Source: an optimization exercise on an open RTL-to-GDS flow (aim: small area). Production flows keep margins and buffers that such runs may drop.
RTL that was checked went through simulation tests only; none was proved equivalent to the original.
Some runs may be left out. An edit can pass the tests and still lose a function that they never use.
Function not checked in runs 15 to 18: the RTL went through the layout flow alone.
Power is estimated from default activity; no workload was simulated.

[flow/run.sh]
#!/bin/bash
# synth_recipe.tcl (not shown) runs the flow's synth.tcl, then flattens the netlist and writes it again
# the make line also repeats each setting of config.mk as NAME=value (left out here)
make -C /OpenROAD-flow-scripts/flow DESIGN_CONFIG=/design/flow/config.mk WORK_HOME=/design/flow/orfs CLKGATE_MAP_FILE= SYNTH_SCRIPT=/design/flow/synth_recipe.tcl finish
[flow/constraint.sdc]
create_clock -name core_clock -period 10.0 [get_ports {clk}]
set_input_delay 2.0000 -clock core_clock [delete_from_list [all_inputs] [get_ports {clk}]]
set_output_delay 2.0000 -clock core_clock [all_outputs]
set_load 0.01 [all_outputs]
[flow/config.mk]
export PLATFORM = sky130hd
export DESIGN_NAME = MotionDetection
export DESIGN_NICKNAME = MotionDetection
export VERILOG_FILES = /design/flow/design.v
export SDC_FILE = /design/flow/constraint.sdc
export NUM_CORES = 8
export LEC_CHECK = 0
export CAP_MARGIN = 20
export CORE_AREA = 10 10 440 440
export DIE_AREA = 0 0 450 450
export SLEW_MARGIN = 20
[flow/design.v]
module md_sad8(a, b, s, c, p);
  input [63:0] a;
  input [63:0] b;
  output [10:0] s;
  output [10:0] c;
  output [3:0] p;
  wire ns1 = a[0] ^ b[0];
  wire nc2 = a[0] & b[0];
  wire ns3 = a[1] ^ b[1] ^ nc2;
  wire nc4 = (a[1] & b[1]) | (a[1] & nc2) | (b[1] & nc2);
  wire ns5 = a[2] ^ b[2] ^ nc4;
  wire nc6 = (a[2] & b[2]) | (a[2] & nc4) | (b[2] & nc4);
  wire ns7 = a[3] ^ b[3] ^ nc6;
  wire nc8 = (a[3] & b[3]) | (a[3] & nc6) | (b[3] & nc6);
  wire ns9 = a[4] ^ b[4] ^ nc8;
  wire nc10 = (a[4] & b[4]) | (a[4] & nc8) | (b[4] & nc8);
  wire ns11 = a[5] ^ b[5] ^ nc10;
  wire nc12 = (a[5] & b[5]) | (a[5] & nc10) | (b[5] & nc10);
  wire ns13 = a[6] ^ b[6] ^ nc12;
  wire nc14 = (a[6] & b[6]) | (a[6] & nc12) | (b[6] & nc12);
  wire ns15 = a[7] ^ b[7] ^ nc14;
  wire nc16 = (a[7] & b[7]) | (a[7] & nc14) | (b[7] & nc14);
  wire nv17 = ns1 ^ ~nc16;
  wire nv18 = ns3 ^ ~nc16;
  wire nv19 = ns5 ^ ~nc16;
  wire nv20 = ns7 ^ ~nc16;
  wire nv21 = ns9 ^ ~nc16;
  wire nv22 = ns11 ^ ~nc16;
  wire nv23 = ns13 ^ ~nc16;
  wire nv24 = ns15 ^ ~nc16;
  wire ns25 = a[8] ^ b[8];
  wire nc26 = a[8] & b[8];
  wire ns27 = a[9] ^ b[9] ^ nc26;
  wire nc28 = (a[9] & b[9]) | (a[9] & nc26) | (b[9] & nc26);
  wire ns29 = a[10] ^ b[10] ^ nc28;
  wire nc30 = (a[10] & b[10]) | (a[10] & nc28) | (b[10] & nc28);
  wire ns31 = a[11] ^ b[11] ^ nc30;
  wire nc32 = (a[11] & b[11]) | (a[11] & nc30) | (b[11] & nc30);
  wire ns33 = a[12] ^ b[12] ^ nc32;
  wire nc34 = (a[12] & b[12]) | (a[12] & nc32) | (b[12] & nc32);
  wire ns35 = a[13] ^ b[13] ^ nc34;
  wire nc36 = (a[13] & b[13]) | (a[13] & nc34) | (b[13] & nc34);
  wire ns37 = a[14] ^ b[14] ^ nc36;
  wire nc38 = (a[14] & b[14]) | (a[14] & nc36) | (b[14] & nc36);
  wire ns39 = a[15] ^ b[15] ^ nc38;
  wire nc40 = (a[15] & b[15]) | (a[15] & nc38) | (b[15] & nc38);
  wire nv41 = ns25 ^ ~nc40;
  wire nv42 = ns27 ^ ~nc40;
  wire nv43 = ns29 ^ ~nc40;
  wire nv44 = ns31 ^ ~nc40;
  wire nv45 = ns33 ^ ~nc40;
  wire nv46 = ns35 ^ ~nc40;
  wire nv47 = ns37 ^ ~nc40;
  wire nv48 = ns39 ^ ~nc40;
  wire ns49 = a[16] ^ b[16];
  wire nc50 = a[16] & b[16];
  wire ns51 = a[17] ^ b[17] ^ nc50;
  wire nc52 = (a[17] & b[17]) | (a[17] & nc50) | (b[17] & nc50);
  wire ns53 = a[18] ^ b[18] ^ nc52;
  wire nc54 = (a[18] & b[18]) | (a[18] & nc52) | (b[18] & nc52);
  wire ns55 = a[19] ^ b[19] ^ nc54;
  wire nc56 = (a[19] & b[19]) | (a[19] & nc54) | (b[19] & nc54);
  wire ns57 = a[20] ^ b[20] ^ nc56;
  wire nc58 = (a[20] & b[20]) | (a[20] & nc56) | (b[20] & nc56);
  wire ns59 = a[21] ^ b[21] ^ nc58;
  wire nc60 = (a[21] & b[21]) | (a[21] & nc58) | (b[21] & nc58);
  wire ns61 = a[22] ^ b[22] ^ nc60;
  wire nc62 = (a[22] & b[22]) | (a[22] & nc60) | (b[22] & nc60);
  wire ns63 = a[23] ^ b[23] ^ nc62;
  wire nc64 = (a[23] & b[23]) | (a[23] & nc62) | (b[23] & nc62);
  wire nv65 = ns49 ^ ~nc64;
  wire nv66 = ns51 ^ ~nc64;
  wire nv67 = ns53 ^ ~nc64;
  wire nv68 = ns55 ^ ~nc64;
  wire nv69 = ns57 ^ ~nc64;
  wire nv70 = ns59 ^ ~nc64;
  wire nv71 = ns61 ^ ~nc64;
  wire nv72 = ns63 ^ ~nc64;
  wire ns73 = a[24] ^ b[24];
  wire nc74 = a[24] & b[24];
  wire ns75 = a[25] ^ b[25] ^ nc74;
  wire nc76 = (a[25] & b[25]) | (a[25] & nc74) | (b[25] & nc74);
  wire ns77 = a[26] ^ b[26] ^ nc76;
  wire nc78 = (a[26] & b[26]) | (a[26] & nc76) | (b[26] & nc76);
  wire ns79 = a[27] ^ b[27] ^ nc78;
  wire nc80 = (a[27] & b[27]) | (a[27] & nc78) | (b[27] & nc78);
  wire ns81 = a[28] ^ b[28] ^ nc80;
  wire nc82 = (a[28] & b[28]) | (a[28] & nc80) | (b[28] & nc80);
  wire ns83 = a[29] ^ b[29] ^ nc82;
  wire nc84 = (a[29] & b[29]) | (a[29] & nc82) | (b[29] & nc82);
  wire ns85 = a[30] ^ b[30] ^ nc84;
  wire nc86 = (a[30] & b[30]) | (a[30] & nc84) | (b[30] & nc84);
  wire ns87 = a[31] ^ b[31] ^ nc86;
  wire nc88 = (a[31] & b[31]) | (a[31] & nc86) | (b[31] & nc86);
  wire nv89 = ns73 ^ ~nc88;
  wire nv90 = ns75 ^ ~nc88;
  wire nv91 = ns77 ^ ~nc88;
  wire nv92 = ns79 ^ ~nc88;
  wire nv93 = ns81 ^ ~nc88;
  wire nv94 = ns83 ^ ~nc88;
  wire nv95 = ns85 ^ ~nc88;
  wire nv96 = ns87 ^ ~nc88;
  wire ns97 = a[32] ^ b[32];
  wire nc98 = a[32] & b[32];
  wire ns99 = a[33] ^ b[33] ^ nc98;
  wire nc100 = (a[33] & b[33]) | (a[33] & nc98) | (b[33] & nc98);
  wire ns101 = a[34] ^ b[34] ^ nc100;
  wire nc102 = (a[34] & b[34]) | (a[34] & nc100) | (b[34] & nc100);
  wire ns103 = a[35] ^ b[35] ^ nc102;
  wire nc104 = (a[35] & b[35]) | (a[35] & nc102) | (b[35] & nc102);
  wire ns105 = a[36] ^ b[36] ^ nc104;
  wire nc106 = (a[36] & b[36]) | (a[36] & nc104) | (b[36] & nc104);
  wire ns107 = a[37] ^ b[37] ^ nc106;
  wire nc108 = (a[37] & b[37]) | (a[37] & nc106) | (b[37] & nc106);
  wire ns109 = a[38] ^ b[38] ^ nc108;
  wire nc110 = (a[38] & b[38]) | (a[38] & nc108) | (b[38] & nc108);
  wire ns111 = a[39] ^ b[39] ^ nc110;
  wire nc112 = (a[39] & b[39]) | (a[39] & nc110) | (b[39] & nc110);
  wire nv113 = ns97 ^ ~nc112;
  wire nv114 = ns99 ^ ~nc112;
  wire nv115 = ns101 ^ ~nc112;
  wire nv116 = ns103 ^ ~nc112;
  wire nv117 = ns105 ^ ~nc112;
  wire nv118 = ns107 ^ ~nc112;
  wire nv119 = ns109 ^ ~nc112;
  wire nv120 = ns111 ^ ~nc112;
  wire ns121 = a[40] ^ b[40];
  wire nc122 = a[40] & b[40];
  wire ns123 = a[41] ^ b[41] ^ nc122;
  wire nc124 = (a[41] & b[41]) | (a[41] & nc122) | (b[41] & nc122);
  wire ns125 = a[42] ^ b[42] ^ nc124;
  wire nc126 = (a[42] & b[42]) | (a[42] & nc124) | (b[42] & nc124);
  wire ns127 = a[43] ^ b[43] ^ nc126;
  wire nc128 = (a[43] & b[43]) | (a[43] & nc126) | (b[43] & nc126);
  wire ns129 = a[44] ^ b[44] ^ nc128;
  wire nc130 = (a[44] & b[44]) | (a[44] & nc128) | (b[44] & nc128);
  wire ns131 = a[45] ^ b[45] ^ nc130;
  wire nc132 = (a[45] & b[45]) | (a[45] & nc130) | (b[45] & nc130);
  wire ns133 = a[46] ^ b[46] ^ nc132;
  wire nc134 = (a[46] & b[46]) | (a[46] & nc132) | (b[46] & nc132);
  wire ns135 = a[47] ^ b[47] ^ nc134;
  wire nc136 = (a[47] & b[47]) | (a[47] & nc134) | (b[47] & nc134);
  wire nv137 = ns121 ^ ~nc136;
  wire nv138 = ns123 ^ ~nc136;
  wire nv139 = ns125 ^ ~nc136;
  wire nv140 = ns127 ^ ~nc136;
  wire nv141 = ns129 ^ ~nc136;
  wire nv142 = ns131 ^ ~nc136;
  wire nv143 = ns133 ^ ~nc136;
  wire nv144 = ns135 ^ ~nc136;
  wire ns145 = a[48] ^ b[48];
  wire nc146 = a[48] & b[48];
  wire ns147 = a[49] ^ b[49] ^ nc146;
  wire nc148 = (a[49] & b[49]) | (a[49] & nc146) | (b[49] & nc146);
  wire ns149 = a[50] ^ b[50] ^ nc148;
  wire nc150 = (a[50] & b[50]) | (a[50] & nc148) | (b[50] & nc148);
  wire ns151 = a[51] ^ b[51] ^ nc150;
  wire nc152 = (a[51] & b[51]) | (a[51] & nc150) | (b[51] & nc150);
  wire ns153 = a[52] ^ b[52] ^ nc152;
  wire nc154 = (a[52] & b[52]) | (a[52] & nc152) | (b[52] & nc152);
  wire ns155 = a[53] ^ b[53] ^ nc154;
  wire nc156 = (a[53] & b[53]) | (a[53] & nc154) | (b[53] & nc154);
  wire ns157 = a[54] ^ b[54] ^ nc156;
  wire nc158 = (a[54] & b[54]) | (a[54] & nc156) | (b[54] & nc156);
  wire ns159 = a[55] ^ b[55] ^ nc158;
  wire nc160 = (a[55] & b[55]) | (a[55] & nc158) | (b[55] & nc158);
  wire nv161 = ns145 ^ ~nc160;
  wire nv162 = ns147 ^ ~nc160;
  wire nv163 = ns149 ^ ~nc160;
  wire nv164 = ns151 ^ ~nc160;
  wire nv165 = ns153 ^ ~nc160;
  wire nv166 = ns155 ^ ~nc160;
  wire nv167 = ns157 ^ ~nc160;
  wire nv168 = ns159 ^ ~nc160;
  wire ns169 = a[56] ^ b[56];
  wire nc170 = a[56] & b[56];
  wire ns171 = a[57] ^ b[57] ^ nc170;
  wire nc172 = (a[57] & b[57]) | (a[57] & nc170) | (b[57] & nc170);
  wire ns173 = a[58] ^ b[58] ^ nc172;
  wire nc174 = (a[58] & b[58]) | (a[58] & nc172) | (b[58] & nc172);
  wire ns175 = a[59] ^ b[59] ^ nc174;
  wire nc176 = (a[59] & b[59]) | (a[59] & nc174) | (b[59] & nc174);
  wire ns177 = a[60] ^ b[60] ^ nc176;
  wire nc178 = (a[60] & b[60]) | (a[60] & nc176) | (b[60] & nc176);
  wire ns179 = a[61] ^ b[61] ^ nc178;
  wire nc180 = (a[61] & b[61]) | (a[61] & nc178) | (b[61] & nc178);
  wire ns181 = a[62] ^ b[62] ^ nc180;
  wire nc182 = (a[62] & b[62]) | (a[62] & nc180) | (b[62] & nc180);
  wire ns183 = a[63] ^ b[63] ^ nc182;
  wire nc184 = (a[63] & b[63]) | (a[63] & nc182) | (b[63] & nc182);
  wire nv185 = ns169 ^ ~nc184;
  wire nv186 = ns171 ^ ~nc184;
  wire nv187 = ns173 ^ ~nc184;
  wire nv188 = ns175 ^ ~nc184;
  wire nv189 = ns177 ^ ~nc184;
  wire nv190 = ns179 ^ ~nc184;
  wire nv191 = ns181 ^ ~nc184;
  wire nv192 = ns183 ^ ~nc184;
  wire ns193 = nv113 ^ nv137 ^ nv161;
  wire nc194 = (nv113 & nv137) | (nv113 & nv161) | (nv137 & nv161);
  wire ns195 = nv17 ^ nv185 ^ nv41;
  wire nc196 = (nv17 & nv185) | (nv17 & nv41) | (nv185 & nv41);
  wire ns197 = nv114 ^ nv138 ^ nv162;
  wire nc198 = (nv114 & nv138) | (nv114 & nv162) | (nv138 & nv162);
  wire ns199 = nv18 ^ nv186 ^ nv42;
  wire nc200 = (nv18 & nv186) | (nv18 & nv42) | (nv186 & nv42);
  wire ns201 = nv115 ^ nv139 ^ nv163;
  wire nc202 = (nv115 & nv139) | (nv115 & nv163) | (nv139 & nv163);
  wire ns203 = nv187 ^ nv19 ^ nv43;
  wire nc204 = (nv187 & nv19) | (nv187 & nv43) | (nv19 & nv43);
  wire ns205 = nv116 ^ nv140 ^ nv164;
  wire nc206 = (nv116 & nv140) | (nv116 & nv164) | (nv140 & nv164);
  wire ns207 = nv188 ^ nv20 ^ nv44;
  wire nc208 = (nv188 & nv20) | (nv188 & nv44) | (nv20 & nv44);
  wire ns209 = nv117 ^ nv141 ^ nv165;
  wire nc210 = (nv117 & nv141) | (nv117 & nv165) | (nv141 & nv165);
  wire ns211 = nv189 ^ nv21 ^ nv45;
  wire nc212 = (nv189 & nv21) | (nv189 & nv45) | (nv21 & nv45);
  wire ns213 = nv118 ^ nv142 ^ nv166;
  wire nc214 = (nv118 & nv142) | (nv118 & nv166) | (nv142 & nv166);
  wire ns215 = nv190 ^ nv22 ^ nv46;
  wire nc216 = (nv190 & nv22) | (nv190 & nv46) | (nv22 & nv46);
  wire ns217 = nv119 ^ nv143 ^ nv167;
  wire nc218 = (nv119 & nv143) | (nv119 & nv167) | (nv143 & nv167);
  wire ns219 = nv191 ^ nv23 ^ nv47;
  wire nc220 = (nv191 & nv23) | (nv191 & nv47) | (nv23 & nv47);
  wire ns221 = nv120 ^ nv144 ^ nv168;
  wire nc222 = (nv120 & nv144) | (nv120 & nv168) | (nv144 & nv168);
  wire ns223 = nv192 ^ nv24 ^ nv48;
  wire nc224 = (nv192 & nv24) | (nv192 & nv48) | (nv24 & nv48);
  wire ns225 = nv65 ^ nv89 ^ ns193;
  wire nc226 = (nv65 & nv89) | (nv65 & ns193) | (nv89 & ns193);
  wire ns227 = nv66 ^ nv90 ^ nc194;
  wire nc228 = (nv66 & nv90) | (nv66 & nc194) | (nv90 & nc194);
  wire ns229 = nc196 ^ ns197 ^ ns199;
  wire nc230 = (nc196 & ns197) | (nc196 & ns199) | (ns197 & ns199);
  wire ns231 = nv67 ^ nv91 ^ nc198;
  wire nc232 = (nv67 & nv91) | (nv67 & nc198) | (nv91 & nc198);
  wire ns233 = nc200 ^ ns201 ^ ns203;
  wire nc234 = (nc200 & ns201) | (nc200 & ns203) | (ns201 & ns203);
  wire ns235 = nv68 ^ nv92 ^ nc202;
  wire nc236 = (nv68 & nv92) | (nv68 & nc202) | (nv92 & nc202);
  wire ns237 = nc204 ^ ns205 ^ ns207;
  wire nc238 = (nc204 & ns205) | (nc204 & ns207) | (ns205 & ns207);
  wire ns239 = nv69 ^ nv93 ^ nc206;
  wire nc240 = (nv69 & nv93) | (nv69 & nc206) | (nv93 & nc206);
  wire ns241 = nc208 ^ ns209 ^ ns211;
  wire nc242 = (nc208 & ns209) | (nc208 & ns211) | (ns209 & ns211);
  wire ns243 = nv70 ^ nv94 ^ nc210;
  wire nc244 = (nv70 & nv94) | (nv70 & nc210) | (nv94 & nc210);
  wire ns245 = nc212 ^ ns213 ^ ns215;
  wire nc246 = (nc212 & ns213) | (nc212 & ns215) | (ns213 & ns215);
  wire ns247 = nv71 ^ nv95 ^ nc214;
  wire nc248 = (nv71 & nv95) | (nv71 & nc214) | (nv95 & nc214);
  wire ns249 = nc216 ^ ns217 ^ ns219;
  wire nc250 = (nc216 & ns217) | (nc216 & ns219) | (ns217 & ns219);
  wire ns251 = nv72 ^ nv96 ^ nc218;
  wire nc252 = (nv72 & nv96) | (nv72 & nc218) | (nv96 & nc218);
  wire ns253 = nc220 ^ ns221 ^ ns223;
  wire nc254 = (nc220 & ns221) | (nc220 & ns223) | (ns221 & ns223);
  wire ns255 = nc226 ^ ns227 ^ ns229;
  wire nc256 = (nc226 & ns227) | (nc226 & ns229) | (ns227 & ns229);
  wire ns257 = nc228 ^ nc230 ^ ns231;
  wire nc258 = (nc228 & nc230) | (nc228 & ns231) | (nc230 & ns231);
  wire ns259 = nc232 ^ nc234 ^ ns235;
  wire nc260 = (nc232 & nc234) | (nc232 & ns235) | (nc234 & ns235);
  wire ns261 = nc236 ^ nc238 ^ ns239;
  wire nc262 = (nc236 & nc238) | (nc236 & ns239) | (nc238 & ns239);
  wire ns263 = nc240 ^ nc242 ^ ns243;
  wire nc264 = (nc240 & nc242) | (nc240 & ns243) | (nc242 & ns243);
  wire ns265 = nc244 ^ nc246 ^ ns247;
  wire nc266 = (nc244 & nc246) | (nc244 & ns247) | (nc246 & ns247);
  wire ns267 = nc248 ^ nc250 ^ ns251;
  wire nc268 = (nc248 & nc250) | (nc248 & ns251) | (nc250 & ns251);
  wire ns269 = nc222 ^ nc224 ^ nc252;
  wire nc270 = (nc222 & nc224) | (nc222 & nc252) | (nc224 & nc252);
  wire ns271 = ns233 ^ nc256 ^ ns257;
  wire nc272 = (ns233 & nc256) | (ns233 & ns257) | (nc256 & ns257);
  wire ns273 = ns237 ^ nc258 ^ ns259;
  wire nc274 = (ns237 & nc258) | (ns237 & ns259) | (nc258 & ns259);
  wire ns275 = ns241 ^ nc260 ^ ns261;
  wire nc276 = (ns241 & nc260) | (ns241 & ns261) | (nc260 & ns261);
  wire ns277 = ns245 ^ nc262 ^ ns263;
  wire nc278 = (ns245 & nc262) | (ns245 & ns263) | (nc262 & ns263);
  wire ns279 = ns249 ^ nc264 ^ ns265;
  wire nc280 = (ns249 & nc264) | (ns249 & ns265) | (nc264 & ns265);
  wire ns281 = ns253 ^ nc266 ^ ns267;
  wire nc282 = (ns253 & nc266) | (ns253 & ns267) | (nc266 & ns267);
  wire ns283 = nc254 ^ nc268 ^ ns269;
  wire nc284 = (nc254 & nc268) | (nc254 & ns269) | (nc268 & ns269);
  wire ns285 = nc112 ^ nc136 ^ nc16;
  wire nc286 = (nc112 & nc136) | (nc112 & nc16) | (nc136 & nc16);
  wire ns287 = nc160 ^ nc184 ^ nc40;
  wire nc288 = (nc160 & nc184) | (nc160 & nc40) | (nc184 & nc40);
  wire ns289 = nc64 ^ nc88;
  wire nc290 = nc64 & nc88;
  wire ns291 = ns289 ^ ns285 ^ ns287;
  wire nc292 = (ns289 & ns285) | (ns289 & ns287) | (ns285 & ns287);
  wire ns293 = nc290 ^ nc286 ^ nc288;
  wire nc294 = (nc290 & nc286) | (nc290 & nc288) | (nc286 & nc288);
  wire ns295 = nc292 ^ ns293;
  wire nc296 = nc292 & ns293;
  wire ns297 = nc294 ^ nc296;
  wire nc298 = nc294 & nc296;
  assign p = {nc298,ns297,ns295,ns291};
  assign s = {1'b0,nc284,nc282,nc280,nc278,nc276,nc274,nc272,ns271,ns255,ns195};
  assign c = {1'b0,nc270,ns283,ns281,ns279,ns277,ns275,ns273,1'b0,1'b0,ns225};
endmodule
module md_acc(a, x, z, p, y);
  input [15:0] a;
  input [10:0] x;
  input [10:0] z;
  input [3:0] p;
  output [15:0] y;
  wire ms1 = a[0] ^ p[0] ^ x[0];
  wire mc2 = (a[0] & p[0]) | (a[0] & x[0]) | (p[0] & x[0]);
  wire ms3 = a[1] ^ p[1] ^ x[1];
  wire mc4 = (a[1] & p[1]) | (a[1] & x[1]) | (p[1] & x[1]);
  wire ms5 = a[2] ^ p[2] ^ x[2];
  wire mc6 = (a[2] & p[2]) | (a[2] & x[2]) | (p[2] & x[2]);
  wire ms7 = a[3] ^ p[3] ^ x[3];
  wire mc8 = (a[3] & p[3]) | (a[3] & x[3]) | (p[3] & x[3]);
  wire ms9 = a[4] ^ x[4] ^ z[4];
  wire mc10 = (a[4] & x[4]) | (a[4] & z[4]) | (x[4] & z[4]);
  wire ms11 = a[5] ^ x[5] ^ z[5];
  wire mc12 = (a[5] & x[5]) | (a[5] & z[5]) | (x[5] & z[5]);
  wire ms13 = a[6] ^ x[6] ^ z[6];
  wire mc14 = (a[6] & x[6]) | (a[6] & z[6]) | (x[6] & z[6]);
  wire ms15 = a[7] ^ x[7] ^ z[7];
  wire mc16 = (a[7] & x[7]) | (a[7] & z[7]) | (x[7] & z[7]);
  wire ms17 = a[8] ^ x[8] ^ z[8];
  wire mc18 = (a[8] & x[8]) | (a[8] & z[8]) | (x[8] & z[8]);
  wire ms19 = a[9] ^ x[9] ^ z[9];
  wire mc20 = (a[9] & x[9]) | (a[9] & z[9]) | (x[9] & z[9]);
  wire ms21 = a[10] ^ x[10] ^ z[10];
  wire mc22 = (a[10] & x[10]) | (a[10] & z[10]) | (x[10] & z[10]);
  wire ms23 = z[1] ^ mc2 ^ ms3;
  wire mc24 = (z[1] & mc2) | (z[1] & ms3) | (mc2 & ms3);
  wire ms25 = z[2] ^ mc4 ^ ms5;
  wire mc26 = (z[2] & mc4) | (z[2] & ms5) | (mc4 & ms5);
  wire ms27 = z[3] ^ mc6 ^ ms7;
  wire mc28 = (z[3] & mc6) | (z[3] & ms7) | (mc6 & ms7);
  wire ms29 = mc8 ^ ms9 ^ mc28;
  wire mc30 = (mc8 & ms9) | (mc8 & mc28) | (ms9 & mc28);
  wire ms31 = mc10 ^ ms11 ^ mc30;
  wire mc32 = (mc10 & ms11) | (mc10 & mc30) | (ms11 & mc30);
  wire ms33 = mc12 ^ ms13 ^ mc32;
  wire mc34 = (mc12 & ms13) | (mc12 & mc32) | (ms13 & mc32);
  wire ms35 = mc14 ^ ms15 ^ mc34;
  wire mc36 = (mc14 & ms15) | (mc14 & mc34) | (ms15 & mc34);
  wire ms37 = mc16 ^ ms17 ^ mc36;
  wire mc38 = (mc16 & ms17) | (mc16 & mc36) | (ms17 & mc36);
  wire ms39 = mc18 ^ ms19 ^ mc38;
  wire mc40 = (mc18 & ms19) | (mc18 & mc38) | (ms19 & mc38);
  wire ms41 = mc20 ^ ms21 ^ mc40;
  wire mc42 = (mc20 & ms21) | (mc20 & mc40) | (ms21 & mc40);
  wire ms43 = a[11] ^ mc22 ^ mc42;
  wire mc44 = (a[11] & mc22) | (a[11] & mc42) | (mc22 & mc42);
  wire ms45 = z[0] ^ ms1;
  wire mc46 = z[0] & ms1;
  wire ms47 = ms23 ^ mc46;
  wire mc48 = ms23 & mc46;
  wire ms49 = mc24 ^ ms25 ^ mc48;
  wire mc50 = (mc24 & ms25) | (mc24 & mc48) | (ms25 & mc48);
  wire ms51 = mc26 ^ ms27 ^ mc50;
  wire mc52 = (mc26 & ms27) | (mc26 & mc50) | (ms27 & mc50);
  wire ms53 = ms29 ^ mc52;
  wire mc54 = ms29 & mc52;
  wire ms55 = ms31 ^ mc54;
  wire mc56 = ms31 & mc54;
  wire ms57 = ms33 ^ mc56;
  wire mc58 = ms33 & mc56;
  wire ms59 = ms35 ^ mc58;
  wire mc60 = ms35 & mc58;
  wire ms61 = ms37 ^ mc60;
  wire mc62 = ms37 & mc60;
  wire ms63 = ms39 ^ mc62;
  wire mc64 = ms39 & mc62;
  wire ms65 = ms41 ^ mc64;
  wire mc66 = ms41 & mc64;
  wire ms67 = ms43 ^ mc66;
  wire mc68 = ms43 & mc66;
  wire ms69 = mc44 ^ a[12] ^ mc68;
  wire mc70 = (mc44 & a[12]) | (mc44 & mc68) | (a[12] & mc68);
  wire ms71 = a[13] ^ mc70;
  wire mc72 = a[13] & mc70;
  wire ms73 = a[14] ^ mc72;
  wire mc74 = a[14] & mc72;
  wire ms75 = a[15] ^ mc74;
  wire mc76 = a[15] & mc74;
  assign y = {ms75,ms73,ms71,ms69,ms67,ms65,ms63,ms61,ms59,ms57,ms55,ms53,ms51,ms49,ms47,ms45};
endmodule
module MotionDetection(clk, ena, rst, din1, din2, dout, state, count,
                       sr_we, sr_addr, sr_wdata, sr_rdata,
                       cr_we, cr_addr, cr_wdata, cr_rdata);
input [31:0] din1, din2;
input clk, ena, rst;
input [3:0] state;
output [31:0] dout;
input [8:0] count;
output [11:0]  sr_we;
output [83:0]  sr_addr;
output [383:0] sr_wdata;
input  [383:0] sr_rdata;
output [3:0]   cr_we;
output [27:0]  cr_addr;
output [127:0] cr_wdata;
input  [127:0] cr_rdata;
reg        page;           
reg  [5:0] cx, cy;         
reg  [5:0] bestx, besty;
reg [15:0] bestsad;
reg [15:0] acc0, acc1, acc2;
reg [10:0] ps0, pc0, ps1, pc1, ps2, pc2;    
reg  [3:0] pp0, pp1, pp2;                   
reg  [5:0] mvx, mvy;
assign dout = {10'b0, mvx, 10'b0, mvy};
genvar t;
integer i;
wire ld_c  = (count >= 9'd48)  && (count < 9'd112);
wire ld_01 = (count >= 9'd160) && (count < 9'd224);
wire ld_11 = (count >= 9'd272) && (count < 9'd336);
wire ld_12 = (count >= 9'd384) && (count < 9'd448);
wire ld_21 = (count >= 9'd448);
wire [3:0] lr = count[5:2] + (ld_c ? 4'd4 : ld_01 ? 4'd8 : ld_11 ? 4'd12 : 4'd0);
wire [1:0] lk = count[1:0];
wire tx0 = ld_c  | ld_11 | ld_12;
wire tx1 = ld_01 | ld_11 | ld_21;
wire tx2 = ld_01 | ld_12 | ld_21;
wire [1:0] ty0 = ld_c  ? 2'd0 : ld_11 ? 2'd1 : 2'd2;
wire [1:0] ty1 = ld_01 ? 2'd0 : ld_11 ? 2'd1 : 2'd2;
wire [1:0] ty2 = ld_01 ? 2'd0 : ld_12 ? 2'd1 : 2'd2;
wire [31:0] wd2   = ld_12 ? din1 : din2;        
wire [31:0] bus01 = lk[1] ? din1 : din2;
wire [31:0] bus23 = lk[1] ? din2 : wd2;
wire [31:0] bus45 = lk[1] ? wd2  : din1;
reg  [5:0] lwe;
reg  [6:0] laddr [0:5];
always @* begin
  for (i = 0; i < 6; i = i + 1) begin
    lwe[i] = 1'b0;
    laddr[i] = 7'd0;
  end
  lwe[0] = (tx0 & lk == 2'd0) | (tx1 & lk == 2'd2);
  laddr[0] = lk[1] ? {1'b1, ty1, lr} : {1'b0, ty0, lr};
  lwe[1] = (tx0 & lk == 2'd1) | (tx1 & lk == 2'd3);
  laddr[1] = lk[1] ? {1'b1, ty1, lr} : {1'b0, ty0, lr};
  lwe[2] = (tx0 & lk == 2'd2) | (tx2 & lk == 2'd0);
  laddr[2] = lk[1] ? {1'b0, ty0, lr} : {1'b1, ty2, lr};
  lwe[3] = (tx0 & lk == 2'd3) | (tx2 & lk == 2'd1);
  laddr[3] = lk[1] ? {1'b0, ty0, lr} : {1'b1, ty2, lr};
  lwe[4] = (tx1 & lk == 2'd0) | (tx2 & lk == 2'd2);
  laddr[4] = lk[1] ? {1'b1, ty2, lr} : {1'b0, ty1, lr};
  lwe[5] = (tx1 & lk == 2'd1) | (tx2 & lk == 2'd3);
  laddr[5] = lk[1] ? {1'b1, ty2, lr} : {1'b0, ty1, lr};
end
wire [1:0] step = count[8:7];
wire [6:0] n = count[6:0];
wire st0 = (step == 2'd0), st1 = (step == 2'd1), st2 = (step == 2'd2), st3 = (step == 2'd3);
wire [5:0] s = {2'b0, st0, st1, st2, st3};
wire [5:0] xl = cx - s;
wire [5:0] xr = cx + s;
function [2:0] gsel;    
  input [6:0] v;
  gsel = {(v >= 7'd80) && (v < 7'd112), (v >= 7'd40) && (v < 7'd72), v < 7'd32};
endfunction
wire [2:0] ga = gsel(n);
wire       act = |ga;
wire [4:0] la = ga[2] ? n - 7'd80 : ga[1] ? n - 7'd40 : n;
wire [3:0] rr = la[4:1];
wire       rh = la[0];
wire [5:0] ry = cy + (ga[0] ? -s : ga[1] ? 6'd0 : s) + {2'b0, rr};
wire [5:0] xb = xl + {1'b0, rh, 3'b0};        
wire [3:0] q0 = xb[5:2];
wire       cv = xl[2];
generate
for (t = 0; t < 12; t = t + 1) begin : sr
  localparam M = t % 6;
  wire ldset = (t < 6) ? ~page : page;       
  assign sr_we[t] = ena & ldset & lwe[M];
  assign sr_addr[7*t+6:7*t] = ldset ? laddr[M] : {(q0 > M), ry};
  assign sr_wdata[32*t+31:32*t] = (M < 2) ? bus01 : (M < 4) ? bus23 : bus45;
end
for (t = 0; t < 4; t = t + 1) begin : cr
  localparam E = t % 2;
  wire ldset = (t < 2) ? ~page : page;
  assign cr_we[t] = ena & ldset & ld_c;
  assign cr_addr[7*t+6:7*t] = ldset ? {1'b0, lk[0] ^ E[0], lr, lk[1]} : {1'b0, cv, rr, rh};
  assign cr_wdata[32*t+31:32*t] = ~din1;
end
endgenerate
wire [31:0] wset [0:5];
wire [31:0] cset [0:1];
generate
for (t = 0; t < 6; t = t + 1) begin : ws
  assign wset[t] = page ? sr_rdata[32*t+31:32*t] : sr_rdata[32*(t+6)+31:32*(t+6)];
end
for (t = 0; t < 2; t = t + 1) begin : cs
  assign cset[t] = page ? cr_rdata[32*t+31:32*t] : cr_rdata[32*(t+2)+31:32*(t+2)];
end
endgenerate
function [7:0] wbyte; input [2:0] m; input [1:0] b;
  reg [31:0] w;
  begin w = wset[m]; wbyte = w[31-8*b -: 8]; end
endfunction
reg  [5:0] base0, base1, base2;    
reg  [1:0] st1r, dd;               
always @(posedge clk) begin
  base0 <= xl + {1'b0, rh, 3'b0};
  base1 <= cx + {1'b0, rh, 3'b0};
  base2 <= xr + {1'b0, rh, 3'b0};
  st1r <= step;
  dd <= xl[1:0];
end
wire sd0 = (st1r == 2'd0), sd1 = (st1r == 2'd1), sd2 = (st1r == 2'd2), sd3 = (st1r == 2'd3);
wire [3:0] rl = {sd3 & dd[1], sd3 & ~dd[1], sd2, sd0 | sd1};          
wire [2:0] rc = {sd1 | sd2 | (sd3 & dd[1]), sd3 & ~dd[1], sd0};        
wire [3:0] rq = {sd3 & dd[1], sd3 & ~dd[1], sd2, sd0 | sd1};          
wire [7:0] cl8 [0:7];
generate
for (t = 0; t < 8; t = t + 1) begin : cl
  wire [31:0] cw = cset[t/4];
  assign cl8[t] = cw[31-8*(t%4) -: 8];
end
endgenerate
wire [63:0] wa0, wa1, wa2, cb0, cb1, cb2;
generate
for (t = 0; t < 8; t = t + 1) begin : lane
  wire [2:0] k0 = base0[5:3] + (t < base0[2:0] ? 3'd1 : 3'd0);
  wire [2:0] k1 = base1[5:3] + (t < base1[2:0] ? 3'd1 : 3'd0);
  wire [2:0] k2 = base2[5:3] + (t < base2[2:0] ? 3'd1 : 3'd0);
  wire [2:0] o0 = {k0 == 3'd2 || k0 == 3'd5, k0 == 3'd1 || k0 == 3'd4, k0 == 3'd0 || k0 == 3'd3};
  wire [2:0] o1 = {k1 == 3'd2 || k1 == 3'd5, k1 == 3'd1 || k1 == 3'd4, k1 == 3'd0 || k1 == 3'd3};
  wire [2:0] o2 = {k2 == 3'd2 || k2 == 3'd5, k2 == 3'd1 || k2 == 3'd4, k2 == 3'd0 || k2 == 3'd3};
  localparam G = t / 4, B = t % 4;
  wire [7:0] wb0 = wset[G][31-8*B -: 8];
  wire [7:0] wb1 = wset[G+2][31-8*B -: 8];
  wire [7:0] wb2 = wset[G+4][31-8*B -: 8];
  assign wa0[8*t+7:8*t] = ({8{o0[0]}} & wb0) | ({8{o0[1]}} & wb1) | ({8{o0[2]}} & wb2);
  assign wa1[8*t+7:8*t] = ({8{o1[0]}} & wb0) | ({8{o1[1]}} & wb1) | ({8{o1[2]}} & wb2);
  assign wa2[8*t+7:8*t] = ({8{o2[0]}} & wb0) | ({8{o2[1]}} & wb1) | ({8{o2[2]}} & wb2);
  assign cb0[8*t+7:8*t] = ({8{rl[0]}} & cl8[t]) | ({8{rl[1]}} & cl8[(t+6)%8]) |
                          ({8{rl[2]}} & cl8[(t+7)%8]) | ({8{rl[3]}} & cl8[(t+5)%8]);
  assign cb1[8*t+7:8*t] = ({8{rc[0]}} & cl8[t]) | ({8{rc[1]}} & cl8[(t+6)%8]) |
                          ({8{rc[2]}} & cl8[(t+4)%8]);
  assign cb2[8*t+7:8*t] = ({8{rq[0]}} & cl8[t]) | ({8{rq[1]}} & cl8[(t+2)%8]) |
                          ({8{rq[2]}} & cl8[(t+5)%8]) | ({8{rq[3]}} & cl8[(t+3)%8]);
end
endgenerate
wire [10:0] s0, c0, s1, c1, s2, c2;
wire [3:0]  p0, p1, p2;
md_sad8 u0 (.a(wa0), .b(cb0), .s(s0), .c(c0), .p(p0));
md_sad8 u1 (.a(wa1), .b(cb1), .s(s1), .c(c1), .p(p1));
md_sad8 u2 (.a(wa2), .b(cb2), .s(s2), .c(c2), .p(p2));
always @(posedge clk) begin
  ps0 <= s0; pc0 <= c0; pp0 <= p0;
  ps1 <= s1; pc1 <= c1; pp1 <= p1;
  ps2 <= s2; pc2 <= c2; pp2 <= p2;
end
wire [6:0] n2 = count[6:0] - 7'd2;           
wire [2:0] g2 = gsel(n2);
wire       act2 = |g2;
wire       first2 = (n2 == 7'd0) || (n2 == 7'd40) || (n2 == 7'd80);
wire [15:0] a0, a1, a2;
md_acc v0 (.a(first2 ? 16'd0 : acc0), .x(ps0), .z(pc0), .p(pp0), .y(a0));
md_acc v1 (.a(first2 ? 16'd0 : acc1), .x(ps1), .z(pc1), .p(pp1), .y(a1));
md_acc v2 (.a(first2 ? 16'd0 : acc2), .x(ps2), .z(pc2), .p(pp2), .y(a2));
always @(posedge clk) begin
  if (ena & act2) begin
    acc0 <= a0;
    acc1 <= a1;
    acc2 <= a2;
  end
end
wire [6:0] nc = count[6:0] - 7'd34;
wire [2:0] gc = gsel(nc);
wire [6:0] lc = gc[2] ? nc - 7'd80 : gc[1] ? nc - 7'd40 : nc;
wire       cmp = (|gc) && (lc < 7'd3);
wire [1:0] cu = lc[1:0];
wire [15:0] cand = (cu == 2'd0) ? acc0 : (cu == 2'd1) ? acc1 : acc2;
wire [15:0] bref = (nc == 7'd0) ? 16'hffff : bestsad;
wire        lt = cand < bref;
wire [5:0]  cxu = (cu == 2'd0) ? xl : (cu == 2'd1) ? cx : xr;
wire [5:0]  cyg = cy + (gc[0] ? -s : gc[1] ? 6'd0 : s);
always @(posedge clk) begin
  if (ena) begin
    if (cmp & lt) begin
      bestsad <= cand;
      bestx <= cxu;
      besty <= cyg;
    end
    if (n == 7'd127) begin
      cx <= st3 ? 6'd16 : bestx;
      cy <= st3 ? 6'd16 : besty;
    end
    if (count == 9'd507) begin
      mvx <= bestx;
      mvy <= besty;
    end
  end
end
always @(posedge clk or negedge rst) begin
  if (~rst)
    page <= 1'b0;
  else if (ena && count == 9'd511)
    page <= ~page;
end
endmodule
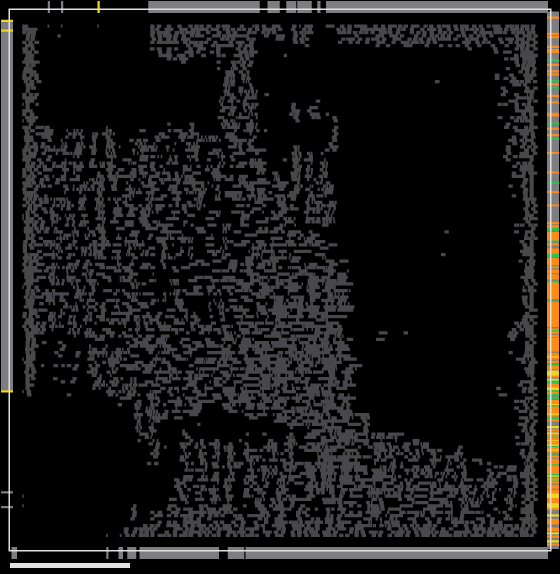
(run_1/io_placement.png)
Scale bar: 100 um. Pins as bars across the die edge, other pins in gray.
cr_wdata -> orange  # pins 128, direction output, edge right
cr_addr -> yellow  # pins 28, direction output, edge 24 right, 3 left, 1 top
din2 -> green  # pins 32, direction input, edge right
all pins by edge = 371 bottom, 334 top, 329 right, 230 left

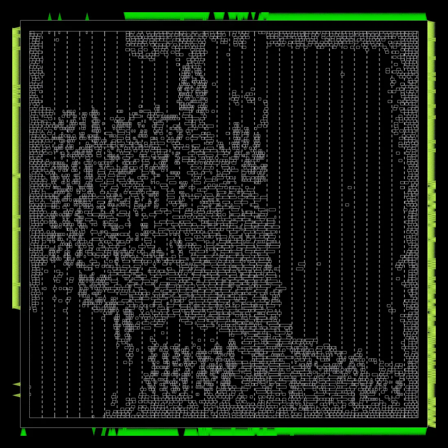
(run_1/placement.png)
TAP cells: 2464
Core Util, Final: 28.9%
core box area: 0.183 sq mm

==> reports/results.tsv, run 1 <==
metric	value	unit
synthDistinctLibCells	68	
holdPathEnd	mvy[0]	
clkTransAtPathRegs	0.08	ns
synth_area_leaders	fa_1 19%, mux2_2 9.7%, buf_4 8.7%, edfxtp_1 7.4%, ha_1 5.5%	
layout-drive-gt1-share	9.54	%
die_area	0.203	sq mm
synthArstFlopShare	0.538	%
reg2regPathDepth	19	
track_usage	22.1	%
firstDrtPassIters	8	
grt-busiest-layer	met2	
max_freq	109	MHz
grt_pass1_vias	38517	
cts_setup_buffers	0	
syn_inst	5042	
slew_headroom	19.7	%
status	complete, no violations	
drc	0	
cp_max_fo	8	
syn_to_final_growth	29.9	%
hold_class	flop to flop	
htree_levels	4	
synth_top_area_cell	fa_1	
worstPathArrival	9.62	ns
synth.avg_cell_area	8.10	sq um
synth_edf_count	100	
use_met1	24.1	%
min_period_over_period	92.1	%
antenna_found_initial	22	
p_leak	21.0	nW
yosysWarningCount	2	
fillers	19737	
initial_core_util	22.2	%
drtIter0Drc	3848	
synth_most_common_cell	nand2_1	
gp_congestion	1.05	
worstSkewPairLatency	0.46	ns
r2r-start	base1[1]	
rsz0062_at_grt	false	
grtUsageMet3	3.42	%
cts.repair.resized	0	
min_period	9.21	ns
critPathLaunch	cr_rdata[48]	
synth-seq-cells	186	
synth_area	0.0408	sq mm
grt_max_degree	66	
vias	39518	
io_buffer_count	1235	
cts_hold_buf	0	
mostFrequentLayoutCells	1233 x clkdlybuf4s50_1, 559 x nand2_1, 390 x nor2_1	
ys_dominant_reg_cell	edfxtp_1	
yosys-top-cells-count	559 x nand2_1, 472 x buf_4, 390 x nor2_1	
grt_overflow	0	
drv_cap	0	
peakVddDrop	0.374	mV
worst_slack	0.788	ns
critPathLaunchType	primary input	
final_common_cell	clkdlybuf4s50_1	
fin_skew	0.0170	ns
r2r_end	pc1[4]	
cts_tree	yes	
end_kind	flop	
setup_tns	0	ns
holdWs	0.452	ns
drv_slew	0	
routed_wirelength	239	mm
holdPathStages	0	
crit_end	ps0[2]	
r2r_slack	0.82	ns
final-setup-viol-count	0	
fin_nets	6778	
ys_seq_area_share	11.6	%
clkSinkCount	186	
synth_top_area_share	19.1	%
vias_per_cell	4.88	
std_cell_rows	157	
post-place-ws	0.320	ns
clockRootBuffer	clkbuf_16	
grt_pass1_wl	318	mm
critical_path_class	primary input to flop	
min_from	besty[0]	
clockBufferDepth	2	
wl_per_cell	29.5	um
finalHoldViolCount	0	
numCtsBuffers	17	
p_per_area	301	mW/mm^2
crit_required	10.41	ns
worst_pin_slew	1.20	ns
use_met2	40.4	%
ant_nets	0	
place.detailed.hpwl	207	mm
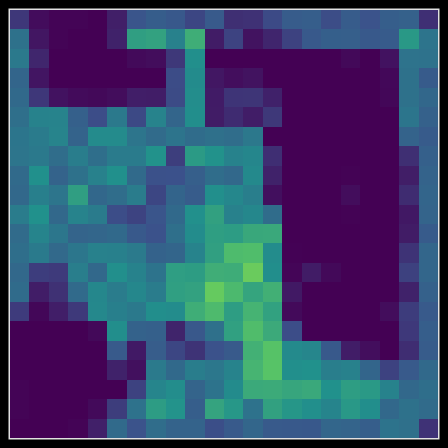
(run_1/cell_density.png)
22 x 22 tiles, from dark purple (low) to yellow (high), 0 to 100% covered.
tiles over 75% full = 0.40%
mean over tiles = 25%
nearly empty tiles = 27%
emptiest ninth of the die = middle right
densest ninth of the die = bottom center

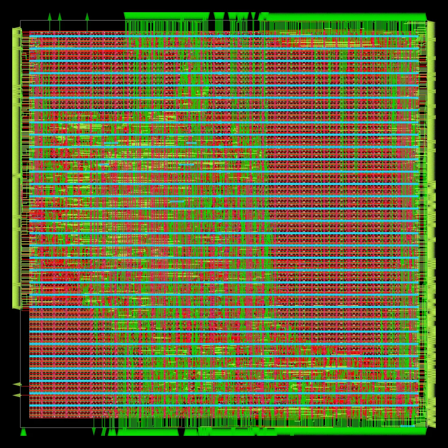
(run_1/layout.png)
post-route non-filler standard cell count: 8098
die width: 450 um
top-level port count: 1264

## run 1: power by group
group	internal [mW]	leakage [nW]	switching (mW)	total, mW
clock network	0.354	0.301	0.352	0.706
registers	1.57	1.65	0.196	1.77
logic	5.48	19.0	7.99	13.5
## run 1: state kept, by name (all words and copies together), names as in the netlist, 8 cells and up
| name | flops |
|---|---|
| pc0 | 8 |
| acc1 | 16 |
| acc0 | 16 |
| pc1 | 8 |
| ps2 | 10 |
| pc2 | 8 |
| ps1 | 10 |
| ps0 | 10 |
| bestsad | 16 |
| acc2 | 16 |
## run 1: cell type report
class / count / area, sq um / area share, %
diodes: 5 / 12.5 / 0.0236
clock buffers: 18 / 450 / 0.850
clock inverters: 14 / 168 / 0.316
inverters: 353 / 1330 / 2.50
multi-input cells: 3710 / 30000 / 56.6
flip-flops and latches: 186 / 4740 / 8.95
well taps: 2464 / 3080 / 5.82
repair buffers: 1348 / 13200 / 25.0
## run 1: metrics by stage
stage	power, mW	instance area [sq um]	instances
floorplan	9.99	40900	5065
global placement	14.9	52400	8061
detailed placement	15.2	52400	8061
CTS	16.0	53000	8093
global route	17.6	53000	8095
finish	15.9	53000	8098
## run 1: worst max-delay path: stages
cell             delay [ns]
clkdlybuf4s50_1        0.40
mux2_2                 0.40
mux2_2                 0.32
nand2_1                0.11
nand3_1                0.24
ha_1                   0.31
fa_1                   0.45
fa_1                   0.47
fa_1                   0.47
fa_1                   0.48
fa_1                   0.48
fa_1                   0.47
fa_1                   0.47
buf_4                  0.21
xor2_1                 0.19
fa_1                   0.49
fa_1                   0.54
fa_1                   0.54
inv_1                  0.05
fa_1                   0.52
## run 1: layer usage
layer	vias to the layer above	part of all wire [%]	wire length [um]
met1	19240	36	86300
met2	2043	51	122000
met4	12	6.7	15900
li1	17873	-	-
met5	-	0.031	74
met3	350	6.1	14500
## run 1: cell families after synthesis
| kind of cell | synth area share [%] |
|---|---|
| DFF | 11.6 |
| buffers and inverters | 15.3 |
| xor gates and xnor gates | 5.53 |
| AOI/OAI and AO/OA | 16.7 |
| adders and majority gates | 24.6 |
| other | 0.00919 |
| muxes | 13.6 |
| and+or+nand+nor | 12.6 |
--- run 2 (diff from run 1) ---
==> flow/flow/run.sh (new file) <==
#!/bin/bash
# Standard layout (standard.sh), with the port buffers that ORFS's
# buffer_ports inserts on every input and output made sky130_fd_sc_hd__buf_1.
set -euo pipefail
bash standard.sh BUFFER_PORTS_ARGS="-buffer_cell sky130_fd_sc_hd__buf_1" finish > orfs_make.log 2>&1
==> flow/standard.sh (new file) <==
#!/bin/bash
# synth_recipe.tcl (not shown) runs the flow's synth.tcl, then flattens the netlist and writes it again
# the make line also repeats each setting of config.mk as NAME=value (left out here)
make -C /OpenROAD-flow-scripts/flow DESIGN_CONFIG=/design/flow/config.mk WORK_HOME=/design/flow/orfs CLKGATE_MAP_FILE= SYNTH_SCRIPT=/design/flow/synth_recipe.tcl "${@:-finish}"
removed: flow/run.sh
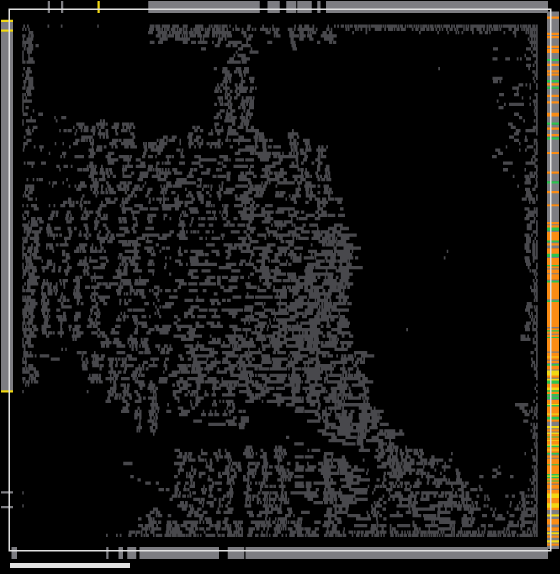
(run_2/io_placement.png)
Scale bar: 100 um. Pins as bars across the die edge, other pins in gray.
din2 -> green  # pins 32, direction input, edge right
cr_addr -> yellow  # pins 28, direction output, edge 24 right, 3 left, 1 top
cr_wdata -> orange  # pins 128, direction output, edge right
all pins by edge = 371 bottom, 334 top, 329 right, 230 left

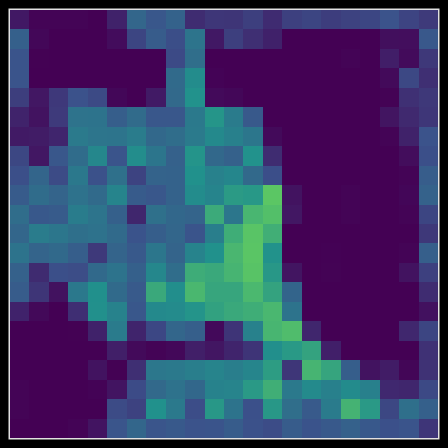
(run_2/cell_density.png)
22 x 22 tiles, from dark purple (low) to yellow (high), 0 to 100% covered.
densest ninth of the die = center
mean over tiles = 21%
emptiest ninth of the die = middle right

==> run 2 against run 1 <==
Wire length decreased by 0.25%. Maximum frequency increased by 1.1%. Via count about the same. Die area unchanged. Utilization decreased by 4.3 points. Clock skew increased by 0.0018 ns. Cell count about the same. Sequential power about the same. First-iteration DRC count decreased by 0.96%. Critical path depth increased by 9.
==> reports/results.tsv, run 2 <==
metric	value	unit
status	complete, no violations	
layout-drive-gt1-share	9.46	%
p_seq_share	11.2	%
hold_class	flop to flop	
synth_top_area_share	19.1	%
io_buffer_count	1235	
ys_dominant_reg_cell	edfxtp_1	
antenna_found_initial	25	
cts_setup_buffers	0	
synth_top_area_cell	fa_1	
design_area	0.0452	sq mm
routed_wirelength	238	mm
yosys-top-cells-count	559 x nand2_1, 472 x buf_4, 390 x nor2_1	
vias_per_cell	4.88	
end_kind	flop	
std_cell_rows	157	
fin_nets	6771	
vias	39503	
critPathLaunchType	primary input	
yosysWarningCount	2	
crit_path_max_incr_delay	0.53	ns
clkTransAtPathRegs	0.07	ns
core	0.183	sq mm
maxPowerGroup	combinational cells	
fin_skew	0.0188	ns
crit_required	10.19	ns
synth-seq-cells	186	
wl_per_cell	29.4	um
synth_edf_count	100	
syn_inst	5042	
critPathMostFrequentCell	fa_1	
setup_tns	0	ns
p_sw_share	55.1	%
firstDrtPassIters	8	
grt_pass1_vias	39031	
min_period_over_period	91.2	%
p_clk_share	4.2	%
fillers	20067	
rsz0062_at_grt	false	
grt_max_degree	63	
drv_cap	0	
cts_hold_buf	0	
peakVddDrop	0.408	mV
ant_nets	0	
max_freq	110	MHz
initial_core_util	22.2	%
p_comb_share	84.5	%
intPower	7.01	mW
drc	0	
synth_area	0.0408	sq mm
place.detailed.hpwl	207	mm
clkSinkCount	186	
final-setup-viol-count	0	
synth_most_common_cell	nand2_1	
placed_cell_area	0.0446	sq mm
synth_area_leaders	fa_1 19%, mux2_2 9.7%, buf_4 8.7%, edfxtp_1 7.4%, ha_1 5.5%	
critical_path_class	primary input to flop	
sequentialPower	1.75	mW
holdWs	0.446	ns
synth.avg_cell_area	8.10	sq um
drv_slew	0	
min_period	9.12	ns
htree_levels	4	
track_usage	22.1	%
clockRootBuffer	clkbuf_16	
synthArstFlopShare	0.538	%
final_common_cell	buf_1	
clockBufferDepth	2	
gp_congestion	1.06	
p_per_area	345	mW/mm^2
grt_overflow	0	
cts.repair.resized	0	
total_power	15.6	mW
slew_headroom	24.1	%
p_leak	17.6	nW
synthDistinctLibCells	68	
cts_tree	yes	
syn_to_final_growth	10.7	%
cp_max_fo	21	
ys_seq_area_share	11.6	%
finalHoldViolCount	0	
worstPathArrival	9.30	ns
powerClk	661	uW
numCtsBuffers	17	
p_switching	8.61	mW
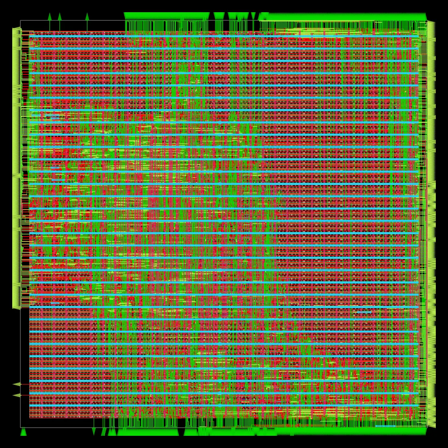
(run_2/layout.png)
die area: 0.203 sq mm
post-route non-filler standard cell count: 8094
Core Util, Final: 24.6%

## run 2: cell count changes in the layout (fill, tap and decap cells not counted), moves of 2 or more
| cell | before | now |
|---|---|---|
| inv_6 | 4 | 2 |
| buf_1 | 0 | 1232 |
| diode_2 | 5 | 8 |
| buf_4 | 111 | 102 |
| clkdlybuf4s50_1 | 1233 | 0 |
| inv_4 | 0 | 2 |
| clkinvlp_4 | 0 | 2 |
| clkbuf_2 | 0 | 3 |
| clkinv_8 | 4 | 1 |
## run 2: through the flow
| step | cells | worst slack, ns |
|---|---|---|
| after floorplan | 5065 | 1.19 |
| after global placement | 8054 | 0.482 |
| after detailed placement | 8054 | 0.445 |
| after CTS | 8086 | 0.905 |
| after global routing | 8087 | 0.587 |
| final | 8094 | 0.885 |
## run 2: per-layer routing
metal  track usage, %  routed length [um]
met1             24.2               86200
met2             40.4              122000
met3             3.74               15400
met4             11.6               14600
met5                0                  91
## run 2: worst max-delay path: cells and delay by family
kind	cells	cell delay (ns)
and+or+nand+nor	2	0.21
buffers and inverters	8	1.13
xor gates and xnor gates	2	0.67
muxes	1	0.31
AOI/OAI and AO/OA	1	0.53
adders and majority gates	15	4.41
## run 2: layout make-up
type | count | area [sq um] | share of cell area (%)
Multi-Input combinational cell | 3710 | 30000 | 66.3
Tap cell | 2464 | 3080 | 6.82
Timing Repair Buffer | 1341 | 5490 | 12.1
Inverter | 353 | 1330 | 2.93
Clock inverter | 14 | 129 | 0.285
Sequential cell | 186 | 4740 | 10.5
Antenna cell | 8 | 20.0 | 0.0443
Clock buffer | 18 | 430 | 0.952
## run 2: final timing paths
| kind | cells past startpoint | to | from | slack, ns |
|---|---|---|---|---|
| min | 0 | mvx[4] | bestx[4] | 0.45 |
| max | 29 | acc1[15] | count[2] | 0.88 |
| min reg2reg | 0 | mvx[4] | bestx[4] | 0.45 |
| min in group asynchronous | 1 | page | rst | 1.29 |
| max reg2reg | 19 | pc2[5] | base2[1] | 0.98 |
| max in group asynchronous | 1 | page | rst | 8.60 |
## run 2: cell families after synthesis
group | after synthesis | synth area share, %
AO/OA/AOI/OAI | 1127 | 16.7
XOR/XNOR | 255 | 5.53
adder cells (fa/ha/maj) | 570 | 24.6
AND/OR/NAND/NOR | 1222 | 12.6
other | 1 | 0.00919
buffers and inverters | 1169 | 15.3
multiplexers | 512 | 13.6
flip-flops | 186 | 11.6
--- run 3 (diff from run 2) ---
--- a/flow/design.v
+++ b/flow/design.v
@@ -526,10 +526,15 @@
 wire [63:0] wa0, wa1, wa2, cb0, cb1, cb2;
+function [2:0] mod3oh; input [2:0] v;
+  mod3oh = {v == 3'd2 || v == 3'd5, v == 3'd1 || v == 3'd4, v == 3'd0 || v == 3'd3};
+endfunction
+function [7:0] therm; input [2:0] v;    
+  therm = ~(8'hff << v);
+endfunction
+wire [2:0] bk0 = mod3oh(base0[5:3]), bk1 = mod3oh(base1[5:3]), bk2 = mod3oh(base2[5:3]);
+wire [7:0] th0 = therm(base0[2:0]), th1 = therm(base1[2:0]), th2 = therm(base2[2:0]);
 generate
 for (t = 0; t < 8; t = t + 1) begin : lane
-  wire [2:0] k0 = base0[5:3] + (t < base0[2:0] ? 3'd1 : 3'd0);
-  wire [2:0] k1 = base1[5:3] + (t < base1[2:0] ? 3'd1 : 3'd0);
-  wire [2:0] k2 = base2[5:3] + (t < base2[2:0] ? 3'd1 : 3'd0);
-  wire [2:0] o0 = {k0 == 3'd2 || k0 == 3'd5, k0 == 3'd1 || k0 == 3'd4, k0 == 3'd0 || k0 == 3'd3};
-  wire [2:0] o1 = {k1 == 3'd2 || k1 == 3'd5, k1 == 3'd1 || k1 == 3'd4, k1 == 3'd0 || k1 == 3'd3};
-  wire [2:0] o2 = {k2 == 3'd2 || k2 == 3'd5, k2 == 3'd1 || k2 == 3'd4, k2 == 3'd0 || k2 == 3'd3};
+  wire [2:0] o0 = th0[t] ? {bk0[1:0], bk0[2]} : bk0;
+  wire [2:0] o1 = th1[t] ? {bk1[1:0], bk1[2]} : bk1;
+  wire [2:0] o2 = th2[t] ? {bk2[1:0], bk2[2]} : bk2;
   localparam G = t / 4, B = t % 4;
--- a/flow/config.mk
+++ b/flow/config.mk
@@ -7,2 +7,3 @@
 export LEC_CHECK = 0
+export ABC_AREA = 1
 export CAP_MARGIN = 20
@@ -10,2 +11,3 @@
 export DIE_AREA = 0 0 450 450
+export GPL_TIMING_DRIVEN = 0
 export SLEW_MARGIN = 20
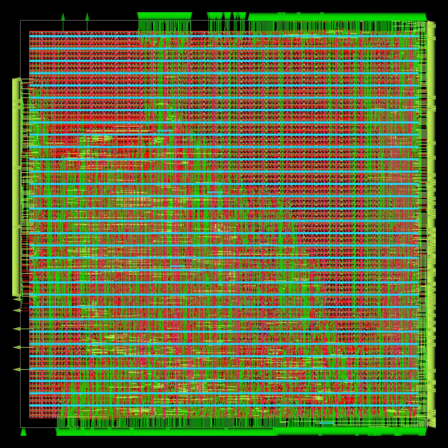
(run_3/layout.png)
number of core rows: 157
Die Span Y: 450 um
Core Util, Final: 24.3%

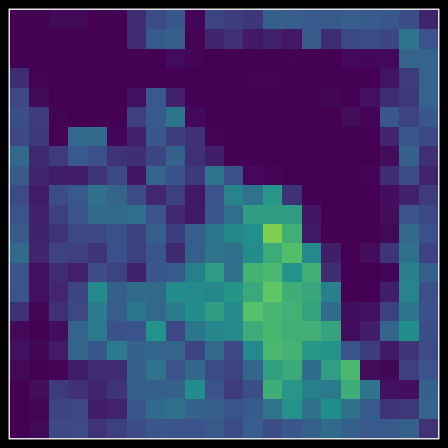
(run_3/cell_density.png)
22 x 22 tiles, from dark purple (low) to yellow (high), 0 to 100% covered.
densest ninth of the die = bottom center
emptiest ninth of the die = upper left
mean over tiles = 21%
fullest tile = 80%

==> run 3 against run 2 <==
Still clean. Wire length up 16%. Sequential share of layout area up 0.10 points. Count of clock-buffer cells in the layout unchanged. Sequential power down 5%. Critical path depth down 8. Maximum frequency down 7.6%. Die area unchanged. Final area down 1.2%. Non-clock buffer count up 614. Total power down 7.9%. Global-route usage up 3.7 points. Critical endpoint is now pc0[5]. Largest cell class unchanged. Largest power group unchanged. Highest routed layer unchanged.
==> reports/results.tsv, run 3 <==
metric	value	unit
maxPowerGroup	combinational cells	
ant_nets	0	
layout-drive-gt1-share	11.2	%
firstDrtPassIters	8	
worst_pin_slew	1.25	ns
final_common_cell	nand2_1	
drtIter0Drc	3780	
slew_headroom	15.7	%
yosysWarningCount	2	
htree_levels	4	
p_clk_share	4.6	%
critPathBufInv	5	
syn_inst	5114	
worstSkewPairLatency	0.46	ns
ys_seq_area_share	13.5	%
post-place-ws	-0.823	ns
core	0.183	sq mm
r2r_slack	0.21	ns
grt_pass1_wl	358	mm
p_comb_share	83.8	%
cp_max_fo	8	
slowest_stage	fa_1	
track_usage	25.8	%
numCtsBuffers	17	
powerClk	668	uW
p_per_area	322	mW/mm^2
sequentialPower	1.67	mW
p_seq_share	11.6	%
drv_cap	0	
place.detailed.hpwl	248	mm
synth_most_common_cell	nand2_1	
die_w	450	um
crit_family	adder cells	
critPathMostFrequentCell	fa_1	
clkTransAtPathRegs	0.08	ns
synth_area_leaders	fa_1 22%, nand2_1 21%, buf_4 10%, edfxtp_1 8.6%, inv_1 6.0%	
synth.avg_cell_area	6.86	sq um
r2r_end	pc0[5]	
synth-seq-cells	186	
num_io_pins	1264	
end_kind	flop	
holdPathEnd	mvx[4]	
max_freq	101	MHz
holdPathStages	0	
vias	40077	
r2r-start	st1r[0]	
p_leak	21.1	nW
clkSinkCount	186	
drv_slew	0	
routed_wirelength	275	mm
powerComb	12.1	mW
initial_core_util	19.1	%
worstPathArrival	10.27	ns
drc	0	
fin_nets	7575	
gp_congestion	1.03	
holdWs	0.449	ns
cts_tree	yes	
synth_area	0.0351	sq mm
intPower	6.42	mW
antenna_found_initial	16	
p_sw_share	55.4	%
peakVddDrop	0.525	mV
min_period	9.87	ns
critPathLaunchType	primary input	
crit_path_max_incr_delay	0.68	ns
fillers	20800	
status	complete, no violations	
synth_top_area_share	22.2	%
ys_dominant_reg_cell	edfxtp_1	
synthDistinctLibCells	49	
multi_input_area	0.0243	sq mm
wl_per_cell	30.8	um
clockRootBuffer	clkbuf_16	
vias_per_cell	4.48	
syn_to_final_growth	27.2	%
min_period_over_period	98.7	%
fin_skew	0.0135	ns
grt_overflow	0	
synth_top_area_cell	fa_1	
grt_pass1_vias	39758	
path_cells	buf_1 -> or2_2 -> o21ai_1 -> inv_1 -> nand2_1 -> nand4_1 -> fa_1 -> fa_1 -> fa_1 -> fa_1 -> fa_1 -> fa_1 -> fa_1 -> clkbuf_1 -> xnor2_1 -> fa_1 -> inv_1 -> fa_1 -> fa_1 -> inv_1 -> fa_1	
mostFrequentLayoutCells	2009 x nand2_1, 1243 x buf_1, 564 x inv_1	
ff_latch_area	0.00473	sq mm
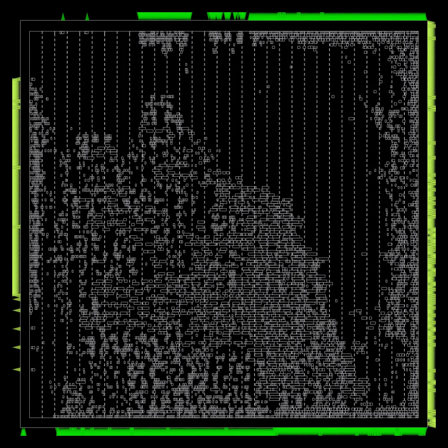
(run_3/placement.png)
seq_cells: 186
post-route non-filler standard cell count: 8940

==> run 3: cell types whose count changed after synthesis, moves of 89 or more <==
cell and delta:
nand2_1 +1450, mux2_2 -352, a21oi_1 -326, nand3_1 +242, nor2_1 -241, inv_1 +212, a211oi_1 -177, mux2i_1 -146
o22ai_1 -143, clkbuf_1 -89
==> run 3: final cells by class <==
type / count / area share [%]
sequential: 186 / 10.6
inverter: 575 / 4.84
clock buffer: 18 / 0.961
buffer: 653 / 9.67
clock inverter: 14 / 0.334
timing repair buffer: 1302 / 12.3
multi-input combinational: 3722 / 54.4
tap: 2464 / 6.91
antenna: 6 / 0.0336
==> run 3: per-layer routing <==
metal | GRT usage, % | part of all wire [%]
met1 | 27.9 | 36
met2 | 47.5 | 51
met3 | 3.18 | 5.2
met4 | 15.7 | 7.5
met5 | 0 | 0.020
==> run 3: metrics by stage <==
step	instance area, sq um	utilization [%]	TNS (ns)	total power [mW]
floorplan	35200	-	0	8.50
finish	44600	24.3	0	14.4
global placement	42900	23.4	-76.68	13.3
global route	44600	24.3	-0.0589	15.9
detailed placement	44000	24.0	-10.04	13.6
CTS	44600	24.3	0	14.3
==> run 3: cells by family (layout without fill, tap and decap cells) <==
logic type | Yosys count | in the layout | share of synthesized area [%]
buffers and inverters | 1229 | 2562 | 18.4
adders and majority gates | 526 | 526 | 27.1
and+or+nand+nor | 2576 | 2576 | 29.4
xor gates and xnor gates | 215 | 215 | 5.42
muxes | 13 | 13 | 0.371
AOI/OAI and AO/OA | 368 | 368 | 5.85
DFF | 186 | 186 | 13.5
other | 1 | 30 | 0.0107
==> run 3: worst max path at each step <==
stage | start | to | slack [ns] | cells after the start
6_report | cr_rdata[1] | pc0[5] | 0.13 | 21
5_1_grt | count[1] | acc1[15] | -0.06 | 37
4_1_cts | page | ps0[2] | 0.01 | 20
3_5_place_dp | count[1] | acc1[15] | -0.82 | 38
3_3_place_gp | cr_rdata[113] | pc0[5] | -1.34 | 20
2_1_floorplan | count[1] | acc2[15] | 1.20 | 37
==> run 3: what timing repair did <==
| item | 4_1_cts | 5_1_grt |
|---|---|---|
| setup endpoints to repair | 8 | 24 |
| hold buffers | 0 | 0 |
| buffers inserted | 0 | 0 |
| pin swaps | 0 | 0 |
| gates resized for setup | 2 | 3 |
--- run 4 (diff from run 3) ---
--- a/flow/config.mk
+++ b/flow/config.mk
@@ -11,3 +11,3 @@
 export DIE_AREA = 0 0 450 450
-export GPL_TIMING_DRIVEN = 0
+export PLACE_DENSITY = 0.85
 export SLEW_MARGIN = 20
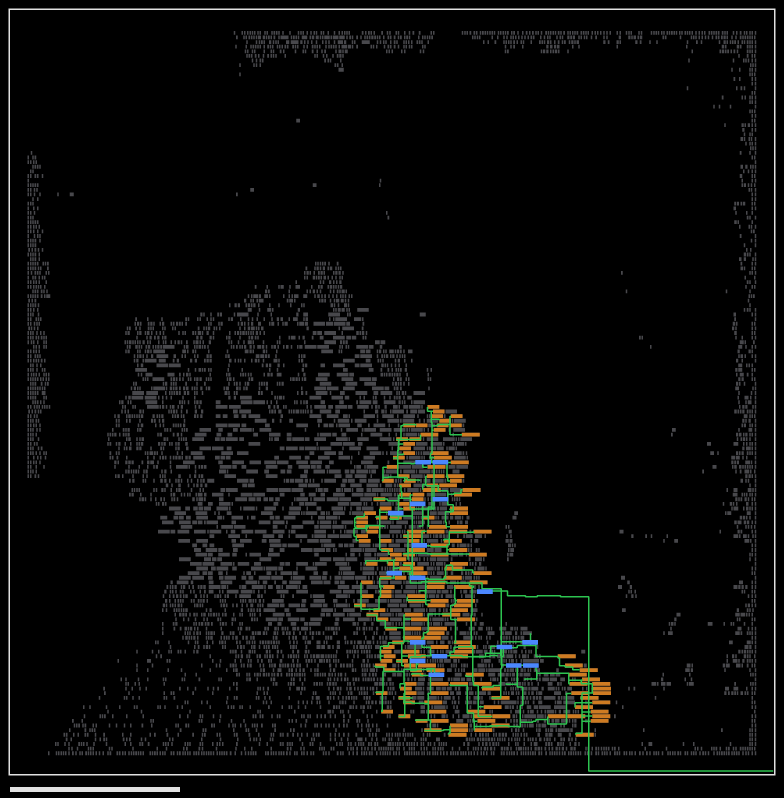
(run_4/clk_routes.png)
Scale bar: 100 um.
flip-flops -> orange  # count 186
clock drivers -> blue  # count 17
clock wires -> green  # length 2520 um
routed clock nets = 18

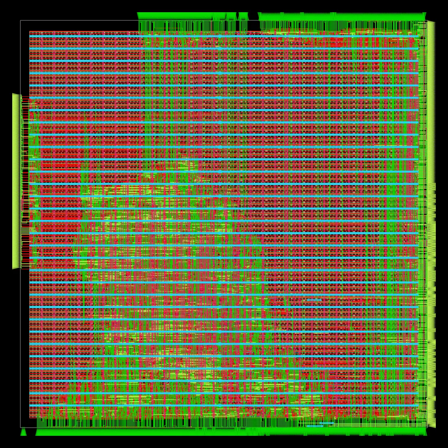
(run_4/layout.png)
Core Util, Final: 21.9%
post-route non-filler standard cell count: 8334
cell area after layout: 0.0401 sq mm

==> run 4 against run 3 <==
Still clean. Combinational power decreased by 12%. Sequential power about the same. Largest cell class unchanged. Sequential share of layout area increased by 1.2 points. Highest routed layer unchanged. Die area unchanged. First-iteration DRC count increased by 24%. Via count decreased by 6.7%. Wire length decreased by 17%. Area after synthesis unchanged.
==> reports/results.tsv, run 4 <==
metric	value	unit
fin_nets	6962	
clockBufferDepth	2	
ant_nets	0	
yosysWarningCount	2	
p_leak	18.4	nW
fin_skew	0.0134	ns
vias	37376	
wl_per_cell	27.5	um
clkTransAtPathRegs	0.07	ns
worstPathArrival	9.52	ns
drv_slew	0	
clkSinkCount	186	
core	0.183	sq mm
critPathBufInv	3	
yosys-top-cells-count	2009 x nand2_1, 564 x inv_1, 474 x buf_4	
die_w	450	um
cts_hold_buf	0	
num_io_pins	1264	
peakVddDrop	0.358	mV
synth_area_leaders	fa_1 22%, nand2_1 21%, buf_4 10%, edfxtp_1 8.6%, inv_1 6.0%	
cts_setup_buffers	0	
grt-busiest-layer	met2	
syn_to_final_growth	14.4	%
routed_wirelength	229	mm
gp_congestion	1.08	
synth-seq-cells	186	
max_freq	109	MHz
clockRootBuffer	clkbuf_16	
firstDrtPassIters	7	
critPathLaunch	cr_rdata[49]	
slowest_stage	fa_1	
rsz0062_at_grt	false	
synthDistinctLibCells	49	
grt_max_degree	102	
end_kind	flop	
status	complete, no violations	
synth.avg_cell_area	6.86	sq um
antenna_found_initial	28	
htree_levels	4	
crit_family	adder cells	
track_usage	21.3	%
critPathMostFrequentCell	fa_1	
grt_pass1_wl	301	mm
r2r_slack	1.29	ns
initial_core_util	19.1	%
syn_inst	5114	
critPathLaunchType	primary input	
ys_dominant_reg_cell	edfxtp_1	
io_buffer_count	1235	
cts.repair.resized	0	
reg2regPathDepth	19	
die_area	0.203	sq mm
cts_tree	yes	
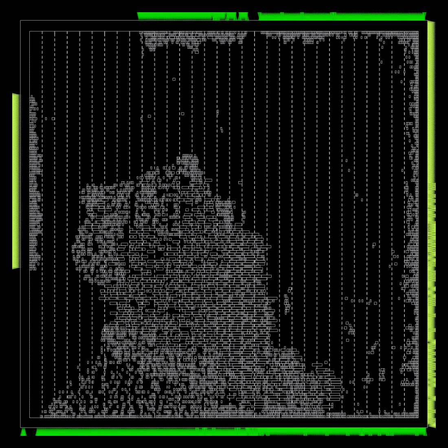
(run_4/placement.png)
sequential share of cell area: 11.8%
Filler cells: 20633

-- run 4: report_power, final --
group          total, mW  switching, mW  leakage, nW  internal (mW)
registers           1.68          0.154         1.65           1.52
clock network      0.640          0.314        0.273          0.327
logic               10.7           6.66         16.5           4.05
total               13.0           7.13         18.4           5.90
-- run 4: worst min path at each step --
| stage | depth (start not counted) | endpoint | startpoint |
|---|---|---|---|
| 2_1_floorplan | 0 | base1[0] | cx[0] |
| 3_3_place_gp | 0 | base1[0] | cx[0] |
| 3_5_place_dp | 0 | base1[0] | cx[0] |
| 4_1_cts | 0 | base1[0] | cx[0] |
| 5_1_grt | 0 | mvx[3] | bestx[3] |
| 6_report | 0 | base1[0] | cx[0] |
-- run 4: per-layer routing --
metal  wire (um)  vias up
met4       19800        6
met5          43        -
met1       74300    17663
li1            -    16748
met3       15900      515
met2      119000     2444
-- run 4: per-stage QoR --
stage          hold WS, ns  setup WS [ns]  util [%]  cell area [sq um]  cells
4_1_cts              0.441          0.781      21.9              40100   8321
3_5_place_dp         0.410          0.328      21.6              39600   8289
2_1_floorplan        0.376           1.20         -              35200   5137
5_1_grt              0.463          0.608      21.9              40100   8330
6_report             0.444          0.792      21.9              40100   8334
3_3_place_gp         0.422          0.373      21.6              39500   8287
-- run 4: cell families after synthesis --
logic type / synth area share, %
compound gates: 5.85
flops: 13.5
other cells: 0.0107
buf+inv: 18.4
simple gates: 29.4
mux: 0.371
fa+ha+maj: 27.1
xor+xnor: 5.42
-- run 4: cell type report --
| class | count | share of cell area [%] |
|---|---|---|
| Inverter | 575 | 5.41 |
| Multi-Input combinational cell | 3722 | 60.1 |
| Tap cell | 2464 | 7.68 |
| Clock inverter | 13 | 0.231 |
| Timing Repair Buffer | 1342 | 13.6 |
| Clock buffer | 19 | 1.10 |
| Antenna cell | 13 | 0.0811 |
| Sequential cell | 186 | 11.8 |
-- run 4: worst register-to-register path, cell delays in order, from the launching register on --
cell and delay [ns]:
dfrtp_4 0.66, inv_8 0.30, or2_2 0.44, o21ai_1 0.37
inv_1 0.29, nand2_1 0.15, nand4_1 0.25, fa_1 0.50
fa_1 0.46, fa_1 0.47, fa_1 0.46, fa_1 0.52
fa_1 0.50, fa_1 0.73, xor2_1 0.29, fa_1 0.53
fa_1 0.55, fa_1 0.55, inv_1 0.05, fa_1 0.50
--- run 5 (diff from run 4) ---
--- a/flow/config.mk
+++ b/flow/config.mk
@@ -11,3 +11,2 @@
 export DIE_AREA = 0 0 450 450
-export PLACE_DENSITY = 0.85
 export SLEW_MARGIN = 20
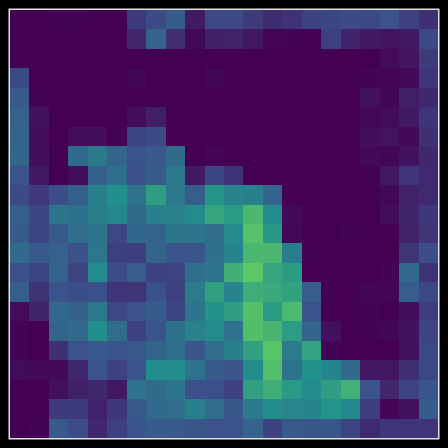
(run_5/cell_density.png)
22 x 22 tiles, from dark purple (low) to yellow (high), 0 to 100% covered.
mean over tiles = 19%
fullest tile = 74%
nearly empty tiles = 34%

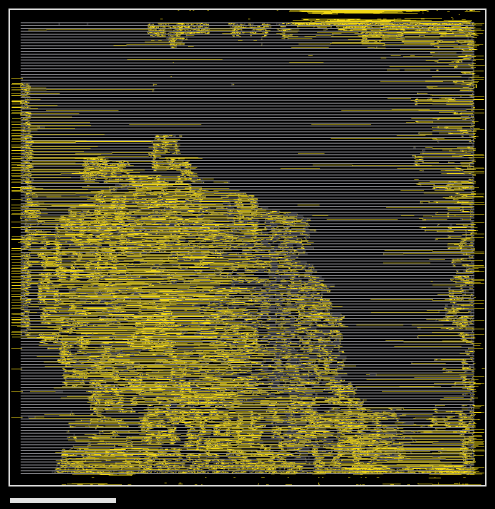
(run_5/layer_met1.png)
Scale bar: 100 um. Supply wires on this layer in gray.
share of all routed wire = 36%
main direction = horizontal
wire length on this layer = 84.4 mm

==> run 5 against run 4 <==
Wire length up 1.8%. Area after synthesis unchanged. Total power increased by 1.5%. First-iteration DRC count shrank 22%. Worst hold slack better by 0.0016 ns. Utilization increased by 0.25 points. Sequential share of layout area fell by 0.13 points. Critical path depth is 3 higher. Clock power increased by 12%. Global-route usage rose by 0.46 points. Largest power group unchanged. Highest routed layer unchanged.
==> reports/results.tsv, run 5 <==
metric	value	unit
p_per_area	326	mW/mm^2
grt_overflow	0	
gp_congestion	1.08	
p_clk_share	5.4	%
setup_tns	0	ns
rsz0062_at_grt	false	
ff_latch_area	0.00473	sq mm
clockBufferDepth	2	
track_usage	21.7	%
wl_per_cell	27.9	um
slowest_stage	fa_1	
placed_cell_area	0.0400	sq mm
mostFrequentLayoutCells	2008 x nand2_1, 1234 x buf_1, 562 x inv_1	
io_buffer_count	1235	
vias_per_cell	4.40	
initial_core_util	19.1	%
place.detailed.hpwl	210	mm
crit_family	adder cells	
final-setup-viol-count	0	
fin_skew	0.0129	ns
grt_max_degree	125	
synth_top_area_cell	fa_1	
synth_top_area_share	22.2	%
htree_levels	4	
drtIter0Drc	3664	
yosys-top-cells-count	2009 x nand2_1, 564 x inv_1, 474 x buf_4	
cts_tree	yes	
grt_pass1_vias	36209	
ys_seq_area_share	13.5	%
clockRootBuffer	clkbuf_16	
syn_inst	5114	
hold_class	flop to flop	
grt_pass1_wl	308	mm
design_area	0.0406	sq mm
critPathLaunch	cr_rdata[25]	
synth_most_common_cell	nand2_1	
multi_input_area	0.0241	sq mm
final_common_cell	nand2_1	
r2r-start	page	
drv_slew	0	
p_leak	18.7	nW
worstPathArrival	9.43	ns
synthArstFlopShare	0.538	%
p_comb_share	81.9	%
synth-seq-cells	186	
critical_path_class	primary input to flop	
yosysWarningCount	2	
path_cells	buf_1 -> or2_2 -> o21ai_1 -> buf_4 -> inv_1 -> buf_4 -> nand2_1 -> nand3_1 -> fa_1 -> fa_1 -> fa_1 -> fa_1 -> fa_1 -> fa_1 -> fa_1 -> xnor2_1 -> fa_1 -> inv_1 -> fa_1 -> fa_1 -> inv_1 -> fa_1	
die_y	450	um
status	complete, no violations	
layout-drive-gt1-share	4.49	%
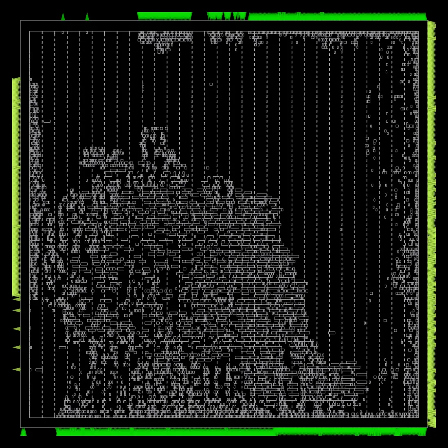
(run_5/placement.png)
Core Util, Final: 22.1%
sequential share of cell area: 11.7%
Filler cells: 20700

## run 5: cells by family after synthesis
logic type      Yosys count  share of synthesized area [%]
simple gates           2576                           29.4
xor+xnor                215                           5.42
mux                      13                          0.371
flops                   186                           13.5
compound gates          368                           5.85
other cells               1                         0.0107
buf+inv                1229                           18.4
fa+ha+maj               526                           27.1
## run 5: per-layer routing
layer  track usage (%)  up-vias  wire (um)
li1                  -    16829          -
met1              23.6    17912      84400
met2              41.1     1802     122000
met3              2.78      290      12100
met4              10.9        8      14300
met5                 0        -         45
## run 5: path summary, 6_finish.rpt
| kind | to | slack [ns] | depth (start not counted) |
|---|---|---|---|
| max reg2reg | pc2[4] | 1.36 | 22 |
| min in group asynchronous | page | 1.30 | 1 |
| max in group asynchronous | page | 8.59 | 1 |
| max | pc2[4] | 0.98 | 22 |
| min reg2reg | base1[0] | 0.45 | 0 |
| min | base1[0] | 0.45 | 0 |
## run 5: through the flow
step | util (%) | hold WS, ns | worst slack (ns)
5_1_grt | 22.1 | 0.470 | 0.841
6_report | 22.1 | 0.446 | 0.980
4_1_cts | 22.1 | 0.444 | 1.01
3_5_place_dp | 21.8 | 0.406 | 0.511
3_3_place_gp | 21.8 | 0.425 | 0.513
2_1_floorplan | - | 0.376 | 1.20
## run 5: power by group through the flow
stage	Combinational [mW]	Clock, mW	Sequential (mW)
global placement	10.6	0	1.70
CTS	10.8	0.731	1.68
finish	10.8	0.717	1.68
detailed placement	10.8	0	1.70
global route	12.3	0.755	1.71
floorplan	6.86	0	1.64
## run 5: final cells by class
type                            instances  area share, %
Multi-Input combinational cell       3722           59.5
Antenna cell                            5         0.0308
Inverter                              575           5.35
Sequential cell                       186           11.7
Clock buffer                           18           1.08
Timing Repair Buffer                 1385           14.4
Tap cell                             2464           7.59
Clock inverter                         14          0.435
--- run 6 (diff from run 5) ---
==> flow/flow/run.sh (replaced) <==
#!/bin/bash
# Standard layout (standard.sh) with two changes:
#  - the port buffers that ORFS's buffer_ports inserts on every input and output
#    are sky130_fd_sc_hd__buf_1;
#  - synthesis maps the logic with flow/abc_area.script (an area-oriented ABC
#    script) instead of ORFS's abc_area.script. Everything else, registers
#    included, is the standard synthesis.
set -euo pipefail
here=$(pwd)
mkdir -p scripts
for f in "$FLOW_HOME"/scripts/*; do ln -sf "$f" scripts/; done
rm -f scripts/abc_area.script
cp flow/abc_area.script scripts/abc_area.script
bash standard.sh SCRIPTS_DIR="$here/scripts" \
  BUFFER_PORTS_ARGS="-buffer_cell sky130_fd_sc_hd__buf_1" finish > orfs_make.log 2>&1
==> flow/flow/abc_area.script (new file) <==
strash
&get -n
&st
&dch
&nf
&put
topo
stime -c
upsize -c
dnsize -c
--- a/flow/config.mk
+++ b/flow/config.mk
@@ -11,2 +11,3 @@
 export DIE_AREA = 0 0 450 450
+export PLACE_DENSITY = 0.85
 export SLEW_MARGIN = 20
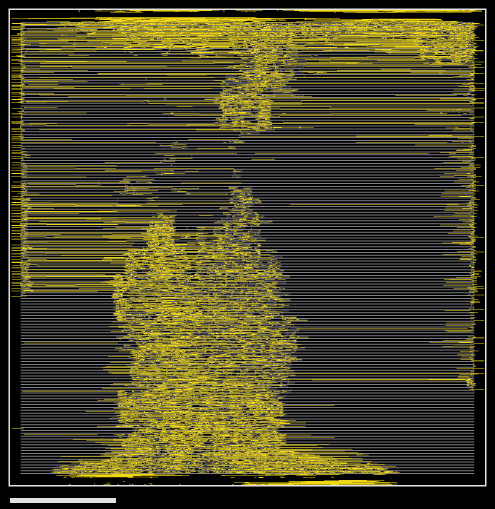
(run_6/layer_met1.png)
Scale bar: 100 um. Supply wires on this layer in gray.
wire length on this layer = 81.5 mm
longest straight run = 295 um
share of all routed wire = 36%

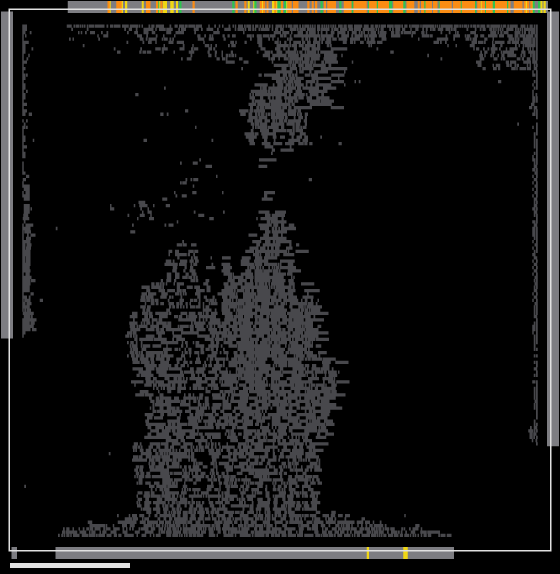
(run_6/io_placement.png)
Scale bar: 100 um. Pins as bars across the die edge, other pins in gray.
cr_wdata -> orange  # pins 128, direction output, edge top
cr_addr -> yellow  # pins 28, direction output, edge 25 top, 3 bottom
din2 -> green  # pins 32, direction input, edge top
all pins by edge = 434 top, 364 bottom, 266 right, 200 left

==> run 6 against run 5 <==
Non-clock buffer count increased by 5. Sequential share of layout area increased by 0.36 points. Count of clock-buffer cells in the layout increased by 9. Critical endpoint is now acc2[15]. Highest routed layer unchanged. Maximum frequency decreased by 4.3%. Utilization decreased by 0.66 points. First-iteration DRC count increased by 42%. Cell count decreased by 14%. Area after synthesis decreased by 6.3%. Combinational power about the same. Via count decreased by 6.9%. Worst setup slack got worse by 0.41 ns.
==> reports/results.tsv, run 6 <==
metric	value	unit
status	complete, no violations	
clockRootBuffer	clkbuf_16	
synthDistinctLibCells	49	
holdWs	0.446	ns
slew_headroom	12.8	%
p_per_area	341	mW/mm^2
r2r-start	base0[1]	
grt_max_degree	79	
synth_area_leaders	fa_1 24%, buf_4 11%, edfxtp_1 9.1%, nand2_1 5.9%, ha_1 5.2%	
synth_area	0.0329	sq mm
ys_dominant_reg_cell	edfxtp_1	
use_met2	32.6	%
antenna_found_initial	64	
firstDrtPassIters	11	
finalHoldViolCount	0	
rsz0062_at_grt	false	
cts_hold_buf	0	
grtUsageMet3	8.06	%
io_buffer_count	1235	
critPathLaunchType	primary input	
layout-drive-gt1-share	6.88	%
worstPathArrival	9.68	ns
critPathMostFrequentCell	fa_1	
drv_slew	0	
max_freq	106	MHz
std_cell_rows	157	
place.detailed.hpwl	197	mm
htree_levels	4	
clkTransAtPathRegs	0.06	ns
clkSinkCount	186	
synth-seq-cells	186	
core	0.183	sq mm
slowest_stage	clkinv_1	
clockBufferDepth	3	
synthArstFlopShare	0.538	%
design_area	0.0394	sq mm
placed_cell_area	0.0385	sq mm
fin_util	21.5	%
synth_most_common_cell	nand2_1	
track_usage	20.9	%
final_common_cell	buf_1	
synth.avg_cell_area	8.88	sq um
vias_per_cell	4.78	
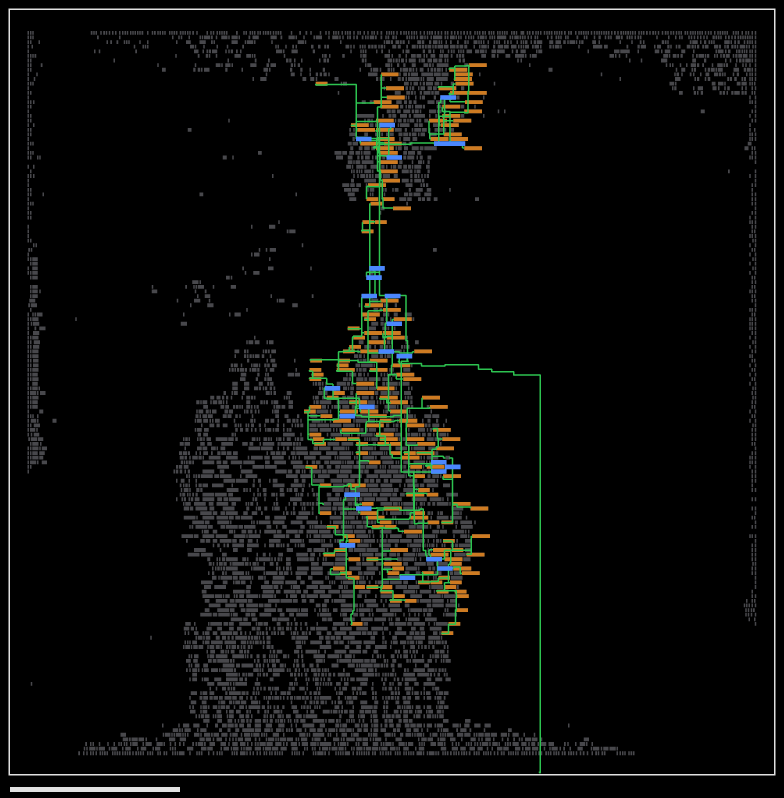
(run_6/clk_routes.png)
Scale bar: 100 um.
flip-flops -> orange  # count 186
clock drivers -> blue  # count 25
clock wires -> green  # length 3060 um
routed clock nets = 26

run 6: cell types whose count changed in the layout (fill, tap and decap cells not counted), moves of 39 or more:
cell / delta
nand2_1: -1488
inv_1: -562
clkinv_1: +367
nand3_1: -273
o221ai_1: +160
mux2i_1: +142
a21oi_1: +77
mux2_1: +74
mux2_2: +64
and2_0: +62
a22oi_1: +48
o21ai_0: -45
a222oi_1: +42
nor2_1: +39
run 6: final timing paths:
kind	to	slack, ns	depth (start not counted)
max	acc2[15]	0.57	32
min reg2reg	mvy[5]	0.45	0
min in group asynchronous	page	1.24	1
max in group asynchronous	page	8.65	1
max reg2reg	ps1[2]	0.84	19
min	mvy[5]	0.45	0
run 6: cell families after synthesis:
| kind of cell | share of synthesized area [%] |
|---|---|
| flip-flops | 14.4 |
| XOR/XNOR | 5.99 |
| AO/OA/AOI/OAI | 12.9 |
| adder cells (fa/ha/maj) | 28.9 |
| other | 0.0114 |
| multiplexers | 9.45 |
| buffers and inverters | 15.2 |
| AND/OR/NAND/NOR | 13.2 |
run 6: final cells by class:
cell class / count / area (sq um) / share of cell area (%)
multi-input cells: 2682 / 23500 / 59.7
repair buffers: 1390 / 5830 / 14.8
flip-flops and latches: 186 / 4730 / 12.0
well taps: 2464 / 3080 / 7.83
inverters: 386 / 1450 / 3.68
clock buffers: 27 / 643 / 1.63
diodes: 28 / 70.1 / 0.178
clock inverters: 6 / 65.1 / 0.165
run 6: metal layers:
layer	vias to the layer above	share of wire, %
met4	30	7.4
met2	2868	44
met1	16496	36
met3	654	13
met5	-	0.092
li1	14253	-
run 6: power by group:
group	leakage (nW)	switching, mW	internal (mW)	total (mW)
logic	11.9	6.66	4.25	10.9
registers	1.65	0.175	1.53	1.71
clock network	0.348	0.335	0.484	0.819
total	13.9	7.17	6.26	13.4
run 6: worst max-delay path: cells and delay by family:
family	cells	cell delay [ns]
and+or+nand+nor	4	0.43
adders and majority gates	16	4.75
buffers and inverters	9	1.92
AOI/OAI and AO/OA	1	0.14
xor gates and xnor gates	2	0.39
run 6: metrics by stage:
step | power, mW | cells
floorplan | 8.99 | 3726
global placement | 11.9 | 7104
detailed placement | 12.4 | 7104
CTS | 13.2 | 7137
global route | 14.9 | 7151
finish | 13.4 | 7169
--- run 7 (diff from run 6) ---
--- a/flow/design.v
+++ b/flow/design.v
@@ -409,2 +409,4 @@
 reg        page;           
+reg  [3:0] slot;           
+reg  [5:0] loc;            
 reg  [5:0] cx, cy;         
@@ -415,2 +417,3 @@
 reg  [3:0] pp0, pp1, pp2;                   
+reg        act1, first1, act2, first2;      
 reg  [5:0] mvx, mvy;
@@ -439,6 +442,2 @@
 always @* begin
-  for (i = 0; i < 6; i = i + 1) begin
-    lwe[i] = 1'b0;
-    laddr[i] = 7'd0;
-  end
   lwe[0] = (tx0 & lk == 2'd0) | (tx1 & lk == 2'd2);
@@ -456,4 +455,21 @@
 end
-wire [1:0] step = count[8:7];
-wire [6:0] n = count[6:0];
+wire [1:0] step = (slot >= 4'd9) ? 2'd3 : (slot >= 4'd6) ? 2'd2 : (slot >= 4'd3) ? 2'd1 : 2'd0;
+wire [1:0] grow = slot - {step, 1'b0} - {2'b0, step};    
+wire       run  = (slot < 4'd12);
+wire       last = (loc == ((grow == 2'd2 || slot == 4'd0) ? 6'd36 : 6'd34));
+always @(posedge clk) begin
+  if (ena) begin
+    if (count == 9'd511) begin
+      slot <= 4'd0;
+      loc <= 6'd0;
+    end else if (run & last) begin
+      if (slot != 4'd0 || count == 9'd111) begin
+        slot <= slot + 4'd1;
+        loc <= 6'd0;
+      end
+    end else if (run) begin
+      loc <= loc + 6'd1;
+    end
+  end
+end
 wire st0 = (step == 2'd0), st1 = (step == 2'd1), st2 = (step == 2'd2), st3 = (step == 2'd3);
@@ -462,12 +478,7 @@
 wire [5:0] xr = cx + s;
-function [2:0] gsel;    
-  input [6:0] v;
-  gsel = {(v >= 7'd80) && (v < 7'd112), (v >= 7'd40) && (v < 7'd72), v < 7'd32};
-endfunction
-wire [2:0] ga = gsel(n);
-wire       act = |ga;
-wire [4:0] la = ga[2] ? n - 7'd80 : ga[1] ? n - 7'd40 : n;
-wire [3:0] rr = la[4:1];
-wire       rh = la[0];
-wire [5:0] ry = cy + (ga[0] ? -s : ga[1] ? 6'd0 : s) + {2'b0, rr};
+wire       act = run & (loc < 6'd32);
+wire [3:0] rr = loc[4:1];
+wire       rh = loc[0];
+wire [5:0] gy = cy + (grow == 2'd0 ? -s : grow == 2'd1 ? 6'd0 : s);    
+wire [5:0] ry = gy + {2'b0, rr};
 wire [5:0] xb = xl + {1'b0, rh, 3'b0};        
@@ -483,7 +494,5 @@
 end
-for (t = 0; t < 4; t = t + 1) begin : cr
-  localparam E = t % 2;
-  wire ldset = (t < 2) ? ~page : page;
-  assign cr_we[t] = ena & ldset & ld_c;
-  assign cr_addr[7*t+6:7*t] = ldset ? {1'b0, lk[0] ^ E[0], lr, lk[1]} : {1'b0, cv, rr, rh};
+for (t = 0; t < 2; t = t + 1) begin : cr
+  assign cr_we[t] = ena & ld_c;
+  assign cr_addr[7*t+6:7*t] = ld_c ? {page, lk[0] ^ t[0], lr, lk[1]} : {~page, cv, rr, rh};
   assign cr_wdata[32*t+31:32*t] = ~din1;
@@ -491,16 +500,5 @@
 endgenerate
-wire [31:0] wset [0:5];
-wire [31:0] cset [0:1];
-generate
-for (t = 0; t < 6; t = t + 1) begin : ws
-  assign wset[t] = page ? sr_rdata[32*t+31:32*t] : sr_rdata[32*(t+6)+31:32*(t+6)];
-end
-for (t = 0; t < 2; t = t + 1) begin : cs
-  assign cset[t] = page ? cr_rdata[32*t+31:32*t] : cr_rdata[32*(t+2)+31:32*(t+2)];
-end
-endgenerate
-function [7:0] wbyte; input [2:0] m; input [1:0] b;
-  reg [31:0] w;
-  begin w = wset[m]; wbyte = w[31-8*b -: 8]; end
-endfunction
+assign cr_we[3:2] = 2'b00;
+assign cr_addr[27:14] = 14'd0;
+assign cr_wdata[127:64] = 128'd0;
 reg  [5:0] base0, base1, base2;    
@@ -513,4 +511,14 @@
   dd <= xl[1:0];
+  act1 <= act;
+  first1 <= act & (loc == 6'd0);
+  act2 <= act1;
+  first2 <= first1;
 end
 wire sd0 = (st1r == 2'd0), sd1 = (st1r == 2'd1), sd2 = (st1r == 2'd2), sd3 = (st1r == 2'd3);
+wire [31:0] wset [0:5];
+generate
+for (t = 0; t < 6; t = t + 1) begin : ws
+  assign wset[t] = page ? sr_rdata[32*t+31:32*t] : sr_rdata[32*(t+6)+31:32*(t+6)];
+end
+endgenerate
 wire [3:0] rl = {sd3 & dd[1], sd3 & ~dd[1], sd2, sd0 | sd1};          
@@ -521,3 +529,3 @@
 for (t = 0; t < 8; t = t + 1) begin : cl
-  wire [31:0] cw = cset[t/4];
+  wire [31:0] cw = cr_rdata[32*(t/4)+31:32*(t/4)];
   assign cl8[t] = cw[31-8*(t%4) -: 8];
@@ -564,6 +572,2 @@
 end
-wire [6:0] n2 = count[6:0] - 7'd2;           
-wire [2:0] g2 = gsel(n2);
-wire       act2 = |g2;
-wire       first2 = (n2 == 7'd0) || (n2 == 7'd40) || (n2 == 7'd80);
 wire [15:0] a0, a1, a2;
@@ -579,22 +583,33 @@
 end
-wire [6:0] nc = count[6:0] - 7'd34;
-wire [2:0] gc = gsel(nc);
-wire [6:0] lc = gc[2] ? nc - 7'd80 : gc[1] ? nc - 7'd40 : nc;
-wire       cmp = (|gc) && (lc < 7'd3);
-wire [1:0] cu = lc[1:0];
-wire [15:0] cand = (cu == 2'd0) ? acc0 : (cu == 2'd1) ? acc1 : acc2;
-wire [15:0] bref = (nc == 7'd0) ? 16'hffff : bestsad;
-wire        lt = cand < bref;
-wire [5:0]  cxu = (cu == 2'd0) ? xl : (cu == 2'd1) ? cx : xr;
-wire [5:0]  cyg = cy + (gc[0] ? -s : gc[1] ? 6'd0 : s);
+reg  [4:0]  cpipe;                 
+reg  [5:0]  cgy;                   
+reg         cg0, cg2;              
+always @(posedge clk) begin
+  cpipe <= {cpipe[3:0], act & (loc == 6'd31)};
+  if (act & (loc == 6'd31)) begin
+    cgy <= gy;
+    cg0 <= (grow == 2'd0);
+    cg2 <= (grow == 2'd2);
+  end
+end
+wire        cmp0 = cpipe[2], cmp1 = cpipe[3], cmp2 = cpipe[4];
+wire [15:0] cand = cmp0 ? acc0 : cmp1 ? acc1 : acc2;
+wire [15:0] bref = (cmp0 & cg0) ? 16'hffff : bestsad;
+wire        lt = (cmp0 | cmp1 | cmp2) & (cand < bref);
+wire [5:0]  cxu = cmp0 ? xl : cmp1 ? cx : xr;
+wire [5:0]  nbx = lt ? cxu : bestx;
+wire [5:0]  nby = lt ? cgy : besty;
 always @(posedge clk) begin
   if (ena) begin
-    if (cmp & lt) begin
+    if (lt) begin
       bestsad <= cand;
       bestx <= cxu;
-      besty <= cyg;
+      besty <= cgy;
     end
-    if (n == 7'd127) begin
-      cx <= st3 ? 6'd16 : bestx;
-      cy <= st3 ? 6'd16 : besty;
+    if (count == 9'd511) begin
+      cx <= 6'd16;
+      cy <= 6'd16;
+    end else if (cmp2 & cg2) begin
+      cx <= nbx;
+      cy <= nby;
     end
--- a/flow/config.mk
+++ b/flow/config.mk
@@ -10,2 +10,3 @@
 export CORE_AREA = 10 10 440 440
+export CTS_BUF_LIST = sky130_fd_sc_hd__clkbuf_4 sky130_fd_sc_hd__clkbuf_8
 export DIE_AREA = 0 0 450 450
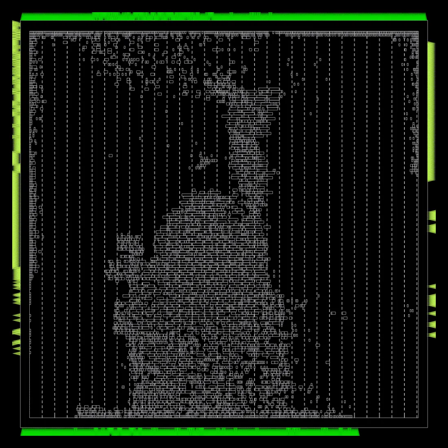
(run_7/placement.png)
seq_cells: 213
Core Util, Final: 20.9%
sequential share of cell area: 14.2%
post-route non-filler standard cell count: 6867
Filler cells: 20278

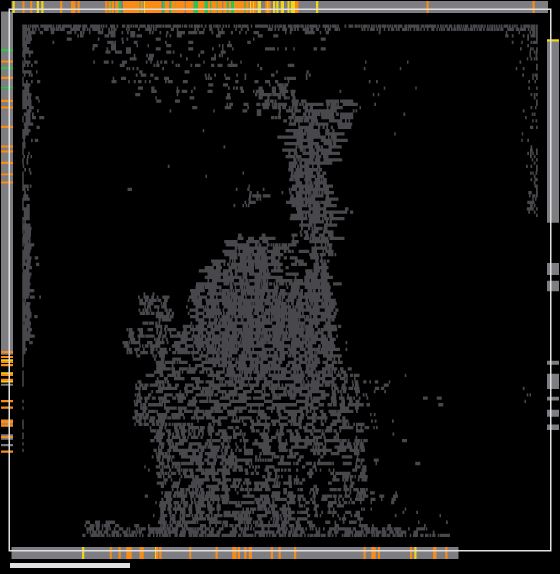
(run_7/io_placement.png)
Scale bar: 100 um. Pins as bars across the die edge, other pins in gray.
cr_addr -> yellow  # pins 28, direction output, edge 21 top, 3 bottom, 3 left, 1 right
din2 -> green  # pins 32, direction input, edge 29 top, 3 left
cr_wdata -> orange  # pins 128, direction output, edge 75 top, 30 bottom, 23 left
all pins by edge = 485 top, 404 bottom, 230 left, 145 right

==> run 7 against run 6 <==
Still clean. Area after synthesis is 0.84% lower. Largest power group unchanged. Critical endpoint is now ps1[8]. Global-route usage is 0.085 points lower. Non-clock buffer count down 173. Critical path type is now flop to flop.
==> reports/results.tsv, run 7 <==
metric	value	unit
vias_per_cell	4.68	
io_buffer_count	1095	
initial_core_util	17.8	%
clockBufferDepth	3	
path_cells	nor2_1 -> o21ai_0 -> o221ai_1 -> ha_1 -> fa_1 -> fa_1 -> fa_1 -> fa_1 -> fa_1 -> fa_1 -> fa_1 -> xnor2_1 -> fa_1 -> clkinv_1 -> fa_1 -> fa_1 -> clkinv_1 -> fa_1	
min_period	9.11	ns
grt_max_degree	78	
crit_path_max_incr_delay	1.02	ns
synth_edf_count	118	
firstDrtPassIters	13	
routed_wirelength	224	mm
p_leak	13.7	nW
clockRootBuffer	clkbuf_8	
total_power	8.40	mW
yosys-top-cells-count	479 x buf_4, 427 x nand2_1, 385 x fa_1	
synth-seq-cells	213	
synthArstFlopShare	0.469	%
cts_setup_buffers	0	
ys_seq_area_share	16.7	%
die_y	450	um
use_met1	27.4	%
hold_class	flop to flop	
cp_max_fo	12	
fin_skew	0.0621	ns
syn_to_final_growth	17.9	%
p_per_area	218	mW/mm^2
die_w	450	um
max_freq	110	MHz
synth_area	0.0326	sq mm
worst_pin_slew	1.38	ns
mostFrequentLayoutCells	1094 x buf_1, 426 x nand2_1, 385 x fa_1	
vias	32115	
clkSinkCount	213	
cts.repair.resized	0	
synth_most_common_cell	buf_4	
cts_hold_buf	0	
critPathMostFrequentCell	fa_1	
grt_pass1_wl	291	mm
grt_pass1_vias	32494	
drc	0	
std_cell_rows	157	
final_common_cell	buf_1	
grt_overflow	0	
use_met2	31.1	%
min_period_over_period	91.1	%
drtIter0Drc	4786	
crit_required	10.45	ns
numCtsBuffers	34	
finalHoldViolCount	0	
drv_slew	0	
clkTransAtPathRegs	0.07	ns
fin_nets	5470	
critical_path_class	flop to flop	
peakVddDrop	0.202	mV
num_io_pins	1264	
status	complete, no violations	
slew_headroom	7.80	%
synth_top_area_share	23.6	%
critPathBufInv	2	
ff_latch_area	0.00545	sq mm
yosysWarningCount	2	
multi_input_area	0.0227	sq mm
wl_per_cell	32.6	um
grt-busiest-layer	met2	
drv_cap	0	
place.detailed.hpwl	195	mm
critPathLaunchType	flop	
worstPathArrival	9.56	ns
syn_inst	3485	
synth_area_leaders	fa_1 24%, buf_4 11%, edfxtp_1 11%, dfxtp_1 5.8%, ha_1 5.2%	
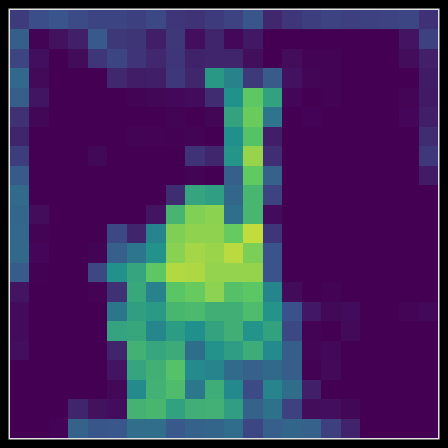
(run_7/cell_density.png)
22 x 22 tiles, from dark purple (low) to yellow (high), 0 to 100% covered.
fullest tile = 91%
tiles over 75% full = 4.5%
emptiest ninth of the die = middle right
mean over tiles = 17%
nearly empty tiles = 50%

run 7: cell types whose count changed after synthesis, moves of 29 or more:
cell | previous run | this run
o21ai_0 | 138 | 53
and2_0 | 64 | 14
nand4_1 | 51 | 12
mux2_2 | 64 | 2
nor2b_1 | 7 | 50
a22oi_1 | 53 | 102
mux2_1 | 74 | 136
a21oi_1 | 154 | 125
nand2_1 | 520 | 427
nor2_1 | 188 | 143
run 7: report_power, final:
part	leakage [nW]	switching, mW	internal, mW	total [mW]
logic	11.4	3.64	2.33	5.98
registers	1.89	0.167	1.48	1.64
clock network	0.362	0.380	0.396	0.776
run 7: routing by layer:
metal / routed length, um / up-vias
met1: 94600 / 15871
li1: - / 13380
met3: 24000 / 509
met5: 128 / -
met2: 94100 / 2335
met4: 11000 / 20
run 7: final cells by class:
cell class,count,share of cell area [%]
Multi-Input combinational cell,2518,59.1
Sequential cell,213,14.2
Timing Repair Buffer,1217,13.2
Tap cell,2464,8.02
Inverter,374,3.65
Clock buffer,49,1.58
Clock inverter,13,0.212
Antenna cell,19,0.124
run 7: final timing paths:
kind,to,start,depth (start not counted),slack (ns)
max,ps1[8],base1[2],18,0.89
min,cpipe[2],cpipe[1],0,0.34
max reg2reg,ps1[8],base1[2],18,0.89
min reg2reg,cpipe[2],cpipe[1],0,0.34
max in group asynchronous,page,rst,1,8.57
min in group asynchronous,page,rst,1,1.26
run 7: metrics by stage:
step | hold slack, ns | instances | setup WS, ns | cell area (sq um)
after detailed placement | 0.315 | 6786 | 0.613 | 37700
final | 0.336 | 6867 | 0.889 | 38400
after floorplan | 0.310 | 3584 | 0.572 | 33000
after global placement | 0.312 | 6786 | 0.656 | 37700
after global routing | 0.333 | 6852 | 0.713 | 38400
after CTS | 0.335 | 6848 | 1.19 | 38400
run 7: logic make-up after synthesis:
family                   synth area share (%)
buffers and inverters                    15.3
AND/OR/NAND/NOR                          11.1
AO/OA/AOI/OAI                            12.9
adder cells (fa/ha/maj)                  28.8
multiplexers                             9.03
XOR/XNOR                                 6.09
flip-flops                               16.7
other                                  0.0115
--- run 8 (diff from run 7) ---
--- a/flow/config.mk
+++ b/flow/config.mk
@@ -10,3 +10,2 @@
 export CORE_AREA = 10 10 440 440
-export CTS_BUF_LIST = sky130_fd_sc_hd__clkbuf_4 sky130_fd_sc_hd__clkbuf_8
 export DIE_AREA = 0 0 450 450
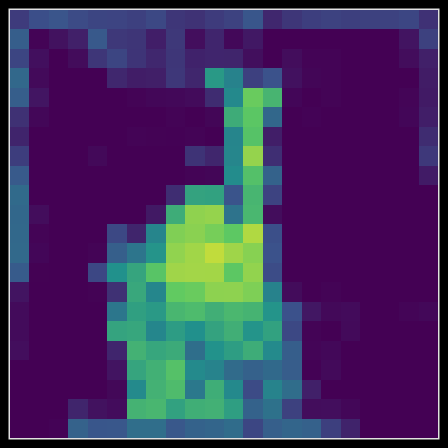
(run_8/cell_density.png)
22 x 22 tiles, from dark purple (low) to yellow (high), 0 to 100% covered.
mean over tiles = 18%
fullest tile = 91%
tiles over 75% full = 4.5%
emptiest ninth of the die = middle right

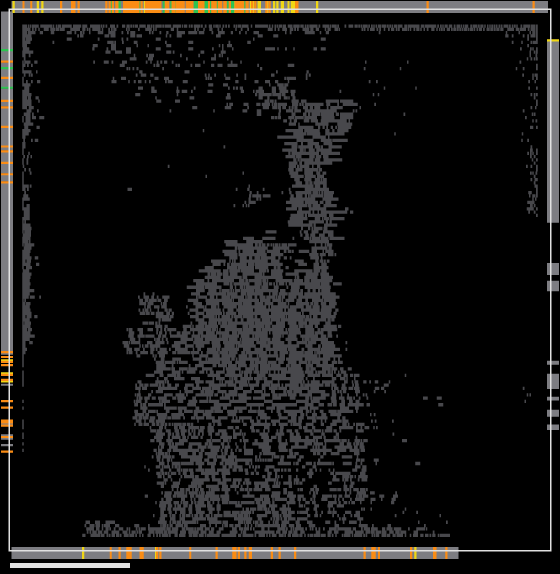
(run_8/io_placement.png)
Scale bar: 100 um. Pins as bars across the die edge, other pins in gray.
din2 -> green  # pins 32, direction input, edge 29 top, 3 left
cr_wdata -> orange  # pins 128, direction output, edge 75 top, 30 bottom, 23 left
cr_addr -> yellow  # pins 28, direction output, edge 21 top, 3 bottom, 3 left, 1 right

==> run 8 against run 7 <==
Via count down 0.69%. Synthesized cell count unchanged. Combinational power about the same. Still clean on timing, DRC and antenna. Largest power group unchanged. Critical endpoint is now pc1[7]. Sequential share of layout area about the same. Largest cell class unchanged. Critical path depth unchanged.
==> reports/results.tsv, run 8 <==
metric	value	unit
synth_top_area_cell	fa_1	
p_per_area	222	mW/mm^2
vias_per_cell	4.66	
cts_hold_buf	0	
p_seq_share	19.3	%
placed_cell_area	0.0377	sq mm
worstSkewPairLatency	0.53	ns
antenna_found_initial	53	
synth_edf_count	118	
yosys-top-cells-count	479 x buf_4, 427 x nand2_1, 385 x fa_1	
p_leak	13.7	nW
clockRootBuffer	clkbuf_16	
synth_top_area_share	23.6	%
cts_tree	yes	
grt_pass1_vias	32408	
syn_inst	3485	
mostFrequentLayoutCells	1094 x buf_1, 426 x nand2_1, 385 x fa_1	
yosysWarningCount	2	
drc	0	
numCtsBuffers	21	
slew_headroom	6.72	%
p_sw_share	49.1	%
end_kind	flop	
syn_to_final_growth	18.1	%
gp_congestion	1.13	
dp.cells	6786	
crit_required	10.41	ns
ff_latch_area	0.00545	sq mm
clkSinkCount	213	
firstDrtPassIters	13	
synth-seq-cells	213	
synthArstFlopShare	0.469	%
routed_wirelength	224	mm
die_w	450	um
die_area	0.203	sq mm
io_buffer_count	1095	
num_io_pins	1264	
rsz0062_at_grt	false	
track_usage	20.9	%
intPower	4.34	mW
total_power	8.54	mW
final-setup-viol-count	0	
fin_skew	0.0320	ns
fin_nets	5457	
peakVddDrop	0.204	mV
htree_levels	1	
max_freq	110	MHz
holdWs	0.337	ns
cts.repair.resized	0	
min_period	9.13	ns
die_y	450	um
r2r_slack	0.87	ns
drtIter0Drc	4352	
final_common_cell	buf_1	
ys_seq_area_share	16.7	%
clockBufferDepth	3	
min_period_over_period	91.3	%
p_clk_share	10.4	%
design_area	0.0385	sq mm
grt_overflow	0	
synth_most_common_cell	buf_4	
ys_dominant_reg_cell	edfxtp_1	
vias	31895	
setup_tns	0	ns
worstPathArrival	9.54	ns
place.detailed.hpwl	195	mm
hold_class	flop to flop	
layout-drive-gt1-share	4.59	%
wl_per_cell	32.7	um
drv_slew	0	
core	0.183	sq mm
critPathLaunchType	flop	
synth.avg_cell_area	9.36	sq um
cp_max_fo	12	
synthDistinctLibCells	55	
std_cell_rows	157	
multi_input_area	0.0227	sq mm
p_switching	4.19	mW
ant_nets	0	
critical_path_class	flop to flop	
drv_cap	0	
p_comb_share	70.4	%
grt_pass1_wl	291	mm
synth_area	0.0326	sq mm
clkTransAtPathRegs	0.07	ns
worst_pin_slew	1.40	ns
finalHoldViolCount	0	
grt_max_degree	78	
initial_core_util	17.8	%
cts_setup_buffers	0	
status	complete, no violations	
layoutNonFillerInstCount	6842	
synth_area_leaders	fa_1 24%, buf_4 11%, edfxtp_1 11%, dfxtp_1 5.8%, ha_1 5.2%	
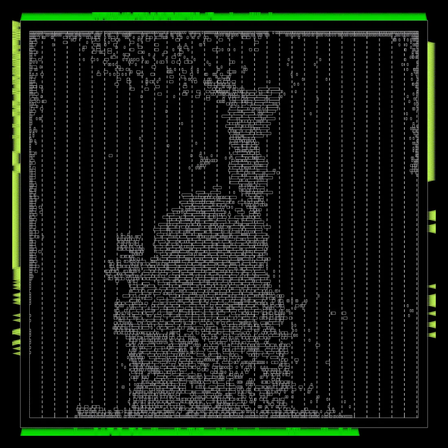
(run_8/placement.png)
Filler cells: 20232
Core Util, Final: 21.0%

run 8: critical path, stage by stage, from the launching register on:
cell	delay, ns
dfxtp_1	1.02
nor2_1	0.27
o21ai_0	0.75
o221ai_1	0.31
ha_1	0.28
fa_1	0.45
fa_1	0.52
fa_1	0.51
fa_1	0.47
fa_1	0.46
fa_1	0.46
fa_1	0.69
xnor2_1	0.26
fa_1	0.82
clkinv_1	0.17
fa_1	0.47
fa_1	0.53
clkinv_1	0.09
fa_1	0.47
run 8: power groups by stage:
stage	combinational [mW]	clock, mW	sequential, mW
2_1_floorplan	4.00	0	1.60
3_3_place_gp	5.63	0	1.66
3_5_place_dp	5.90	0	1.66
4_1_cts	5.97	0.891	1.65
5_1_grt	6.76	0.920	1.66
6_report	6.01	0.885	1.64
run 8: through the flow:
| stage | setup slack, ns | utilization (%) |
|---|---|---|
| floorplan | 0.572 | - |
| global placement | 0.656 | 20.5 |
| detailed placement | 0.613 | 20.5 |
| CTS | 1.15 | 20.9 |
| global route | 0.712 | 21.0 |
| finish | 0.875 | 21.0 |
run 8: path summary, 6_finish.rpt:
| check | start | end | depth (start not counted) |
|---|---|---|---|
| max in group asynchronous | rst | page | 1 |
| setup / recovery | base1[2] | pc1[7] | 18 |
| hold reg to reg | act1 | act2 | 0 |
| min in group asynchronous | rst | page | 1 |
| hold / removal | act1 | act2 | 0 |
| setup reg to reg | base1[2] | pc1[7] | 18 |
run 8: cell families (layout without fill, tap and decap cells):
family / Yosys count / count (layout) / share of synthesized area, %
and+or+nand+nor: 829 / 829 / 11.1
adders and majority gates: 520 / 520 / 28.8
other: 1 / 118 / 0.0115
DFF: 213 / 213 / 16.7
AOI/OAI and AO/OA: 567 / 567 / 12.9
buffers and inverters: 853 / 1629 / 15.3
muxes: 277 / 277 / 9.03
xor gates and xnor gates: 225 / 225 / 6.09
run 8: layer usage:
layer	up-vias	global-route usage, %	part of all wire, %
met5	-	0.142	0.071
met2	2372	31.0	42
met3	517	7.36	11
met4	18	7.93	5.0
li1	13353	-	-
met1	15635	27.5	42
run 8: final cells by class:
class | count | share of cell area, %
diodes | 18 | 0.117
repair buffers | 1217 | 13.1
multi-input cells | 2518 | 59.0
clock inverters | 13 | 0.507
flip-flops and latches | 213 | 14.2
inverters | 374 | 3.65
clock buffers | 25 | 1.43
well taps | 2464 | 8.01
--- run 9 (diff from run 8) ---
--- a/flow/config.mk
+++ b/flow/config.mk
@@ -10,2 +10,4 @@
 export CORE_AREA = 10 10 440 440
+export CTS_BUF_LIST = sky130_fd_sc_hd__clkbuf_8 sky130_fd_sc_hd__clkbuf_16
+export CTS_CLUSTER_SIZE = 40
 export DIE_AREA = 0 0 450 450
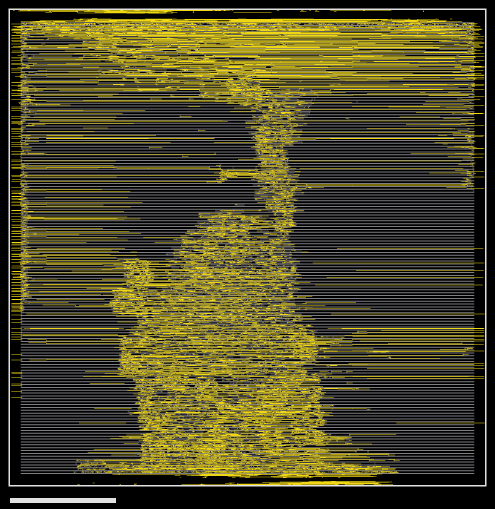
(run_9/layer_met1.png)
Scale bar: 100 um. Supply wires on this layer in gray.
nets with wire on the layer = 4797
wire length on this layer = 94.5 mm
longest straight run = 311 um
share of all routed wire = 42%

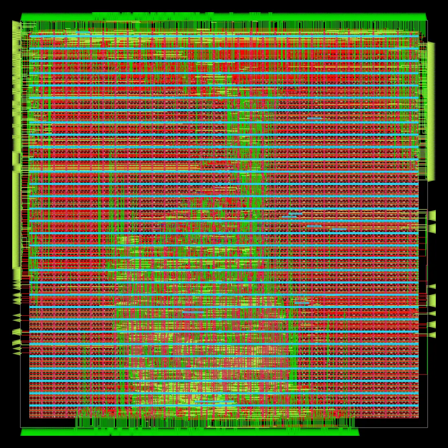
(run_9/layout.png)
total wire length: 224 mm
cell area after layout: 0.0385 sq mm

==> run 9 against run 8 <==
Still clean. Cell count is the same. Wire length is essentially flat. Clock power is essentially flat. Total power is essentially flat. Sequential share of layout area is the same. Synthesized cell count is the same. Largest power group unchanged.
==> reports/results.tsv, run 9 <==
metric	value	unit
drv_cap	0	
synth_top_area_cell	fa_1	
crit_required	10.41	ns
place.detailed.hpwl	195	mm
critPathLaunchType	flop	
ant_nets	0	
rsz0062_at_grt	false	
synthDistinctLibCells	55	
synth_area	0.0326	sq mm
crit_family	adder cells	
numCtsBuffers	21	
status	complete, no violations	
drtIter0Drc	4348	
grt_pass1_vias	32408	
core	0.183	sq mm
crit_path_max_incr_delay	1.03	ns
worstSkewPairLatency	0.53	ns
routed.top_layer	met5	
fin_skew	0.0323	ns
io_buffer_count	1095	
die_y	450	um
ys_seq_area_share	16.7	%
std_cell_rows	157	
setup_tns	0	ns
critPathBufInv	2	
max_freq	110	MHz
antenna_found_initial	53	
worst_pin_slew	1.40	ns
track_usage	20.9	%
cp_max_fo	12	
drv_slew	0	
wl_met1	94.5	mm
synthArstFlopShare	0.469	%
slowest_stage	dfxtp_1	
p_leak	13.7	nW
finalHoldViolCount	0	
firstDrtPassIters	15	
synth_area_leaders	fa_1 24%, buf_4 11%, edfxtp_1 11%, dfxtp_1 5.8%, ha_1 5.2%	
grt_max_degree	78	
grt_overflow	0	
initial_core_util	17.8	%
fillers	20232	
min_period_over_period	91.3	%
grt_pass1_wl	291	mm
cts_hold_buf	0	
yosys-top-cells-count	479 x buf_4, 427 x nand2_1, 385 x fa_1	
syn_to_final_growth	18.1	%
slew_headroom	6.72	%
mostFrequentLayoutCells	1094 x buf_1, 426 x nand2_1, 385 x fa_1	
fin_nets	5457	
synth_top_area_share	23.6	%
num_io_pins	1264	
wl_per_cell	32.7	um
final_common_cell	buf_1	
route.met3.wl	24.4	mm
yosysWarningCount	2	
ys_dominant_reg_cell	edfxtp_1	
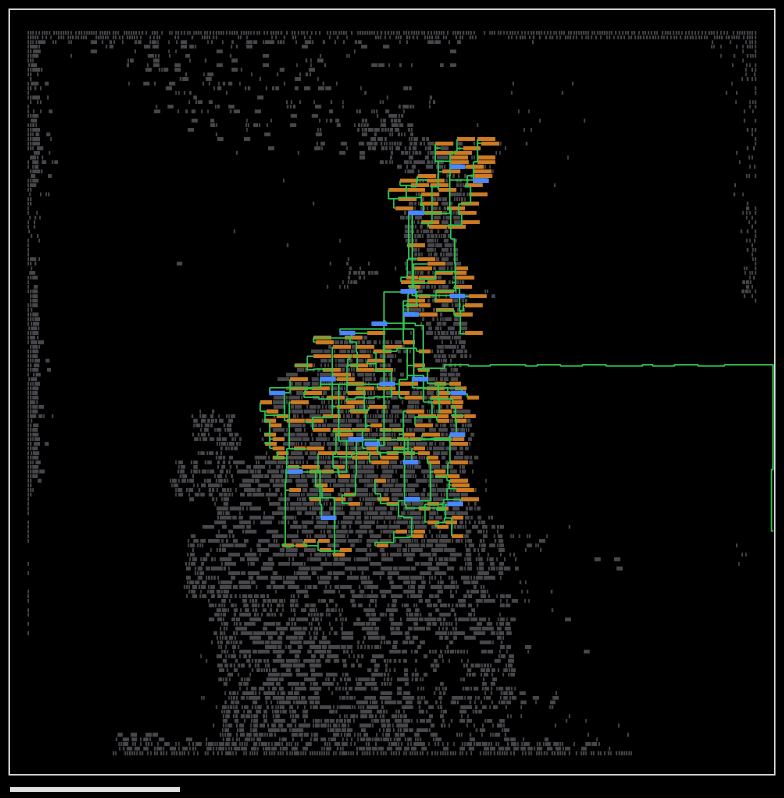
(run_9/clk_routes.png)
Scale bar: 100 um.
clock drivers -> blue  # count 21
clock wires -> green  # length 3190 um
flip-flops -> orange  # count 213
routed clock nets = 22
flops lie = center

[run 9: path summary, 6_finish.rpt]
check	from	slack, ns	depth (start not counted)	to
setup reg to reg	base1[2]	0.87	18	pc1[7]
hold reg to reg	act1	0.34	0	act2
min in group asynchronous	rst	1.28	1	page
hold / removal	act1	0.34	0	act2
setup / recovery	base1[2]	0.87	18	pc1[7]
max in group asynchronous	rst	8.55	1	page
[run 9: cell type report]
cell class,instances,area share (%)
antenna,18,0.117
clock buffer,22,1.40
clock inverter,16,0.536
inverter,374,3.65
multi-input combinational,2518,59.0
sequential,213,14.2
tap,2464,8.01
timing repair buffer,1217,13.1
[run 9: power by group]
part	internal (mW)	leakage (nW)	switching [mW]	total, mW
Clock	0.521	0.370	0.361	0.882
Combinational	2.35	11.4	3.66	6.01
Sequential	1.48	1.89	0.167	1.64
Total	4.34	13.7	4.19	8.53
[run 9: logic make-up (layout without fill, tap and decap cells)]
family | after synthesis | after routing | synth area share, %
compound gates | 567 | 567 | 12.9
xor+xnor | 225 | 225 | 6.09
fa+ha+maj | 520 | 520 | 28.8
buf+inv | 853 | 1629 | 15.3
flops | 213 | 213 | 16.7
mux | 277 | 277 | 9.03
other cells | 1 | 118 | 0.0115
simple gates | 829 | 829 | 11.1
[run 9: metal layers]
metal / global-route usage, % / vias up
li1: - / 13351
met1: 27.5 / 15601
met2: 31.0 / 2383
met3: 7.36 / 518
met4: 7.93 / 18
met5: 0.142 / -
[run 9: worst reg2reg max path, delay by kind of cell (launching register included)]
family | cells | cell delay, ns
AND/OR/NAND/NOR | 1 | 0.30
AO/OA/AOI/OAI | 2 | 1.07
XOR/XNOR | 1 | 0.26
adder cells (fa/ha/maj) | 12 | 6.12
flip-flops | 1 | 1.03
buffers and inverters | 2 | 0.26
[run 9: through the flow]
step	hold WS (ns)	util (%)	cells	worst slack (ns)
finish	0.337	21.0	6842	0.872
global route	0.346	21.0	6827	0.712
CTS	0.335	20.9	6824	1.15
global placement	0.312	20.5	6786	0.656
detailed placement	0.315	20.5	6786	0.613
floorplan	0.310	-	3584	0.572
--- run 10 (diff from run 9) ---
==> flow/config.mk (replaced) <==
export PLATFORM = sky130hd
export DESIGN_NAME = MotionDetection
export DESIGN_NICKNAME = MotionDetection
export VERILOG_FILES = /design/flow/design.v
export SDC_FILE = /design/flow/constraint.sdc
export NUM_CORES = 8
export LEC_CHECK = 0
export ABC_AREA = 1
export CAP_MARGIN = 20
export CORE_AREA = 5 5 435 435
export DIE_AREA = 0 0 440 440
export PLACE_DENSITY = 0.92
export SLEW_MARGIN = 20
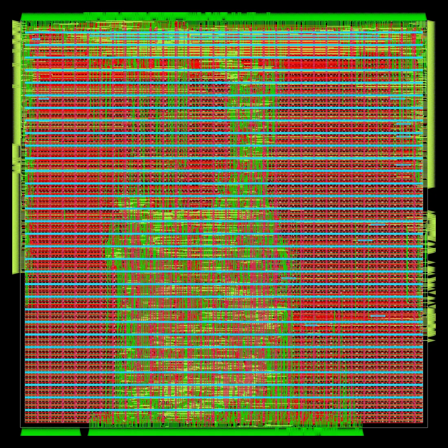
(run_10/layout.png)
Core Util, Final: 20.9%
die width: 440 um

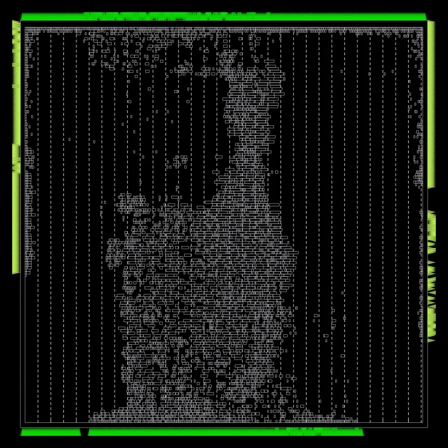
(run_10/placement.png)
Filler cells: 20283
sequential share of cell area: 14.2%
post-route non-filler standard cell count: 6844

==> run 10 against run 9 <==
Still clean on timing, DRC and antenna. Global-route usage is 1.1 points higher. Via count is 0.16% higher. Clock power is 7.1% lower. Synthesized cell count stayed put. First-iteration DRC count is 3.1% higher. Die area is 4.4% lower. Register-to-register slack better by 0.11 ns. Largest cell class unchanged. Largest power group unchanged.
==> reports/results.tsv, run 10 <==
metric	value	unit
slowest_stage	a21oi_2	
layout-drive-gt1-share	4.21	%
reg2regPathDepth	21	
firstDrtPassIters	14	
r2r-start	base0[4]	
ant_nets	0	
dp.cells	6771	
drc	0	
cp_max_fo	9	
place.detailed.hpwl	195	mm
status	complete, no violations	
peakVddDrop	0.168	mV
crit_end	pc0[4]	
core	0.183	sq mm
finalHoldViolCount	0	
mostFrequentLayoutCells	1094 x buf_1, 426 x nand2_1, 385 x fa_1	
syn_inst	3485	
ys_seq_area_share	16.7	%
crit_path_max_incr_delay	0.76	ns
synthArstFlopShare	0.469	%
cts_tree	yes	
path_cells	nand2b_1 -> nor2_1 -> a21oi_2 -> nor2_1 -> a21oi_1 -> o221ai_1 -> ha_1 -> fa_1 -> fa_1 -> fa_1 -> fa_1 -> fa_1 -> fa_1 -> fa_1 -> xnor2_1 -> fa_1 -> clkinv_1 -> fa_1 -> fa_1 -> clkinv_1 -> fa_1	
routed_wirelength	224	mm
synth_area_leaders	fa_1 24%, buf_4 11%, edfxtp_1 11%, dfxtp_1 5.8%, ha_1 5.2%	
p_per_area	220	mW/mm^2
fin_skew	0.0241	ns
final_common_cell	buf_1	
grt_max_degree	83	
grt_pass1_vias	30873	
htree_levels	1	
synth_top_area_cell	fa_1	
cts_setup_buffers	0	
vias_per_cell	4.66	
clockRootBuffer	clkbuf_16	
io_buffer_count	1095	
synth_top_area_share	23.6	%
hold_class	flop to flop	
antenna_found_initial	75	
crit_required	10.42	ns
total_power	8.46	mW
ys_dominant_reg_cell	edfxtp_1	
cts.repair.resized	0	
drv_slew	0	
ff_latch_area	0.00545	sq mm
drtIter0Drc	4481	
grt_overflow	0	
initial_core_util	17.8	%
worst_slack	0.985	ns
design_area	0.0384	sq mm
min_period	9.02	ns
gp_congestion	1.05	
clkTransAtPathRegs	0.07	ns
slew_headroom	12.8	%
numCtsBuffers	21	
clockBufferDepth	3	
rsz0062_at_grt	false	
synth_most_common_cell	buf_4	
syn_to_final_growth	17.7	%
r2r_slack	0.98	ns
wl_per_cell	32.7	um
critPathLaunch	base0[4]	
critPathMostFrequentCell	fa_1	
setup_tns	0	ns
drv_cap	0	
num_io_pins	1264	
synth_edf_count	118	
worstSkewPairLatency	0.54	ns
fin_nets	5443	
die_area	0.194	sq mm
holdPathStages	0	
yosysWarningCount	2	
synth_area	0.0326	sq mm
r2r_end	pc0[4]	
end_kind	flop	
p_leak	13.6	nW
cts_hold_buf	0	
std_cell_rows	157	
critical_path_class	flop to flop	
synthDistinctLibCells	55	
min_period_over_period	90.2	%
synth-seq-cells	213	
post-place-ws	0.605	ns
grt_pass1_wl	284	mm
synth.avg_cell_area	9.36	sq um
max_freq	111	MHz
multi_input_area	0.0227	sq mm
vias	31921	
final-setup-viol-count	0	
track_usage	21.9	%
worstPathArrival	9.43	ns
worst_pin_slew	1.31	ns
placed_cell_area	0.0376	sq mm
clkSinkCount	213	
yosys-top-cells-count	479 x buf_4, 427 x nand2_1, 385 x fa_1	
critPathLaunchType	flop	
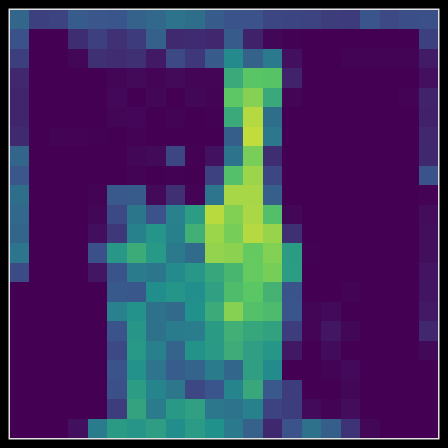
(run_10/cell_density.png)
22 x 22 tiles, from dark purple (low) to yellow (high), 0 to 100% covered.
fullest tile = 91%
densest ninth of the die = center
tiles over 75% full = 4.3%
emptiest ninth of the die = middle right

run 10: cell types whose count changed in the layout (fill, tap and decap cells not counted), moves of 4 or more:
cell       delta
diode_2      +16
buf_4        -14
mux2i_1       +6
mux2i_2       -6
bufinv_16     -4
clkinv_4      +4
inv_6         +4
run 10: worst min path at each step:
stage	start	endpoint	slack [ns]
after floorplan	act1	act2	0.31
after global placement	cpipe[0]	cpipe[1]	0.31
after detailed placement	first1	first2	0.31
after CTS	first1	first2	0.34
after global routing	act1	act2	0.34
final	first1	first2	0.33
run 10: final cells by class:
| cell class | count | share of cell area [%] |
|---|---|---|
| multi-input combinational | 2518 | 59.2 |
| sequential | 213 | 14.2 |
| timing repair buffer | 1203 | 12.9 |
| tap | 2464 | 8.03 |
| inverter | 374 | 3.66 |
| clock buffer | 26 | 1.47 |
| clock inverter | 12 | 0.333 |
| antenna | 34 | 0.222 |
run 10: where the power goes:
group	internal [mW]	switching [mW]
clock	0.440	0.378
sequential	1.48	0.159
combinational	2.31	3.69
total	4.23	4.23
run 10: critical path: cells and delay by family (launching register included):
kind | cells | cell delay, ns
adders and majority gates | 12 | 5.95
buffers and inverters | 2 | 0.22
DFF | 1 | 0.39
xor gates and xnor gates | 1 | 0.26
and+or+nand+nor | 3 | 0.46
AOI/OAI and AO/OA | 3 | 1.61
run 10: cell families after synthesis:
family,synth area share (%)
xor gates and xnor gates,6.09
and+or+nand+nor,11.1
buffers and inverters,15.3
other,0.0115
adders and majority gates,28.8
AOI/OAI and AO/OA,12.9
DFF,16.7
muxes,9.03
run 10: stage by stage:
stage                     hold WS (ns)  util [%]
after global placement           0.310      20.5
after detailed placement         0.314      20.5
after floorplan                  0.310         -
after CTS                        0.335      20.9
final                            0.332      20.9
after global routing             0.344      20.9
run 10: layer usage:
metal / wire length, um / GRT usage, %
met2: 90400 / 30.6
met3: 28100 / 8.89
met4: 14000 / 12.2
met5: 745 / 2.27
met1: 90800 / 28.3
--- run 11 (diff from run 10) ---
==> flow/flow/abc_area.script (replaced) <==
strash
&get -n
&st
&syn2
&dch
&nf
&put
topo
stime -c
upsize -c
dnsize -c
--- a/flow/config.mk
+++ b/flow/config.mk
@@ -10,2 +10,4 @@
 export CORE_AREA = 5 5 435 435
+export CTS_CLUSTER_DIAMETER = 150
+export CTS_CLUSTER_SIZE = 22
 export DIE_AREA = 0 0 440 440
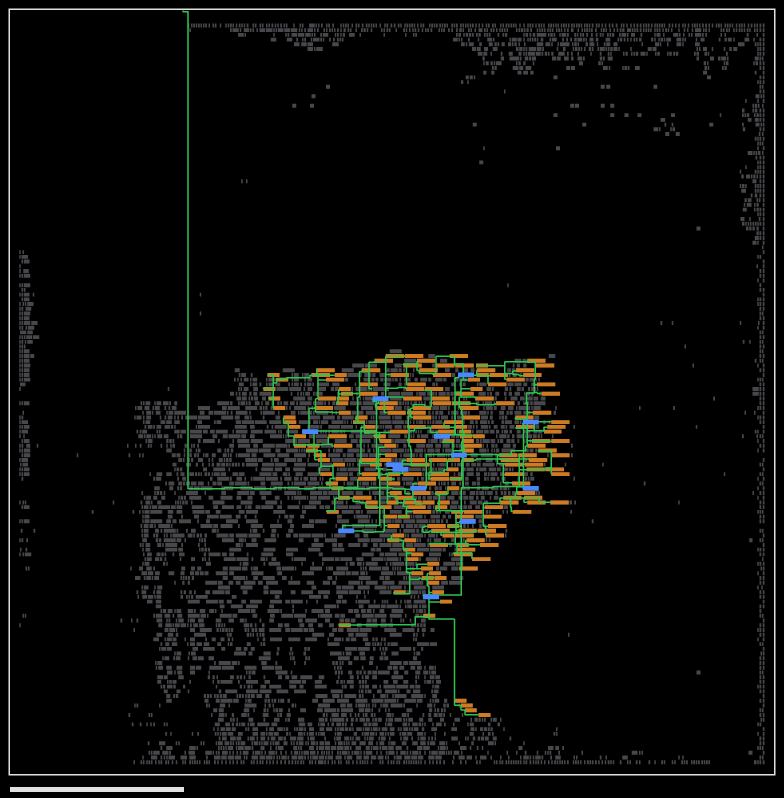
(run_11/clk_routes.png)
Scale bar: 100 um.
flip-flops -> orange  # count 213
clock wires -> green  # length 2950 um
clock drivers -> blue  # count 13
routed clock nets = 14

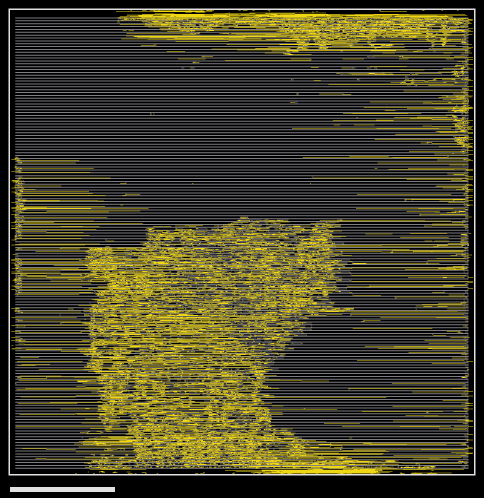
(run_11/layer_met1.png)
Scale bar: 100 um. Supply wires on this layer in gray.
main direction = horizontal
nets with wire on the layer = 4723

==> run 11 against run 10 <==
Clock power down 32%. Die area unchanged. First-iteration DRC count up 5.8%. Worst hold slack better by 0.0028 ns. Combinational power down 1%. Area after synthesis down 0.59%. Cell count up 0.76%. Synthesized cell count up 0.98%. Worst setup slack worse by 0.31 ns. Final area down 0.59%. Sequential cell count unchanged. Largest cell class unchanged. Largest power group unchanged.
==> reports/results.tsv, run 11 <==
metric	value	unit
status	complete, no violations	
initial_core_util	17.7	%
finalHoldViolCount	0	
gp_congestion	1.08	
clkTransAtPathRegs	0.10	ns
critical_path_class	flop to flop	
syn_to_final_growth	17.7	%
ys_dominant_reg_cell	edfxtp_1	
std_cell_rows	157	
synth-compound-area-share	14.2	%
synth_area	0.0324	sq mm
critPathMostFrequentCell	fa_1	
synth-seq-cells	213	
max_freq	107	MHz
synth_top_area_share	23.8	%
critPathBufInv	1	
p_sw_share	50.8	%
final-setup-viol-count	0	
peakVddDrop	0.192	mV
drtIter0Drc	4740	
worstPathArrival	9.75	ns
design_area	0.0381	sq mm
cts_tree	yes	
place.detailed.hpwl	188	mm
p_leak	13.5	nW
io_buffer_count	1095	
layoutNonFillerInstCount	6896	
clockBufferDepth	3	
hold_class	flop to flop	
slew_headroom	16.9	%
synthDistinctLibCells	56	
htree_levels	1	
p_per_area	213	mW/mm^2
worst_pin_slew	1.25	ns
synth_top_family_by_area	adder cells	
numCtsBuffers	13	
drv_slew	0	
antenna_found_initial	46	
firstDrtPassIters	16	
yosysWarningCount	2	
p_clk_share	6.9	%
die_y	440	um
yosys-top-cells-count	479 x buf_4, 397 x clkinv_1, 385 x fa_1	
slowest_stage	dfxtp_1	
setup_tns	0	ns
end_kind	flop	
p_comb_share	73.1	%
synth_area_leaders	fa_1 24%, buf_4 11%, edfxtp_1 11%, dfxtp_1 5.8%, ha_1 5.2%	
cts.repair.resized	0	
critPathLaunchType	flop	
synthArstFlopShare	0.469	%
muxShareOfSynthArea	7.05	%
p_switching	4.12	mW
crit_family	adder cells	
clockRootBuffer	clkbuf_16	
grt_pass1_vias	30395	
syn_inst	3519	
synth_edf_count	118	
synth-xor-area-share	6.10	%
path_cells	nand3_1 -> a21oi_1 -> o221ai_1 -> ha_1 -> fa_1 -> fa_1 -> fa_1 -> fa_1 -> fa_1 -> fa_1 -> fa_1 -> xor2_1 -> fa_1 -> fa_1 -> fa_1 -> clkinv_1 -> fa_1	
synth_most_common_cell	buf_4	
crit_path_max_incr_delay	1.14	ns
grt_overflow	0	
final_common_cell	buf_1	
synth.avg_cell_area	9.21	sq um
ys_seq_area_share	16.8	%
drc	0	
core	0.183	sq mm
die_w	440	um
layout-drive-gt1-share	4.79	%
wl_per_cell	31.2	um
min_period_over_period	93.2	%
synthAdderAreaFrac	29.0	%
synthSimpleGateAreaFrac	11.2	%
die_area	0.194	sq mm
grt_max_degree	65	
crit_required	10.43	ns
vias_per_cell	4.69	
routed_wirelength	215	mm
fin_nets	5508	
track_usage	21.0	%
min_period	9.32	ns
grt_pass1_wl	274	mm
vias	32341	
p_seq_share	20.1	%
cp_max_fo	9	
cts_hold_buf	0	
rsz0062_at_grt	false	
mostFrequentLayoutCells	1093 x buf_1, 397 x clkinv_1, 385 x fa_1	
cts_setup_buffers	0	
ant_nets	0	
fin_skew	0.0283	ns
dp.cells	6845	
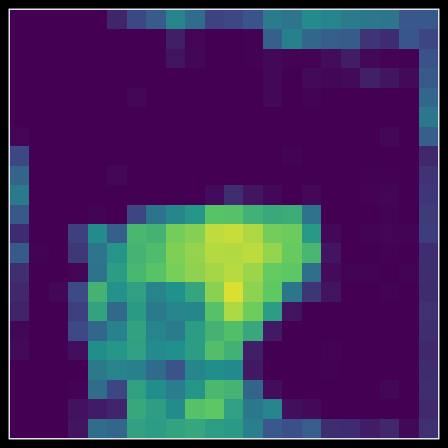
(run_11/cell_density.png)
22 x 22 tiles, from dark purple (low) to yellow (high), 0 to 100% covered.
tiles over 75% full = 5.2%
emptiest ninth of the die = upper left
fullest tile = 94%
nearly empty tiles = 54%
mean over tiles = 18%

run 11: changes by cell type after synthesis, moves of 8 or more:
cell      change
nand4_1       -9
clkinv_1     +24
a22oi_1      -37
o22ai_1      +19
nand3_1      +20
nor2_1       +65
mux2_1       -61
a31oi_1       +8
nand2_1      -62
nor3_1       -16
a21oi_1      +42
a211oi_1     +19
run 11: final cells by class:
class	instances	area (sq um)
fill	20028	145000
multi-input combinational	2528	22400
sequential	213	5450
timing repair buffer	1242	5240
tap	2464	3080
inverter	398	1490
clock buffer	20	352
antenna	29	72.6
clock inverter	2	17.5
run 11: per-layer routing:
layer | wire length [um] | part of all wire, % | up-vias | track usage, %
met5 | 167 | 0.078 | - | 0.378
met1 | 70700 | 33 | 15815 | 22.4
met3 | 22300 | 10 | 488 | 5.78
li1 | - | - | 13478 | -
met2 | 107000 | 50 | 2548 | 37.4
met4 | 14900 | 6.9 | 12 | 11.6
run 11: final timing paths:
check                      endpoint     start  slack [ns]  cells past startpoint
setup / recovery             pc0[5]  base0[1]        0.68                     17
hold / removal                 act2      act1        0.33                      0
setup reg to reg             pc0[5]  base0[1]        0.68                     17
hold reg to reg                act2      act1        0.33                      0
max in group asynchronous      page       rst        8.65                      1
min in group asynchronous      page       rst        1.24                      1
run 11: cells by family (layout without fill, tap and decap cells):
kind of cell,after synthesis,in the layout
buffers and inverters,877,1662
AND/OR/NAND/NOR,833,833
AO/OA/AOI/OAI,632,632
adder cells (fa/ha/maj),520,520
XOR/XNOR,224,224
multiplexers,219,219
flip-flops,213,213
other,1,129
run 11: stage by stage:
step / power [mW] / hold slack [ns] / utilization, % / setup slack, ns
final: 8.13 / 0.335 / 20.8 / 0.679
after CTS: 8.09 / 0.331 / 20.8 / 0.919
after global placement: 7.08 / 0.312 / 20.5 / 0.645
after floorplan: 5.45 / 0.310 / - / 0.255
after global routing: 8.90 / 0.342 / 20.8 / 0.523
after detailed placement: 7.48 / 0.312 / 20.6 / 0.610
run 11: power by group through the flow:
stage	clock (mW)	sequential, mW	combinational (mW)
final	0.558	1.63	5.94
after global routing	0.592	1.65	6.66
after CTS	0.559	1.63	5.90
after detailed placement	0	1.65	5.83
after global placement	0	1.63	5.45
after floorplan	0	1.59	3.86
--- run 12 (diff from run 11) ---
==> flow/flow/run.sh (replaced) <==
#!/bin/bash
# Standard layout (standard.sh) with three changes:
#  - the port buffers that ORFS's buffer_ports inserts on every input and output
#    are sky130_fd_sc_hd__buf_1;
#  - yosys synth runs with -noabc (SYNTH_ARGS), so the explicit full-adder
#    structure of the RTL reaches extract_fa as written;
#  - the final ABC mapping uses flow/abc_area.script (an area-oriented script)
#    instead of ORFS's abc_area.script.
# Everything else, registers included, is the standard synthesis and layout.
set -euo pipefail
here=$(pwd)
mkdir -p scripts
for f in "$FLOW_HOME"/scripts/*; do ln -sf "$f" scripts/; done
rm -f scripts/abc_area.script
cp flow/abc_area.script scripts/abc_area.script
bash standard.sh SCRIPTS_DIR="$here/scripts" SYNTH_ARGS=-noabc \
  BUFFER_PORTS_ARGS="-buffer_cell sky130_fd_sc_hd__buf_1" finish > orfs_make.log 2>&1
--- a/flow/config.mk
+++ b/flow/config.mk
@@ -8,3 +8,3 @@
 export ABC_AREA = 1
-export CAP_MARGIN = 20
+export CAP_MARGIN = 5
 export CORE_AREA = 5 5 435 435
@@ -14,2 +14,2 @@
 export PLACE_DENSITY = 0.92
-export SLEW_MARGIN = 20
+export SLEW_MARGIN = 5
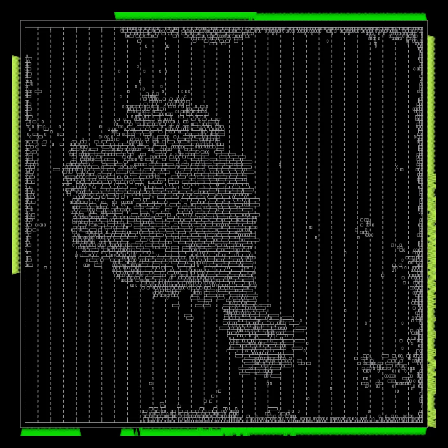
(run_12/placement.png)
Core Util, Final: 20.2%
sequential share of cell area: 14.7%
post-route non-filler standard cell count: 6652
Filler cells: 20105

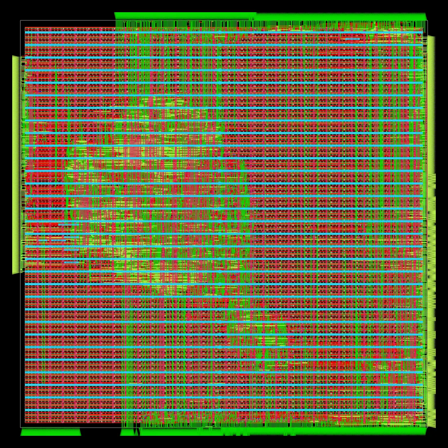
(run_12/layout.png)
total wire length: 200 mm
Die Span Y: 440 um
cell area after layout: 0.0371 sq mm
die area: 0.194 sq mm

==> run 12 against run 11 <==
First-iteration DRC count down 20%. Via count fell by 5.1%. Synthesized cell count fell by 6.0%. Largest cell class unchanged. Area after synthesis shrank 2.5%. Maximum frequency grew 1.5%. Utilization fell by 0.55 points. Critical path depth is 8 higher. Critical endpoint is now sr_addr[61].
==> reports/results.tsv, run 12 <==
metric	value	unit
status	complete, no violations	
vias	30694	
grt_overflow	0	
multi_input_area	0.0226	sq mm
synth_area	0.0316	sq mm
max_freq	109	MHz
yosys-top-cells-count	479 x buf_4, 385 x fa_1, 380 x nand2_1	
ff_latch_area	0.00545	sq mm
ys_seq_area_share	17.2	%
place.detailed.hpwl	175	mm
muxShareOfSynthArea	6.96	%
rsz0062_at_grt	false	
p_per_area	203	mW/mm^2
num_io_pins	1264	
cts.repair.resized	0	
min_period_over_period	91.9	%
grt_max_degree	93	
layout-drive-gt1-share	4.35	%
htree_levels	1	
grt_pass1_wl	255	mm
finalHoldViolCount	0	
min_from	cpipe[0]	
hold_class	flop to flop	
fin_nets	5273	
synth_edf_count	118	
cts_hold_buf	0	
synth_top_family_by_area	adder cells	
numCtsBuffers	13	
total_power	7.55	mW
synth-compound-area-share	14.3	%
synth-seq-cells	213	
placed_cell_area	0.0367	sq mm
gp_congestion	1.06	
crit_required	8.00	ns
die_w	440	um
clkSinkCount	213	
cts_tree	yes	
yosysWarningCount	2	
syn_to_final_growth	17.5	%
worst_pin_slew	1.23	ns
firstDrtPassIters	12	
synth_top_area_share	24.4	%
critical_path_class	flop to primary output	
synthDistinctLibCells	51	
clockRootBuffer	clkbuf_16	
ys_dominant_reg_cell	edfxtp_1	
drtIter0Drc	3815	
worstSkewPairLatency	0.51	ns
drv_slew	0	
grt_pass1_vias	28615	
p_leak	12.9	nW
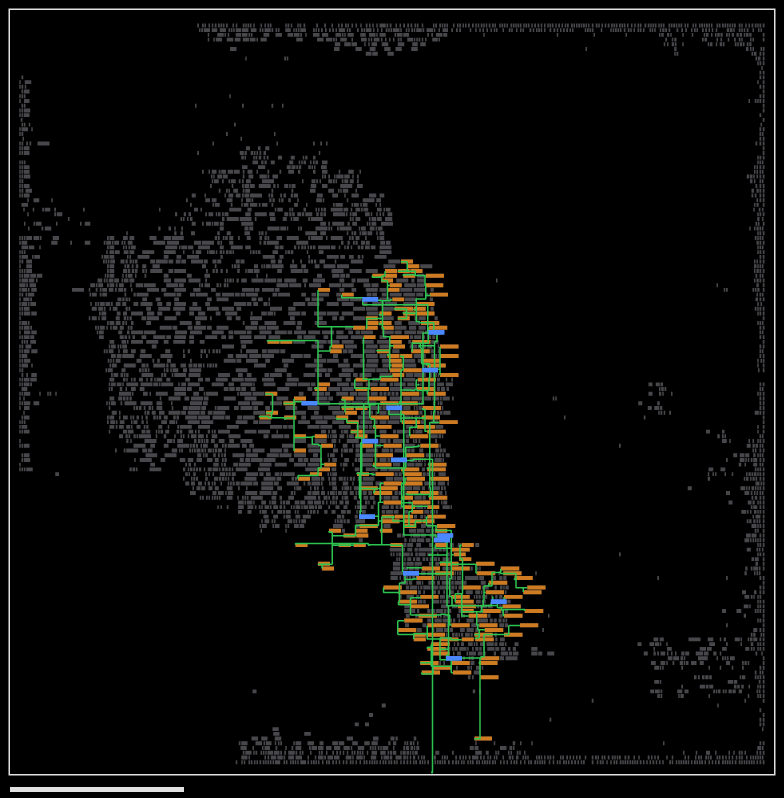
(run_12/clk_routes.png)
Scale bar: 100 um.
clock drivers -> blue  # count 13
flip-flops -> orange  # count 213
clock wires -> green  # length 2840 um
routed clock nets = 14

-- run 12: layer usage --
layer	GRT usage, %	part of all wire [%]
met4	14.6	9.2
met3	3.07	7.9
met1	19.1	31
met2	36.3	52
met5	0	0.048
-- run 12: power by group --
part	leakage [nW]	switching [mW]	internal, mW
Clock	0.178	0.313	0.250
Sequential	1.89	0.170	1.47
Combinational	10.8	3.11	2.24
Total	12.9	3.59	3.96
-- run 12: worst min-delay path by stage --
| stage | slack, ns | cells past startpoint | to |
|---|---|---|---|
| 6_report | 0.33 | 0 | cpipe[1] |
| 5_1_grt | 0.35 | 0 | act2 |
| 4_1_cts | 0.33 | 0 | cpipe[1] |
| 3_5_place_dp | 0.32 | 0 | act2 |
| 3_3_place_gp | 0.31 | 0 | act2 |
| 2_1_floorplan | 0.31 | 0 | act2 |
-- run 12: cell type report --
cell class	instances	share of cell area, %
Timing Repair Buffer	1210	13.5
Antenna cell	28	0.189
Multi-Input combinational cell	2566	60.8
Clock inverter	2	0.0472
Sequential cell	213	14.7
Clock buffer	20	0.947
Inverter	149	1.51
Tap cell	2464	8.30
-- run 12: metrics by stage --
stage          setup slack (ns)  hold WS (ns)  cells  utilization [%]
5_1_grt                   0.511         0.354   6636             20.2
3_5_place_dp              0.717         0.316   6602             20.0
6_report                  0.815         0.332   6652             20.2
3_3_place_gp              0.778         0.313   6602             20.0
2_1_floorplan             0.216         0.310   3407                -
4_1_cts                   0.980         0.334   6624             20.2
-- run 12: worst max-delay path, stage by stage, from the launching register on --
cell and delay [ns]:
edfxtp_1 0.47, clkinv_1 0.12, ha_1 0.14, o21ai_0 0.08
nand2b_1 0.31, o21a_1 0.25, clkinv_1 0.28, ha_1 0.40
ha_1 0.29, clkinv_1 0.06, ha_1 0.17, nor2_1 0.18
xnor2_1 0.30, nand2_1 0.21, clkinv_1 0.11, nand2_1 0.06
o21ai_0 0.18, fa_1 0.57, ha_1 0.31, a21o_1 0.18
a21oi_1 0.21, nor2b_1 0.07, o21ai_0 0.21, xor2_1 0.84
mux2i_1 0.45, buf_1 0.24
-- run 12: kinds of logic (layout without fill, tap and decap cells) --
logic type               after synthesis  in the layout
AND/OR/NAND/NOR                      877            877
buffers and inverters                628           1381
AO/OA/AOI/OAI                        626            626
adder cells (fa/ha/maj)              528            528
XOR/XNOR                             226            226
flip-flops                           213            213
multiplexers                         209            209
other                                  1            128
--- run 13 (diff from run 12) ---
--- a/flow/config.mk
+++ b/flow/config.mk
@@ -8,3 +8,3 @@
 export ABC_AREA = 1
-export CAP_MARGIN = 5
+export CAP_MARGIN = 20
 export CORE_AREA = 5 5 435 435
@@ -14,2 +14,2 @@
 export PLACE_DENSITY = 0.92
-export SLEW_MARGIN = 5
+export SLEW_MARGIN = 20
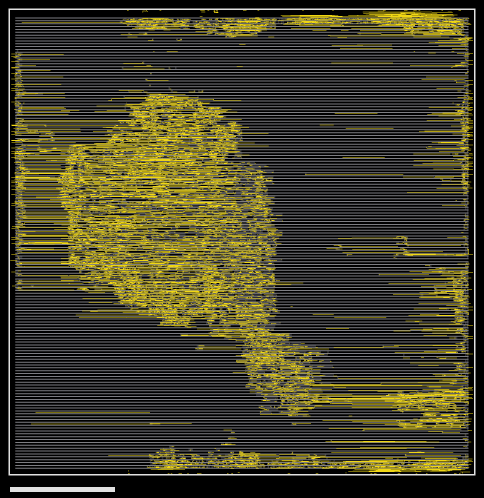
(run_13/layer_met1.png)
Scale bar: 100 um. Supply wires on this layer in gray.
main direction = horizontal
nets with wire on the layer = 4468

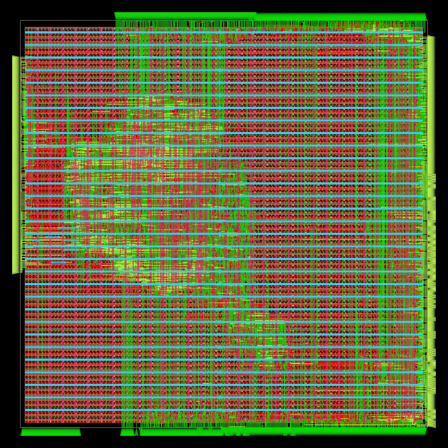
(run_13/layout.png)
Core Util, Final: 20.2%
cell area after layout: 0.0371 sq mm
total wire length: 200 mm
post-route non-filler standard cell count: 6650

==> run 13 against run 12 <==
Still clean. Combinational power about the same. Maximum frequency about the same. Synthesized cell count unchanged. Largest power group unchanged. Sequential share of layout area about the same. Largest cell class unchanged. Global-route usage about the same. First-iteration DRC count decreased by 5.3%. Critical endpoint is now sr_addr[68]. Area after synthesis unchanged. Clock power decreased by 0.9%. Worst hold slack improved by 0.0039 ns.
==> reports/results.tsv, run 13 <==
metric	value	unit
clock_area_share	0.994	%
cts_tree	yes	
vias	30865	
grtUsageMet3	3.08	%
non_clock_buffer_area_share	13.6	%
grt_pass1_wl	254	mm
track_usage	19.4	%
use_met1	19.0	%
ys_seq_area_share	17.2	%
yosys-top-cells-count	479 x buf_4, 385 x fa_1, 380 x nand2_1	
die_area	0.194	sq mm
grt_pass1_vias	28492	
hold_class	flop to flop	
multi_input_area	0.0226	sq mm
wl_per_cell	30.1	um
final_common_cell	buf_1	
grt_overflow	0	
antenna_found_initial	47	
synth_top_area_share	24.4	%
status	complete, no violations	
fillers	20113	
worstPathArrival	7.19	ns
synth_edf_count	118	
synth_area_leaders	fa_1 24%, buf_4 11%, edfxtp_1 11%, dfxtp_1 6.0%, xnor2_1 5.8%	
critical_path_class	flop to primary output	
rsz0062_at_grt	false	
clkTransAtPathRegs	0.09	ns
end_kind	primary output	
p_per_area	204	mW/mm^2
syn_to_final_growth	17.5	%
n_all_buffers	1212	
initial_core_util	17.2	%
p_leak	12.9	nW
multi_input_area_share	60.8	%
synth_area	0.0316	sq mm
worstSkewPairLatency	0.51	ns
min_period_over_period	91.9	%
cp_max_fo	7	
drv_slew	0	
crit_required	8.00	ns
synth-seq-cells	213	
cts_hold_buf	0	
mostFrequentLayoutCells	1093 x buf_1, 385 x fa_1, 380 x nand2_1	
synthDistinctLibCells	51	
placed_cell_area	0.0367	sq mm
syn_inst	3308	
use_met2	36.7	%
synth_most_common_cell	buf_4	
place.detailed.hpwl	175	mm
clkSinkCount	213	
core	0.183	sq mm
ys_dominant_reg_cell	edfxtp_1	
vias_per_cell	4.64	
largest_cell_class	multi-input combinational cells	
drv_cap	0	
clockBufferDepth	3	
tap_cells	2464	
design.seq.count	213	
fin_skew	0.0335	ns
final-setup-viol-count	0	
clock_buffers	20	
io_buffer_count	1095	
ff_latch_area	0.00545	sq mm
std_cell_rows	157	
ant_nets	0	
cts_setup_buffers	0	
diodes	24	
yosysWarningCount	2	
firstDrtPassIters	14	
synth_top_area_cell	fa_1	
peakVddDrop	0.173	mV
sh_seq_area	14.7	%
max_freq	109	MHz
die_y	440	um
worst_pin_slew	1.19	ns
synth.avg_cell_area	9.56	sq um
cts.repair.resized	0	
critPathLaunchType	flop	
grt_max_degree	93	
non_clock_inverter_count	149	
slew_headroom	20.4	%
htree_levels	1	
numCtsBuffers	13	
layout-drive-gt1-share	4.40	%
min_period	9.19	ns
drc	0	
gp_congestion	1.06	
grt-busiest-layer	met2	
synthArstFlopShare	0.469	%
finalHoldViolCount	0	
setup_tns	0	ns
comb.multi_input.count	2566	
num_io_pins	1264	
drtIter0Drc	3614	
die_w	440	um
fin_nets	5275	
clockRootBuffer	clkbuf_16	
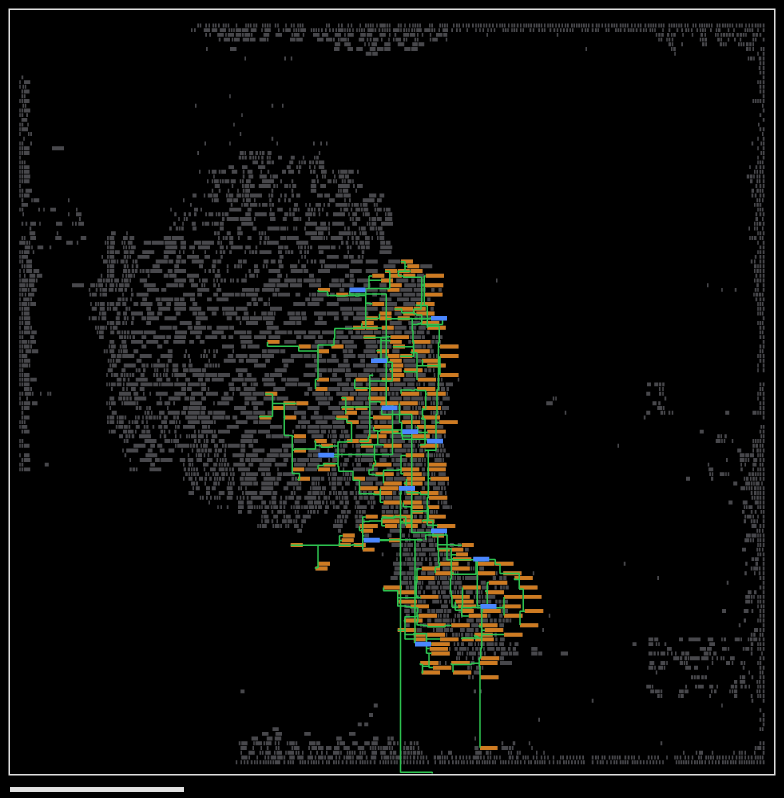
(run_13/clk_routes.png)
Scale bar: 100 um.
clock drivers -> blue  # count 13
flip-flops -> orange  # count 213
clock wires -> green  # length 2740 um
routed clock nets = 14

==> run 13: worst paths after layout <==
| path | startpoint | to | slack [ns] | cells past startpoint |
|---|---|---|---|---|
| min reg2reg | cpipe[0] | cpipe[1] | 0.34 | 0 |
| min in group asynchronous | rst | page | 1.25 | 1 |
| min | cpipe[0] | cpipe[1] | 0.34 | 0 |
| max reg2reg | base0[1] | pc1[3] | 1.00 | 16 |
| max | slot[0] | sr_addr[68] | 0.81 | 25 |
| max in group asynchronous | rst | page | 8.64 | 1 |
==> run 13: cells by family after synthesis <==
family / share of synthesized area [%]
AO/OA/AOI/OAI: 14.3
XOR/XNOR: 6.35
adder cells (fa/ha/maj): 30.0
buffers and inverters: 13.1
flip-flops: 17.2
multiplexers: 6.96
other: 0.0119
AND/OR/NAND/NOR: 12.0
==> run 13: per-layer routing <==
layer | routed length (um) | vias to the layer above
li1 | - | 13035
met1 | 61000 | 14971
met2 | 107000 | 2331
met3 | 15800 | 516
met4 | 16700 | 12
met5 | 82 | -
==> run 13: critical path, stage by stage, from the launching register on <==
cell and delay (ns):
edfxtp_1 0.47, clkinv_1 0.12, ha_1 0.14, o21ai_0 0.07
nand2b_1 0.31, o21a_1 0.25, clkinv_1 0.26, ha_1 0.39
ha_1 0.30, clkinv_1 0.06, ha_1 0.17, nor2_1 0.18
xnor2_1 0.30, nand2_1 0.20, clkinv_1 0.11, nand2_1 0.05
o21ai_0 0.18, fa_1 0.58, ha_1 0.31, a21o_1 0.18
a21oi_1 0.21, nor2b_1 0.07, o21ai_0 0.21, xor2_1 0.91
mux2i_1 0.44, buf_1 0.24
==> run 13: power by group <==
part	leakage [nW]	total, mW	internal [mW]	switching, mW
combinational	10.8	5.37	2.25	3.12
sequential	1.89	1.63	1.46	0.170
clock	0.178	0.558	0.250	0.309
==> run 13: metrics by stage <==
stage	cells	hold slack, ns	setup WS [ns]	util (%)	power [mW]
floorplan	3407	0.310	0.216	-	5.03
global placement	6602	0.313	0.778	20.0	6.52
detailed placement	6604	0.316	0.723	20.0	6.94
CTS	6626	0.340	0.985	20.2	7.52
global route	6635	0.344	0.528	20.2	8.20
finish	6650	0.336	0.811	20.2	7.56
--- run 14 (diff from run 13) ---
--- a/flow/config.mk
+++ b/flow/config.mk
@@ -9,7 +9,7 @@
 export CAP_MARGIN = 20
-export CORE_AREA = 5 5 435 435
+export CORE_AREA = 4 4 428 428
 export CTS_CLUSTER_DIAMETER = 150
 export CTS_CLUSTER_SIZE = 22
-export DIE_AREA = 0 0 440 440
-export PLACE_DENSITY = 0.92
+export DIE_AREA = 0 0 432 432
+export PLACE_DENSITY = 0.95
 export SLEW_MARGIN = 20
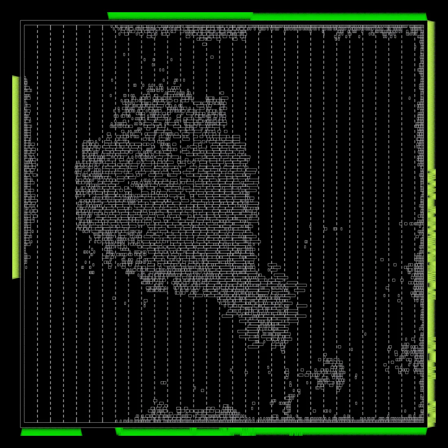
(run_14/placement.png)
sequential share of cell area: 14.8%
TAP cells: 2355
Filler cells: 19565
core box area: 0.179 sq mm
post-route non-filler standard cell count: 6530

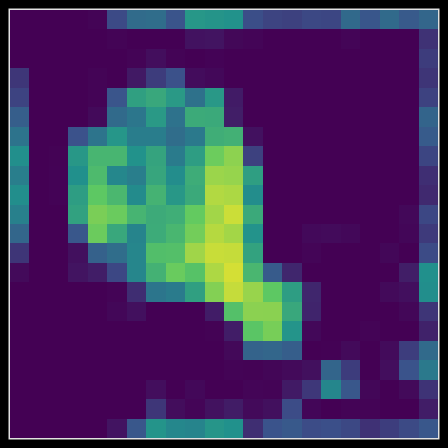
(run_14/cell_density.png)
22 x 22 tiles, from dark purple (low) to yellow (high), 0 to 100% covered.
emptiest ninth of the die = lower left
nearly empty tiles = 53%
tiles over 75% full = 5.6%
densest ninth of the die = center
mean over tiles = 18%

==> run 14 against run 13 <==
Still clean on timing, DRC and antenna. Register-to-register slack better by 0.19 ns. Sequential share of layout area up 0.13 points. Combinational power about the same.
==> reports/results.tsv, run 14 <==
metric	value	unit
status	complete, no violations	
drc	0	
max_freq	109	MHz
syn_inst	3308	
min_period_over_period	92.1	%
worstPathArrival	7.21	ns
syn_to_final_growth	16.5	%
final_common_cell	buf_1	
hold_class	flop to flop	
place.detailed.hpwl	169	mm
fin_skew	0.0167	ns
worstSkewPairLatency	0.48	ns
clkSinkCount	213	
yosys-top-cells-count	479 x buf_4, 385 x fa_1, 380 x nand2_1	
drtIter0Drc	4527	
gp_congestion	1.08	
grt_overflow	0	
end_kind	primary output	
grt_pass1_wl	247	mm
peakVddDrop	0.184	mV
ys_seq_area_share	17.2	%
clkTransAtPathRegs	0.10	ns
cts.repair.resized	0	
critical_path_class	flop to primary output	
synth.avg_cell_area	9.56	sq um
vias	30822	
fin_nets	5270	
mostFrequentLayoutCells	1094 x buf_1, 385 x fa_1, 380 x nand2_1	
layout-drive-gt1-share	3.73	%
synthDistinctLibCells	51	
numCtsBuffers	13	
synth_top_area_share	24.4	%
clockBufferDepth	3	
routed_wirelength	194	mm
die_area	0.187	sq mm
synth_area_leaders	fa_1 24%, buf_4 11%, edfxtp_1 11%, dfxtp_1 6.0%, xnor2_1 5.8%	
grt_pass1_vias	28354	
finalHoldViolCount	0	
ant_nets	0	
io_buffer_count	1095	
min_period	9.21	ns
critPathLaunchType	flop	
placed_cell_area	0.0364	sq mm
cts_hold_buf	0	
htree_levels	1	
num_io_pins	1264	
final-setup-viol-count	0	
synth-seq-cells	213	
slew_headroom	20.0	%
yosysWarningCount	2	
clockRootBuffer	clkbuf_16	
cts_setup_buffers	0	
synth-compound-area-share	14.3	%
synthArstFlopShare	0.469	%
crit_required	8.00	ns
setup_tns	0	ns
drv_cap	0	
muxShareOfSynthArea	6.96	%
rsz0062_at_grt	false	
firstDrtPassIters	17	
synthSimpleGateAreaFrac	12.0	%
ys_dominant_reg_cell	edfxtp_1	
p_leak	12.8	nW
initial_core_util	17.7	%
track_usage	19.5	%
p_per_area	205	mW/mm^2
vias_per_cell	4.72	
cts_tree	yes	
drv_slew	0	
synth_edf_count	118	
antenna_found_initial	47	
synth_top_family_by_area	adder cells	
worst_pin_slew	1.20	ns
synth-xor-area-share	6.35	%
synth_top_area_cell	fa_1	
synth_most_common_cell	buf_4	
cp_max_fo	7	
synth_area	0.0316	sq mm
grt_max_degree	65	
wl_per_cell	29.7	um
synthAdderAreaFrac	30.0	%
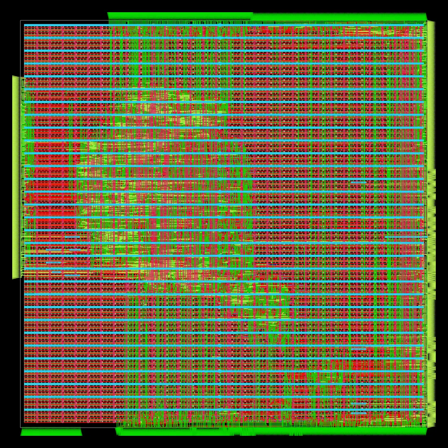
(run_14/layout.png)
Core Util, Final: 20.6%
Die Span Y: 432 um
number of core rows: 155
cell area after layout: 0.0368 sq mm
die width: 432 um

## run 14: cell counts after synthesis
No cell type changed its count.
## run 14: worst max-delay path, stage by stage (launching register included)
cell and delay (ns):
edfxtp_1 0.48, clkinv_1 0.13, ha_1 0.15, o21ai_0 0.08, nand2b_1 0.32, o21a_1 0.26, clkinv_1 0.28, ha_1 0.39
ha_1 0.28, clkinv_1 0.06, ha_1 0.18, nor2_1 0.18, xnor2_1 0.31, nand2_1 0.20, clkinv_1 0.09, nand2_1 0.05
o21ai_0 0.19, ha_1 0.32, nand3_1 0.10, nor2_1 0.06, a2111oi_0 0.71, xnor3_1 0.54, xor2_1 0.65, mux2i_1 0.48
buf_1 0.24
## run 14: path summary, 6_finish.rpt
| kind | endpoint | slack (ns) | depth (start not counted) | start |
|---|---|---|---|---|
| worst max-delay path | sr_addr[19] | 0.79 | 24 | slot[0] |
| worst min-delay path | first2 | 0.34 | 0 | first1 |
| worst max register to register | pc1[3] | 1.19 | 16 | base1[2] |
| worst min register to register | first2 | 0.34 | 0 | first1 |
| max in group asynchronous | page | 8.62 | 1 | rst |
| min in group asynchronous | page | 1.27 | 1 | rst |
## run 14: logic make-up after synthesis
kind of cell | after synthesis
and+or+nand+nor | 877
buffers and inverters | 628
AOI/OAI and AO/OA | 626
adders and majority gates | 528
xor gates and xnor gates | 226
DFF | 213
muxes | 209
other | 1
## run 14: area by class of cell
type                    count  area [sq um]  area share (%)
flip-flops and latches    213          5450            14.8
repair buffers           1207          4970            13.5
clock inverters             1          8.76          0.0238
multi-input cells        2566         22500            61.1
inverters                 149           559            1.52
well taps                2355          2950            8.00
diodes                     19          47.5           0.129
clock buffers              20           352           0.955
## run 14: where the power goes
part,internal (mW),switching [mW]
clock network,0.247,0.292
logic,2.27,3.11
registers,1.46,0.153
## run 14: routing by layer
layer	share of wire, %	GRT usage, %	vias up
met5	0.088	0	-
met4	8.5	12.7	22
met3	7.7	3.10	542
met2	53	37.4	2413
met1	31	19.2	14833
li1	-	-	13012
## run 14: metrics by stage
step	power, mW	cells	hold slack, ns	setup slack [ns]
final	7.54	6530	0.337	0.785
after floorplan	5.03	3407	0.310	0.216
after detailed placement	6.93	6490	0.316	0.807
after global routing	8.15	6519	0.342	0.524
after CTS	7.51	6511	0.338	0.971
after global placement	6.49	6490	0.314	0.850
--- run 15 (diff from run 14) ---
--- a/flow/design.v
+++ b/flow/design.v
@@ -432,5 +432,2 @@
 wire tx2 = ld_01 | ld_12 | ld_21;
-wire [1:0] ty0 = ld_c  ? 2'd0 : ld_11 ? 2'd1 : 2'd2;
-wire [1:0] ty1 = ld_01 ? 2'd0 : ld_11 ? 2'd1 : 2'd2;
-wire [1:0] ty2 = ld_01 ? 2'd0 : ld_12 ? 2'd1 : 2'd2;
 wire [31:0] wd2   = ld_12 ? din1 : din2;        
@@ -439,18 +436,11 @@
 wire [31:0] bus45 = lk[1] ? wd2  : din1;
-reg  [5:0] lwe;
-reg  [6:0] laddr [0:5];
-always @* begin
-  lwe[0] = (tx0 & lk == 2'd0) | (tx1 & lk == 2'd2);
-  laddr[0] = lk[1] ? {1'b1, ty1, lr} : {1'b0, ty0, lr};
-  lwe[1] = (tx0 & lk == 2'd1) | (tx1 & lk == 2'd3);
-  laddr[1] = lk[1] ? {1'b1, ty1, lr} : {1'b0, ty0, lr};
-  lwe[2] = (tx0 & lk == 2'd2) | (tx2 & lk == 2'd0);
-  laddr[2] = lk[1] ? {1'b0, ty0, lr} : {1'b1, ty2, lr};
-  lwe[3] = (tx0 & lk == 2'd3) | (tx2 & lk == 2'd1);
-  laddr[3] = lk[1] ? {1'b0, ty0, lr} : {1'b1, ty2, lr};
-  lwe[4] = (tx1 & lk == 2'd0) | (tx2 & lk == 2'd2);
-  laddr[4] = lk[1] ? {1'b1, ty2, lr} : {1'b0, ty1, lr};
-  lwe[5] = (tx1 & lk == 2'd1) | (tx2 & lk == 2'd3);
-  laddr[5] = lk[1] ? {1'b1, ty2, lr} : {1'b0, ty1, lr};
-end
+wire [5:0] lwe;
+wire [5:0] lhi = {lk[1], lk[1], ~lk[1], ~lk[1], lk[1], lk[1]};
+assign lwe[0] = (tx0 & lk == 2'd0) | (tx1 & lk == 2'd2);
+assign lwe[1] = (tx0 & lk == 2'd1) | (tx1 & lk == 2'd3);
+assign lwe[2] = (tx0 & lk == 2'd2) | (tx2 & lk == 2'd0);
+assign lwe[3] = (tx0 & lk == 2'd3) | (tx2 & lk == 2'd1);
+assign lwe[4] = (tx1 & lk == 2'd0) | (tx2 & lk == 2'd2);
+assign lwe[5] = (tx1 & lk == 2'd1) | (tx2 & lk == 2'd3);
+wire [5:0] lrow = {ld_c | ld_01 ? 2'd0 : ld_11 ? 2'd1 : ld_12 ? 2'd3 : 2'd2, lr};
 wire [1:0] step = (slot >= 4'd9) ? 2'd3 : (slot >= 4'd6) ? 2'd2 : (slot >= 4'd3) ? 2'd1 : 2'd0;
@@ -486,2 +476,5 @@
 wire       cv = xl[2];
+wire [5:0] rowa = page ? ry : lrow;
+wire [5:0] rowb = page ? lrow : ry;
+wire       ry1 = (ry[5:4] == 2'd1), ry2 = (ry[5:4] == 2'd2);
 generate
@@ -490,4 +483,7 @@
   wire ldset = (t < 6) ? ~page : page;       
+  wire sel = (q0 > M);                       
+  wire mv4 = ~ldset & ((M >= 2 && sel && ry1) || (M <= 3 && !sel && ry2));
+  wire [5:0] row = (t < 6) ? rowa : rowb;
   assign sr_we[t] = ena & ldset & lwe[M];
-  assign sr_addr[7*t+6:7*t] = ldset ? laddr[M] : {(q0 > M), ry};
+  assign sr_addr[7*t+6:7*t] = {ldset ? lhi[M] : sel, row[5:4] | {mv4, mv4}, row[3:0]};
   assign sr_wdata[32*t+31:32*t] = (M < 2) ? bus01 : (M < 4) ? bus23 : bus45;
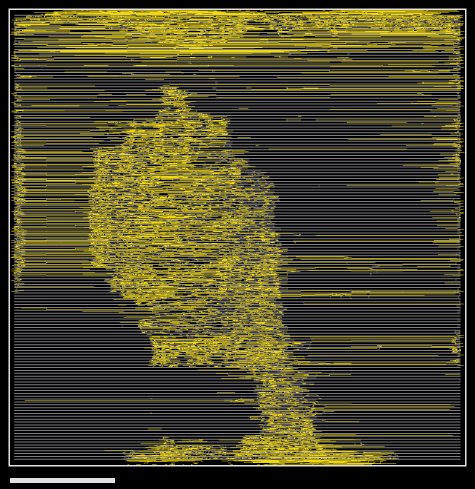
(run_15/layer_met1.png)
Scale bar: 100 um. Supply wires on this layer in gray.
nets with wire on the layer = 4579
longest straight run = 331 um
wire length on this layer = 77.2 mm
share of all routed wire = 36%
main direction = horizontal

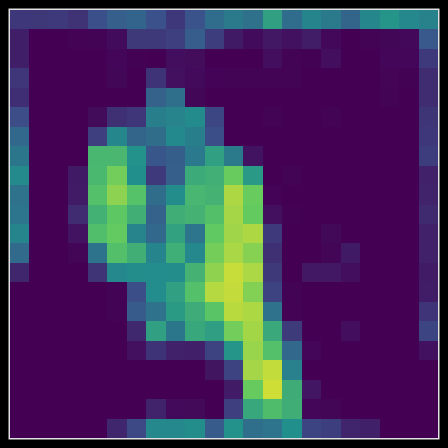
(run_15/cell_density.png)
22 x 22 tiles, from dark purple (low) to yellow (high), 0 to 100% covered.
tiles over 75% full = 6.0%
nearly empty tiles = 53%
densest ninth of the die = center
mean over tiles = 18%

==> run 15 against run 14 <==
Sequential cell count up 1. First-iteration DRC count down 4.1%. Clock skew up 0.0030 ns. Area after synthesis up 0.30%. Sequential share of layout area about the same. Combinational power up 4.8%. Global-route usage up 1.9 points. Clock power up 2%. Utilization up 0.065 points. Critical path depth up 2.
==> reports/results.tsv, run 15 <==
metric	value	unit
status	complete, no violations	
fin_skew	0.0197	ns
slowest_stage	o21ai_0	
initial_core_util	17.8	%
finalHoldViolCount	0	
p_sw_share	48.4	%
clockBufferDepth	3	
syn_to_final_growth	16.5	%
worstPathArrival	7.39	ns
wl_per_cell	32.4	um
setup_tns	0	ns
p_comb_share	72.2	%
yosysWarningCount	1	
clkTransAtPathRegs	0.10	ns
synth_edf_count	118	
drv_slew	0	
layout-drive-gt1-share	3.50	%
critical_path_class	flop to primary output	
hold_class	flop to flop	
routed_wirelength	212	mm
synth_most_common_cell	buf_4	
min_period	9.39	ns
min_period_over_period	93.9	%
synth.avg_cell_area	9.60	sq um
crit_required	8.00	ns
crit_family	compound AO/OA/AOI/OAI gates	
slew_headroom	17.0	%
p_leak	12.8	nW
worstSkewPairLatency	0.49	ns
final_common_cell	buf_1	
track_usage	21.4	%
synthDistinctLibCells	51	
grt_pass1_wl	268	mm
multi_input_area	0.0226	sq mm
syn_inst	3303	
post-place-ws	0.848	ns
mostFrequentLayoutCells	1094 x buf_1, 385 x fa_1, 364 x nand2_1	
cts_setup_buffers	0	
p_switching	3.78	mW
numCtsBuffers	13	
yosys-top-cells-count	475 x buf_4, 385 x fa_1, 365 x nand2_1	
worst_slack	0.613	ns
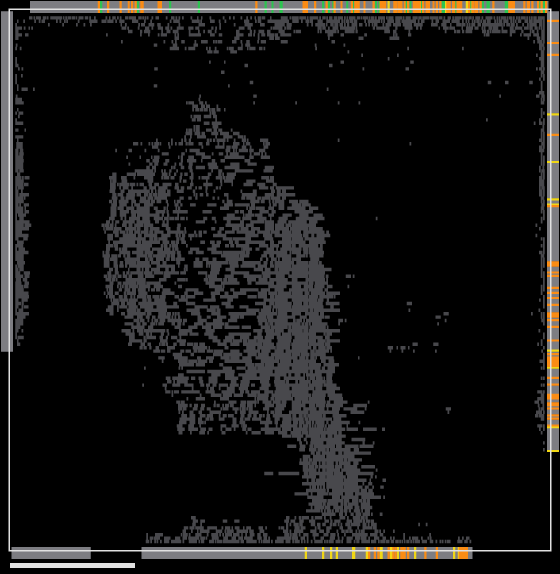
(run_15/io_placement.png)
Scale bar: 100 um. Pins as bars across the die edge, other pins in gray.
cr_wdata -> orange  # pins 128, direction output, edge 73 top, 38 right, 17 bottom
cr_addr -> yellow  # pins 28, direction output, edge 15 bottom, 8 right, 5 top
din2 -> green  # pins 32, direction input, edge top
all pins by edge = 450 top, 355 bottom, 259 right, 200 left

[run 15: cell types whose count changed after synthesis, moves of 15 or more]
| cell | previous run | this run |
|---|---|---|
| nor2_1 | 216 | 249 |
| nand2_1 | 380 | 365 |
| o22ai_1 | 25 | 1 |
| o31ai_1 | 2 | 27 |
| a222oi_1 | 80 | 64 |
| a221o_1 | 1 | 24 |
| o21ai_0 | 65 | 48 |
[run 15: final cells by class]
class | instances | area share, %
Multi-Input combinational cell | 2574 | 61.3
Sequential cell | 214 | 14.8
Timing Repair Buffer | 1190 | 13.2
Tap cell | 2355 | 7.98
Inverter | 139 | 1.45
Clock buffer | 20 | 0.952
Antenna cell | 40 | 0.271
Clock inverter | 1 | 0.0237
[run 15: kinds of logic after synthesis]
family,after synthesis
XOR/XNOR,230
multiplexers,226
AND/OR/NAND/NOR,881
other,1
adder cells (fa/ha/maj),528
buffers and inverters,614
flip-flops,214
AO/OA/AOI/OAI,609
[run 15: routing by layer]
metal	vias to the layer above	GRT usage [%]	part of all wire [%]
met2	2699	33.3	44
met3	583	7.45	11
met4	10	13.4	7.8
met1	15319	25.0	36
met5	-	1.01	0.079
li1	12948	-	-
[run 15: power by group through the flow]
stage | sequential [mW] | combinational, mW | clock (mW)
after floorplan | 1.60 | 3.45 | 0
after global placement | 1.63 | 5.05 | 0
after detailed placement | 1.64 | 5.43 | 0
after CTS | 1.62 | 5.51 | 0.548
after global routing | 1.65 | 6.14 | 0.575
final | 1.62 | 5.64 | 0.548
[run 15: per-stage QoR]
stage          cells  util [%]  hold WS [ns]  instance area (sq um)
5_1_grt         6516      20.7         0.350                  36900
6_report        6533      20.7         0.341                  36900
4_1_cts         6493      20.6         0.341                  36800
3_5_place_dp    6472      20.4         0.312                  36400
2_1_floorplan   3402         -         0.310                  32100
3_3_place_gp    6470      20.4         0.313                  36400
[run 15: path summary, 6_finish.rpt]
path | startpoint | to
worst max-delay path | slot[0] | sr_addr[75]
worst min-delay path | cpipe[0] | cpipe[1]
worst max register to register | base0[5] | pc0[5]
worst min register to register | cpipe[0] | cpipe[1]
max in group asynchronous | rst | page
min in group asynchronous | rst | page
==> run 16: a larger rewrite; changed files in full <==
removed: flow/flow/abc_area.script
==> flow/design.v <==
module md_sad8(a, b, s, c, p);
  input [63:0] a;
  input [63:0] b;
  output [10:0] s;
  output [10:0] c;
  output [3:0] p;
  wire ns1 = a[0] ^ ~b[0];
  wire nc2 = a[0] & ~b[0];
  wire ns3 = a[1] ^ ~b[1] ^ nc2;
  wire nc4 = (a[1] & ~b[1]) | (a[1] & nc2) | (~b[1] & nc2);
  wire ns5 = a[2] ^ ~b[2] ^ nc4;
  wire nc6 = (a[2] & ~b[2]) | (a[2] & nc4) | (~b[2] & nc4);
  wire ns7 = a[3] ^ ~b[3] ^ nc6;
  wire nc8 = (a[3] & ~b[3]) | (a[3] & nc6) | (~b[3] & nc6);
  wire ns9 = a[4] ^ ~b[4] ^ nc8;
  wire nc10 = (a[4] & ~b[4]) | (a[4] & nc8) | (~b[4] & nc8);
  wire ns11 = a[5] ^ ~b[5] ^ nc10;
  wire nc12 = (a[5] & ~b[5]) | (a[5] & nc10) | (~b[5] & nc10);
  wire ns13 = a[6] ^ ~b[6] ^ nc12;
  wire nc14 = (a[6] & ~b[6]) | (a[6] & nc12) | (~b[6] & nc12);
  wire ns15 = a[7] ^ ~b[7] ^ nc14;
  wire nc16 = (a[7] & ~b[7]) | (a[7] & nc14) | (~b[7] & nc14);
  wire nv17 = ns1 ^ ~nc16;
  wire nv18 = ns3 ^ ~nc16;
  wire nv19 = ns5 ^ ~nc16;
  wire nv20 = ns7 ^ ~nc16;
  wire nv21 = ns9 ^ ~nc16;
  wire nv22 = ns11 ^ ~nc16;
  wire nv23 = ns13 ^ ~nc16;
  wire nv24 = ns15 ^ ~nc16;
  wire ns25 = a[8] ^ ~b[8];
  wire nc26 = a[8] & ~b[8];
  wire ns27 = a[9] ^ ~b[9] ^ nc26;
  wire nc28 = (a[9] & ~b[9]) | (a[9] & nc26) | (~b[9] & nc26);
  wire ns29 = a[10] ^ ~b[10] ^ nc28;
  wire nc30 = (a[10] & ~b[10]) | (a[10] & nc28) | (~b[10] & nc28);
  wire ns31 = a[11] ^ ~b[11] ^ nc30;
  wire nc32 = (a[11] & ~b[11]) | (a[11] & nc30) | (~b[11] & nc30);
  wire ns33 = a[12] ^ ~b[12] ^ nc32;
  wire nc34 = (a[12] & ~b[12]) | (a[12] & nc32) | (~b[12] & nc32);
  wire ns35 = a[13] ^ ~b[13] ^ nc34;
  wire nc36 = (a[13] & ~b[13]) | (a[13] & nc34) | (~b[13] & nc34);
  wire ns37 = a[14] ^ ~b[14] ^ nc36;
  wire nc38 = (a[14] & ~b[14]) | (a[14] & nc36) | (~b[14] & nc36);
  wire ns39 = a[15] ^ ~b[15] ^ nc38;
  wire nc40 = (a[15] & ~b[15]) | (a[15] & nc38) | (~b[15] & nc38);
  wire nv41 = ns25 ^ ~nc40;
  wire nv42 = ns27 ^ ~nc40;
  wire nv43 = ns29 ^ ~nc40;
  wire nv44 = ns31 ^ ~nc40;
  wire nv45 = ns33 ^ ~nc40;
  wire nv46 = ns35 ^ ~nc40;
  wire nv47 = ns37 ^ ~nc40;
  wire nv48 = ns39 ^ ~nc40;
  wire ns49 = a[16] ^ ~b[16];
  wire nc50 = a[16] & ~b[16];
  wire ns51 = a[17] ^ ~b[17] ^ nc50;
  wire nc52 = (a[17] & ~b[17]) | (a[17] & nc50) | (~b[17] & nc50);
  wire ns53 = a[18] ^ ~b[18] ^ nc52;
  wire nc54 = (a[18] & ~b[18]) | (a[18] & nc52) | (~b[18] & nc52);
  wire ns55 = a[19] ^ ~b[19] ^ nc54;
  wire nc56 = (a[19] & ~b[19]) | (a[19] & nc54) | (~b[19] & nc54);
  wire ns57 = a[20] ^ ~b[20] ^ nc56;
  wire nc58 = (a[20] & ~b[20]) | (a[20] & nc56) | (~b[20] & nc56);
  wire ns59 = a[21] ^ ~b[21] ^ nc58;
  wire nc60 = (a[21] & ~b[21]) | (a[21] & nc58) | (~b[21] & nc58);
  wire ns61 = a[22] ^ ~b[22] ^ nc60;
  wire nc62 = (a[22] & ~b[22]) | (a[22] & nc60) | (~b[22] & nc60);
  wire ns63 = a[23] ^ ~b[23] ^ nc62;
  wire nc64 = (a[23] & ~b[23]) | (a[23] & nc62) | (~b[23] & nc62);
  wire nv65 = ns49 ^ ~nc64;
  wire nv66 = ns51 ^ ~nc64;
  wire nv67 = ns53 ^ ~nc64;
  wire nv68 = ns55 ^ ~nc64;
  wire nv69 = ns57 ^ ~nc64;
  wire nv70 = ns59 ^ ~nc64;
  wire nv71 = ns61 ^ ~nc64;
  wire nv72 = ns63 ^ ~nc64;
  wire ns73 = a[24] ^ ~b[24];
  wire nc74 = a[24] & ~b[24];
  wire ns75 = a[25] ^ ~b[25] ^ nc74;
  wire nc76 = (a[25] & ~b[25]) | (a[25] & nc74) | (~b[25] & nc74);
  wire ns77 = a[26] ^ ~b[26] ^ nc76;
  wire nc78 = (a[26] & ~b[26]) | (a[26] & nc76) | (~b[26] & nc76);
  wire ns79 = a[27] ^ ~b[27] ^ nc78;
  wire nc80 = (a[27] & ~b[27]) | (a[27] & nc78) | (~b[27] & nc78);
  wire ns81 = a[28] ^ ~b[28] ^ nc80;
  wire nc82 = (a[28] & ~b[28]) | (a[28] & nc80) | (~b[28] & nc80);
  wire ns83 = a[29] ^ ~b[29] ^ nc82;
  wire nc84 = (a[29] & ~b[29]) | (a[29] & nc82) | (~b[29] & nc82);
  wire ns85 = a[30] ^ ~b[30] ^ nc84;
  wire nc86 = (a[30] & ~b[30]) | (a[30] & nc84) | (~b[30] & nc84);
  wire ns87 = a[31] ^ ~b[31] ^ nc86;
  wire nc88 = (a[31] & ~b[31]) | (a[31] & nc86) | (~b[31] & nc86);
  wire nv89 = ns73 ^ ~nc88;
  wire nv90 = ns75 ^ ~nc88;
  wire nv91 = ns77 ^ ~nc88;
  wire nv92 = ns79 ^ ~nc88;
  wire nv93 = ns81 ^ ~nc88;
  wire nv94 = ns83 ^ ~nc88;
  wire nv95 = ns85 ^ ~nc88;
  wire nv96 = ns87 ^ ~nc88;
  wire ns97 = a[32] ^ ~b[32];
  wire nc98 = a[32] & ~b[32];
  wire ns99 = a[33] ^ ~b[33] ^ nc98;
  wire nc100 = (a[33] & ~b[33]) | (a[33] & nc98) | (~b[33] & nc98);
  wire ns101 = a[34] ^ ~b[34] ^ nc100;
  wire nc102 = (a[34] & ~b[34]) | (a[34] & nc100) | (~b[34] & nc100);
  wire ns103 = a[35] ^ ~b[35] ^ nc102;
  wire nc104 = (a[35] & ~b[35]) | (a[35] & nc102) | (~b[35] & nc102);
  wire ns105 = a[36] ^ ~b[36] ^ nc104;
  wire nc106 = (a[36] & ~b[36]) | (a[36] & nc104) | (~b[36] & nc104);
  wire ns107 = a[37] ^ ~b[37] ^ nc106;
  wire nc108 = (a[37] & ~b[37]) | (a[37] & nc106) | (~b[37] & nc106);
  wire ns109 = a[38] ^ ~b[38] ^ nc108;
  wire nc110 = (a[38] & ~b[38]) | (a[38] & nc108) | (~b[38] & nc108);
  wire ns111 = a[39] ^ ~b[39] ^ nc110;
  wire nc112 = (a[39] & ~b[39]) | (a[39] & nc110) | (~b[39] & nc110);
  wire nv113 = ns97 ^ ~nc112;
  wire nv114 = ns99 ^ ~nc112;
  wire nv115 = ns101 ^ ~nc112;
  wire nv116 = ns103 ^ ~nc112;
  wire nv117 = ns105 ^ ~nc112;
  wire nv118 = ns107 ^ ~nc112;
  wire nv119 = ns109 ^ ~nc112;
  wire nv120 = ns111 ^ ~nc112;
  wire ns121 = a[40] ^ ~b[40];
  wire nc122 = a[40] & ~b[40];
  wire ns123 = a[41] ^ ~b[41] ^ nc122;
  wire nc124 = (a[41] & ~b[41]) | (a[41] & nc122) | (~b[41] & nc122);
  wire ns125 = a[42] ^ ~b[42] ^ nc124;
  wire nc126 = (a[42] & ~b[42]) | (a[42] & nc124) | (~b[42] & nc124);
  wire ns127 = a[43] ^ ~b[43] ^ nc126;
  wire nc128 = (a[43] & ~b[43]) | (a[43] & nc126) | (~b[43] & nc126);
  wire ns129 = a[44] ^ ~b[44] ^ nc128;
  wire nc130 = (a[44] & ~b[44]) | (a[44] & nc128) | (~b[44] & nc128);
  wire ns131 = a[45] ^ ~b[45] ^ nc130;
  wire nc132 = (a[45] & ~b[45]) | (a[45] & nc130) | (~b[45] & nc130);
  wire ns133 = a[46] ^ ~b[46] ^ nc132;
  wire nc134 = (a[46] & ~b[46]) | (a[46] & nc132) | (~b[46] & nc132);
  wire ns135 = a[47] ^ ~b[47] ^ nc134;
  wire nc136 = (a[47] & ~b[47]) | (a[47] & nc134) | (~b[47] & nc134);
  wire nv137 = ns121 ^ ~nc136;
  wire nv138 = ns123 ^ ~nc136;
  wire nv139 = ns125 ^ ~nc136;
  wire nv140 = ns127 ^ ~nc136;
  wire nv141 = ns129 ^ ~nc136;
  wire nv142 = ns131 ^ ~nc136;
  wire nv143 = ns133 ^ ~nc136;
  wire nv144 = ns135 ^ ~nc136;
  wire ns145 = a[48] ^ ~b[48];
  wire nc146 = a[48] & ~b[48];
  wire ns147 = a[49] ^ ~b[49] ^ nc146;
  wire nc148 = (a[49] & ~b[49]) | (a[49] & nc146) | (~b[49] & nc146);
  wire ns149 = a[50] ^ ~b[50] ^ nc148;
  wire nc150 = (a[50] & ~b[50]) | (a[50] & nc148) | (~b[50] & nc148);
  wire ns151 = a[51] ^ ~b[51] ^ nc150;
  wire nc152 = (a[51] & ~b[51]) | (a[51] & nc150) | (~b[51] & nc150);
  wire ns153 = a[52] ^ ~b[52] ^ nc152;
  wire nc154 = (a[52] & ~b[52]) | (a[52] & nc152) | (~b[52] & nc152);
  wire ns155 = a[53] ^ ~b[53] ^ nc154;
  wire nc156 = (a[53] & ~b[53]) | (a[53] & nc154) | (~b[53] & nc154);
  wire ns157 = a[54] ^ ~b[54] ^ nc156;
  wire nc158 = (a[54] & ~b[54]) | (a[54] & nc156) | (~b[54] & nc156);
  wire ns159 = a[55] ^ ~b[55] ^ nc158;
  wire nc160 = (a[55] & ~b[55]) | (a[55] & nc158) | (~b[55] & nc158);
  wire nv161 = ns145 ^ ~nc160;
  wire nv162 = ns147 ^ ~nc160;
  wire nv163 = ns149 ^ ~nc160;
  wire nv164 = ns151 ^ ~nc160;
  wire nv165 = ns153 ^ ~nc160;
  wire nv166 = ns155 ^ ~nc160;
  wire nv167 = ns157 ^ ~nc160;
  wire nv168 = ns159 ^ ~nc160;
  wire ns169 = a[56] ^ ~b[56];
  wire nc170 = a[56] & ~b[56];
  wire ns171 = a[57] ^ ~b[57] ^ nc170;
  wire nc172 = (a[57] & ~b[57]) | (a[57] & nc170) | (~b[57] & nc170);
  wire ns173 = a[58] ^ ~b[58] ^ nc172;
  wire nc174 = (a[58] & ~b[58]) | (a[58] & nc172) | (~b[58] & nc172);
  wire ns175 = a[59] ^ ~b[59] ^ nc174;
  wire nc176 = (a[59] & ~b[59]) | (a[59] & nc174) | (~b[59] & nc174);
  wire ns177 = a[60] ^ ~b[60] ^ nc176;
  wire nc178 = (a[60] & ~b[60]) | (a[60] & nc176) | (~b[60] & nc176);
  wire ns179 = a[61] ^ ~b[61] ^ nc178;
  wire nc180 = (a[61] & ~b[61]) | (a[61] & nc178) | (~b[61] & nc178);
  wire ns181 = a[62] ^ ~b[62] ^ nc180;
  wire nc182 = (a[62] & ~b[62]) | (a[62] & nc180) | (~b[62] & nc180);
  wire ns183 = a[63] ^ ~b[63] ^ nc182;
  wire nc184 = (a[63] & ~b[63]) | (a[63] & nc182) | (~b[63] & nc182);
  wire nv185 = ns169 ^ ~nc184;
  wire nv186 = ns171 ^ ~nc184;
  wire nv187 = ns173 ^ ~nc184;
  wire nv188 = ns175 ^ ~nc184;
  wire nv189 = ns177 ^ ~nc184;
  wire nv190 = ns179 ^ ~nc184;
  wire nv191 = ns181 ^ ~nc184;
  wire nv192 = ns183 ^ ~nc184;
  wire ns193 = nv113 ^ nv137 ^ nv161;
  wire nc194 = (nv113 & nv137) | (nv113 & nv161) | (nv137 & nv161);
  wire ns195 = nv17 ^ nv185 ^ nv41;
  wire nc196 = (nv17 & nv185) | (nv17 & nv41) | (nv185 & nv41);
  wire ns197 = nv114 ^ nv138 ^ nv162;
  wire nc198 = (nv114 & nv138) | (nv114 & nv162) | (nv138 & nv162);
  wire ns199 = nv18 ^ nv186 ^ nv42;
  wire nc200 = (nv18 & nv186) | (nv18 & nv42) | (nv186 & nv42);
  wire ns201 = nv115 ^ nv139 ^ nv163;
  wire nc202 = (nv115 & nv139) | (nv115 & nv163) | (nv139 & nv163);
  wire ns203 = nv187 ^ nv19 ^ nv43;
  wire nc204 = (nv187 & nv19) | (nv187 & nv43) | (nv19 & nv43);
  wire ns205 = nv116 ^ nv140 ^ nv164;
  wire nc206 = (nv116 & nv140) | (nv116 & nv164) | (nv140 & nv164);
  wire ns207 = nv188 ^ nv20 ^ nv44;
  wire nc208 = (nv188 & nv20) | (nv188 & nv44) | (nv20 & nv44);
  wire ns209 = nv117 ^ nv141 ^ nv165;
  wire nc210 = (nv117 & nv141) | (nv117 & nv165) | (nv141 & nv165);
  wire ns211 = nv189 ^ nv21 ^ nv45;
  wire nc212 = (nv189 & nv21) | (nv189 & nv45) | (nv21 & nv45);
  wire ns213 = nv118 ^ nv142 ^ nv166;
  wire nc214 = (nv118 & nv142) | (nv118 & nv166) | (nv142 & nv166);
  wire ns215 = nv190 ^ nv22 ^ nv46;
  wire nc216 = (nv190 & nv22) | (nv190 & nv46) | (nv22 & nv46);
  wire ns217 = nv119 ^ nv143 ^ nv167;
  wire nc218 = (nv119 & nv143) | (nv119 & nv167) | (nv143 & nv167);
  wire ns219 = nv191 ^ nv23 ^ nv47;
  wire nc220 = (nv191 & nv23) | (nv191 & nv47) | (nv23 & nv47);
  wire ns221 = nv120 ^ nv144 ^ nv168;
  wire nc222 = (nv120 & nv144) | (nv120 & nv168) | (nv144 & nv168);
  wire ns223 = nv192 ^ nv24 ^ nv48;
  wire nc224 = (nv192 & nv24) | (nv192 & nv48) | (nv24 & nv48);
  wire ns225 = nv65 ^ nv89 ^ ns193;
  wire nc226 = (nv65 & nv89) | (nv65 & ns193) | (nv89 & ns193);
  wire ns227 = nv66 ^ nv90 ^ nc194;
  wire nc228 = (nv66 & nv90) | (nv66 & nc194) | (nv90 & nc194);
  wire ns229 = nc196 ^ ns197 ^ ns199;
  wire nc230 = (nc196 & ns197) | (nc196 & ns199) | (ns197 & ns199);
  wire ns231 = nv67 ^ nv91 ^ nc198;
  wire nc232 = (nv67 & nv91) | (nv67 & nc198) | (nv91 & nc198);
  wire ns233 = nc200 ^ ns201 ^ ns203;
  wire nc234 = (nc200 & ns201) | (nc200 & ns203) | (ns201 & ns203);
  wire ns235 = nv68 ^ nv92 ^ nc202;
  wire nc236 = (nv68 & nv92) | (nv68 & nc202) | (nv92 & nc202);
  wire ns237 = nc204 ^ ns205 ^ ns207;
  wire nc238 = (nc204 & ns205) | (nc204 & ns207) | (ns205 & ns207);
  wire ns239 = nv69 ^ nv93 ^ nc206;
  wire nc240 = (nv69 & nv93) | (nv69 & nc206) | (nv93 & nc206);
  wire ns241 = nc208 ^ ns209 ^ ns211;
  wire nc242 = (nc208 & ns209) | (nc208 & ns211) | (ns209 & ns211);
  wire ns243 = nv70 ^ nv94 ^ nc210;
  wire nc244 = (nv70 & nv94) | (nv70 & nc210) | (nv94 & nc210);
  wire ns245 = nc212 ^ ns213 ^ ns215;
  wire nc246 = (nc212 & ns213) | (nc212 & ns215) | (ns213 & ns215);
  wire ns247 = nv71 ^ nv95 ^ nc214;
  wire nc248 = (nv71 & nv95) | (nv71 & nc214) | (nv95 & nc214);
  wire ns249 = nc216 ^ ns217 ^ ns219;
  wire nc250 = (nc216 & ns217) | (nc216 & ns219) | (ns217 & ns219);
  wire ns251 = nv72 ^ nv96 ^ nc218;
  wire nc252 = (nv72 & nv96) | (nv72 & nc218) | (nv96 & nc218);
  wire ns253 = nc220 ^ ns221 ^ ns223;
  wire nc254 = (nc220 & ns221) | (nc220 & ns223) | (ns221 & ns223);
  wire ns255 = nc226 ^ ns227 ^ ns229;
  wire nc256 = (nc226 & ns227) | (nc226 & ns229) | (ns227 & ns229);
  wire ns257 = nc228 ^ nc230 ^ ns231;
  wire nc258 = (nc228 & nc230) | (nc228 & ns231) | (nc230 & ns231);
  wire ns259 = nc232 ^ nc234 ^ ns235;
  wire nc260 = (nc232 & nc234) | (nc232 & ns235) | (nc234 & ns235);
  wire ns261 = nc236 ^ nc238 ^ ns239;
  wire nc262 = (nc236 & nc238) | (nc236 & ns239) | (nc238 & ns239);
  wire ns263 = nc240 ^ nc242 ^ ns243;
  wire nc264 = (nc240 & nc242) | (nc240 & ns243) | (nc242 & ns243);
  wire ns265 = nc244 ^ nc246 ^ ns247;
  wire nc266 = (nc244 & nc246) | (nc244 & ns247) | (nc246 & ns247);
  wire ns267 = nc248 ^ nc250 ^ ns251;
  wire nc268 = (nc248 & nc250) | (nc248 & ns251) | (nc250 & ns251);
  wire ns269 = nc222 ^ nc224 ^ nc252;
  wire nc270 = (nc222 & nc224) | (nc222 & nc252) | (nc224 & nc252);
  wire ns271 = ns233 ^ nc256 ^ ns257;
  wire nc272 = (ns233 & nc256) | (ns233 & ns257) | (nc256 & ns257);
  wire ns273 = ns237 ^ nc258 ^ ns259;
  wire nc274 = (ns237 & nc258) | (ns237 & ns259) | (nc258 & ns259);
  wire ns275 = ns241 ^ nc260 ^ ns261;
  wire nc276 = (ns241 & nc260) | (ns241 & ns261) | (nc260 & ns261);
  wire ns277 = ns245 ^ nc262 ^ ns263;
  wire nc278 = (ns245 & nc262) | (ns245 & ns263) | (nc262 & ns263);
  wire ns279 = ns249 ^ nc264 ^ ns265;
  wire nc280 = (ns249 & nc264) | (ns249 & ns265) | (nc264 & ns265);
  wire ns281 = ns253 ^ nc266 ^ ns267;
  wire nc282 = (ns253 & nc266) | (ns253 & ns267) | (nc266 & ns267);
  wire ns283 = nc254 ^ nc268 ^ ns269;
  wire nc284 = (nc254 & nc268) | (nc254 & ns269) | (nc268 & ns269);
  wire ns285 = nc112 ^ nc136 ^ nc16;
  wire nc286 = (nc112 & nc136) | (nc112 & nc16) | (nc136 & nc16);
  wire ns287 = nc160 ^ nc184 ^ nc40;
  wire nc288 = (nc160 & nc184) | (nc160 & nc40) | (nc184 & nc40);
  wire ns289 = nc64 ^ nc88;
  wire nc290 = nc64 & nc88;
  wire ns291 = ns289 ^ ns285 ^ ns287;
  wire nc292 = (ns289 & ns285) | (ns289 & ns287) | (ns285 & ns287);
  wire ns293 = nc290 ^ nc286 ^ nc288;
  wire nc294 = (nc290 & nc286) | (nc290 & nc288) | (nc286 & nc288);
  wire ns295 = nc292 ^ ns293;
  wire nc296 = nc292 & ns293;
  wire ns297 = nc294 ^ nc296;
  wire nc298 = nc294 & nc296;
  assign p = {nc298,ns297,ns295,ns291};
  assign s = {1'b0,nc284,nc282,nc280,nc278,nc276,nc274,nc272,ns271,ns255,ns195};
  assign c = {1'b0,nc270,ns283,ns281,ns279,ns277,ns275,ns273,1'b0,1'b0,ns225};
endmodule
module md_acc(a, x, z, p, y);
  input [15:0] a;
  input [10:0] x;
  input [10:0] z;
  input [3:0] p;
  output [15:0] y;
  wire ms1 = a[0] ^ p[0] ^ x[0];
  wire mc2 = (a[0] & p[0]) | (a[0] & x[0]) | (p[0] & x[0]);
  wire ms3 = a[1] ^ p[1] ^ x[1];
  wire mc4 = (a[1] & p[1]) | (a[1] & x[1]) | (p[1] & x[1]);
  wire ms5 = a[2] ^ p[2] ^ x[2];
  wire mc6 = (a[2] & p[2]) | (a[2] & x[2]) | (p[2] & x[2]);
  wire ms7 = a[3] ^ p[3] ^ x[3];
  wire mc8 = (a[3] & p[3]) | (a[3] & x[3]) | (p[3] & x[3]);
  wire ms9 = a[4] ^ x[4] ^ z[4];
  wire mc10 = (a[4] & x[4]) | (a[4] & z[4]) | (x[4] & z[4]);
  wire ms11 = a[5] ^ x[5] ^ z[5];
  wire mc12 = (a[5] & x[5]) | (a[5] & z[5]) | (x[5] & z[5]);
  wire ms13 = a[6] ^ x[6] ^ z[6];
  wire mc14 = (a[6] & x[6]) | (a[6] & z[6]) | (x[6] & z[6]);
  wire ms15 = a[7] ^ x[7] ^ z[7];
  wire mc16 = (a[7] & x[7]) | (a[7] & z[7]) | (x[7] & z[7]);
  wire ms17 = a[8] ^ x[8] ^ z[8];
  wire mc18 = (a[8] & x[8]) | (a[8] & z[8]) | (x[8] & z[8]);
  wire ms19 = a[9] ^ x[9] ^ z[9];
  wire mc20 = (a[9] & x[9]) | (a[9] & z[9]) | (x[9] & z[9]);
  wire ms21 = a[10] ^ x[10] ^ z[10];
  wire mc22 = (a[10] & x[10]) | (a[10] & z[10]) | (x[10] & z[10]);
  wire ms23 = z[1] ^ mc2 ^ ms3;
  wire mc24 = (z[1] & mc2) | (z[1] & ms3) | (mc2 & ms3);
  wire ms25 = z[2] ^ mc4 ^ ms5;
  wire mc26 = (z[2] & mc4) | (z[2] & ms5) | (mc4 & ms5);
  wire ms27 = z[3] ^ mc6 ^ ms7;
  wire mc28 = (z[3] & mc6) | (z[3] & ms7) | (mc6 & ms7);
  wire ms29 = mc8 ^ ms9 ^ mc28;
  wire mc30 = (mc8 & ms9) | (mc8 & mc28) | (ms9 & mc28);
  wire ms31 = mc10 ^ ms11 ^ mc30;
  wire mc32 = (mc10 & ms11) | (mc10 & mc30) | (ms11 & mc30);
  wire ms33 = mc12 ^ ms13 ^ mc32;
  wire mc34 = (mc12 & ms13) | (mc12 & mc32) | (ms13 & mc32);
  wire ms35 = mc14 ^ ms15 ^ mc34;
  wire mc36 = (mc14 & ms15) | (mc14 & mc34) | (ms15 & mc34);
  wire ms37 = mc16 ^ ms17 ^ mc36;
  wire mc38 = (mc16 & ms17) | (mc16 & mc36) | (ms17 & mc36);
  wire ms39 = mc18 ^ ms19 ^ mc38;
  wire mc40 = (mc18 & ms19) | (mc18 & mc38) | (ms19 & mc38);
  wire ms41 = mc20 ^ ms21 ^ mc40;
  wire mc42 = (mc20 & ms21) | (mc20 & mc40) | (ms21 & mc40);
  wire ms43 = a[11] ^ mc22 ^ mc42;
  wire mc44 = (a[11] & mc22) | (a[11] & mc42) | (mc22 & mc42);
  wire ms45 = z[0] ^ ms1;
  wire mc46 = z[0] & ms1;
  wire ms47 = ms23 ^ mc46;
  wire mc48 = ms23 & mc46;
  wire ms49 = mc24 ^ ms25 ^ mc48;
  wire mc50 = (mc24 & ms25) | (mc24 & mc48) | (ms25 & mc48);
  wire ms51 = mc26 ^ ms27 ^ mc50;
  wire mc52 = (mc26 & ms27) | (mc26 & mc50) | (ms27 & mc50);
  wire ms53 = ms29 ^ mc52;
  wire mc54 = ms29 & mc52;
  wire ms55 = ms31 ^ mc54;
  wire mc56 = ms31 & mc54;
  wire ms57 = ms33 ^ mc56;
  wire mc58 = ms33 & mc56;
  wire ms59 = ms35 ^ mc58;
  wire mc60 = ms35 & mc58;
  wire ms61 = ms37 ^ mc60;
  wire mc62 = ms37 & mc60;
  wire ms63 = ms39 ^ mc62;
  wire mc64 = ms39 & mc62;
  wire ms65 = ms41 ^ mc64;
  wire mc66 = ms41 & mc64;
  wire ms67 = ms43 ^ mc66;
  wire mc68 = ms43 & mc66;
  wire ms69 = mc44 ^ a[12] ^ mc68;
  wire mc70 = (mc44 & a[12]) | (mc44 & mc68) | (a[12] & mc68);
  wire ms71 = a[13] ^ mc70;
  wire mc72 = a[13] & mc70;
  wire ms73 = a[14] ^ mc72;
  wire mc74 = a[14] & mc72;
  wire ms75 = a[15] ^ mc74;
  wire mc76 = a[15] & mc74;
  assign y = {ms75,ms73,ms71,ms69,ms67,ms65,ms63,ms61,ms59,ms57,ms55,ms53,ms51,ms49,ms47,ms45};
endmodule
module MotionDetection(clk, ena, rst, din1, din2, dout, state, count,
                       sr_we, sr_addr, sr_wdata, sr_rdata,
                       cr_we, cr_addr, cr_wdata, cr_rdata);
input [31:0] din1, din2;
input clk, ena, rst;
input [3:0] state;
output [31:0] dout;
input [8:0] count;
output [11:0]  sr_we;
output [83:0]  sr_addr;
output [383:0] sr_wdata;
input  [383:0] sr_rdata;
output [3:0]   cr_we;
output [27:0]  cr_addr;
output [127:0] cr_wdata;
input  [127:0] cr_rdata;
reg        page;           
reg  [5:0] cx, cy;         
reg  [5:0] bestx, besty;
reg [15:0] bestsad;
reg [15:0] acc0, acc1, acc2;
reg [10:0] ps0, pc0, ps1, pc1, ps2, pc2;    
reg  [3:0] pp0, pp1, pp2;                   
reg  [5:0] mvx, mvy;
assign dout = {10'b0, mvx, 10'b0, mvy};
genvar t;
integer i;
wire ld_c  = (count >= 9'd48)  && (count < 9'd112);
wire ld_01 = (count >= 9'd160) && (count < 9'd224);
wire ld_11 = (count >= 9'd272) && (count < 9'd336);
wire ld_12 = (count >= 9'd384) && (count < 9'd448);
wire ld_21 = (count >= 9'd448);
wire [3:0] lr = count[5:2] + (ld_c ? 4'd4 : ld_01 ? 4'd8 : ld_11 ? 4'd12 : 4'd0);
wire [1:0] lk = count[1:0];
wire tx0 = ld_c  | ld_11 | ld_12;
wire tx1 = ld_01 | ld_11 | ld_21;
wire tx2 = ld_01 | ld_12 | ld_21;
wire [1:0] ty0 = ld_c  ? 2'd0 : ld_11 ? 2'd1 : 2'd2;
wire [1:0] ty1 = ld_01 ? 2'd0 : ld_11 ? 2'd1 : 2'd2;
wire [1:0] ty2 = ld_01 ? 2'd0 : ld_12 ? 2'd1 : 2'd2;
wire [31:0] wd2   = ld_12 ? din1 : din2;        
wire [31:0] bus01 = lk[1] ? din1 : din2;
wire [31:0] bus23 = lk[1] ? din2 : wd2;
wire [31:0] bus45 = lk[1] ? wd2  : din1;
reg  [5:0] lwe;
reg  [6:0] laddr [0:5];
always @* begin
  for (i = 0; i < 6; i = i + 1) begin
    lwe[i] = 1'b0;
    laddr[i] = 7'd0;
  end
  lwe[0] = (tx0 & lk == 2'd0) | (tx1 & lk == 2'd2);
  laddr[0] = lk[1] ? {1'b1, ty1, lr} : {1'b0, ty0, lr};
  lwe[1] = (tx0 & lk == 2'd1) | (tx1 & lk == 2'd3);
  laddr[1] = lk[1] ? {1'b1, ty1, lr} : {1'b0, ty0, lr};
  lwe[2] = (tx0 & lk == 2'd2) | (tx2 & lk == 2'd0);
  laddr[2] = lk[1] ? {1'b0, ty0, lr} : {1'b1, ty2, lr};
  lwe[3] = (tx0 & lk == 2'd3) | (tx2 & lk == 2'd1);
  laddr[3] = lk[1] ? {1'b0, ty0, lr} : {1'b1, ty2, lr};
  lwe[4] = (tx1 & lk == 2'd0) | (tx2 & lk == 2'd2);
  laddr[4] = lk[1] ? {1'b1, ty2, lr} : {1'b0, ty1, lr};
  lwe[5] = (tx1 & lk == 2'd1) | (tx2 & lk == 2'd3);
  laddr[5] = lk[1] ? {1'b1, ty2, lr} : {1'b0, ty1, lr};
end
wire [1:0] step = count[8:7];
wire [6:0] n = count[6:0];
wire st0 = (step == 2'd0), st1 = (step == 2'd1), st2 = (step == 2'd2), st3 = (step == 2'd3);
wire [5:0] s = {2'b0, st0, st1, st2, st3};
wire [5:0] xl = cx - s;
wire [5:0] xr = cx + s;
function [2:0] gsel;    
  input [6:0] v;
  gsel = {(v >= 7'd80) && (v < 7'd112), (v >= 7'd40) && (v < 7'd72), v < 7'd32};
endfunction
wire [2:0] ga = gsel(n);
wire       act = |ga;
wire [4:0] la = ga[2] ? n - 7'd80 : ga[1] ? n - 7'd40 : n;
wire [3:0] rr = la[4:1];
wire       rh = la[0];
wire [5:0] ry = cy + (ga[0] ? -s : ga[1] ? 6'd0 : s) + {2'b0, rr};
wire [5:0] xb = xl + {1'b0, rh, 3'b0};        
wire [3:0] q0 = xb[5:2];
wire       cv = xl[2];
generate
for (t = 0; t < 12; t = t + 1) begin : sr
  localparam M = t % 6;
  wire ldset = (t < 6) ? ~page : page;       
  assign sr_we[t] = ena & ldset & lwe[M];
  assign sr_addr[7*t+6:7*t] = ldset ? laddr[M] : {(q0 > M), ry};
  assign sr_wdata[32*t+31:32*t] = (M < 2) ? bus01 : (M < 4) ? bus23 : bus45;
end
for (t = 0; t < 4; t = t + 1) begin : cr
  localparam E = t % 2;
  wire ldset = (t < 2) ? ~page : page;
  assign cr_we[t] = ena & ldset & ld_c;
  assign cr_addr[7*t+6:7*t] = ldset ? {1'b0, lk[0] ^ E[0], lr, lk[1]} : {1'b0, cv, rr, rh};
  assign cr_wdata[32*t+31:32*t] = din1;
end
endgenerate
wire [31:0] wset [0:5];
wire [31:0] cset [0:1];
generate
for (t = 0; t < 6; t = t + 1) begin : ws
  assign wset[t] = page ? sr_rdata[32*t+31:32*t] : sr_rdata[32*(t+6)+31:32*(t+6)];
end
for (t = 0; t < 2; t = t + 1) begin : cs
  assign cset[t] = page ? cr_rdata[32*t+31:32*t] : cr_rdata[32*(t+2)+31:32*(t+2)];
end
endgenerate
function [7:0] wbyte; input [2:0] m; input [1:0] b;
  reg [31:0] w;
  begin w = wset[m]; wbyte = w[31-8*b -: 8]; end
endfunction
reg  [1:0] st1r;
reg        h1;
always @(posedge clk) begin
  st1r <= step;
  h1 <= rh;
end
wire [5:0] sstep1 = {2'b0, st1r == 2'd0, st1r == 2'd1, st1r == 2'd2, st1r == 2'd3};
wire [5:0] x1l = cx - sstep1;
wire [5:0] x1r = cx + sstep1;
wire [1:0] dd = x1l[1:0];
wire [5:0] base0 = x1l + {1'b0, h1, 3'b0};    
wire [5:0] base1 = cx  + {1'b0, h1, 3'b0};
wire [5:0] base2 = x1r + {1'b0, h1, 3'b0};
wire sd0 = (st1r == 2'd0), sd1 = (st1r == 2'd1), sd2 = (st1r == 2'd2), sd3 = (st1r == 2'd3);
wire [3:0] rl = {sd3 & dd[1], sd3 & ~dd[1], sd2, sd0 | sd1};          
wire [2:0] rc = {sd1 | sd2 | (sd3 & dd[1]), sd3 & ~dd[1], sd0};        
wire [3:0] rq = {sd3 & dd[1], sd3 & ~dd[1], sd2, sd0 | sd1};          
wire [7:0] cl8 [0:7];
generate
for (t = 0; t < 8; t = t + 1) begin : cl
  wire [31:0] cw = cset[t/4];
  assign cl8[t] = cw[31-8*(t%4) -: 8];
end
endgenerate
wire [63:0] wa0, wa1, wa2, cb0, cb1, cb2;
function [2:0] mod3oh; input [2:0] v;
  mod3oh = {v == 3'd2 || v == 3'd5, v == 3'd1 || v == 3'd4, v == 3'd0 || v == 3'd3};
endfunction
function [7:0] therm; input [2:0] v;    
  therm = ~(8'hff << v);
endfunction
wire [2:0] bk0 = mod3oh(base0[5:3]), bk1 = mod3oh(base1[5:3]), bk2 = mod3oh(base2[5:3]);
wire [7:0] th0 = therm(base0[2:0]), th1 = therm(base1[2:0]), th2 = therm(base2[2:0]);
generate
for (t = 0; t < 8; t = t + 1) begin : lane
  wire [2:0] o0 = th0[t] ? {bk0[1:0], bk0[2]} : bk0;
  wire [2:0] o1 = th1[t] ? {bk1[1:0], bk1[2]} : bk1;
  wire [2:0] o2 = th2[t] ? {bk2[1:0], bk2[2]} : bk2;
  localparam G = t / 4, B = t % 4;
  wire [7:0] wb0 = wset[G][31-8*B -: 8];
  wire [7:0] wb1 = wset[G+2][31-8*B -: 8];
  wire [7:0] wb2 = wset[G+4][31-8*B -: 8];
  assign wa0[8*t+7:8*t] = ({8{o0[0]}} & wb0) | ({8{o0[1]}} & wb1) | ({8{o0[2]}} & wb2);
  assign wa1[8*t+7:8*t] = ({8{o1[0]}} & wb0) | ({8{o1[1]}} & wb1) | ({8{o1[2]}} & wb2);
  assign wa2[8*t+7:8*t] = ({8{o2[0]}} & wb0) | ({8{o2[1]}} & wb1) | ({8{o2[2]}} & wb2);
  assign cb0[8*t+7:8*t] = ({8{rl[0]}} & cl8[t]) | ({8{rl[1]}} & cl8[(t+6)%8]) |
                          ({8{rl[2]}} & cl8[(t+7)%8]) | ({8{rl[3]}} & cl8[(t+5)%8]);
  assign cb1[8*t+7:8*t] = ({8{rc[0]}} & cl8[t]) | ({8{rc[1]}} & cl8[(t+6)%8]) |
                          ({8{rc[2]}} & cl8[(t+4)%8]);
  assign cb2[8*t+7:8*t] = ({8{rq[0]}} & cl8[t]) | ({8{rq[1]}} & cl8[(t+2)%8]) |
                          ({8{rq[2]}} & cl8[(t+5)%8]) | ({8{rq[3]}} & cl8[(t+3)%8]);
end
endgenerate
wire [10:0] s0, c0, s1, c1, s2, c2;
wire [3:0]  p0, p1, p2;
md_sad8 u0 (.a(wa0), .b(cb0), .s(s0), .c(c0), .p(p0));
md_sad8 u1 (.a(wa1), .b(cb1), .s(s1), .c(c1), .p(p1));
md_sad8 u2 (.a(wa2), .b(cb2), .s(s2), .c(c2), .p(p2));
always @(posedge clk) begin
  ps0 <= s0; pc0 <= c0; pp0 <= p0;
  ps1 <= s1; pc1 <= c1; pp1 <= p1;
  ps2 <= s2; pc2 <= c2; pp2 <= p2;
end
wire [6:0] n2 = count[6:0] - 7'd2;           
wire [2:0] g2 = gsel(n2);
wire       act2 = |g2;
wire       first2 = (n2 == 7'd0) || (n2 == 7'd40) || (n2 == 7'd80);
wire [15:0] a0, a1, a2;
md_acc v0 (.a(first2 ? 16'd0 : acc0), .x(ps0), .z(pc0), .p(pp0), .y(a0));
md_acc v1 (.a(first2 ? 16'd0 : acc1), .x(ps1), .z(pc1), .p(pp1), .y(a1));
md_acc v2 (.a(first2 ? 16'd0 : acc2), .x(ps2), .z(pc2), .p(pp2), .y(a2));
always @(posedge clk) begin
  if (ena & act2) begin
    acc0 <= a0;
    acc1 <= a1;
    acc2 <= a2;
  end
end
wire [6:0] nc = count[6:0] - 7'd34;
wire [2:0] gc = gsel(nc);
wire [6:0] lc = gc[2] ? nc - 7'd80 : gc[1] ? nc - 7'd40 : nc;
wire       cmp = (|gc) && (lc < 7'd3);
wire [1:0] cu = lc[1:0];
wire [15:0] cand = (cu == 2'd0) ? acc0 : (cu == 2'd1) ? acc1 : acc2;
wire [15:0] bref = (nc == 7'd0) ? 16'hffff : bestsad;
wire        lt = cand < bref;
wire [5:0]  cxu = (cu == 2'd0) ? xl : (cu == 2'd1) ? cx : xr;
wire [5:0]  cyg = cy + (gc[0] ? -s : gc[1] ? 6'd0 : s);
always @(posedge clk) begin
  if (ena) begin
    if (cmp & lt) begin
      bestsad <= cand;
      bestx <= cxu;
      besty <= cyg;
    end
    if (n == 7'd127) begin
      cx <= st3 ? 6'd16 : bestx;
      cy <= st3 ? 6'd16 : besty;
    end
    if (count == 9'd507) begin
      mvx <= bestx;
      mvy <= besty;
    end
  end
end
always @(posedge clk or negedge rst) begin
  if (~rst)
    page <= 1'b0;
  else if (ena && count == 9'd511)
    page <= ~page;
end
endmodule
==> flow/flow/run.sh <==
#!/bin/bash
# Standard layout (standard.sh), with the port buffers that ORFS's
# buffer_ports inserts on every input and output made sky130_fd_sc_hd__buf_1.
set -euo pipefail
bash standard.sh BUFFER_PORTS_ARGS="-buffer_cell sky130_fd_sc_hd__buf_1" finish > orfs_make.log 2>&1
==> flow/config.mk <==
export PLATFORM = sky130hd
export DESIGN_NAME = MotionDetection
export DESIGN_NICKNAME = MotionDetection
export VERILOG_FILES = /design/flow/design.v
export SDC_FILE = /design/flow/constraint.sdc
export NUM_CORES = 8
export LEC_CHECK = 0
export ABC_AREA = 1
export CAP_MARGIN = 20
export CORE_AREA = 10 10 440 440
export DIE_AREA = 0 0 450 450
export PLACE_DENSITY = 0.85
export SLEW_MARGIN = 20
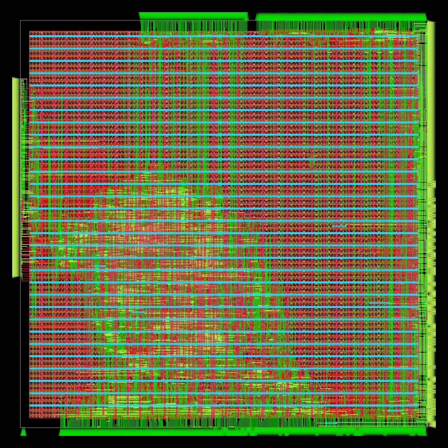
(run_16/layout.png)
total wire length: 237 mm
die width: 450 um
Core Util, Final: 22.2%

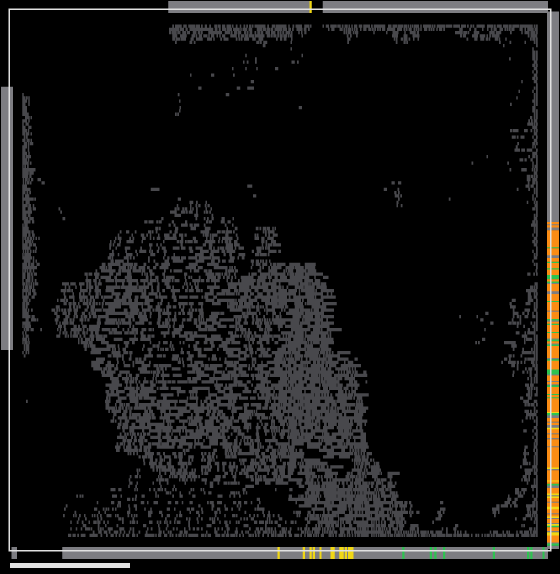
(run_16/io_placement.png)
Scale bar: 100 um. Pins as bars across the die edge, other pins in gray.
din2 -> green  # pins 32, direction input, edge 24 right, 8 bottom
cr_addr -> yellow  # pins 28, direction output, edge 15 bottom, 12 right, 1 top
cr_wdata -> orange  # pins 128, direction output, edge right
all pins by edge = 443 bottom, 331 top, 329 right, 161 left

==> run 16 against run 15 <==
Sequential share of layout area shrank 4.0 points. Worst hold slack better by 0.11 ns. Area after synthesis up 13%. Wire length rose by 12%. Largest power group unchanged. Synthesized cell count grew 54%. Count of clock-buffer cells in the layout fell by 3. First-iteration DRC count is 15% higher. Register-to-register slack worse by 0.91 ns. Die area rose by 8.5%. Critical path depth is the same. Clock power increased by 26%. Utilization grew 1.6 points. Largest cell class unchanged.
==> reports/results.tsv, run 16 <==
metric	value	unit
fin_skew	0.0123	ns
ant_nets	0	
drc	0	
numCtsBuffers	17	
critPathMostFrequentCell	fa_1	
synthArstFlopShare	0.588	%
die_area	0.203	sq mm
htree_levels	4	
setup_tns	0	ns
synth_top_area_cell	fa_1	
cts_hold_buf	0	
p_per_area	341	mW/mm^2
worstPathArrival	9.93	ns
synthDistinctLibCells	58	
synth_area_leaders	fa_1 22%, nand2_1 17%, buf_4 11%, edfxtp_1 8.4%, nand3_1 5.6%	
synth_most_common_cell	nand2_1	
ys_seq_area_share	12.3	%
status	complete, no violations	
syn_inst	5102	
slew_headroom	10.5	%
synth_edf_count	100	
clkTransAtPathRegs	0.08	ns
p_seq_share	11.9	%
grt_pass1_vias	36477	
total_power	13.9	mW
worst_pin_slew	1.33	ns
dp.cells	8272	
synthSimpleGateAreaFrac	27.6	%
max_freq	104	MHz
p_clk_share	5.0	%
yosys-top-cells-count	1601 x nand2_1, 509 x inv_1, 508 x buf_4	
io_buffer_count	1235	
yosysWarningCount	2	
holdWs	0.453	ns
drv_cap	0	
cp_max_fo	9	
muxShareOfSynthArea	0.0841	%
synth_top_family_by_area	simple AND/OR/NAND/NOR gates	
vias	38322	
slowest_stage	fa_1	
final_common_cell	nand2_1	
drv_slew	0	
hold_class	flop to flop	
layoutNonFillerInstCount	8319	
cts_setup_buffers	0	
min_period	9.60	ns
grt_max_degree	123	
antenna_found_initial	36	
firstDrtPassIters	8	
intPower	6.23	mW
critical_path_class	flop to flop	
core	0.183	sq mm
r2r_slack	0.40	ns
end_kind	flop	
ys_dominant_reg_cell	edfxtp_1	
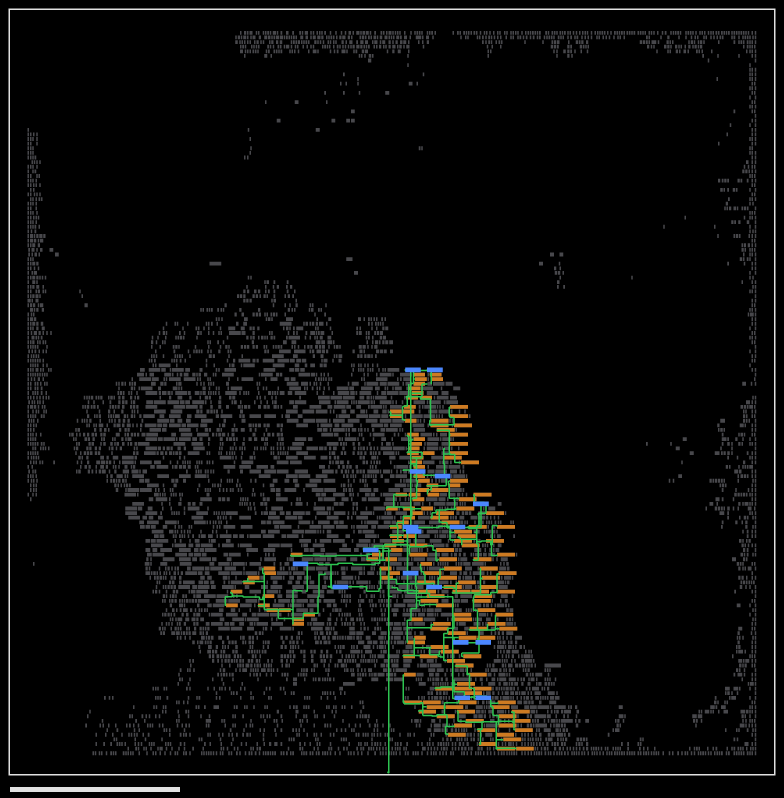
(run_16/clk_routes.png)
Scale bar: 100 um.
clock wires -> green  # length 2360 um
flip-flops -> orange  # count 170
clock drivers -> blue  # count 17
routed clock nets = 18

-- run 16: path summary, 6_finish.rpt --
| path | from | end | cells after the start |
|---|---|---|---|
| max in group asynchronous | rst | page | 1 |
| min in group asynchronous | rst | page | 1 |
| hold / removal | besty[1] | mvy[1] | 0 |
| setup / recovery | st1r[0] | pc2[8] | 26 |
| hold reg to reg | besty[1] | mvy[1] | 0 |
| setup reg to reg | st1r[0] | pc2[8] | 26 |
-- run 16: cells by family (layout without fill, tap and decap cells) --
group | count (synthesis) | in the layout
AO/OA/AOI/OAI | 545 | 545
XOR/XNOR | 221 | 221
adder cells (fa/ha/maj) | 541 | 541
buffers and inverters | 1252 | 1968
flip-flops | 170 | 170
multiplexers | 3 | 3
other | 1 | 38
AND/OR/NAND/NOR | 2369 | 2369
-- run 16: per-layer routing --
| metal | vias to the layer above | part of all wire, % | GRT usage (%) |
|---|---|---|---|
| met1 | 18074 | 31 | 21.6 |
| met2 | 2685 | 52 | 41.1 |
| li1 | 16994 | - | - |
| met4 | 12 | 9.0 | 15.6 |
| met3 | 557 | 8.4 | 4.26 |
| met5 | - | 0.035 | 0 |
-- run 16: through the flow --
stage          worst slack, ns  area, sq um
2_1_floorplan            0.841        35800
3_3_place_gp             0.412        40100
3_5_place_dp             0.429        40100
4_1_cts                  0.360        40700
5_1_grt                 0.0439        40800
6_report                 0.395        40800
-- run 16: worst max-delay path, delay by kind of cell (launching register included) --
family                   cells  cell delay (ns)
adder cells (fa/ha/maj)     16             7.19
AND/OR/NAND/NOR              4             1.04
AO/OA/AOI/OAI                1             0.36
flip-flops                   1             0.33
buffers and inverters        4             0.29
XOR/XNOR                     1             0.26
-- run 16: area by class of cell --
cell class	instances	area [sq um]
Inverter	560	2120
Sequential cell	170	4410
Clock buffer	17	425
Clock inverter	15	170
Fill cell	20655	143000
Multi-Input combinational cell	3703	24800
Tap cell	2464	3080
Timing Repair Buffer	1376	5740
Antenna cell	14	35.0
-- run 16: power by group through the flow --
| stage | logic, mW | registers [mW] | clock network, mW |
|---|---|---|---|
| after floorplan | 7.14 | 1.59 | 0 |
| after global placement | 10.5 | 1.65 | 0 |
| after detailed placement | 11.0 | 1.66 | 0 |
| after CTS | 11.2 | 1.65 | 0.689 |
| after global routing | 12.8 | 1.67 | 0.717 |
| final | 11.6 | 1.66 | 0.692 |
--- run 17 (diff from run 16) ---
==> flow/flow/run.sh (replaced) <==
#!/bin/bash
# Standard layout (standard.sh) with two changes:
#  - the port buffers that ORFS's buffer_ports inserts on every input and output
#    are sky130_fd_sc_hd__buf_1;
#  - synthesis maps the logic with flow/abc_area.script (an area-oriented ABC
#    script) instead of ORFS's abc_area.script. Everything else, registers
#    included, is the standard synthesis.
set -euo pipefail
here=$(pwd)
mkdir -p scripts
for f in "$FLOW_HOME"/scripts/*; do ln -sf "$f" scripts/; done
rm -f scripts/abc_area.script
cp flow/abc_area.script scripts/abc_area.script
bash standard.sh SCRIPTS_DIR="$here/scripts" \
  BUFFER_PORTS_ARGS="-buffer_cell sky130_fd_sc_hd__buf_1" finish > orfs_make.log 2>&1
==> flow/flow/abc_area.script (new file) <==
strash
dch -f
map -a
mfs2
strash
dch -f
map -a
topo
stime -c
--- a/flow/config.mk
+++ b/flow/config.mk
@@ -11,3 +11,2 @@
 export DIE_AREA = 0 0 450 450
-export PLACE_DENSITY = 0.85
 export SLEW_MARGIN = 20
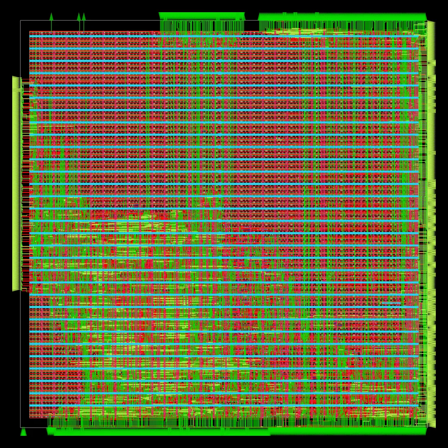
(run_17/layout.png)
Core Util, Final: 22.4%
Die Span Y: 450 um
post-route non-filler standard cell count: 7835
die area: 0.203 sq mm
cell area after layout: 0.0411 sq mm

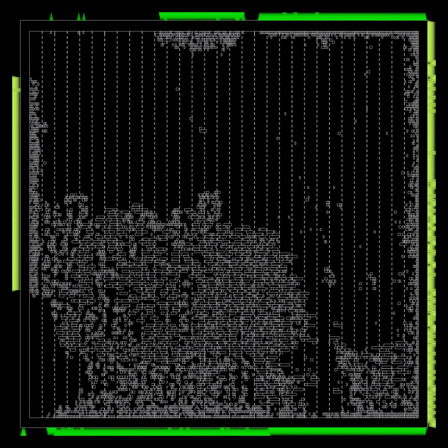
(run_17/placement.png)
Filler cells: 20496
number of core rows: 157
TAP cells: 2464

==> run 17 against run 16 <==
Still clean on timing, DRC and antenna. Sequential power is essentially flat. Total power is 18% higher. Combinational power up 22%. Wire length shrank 5.1%. Register-to-register slack gained 0.06 ns. Count of clock-buffer cells in the layout unchanged. Cell count down 5.8%. Synthesized cell count shrank 14%. Via count is 7.9% lower. Critical endpoint is now pc2[7]. Largest cell class unchanged.
==> reports/results.tsv, run 17 <==
metric	value	unit
syn_inst	4404	
r2r_slack	0.45	ns
yosys-top-cells-count	1164 x nand2_1, 510 x clkinv_1, 504 x buf_4	
clkTransAtPathRegs	0.09	ns
critPathBufInv	7	
final-setup-viol-count	0	
fin_skew	0.0212	ns
ys_seq_area_share	13.3	%
antenna_found_initial	7	
critPathLaunchType	flop	
worst_pin_slew	1.22	ns
grtUsageMet3	3.14	%
fin_nets	6486	
drv_slew	0	
path_depth	33	
synth_edf_count	100	
min_from	bestx[4]	
synth_top_area_share	23.6	%
p_leak	15.9	nW
synthArstFlopShare	0.588	%
grt_pass1_vias	34786	
total_power	16.5	mW
num_io_pins	1264	
synth_top_area_cell	fa_1	
p_switching	8.78	mW
synth_most_common_cell	nand2_1	
cp_max_fo	9	
cts_setup_buffers	0	
critPathMostFrequentCell	fa_2	
die_w	450	um
p_per_area	401	mW/mm^2
grt_max_degree	110	
slowest_stage	fa_1	
synth_top_family_by_area	adder cells	
synth_area	0.0332	sq mm
gp_congestion	1.06	
grt_overflow	0	
min_period	9.55	ns
crit_required	10.40	ns
slew_headroom	17.7	%
reg2regPathDepth	33	
clockRootBuffer	clkbuf_16	
htree_levels	4	
placed_cell_area	0.0404	sq mm
grt_pass1_wl	296	mm
end_kind	flop	
r2r-start	st1r[1]	
status	complete, no violations	
synthSimpleGateAreaFrac	20.3	%
syn_to_final_growth	23.6	%
p_clk_share	4.5	%
multi_input_area	0.0249	sq mm
place.detailed.hpwl	201	mm
critical_path_class	flop to flop	
ff_latch_area	0.00441	sq mm
use_met1	23.2	%
worstPathArrival	9.95	ns
p_seq_share	9.9	%
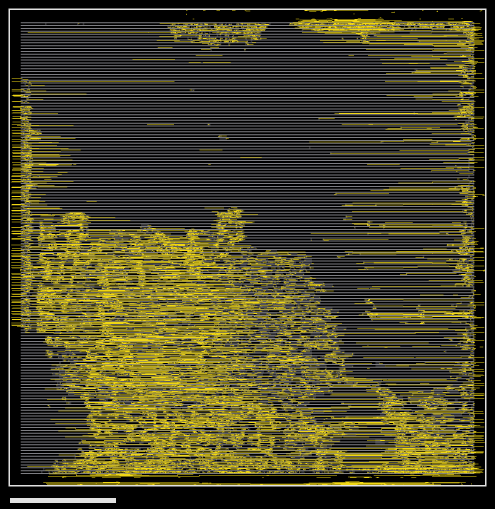
(run_17/layer_met1.png)
Scale bar: 100 um. Supply wires on this layer in gray.
share of all routed wire = 36%
main direction = horizontal

[run 17: cell count changes after synthesis, sizes merged, moves of 53 or more]
cell / before / now
inv: 558 / 0
or2: 68 / 14
buf: 557 / 504
nand2: 1615 / 1164
clkbuf: 135 / 0
mux2i: 3 / 56
a22oi: 2 / 180
nand3: 403 / 24
clkinv: 2 / 510
nor3: 2 / 130
o21ai: 295 / 241
nor2: 268 / 387
[run 17: logic make-up after synthesis]
logic type / Yosys count
XOR/XNOR: 222
AND/OR/NAND/NOR: 1731
flip-flops: 170
other: 1
AO/OA/AOI/OAI: 669
buffers and inverters: 1014
multiplexers: 56
adder cells (fa/ha/maj): 541
[run 17: stage by stage]
| stage | setup slack, ns | hold WS (ns) |
|---|---|---|
| after floorplan | -1.90 | 0.418 |
| after global placement | 0.270 | 0.439 |
| after detailed placement | 0.260 | 0.448 |
| after CTS | 0.205 | 0.467 |
| after global routing | 0.139 | 0.487 |
| final | 0.452 | 0.467 |
[run 17: cell type report]
class / count / share of cell area, %
timing repair buffer: 1411 / 14.8
inverter: 510 / 4.84
multi-input combinational: 3243 / 60.5
sequential: 170 / 10.7
clock inverter: 15 / 0.518
tap: 2464 / 7.51
antenna: 5 / 0.0305
clock buffer: 17 / 1.04
[run 17: worst paths after layout]
| check | to |
|---|---|
| max in group asynchronous | page |
| max | pc2[7] |
| min | mvx[4] |
| max reg2reg | pc2[7] |
| min in group asynchronous | page |
| min reg2reg | mvx[4] |
[run 17: per-layer routing]
metal  wire (um)  part of all wire [%]
met3       15400                   6.9
met5          18                0.0080
met4       12000                   5.3
met1       80200                    36
met2      117000                    52
[run 17: power groups by stage]
stage	registers [mW]	clock network (mW)	logic, mW
after global placement	1.65	0	13.5
final	1.63	0.736	14.1
after CTS	1.64	0.751	13.8
after detailed placement	1.66	0	13.8
after global routing	1.66	0.776	15.4
after floorplan	1.62	0	8.69
[run 17: what timing repair did]
action                                  4_1_cts  5_1_grt
endpoints found under the setup margin        0        5
resized for setup                             0        2
hold buffers                                  0        0
--- run 18 (diff from run 17) ---
==> flow/flow/abc_area.script (replaced) <==
strash
&get -n
&st
&dch
&nf
&put
topo
stime -c
upsize -c
dnsize -c
--- a/flow/config.mk
+++ b/flow/config.mk
@@ -11,2 +11,3 @@
 export DIE_AREA = 0 0 450 450
+export PLACE_DENSITY = 0.85
 export SLEW_MARGIN = 20
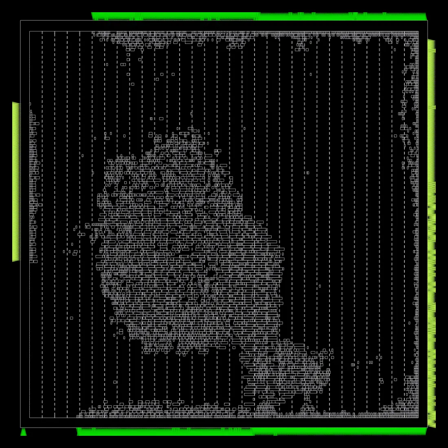
(run_18/placement.png)
core box area: 0.183 sq mm
sequential share of cell area: 11.0%
post-route non-filler standard cell count: 7110
Core Util, Final: 21.8%
Filler cells: 20092

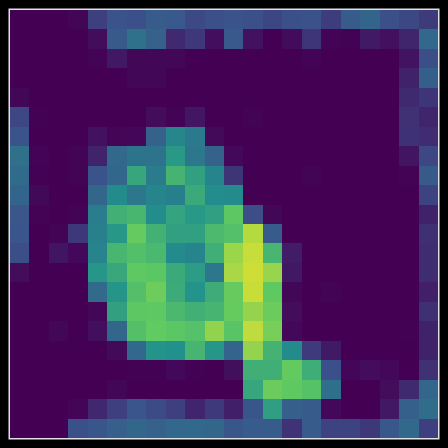
(run_18/cell_density.png)
22 x 22 tiles, from dark purple (low) to yellow (high), 0 to 100% covered.
mean over tiles = 18%
fullest tile = 93%
nearly empty tiles = 51%
emptiest ninth of the die = middle right
tiles over 75% full = 4.8%

==> run 18 against run 17 <==
Combinational power fell by 11%. Worst hold slack got worse by 0.013 ns. Register-to-register slack worse by 0.24 ns. Sequential cell count is the same. Highest routed layer unchanged. Area after synthesis is 0.63% higher. Via count fell by 6.8%. Utilization down 0.53 points. Clock power is 11% lower.
==> reports/results.tsv, run 18 <==
metric	value	unit
worstPathArrival	10.13	ns
die_w	450	um
crit_required	10.34	ns
synth_top_area_cell	fa_1	
wl_per_cell	28.7	um
synth_area_leaders	fa_1 23%, buf_4 11%, edfxtp_1 9.0%, ha_1 5.6%, mux2_1 5.0%	
htree_levels	4	
p_switching	8.06	mW
firstDrtPassIters	7	
initial_core_util	18.2	%
path_depth	30	
max_freq	102	MHz
drtIter0Drc	4043	
die_area	0.203	sq mm
drc	0	
peakVddDrop	0.454	mV
p_leak	14.1	nW
vias	32888	
drv_cap	0	
cts_tree	yes	
p_comb_share	84.4	%
final_common_cell	buf_1	
num_io_pins	1264	
clkSinkCount	170	
end_kind	flop	
synth-seq-cells	170	
synth_top_area_share	23.5	%
vias_per_cell	4.63	
holdPathStages	0	
p_seq_share	11.2	%
gp_congestion	1.08	
p_clk_share	4.4	%
slew_headroom	20.0	%
final-setup-viol-count	0	
ant_nets	0	
syn_to_final_growth	19.9	%
status	complete, no violations	
numCtsBuffers	17	
die_y	450	um
grt_max_degree	95	
std_cell_rows	157	
total_power	14.9	mW
track_usage	18.8	%
critPathLaunchType	flop	
ys_seq_area_share	13.2	%
cp_max_fo	9	
critical_path_class	flop to flop	
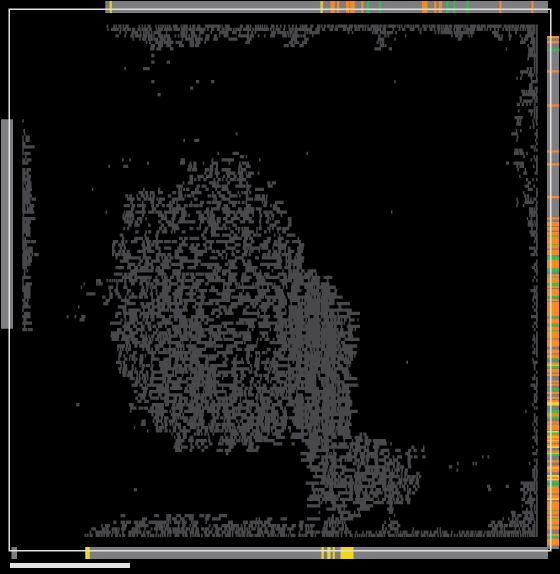
(run_18/io_placement.png)
Scale bar: 100 um. Pins as bars across the die edge, other pins in gray.
cr_wdata -> orange  # pins 128, direction output, edge 112 right, 16 top
cr_addr -> yellow  # pins 28, direction output, edge 14 bottom, 12 right, 2 top
din2 -> green  # pins 32, direction input, edge 27 right, 5 top

run 18: changes by cell type in the layout (fill, tap and decap cells not counted), sizes merged, moves of 105 or more:
cell / before / now
nor2: 387 / 211
o22ai: 128 / 23
mux2i: 56 / 163
nand2: 1164 / 365
mux2: 0 / 205
clkinv: 512 / 319
run 18: final cells by class:
cell class                      count  area (sq um)
Fill cell                       20092        143000
Multi-Input combinational cell   2658         24400
Timing Repair Buffer             1459          6420
Sequential cell                   170          4410
Tap cell                         2464          3080
Inverter                          320          1200
Clock buffer                       19           433
Clock inverter                     13           130
Antenna cell                        7          17.5
run 18: routing by layer:
layer	vias to the layer above	GRT usage, %	share of wire [%]
li1	14160	-	-
met1	15816	18.2	31
met2	2290	34.8	51
met3	602	4.38	8.5
met4	20	13.8	9.2
met5	-	0	0.063
run 18: kinds of logic after synthesis:
| family | count (synthesis) | synth area share, % |
|---|---|---|
| mux | 368 | 11.9 |
| xor+xnor | 234 | 6.13 |
| other cells | 1 | 0.0112 |
| compound gates | 690 | 14.4 |
| fa+ha+maj | 541 | 29.1 |
| buf+inv | 824 | 14.9 |
| flops | 170 | 13.2 |
| simple gates | 801 | 10.4 |
run 18: worst paths after layout:
| check | endpoint | slack [ns] | start |
|---|---|---|---|
| setup / recovery | pc2[6] | 0.21 | st1r[0] |
| hold / removal | mvy[5] | 0.45 | besty[5] |
| setup reg to reg | pc2[6] | 0.21 | st1r[0] |
| hold reg to reg | mvy[5] | 0.45 | besty[5] |
| max in group asynchronous | page | 8.60 | rst |
| min in group asynchronous | page | 1.29 | rst |
run 18: through the flow:
step                      hold WS, ns  instances  setup WS, ns  setup TNS [ns]
after global routing            0.457       7104       -0.0719          -0.172
after floorplan                 0.417       3652         0.201               0
after detailed placement        0.430       7061       -0.0308          -0.107
after CTS                       0.454       7093        0.0841               0
final                           0.453       7110         0.208               0
after global placement          0.430       7060        0.0874               0
run 18: power groups by stage:
stage	combinational (mW)	clock, mW	sequential (mW)
floorplan	7.72	0	1.62
global placement	11.6	0	1.67
detailed placement	12.1	0	1.68
CTS	12.2	0.654	1.67
global route	13.8	0.685	1.70
finish	12.6	0.654	1.67
run 18: timing repair:
action | CTS | global route
buffers inserted | 0 | 2
hold buffers | 0 | 0
resized for setup | 1 | 37
gates cloned | 0 | 1
endpoints found under the setup margin | 9 | 28
pin swaps | 0 | 2

==> screenshots <==
The metal 1 layer.
Scale bar: 100 um. Supply wires on this layer in gray.
image #1
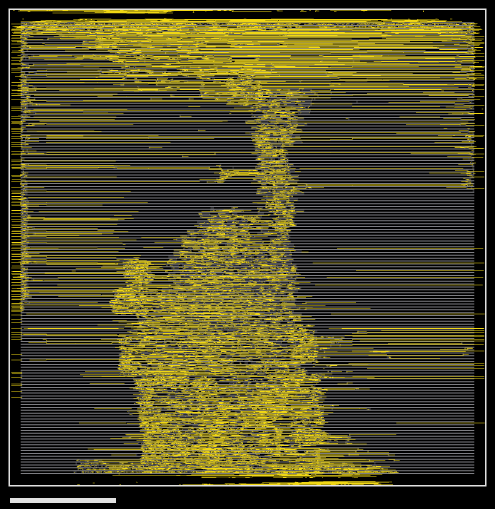
image #2
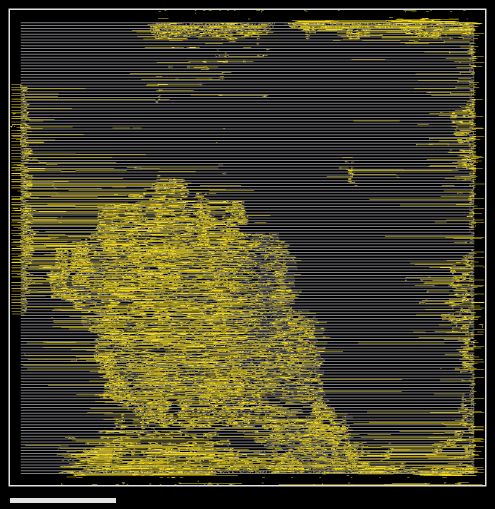
image #3
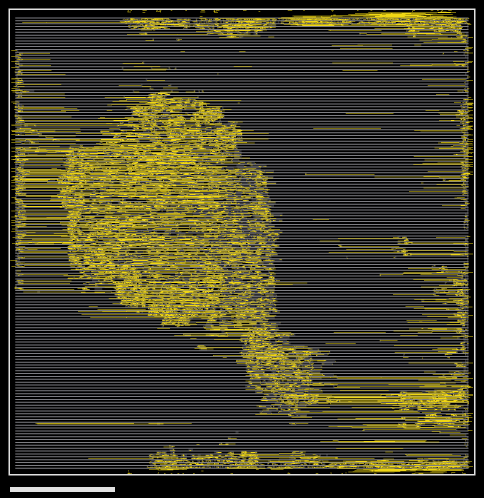
image #4
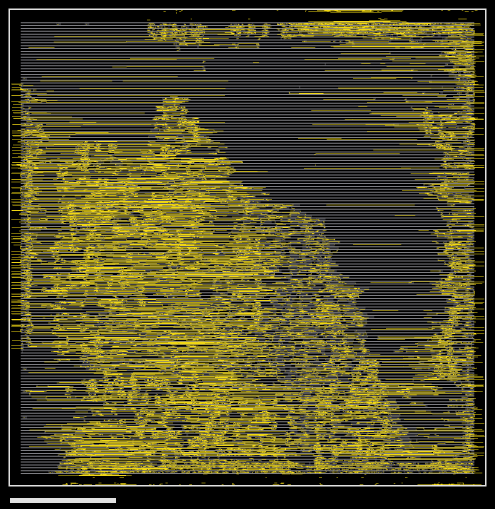
image #4: run 3
image #3: run 12
image #2: run 16
image #1: run 7

Key to image #4:
wire length on this layer = 98.8 mm
longest straight run = 178 um
share of all routed wire = 36%
main direction = horizontal

static timing again, ports no longer ideal:
No port has a modelled driver above. Below, the same layouts with a new extraction and two added sets of constraints. Step 1, drivers: a clkbuf_16 drives clk and a buf_2 each remaining input, both assumed. Step 2 moves the port delays by t, midway between the first and last clock arrival at a register: inputs arrive t later, outputs are due t later. That takes back most of the time a late clock gives input paths. Slacks: no drivers / after step 1 / after step 2; pairs: no drivers / after step 1.
run	shift t [ns]	setup slack, ns	latest minus earliest clock arrival (ns)
run 1	0.518	0.788 / 0.815 / 0.306	0.017 / 0.018
run 2	0.520	0.885 / 0.921 / 0.401	0.019 / 0.019
run 3	0.516	0.132 / 0.161 / -0.355	0.014 / 0.013
run 4	0.506	0.792 / 0.829 / 0.323	0.013 / 0.014
run 5	0.528	0.980 / 1.018 / 0.490	0.013 / 0.013
run 6	0.576	0.572 / 0.583 / 0.007	0.032 / 0.032
run 7	0.619	0.889 / 0.889 / 0.334	0.063 / 0.063
run 8	0.589	0.875 / 0.875 / 0.378	0.032 / 0.032
run 9	0.589	0.872 / 0.872 / 0.370	0.033 / 0.032
run 10	0.597	0.985 / 0.985 / 0.512	0.024 / 0.024
run 11	0.573	0.679 / 0.679 / 0.483	0.030 / 0.030
run 12	0.551	0.815 / 0.758 / 0.687	0.039 / 0.039
run 13	0.542	0.811 / 0.757 / 0.656	0.036 / 0.035
run 14	0.544	0.785 / 0.717 / 0.745	0.017 / 0.017
run 15	0.536	0.613 / 0.556 / 0.663	0.020 / 0.020
run 16	0.505	0.395 / 0.395 / 0.218	0.016 / 0.016
run 17	0.526	0.452 / 0.452 / 0.233	0.021 / 0.022
run 18	0.495	0.208 / 0.208 / 0.021	0.018 / 0.018
With both steps, setup timing fails in run 3, where it was met with ideal ports. For run 6, which loses most, drivers alone change the setup slack by +0.011 ns; drivers and shift together by -0.565 ns.
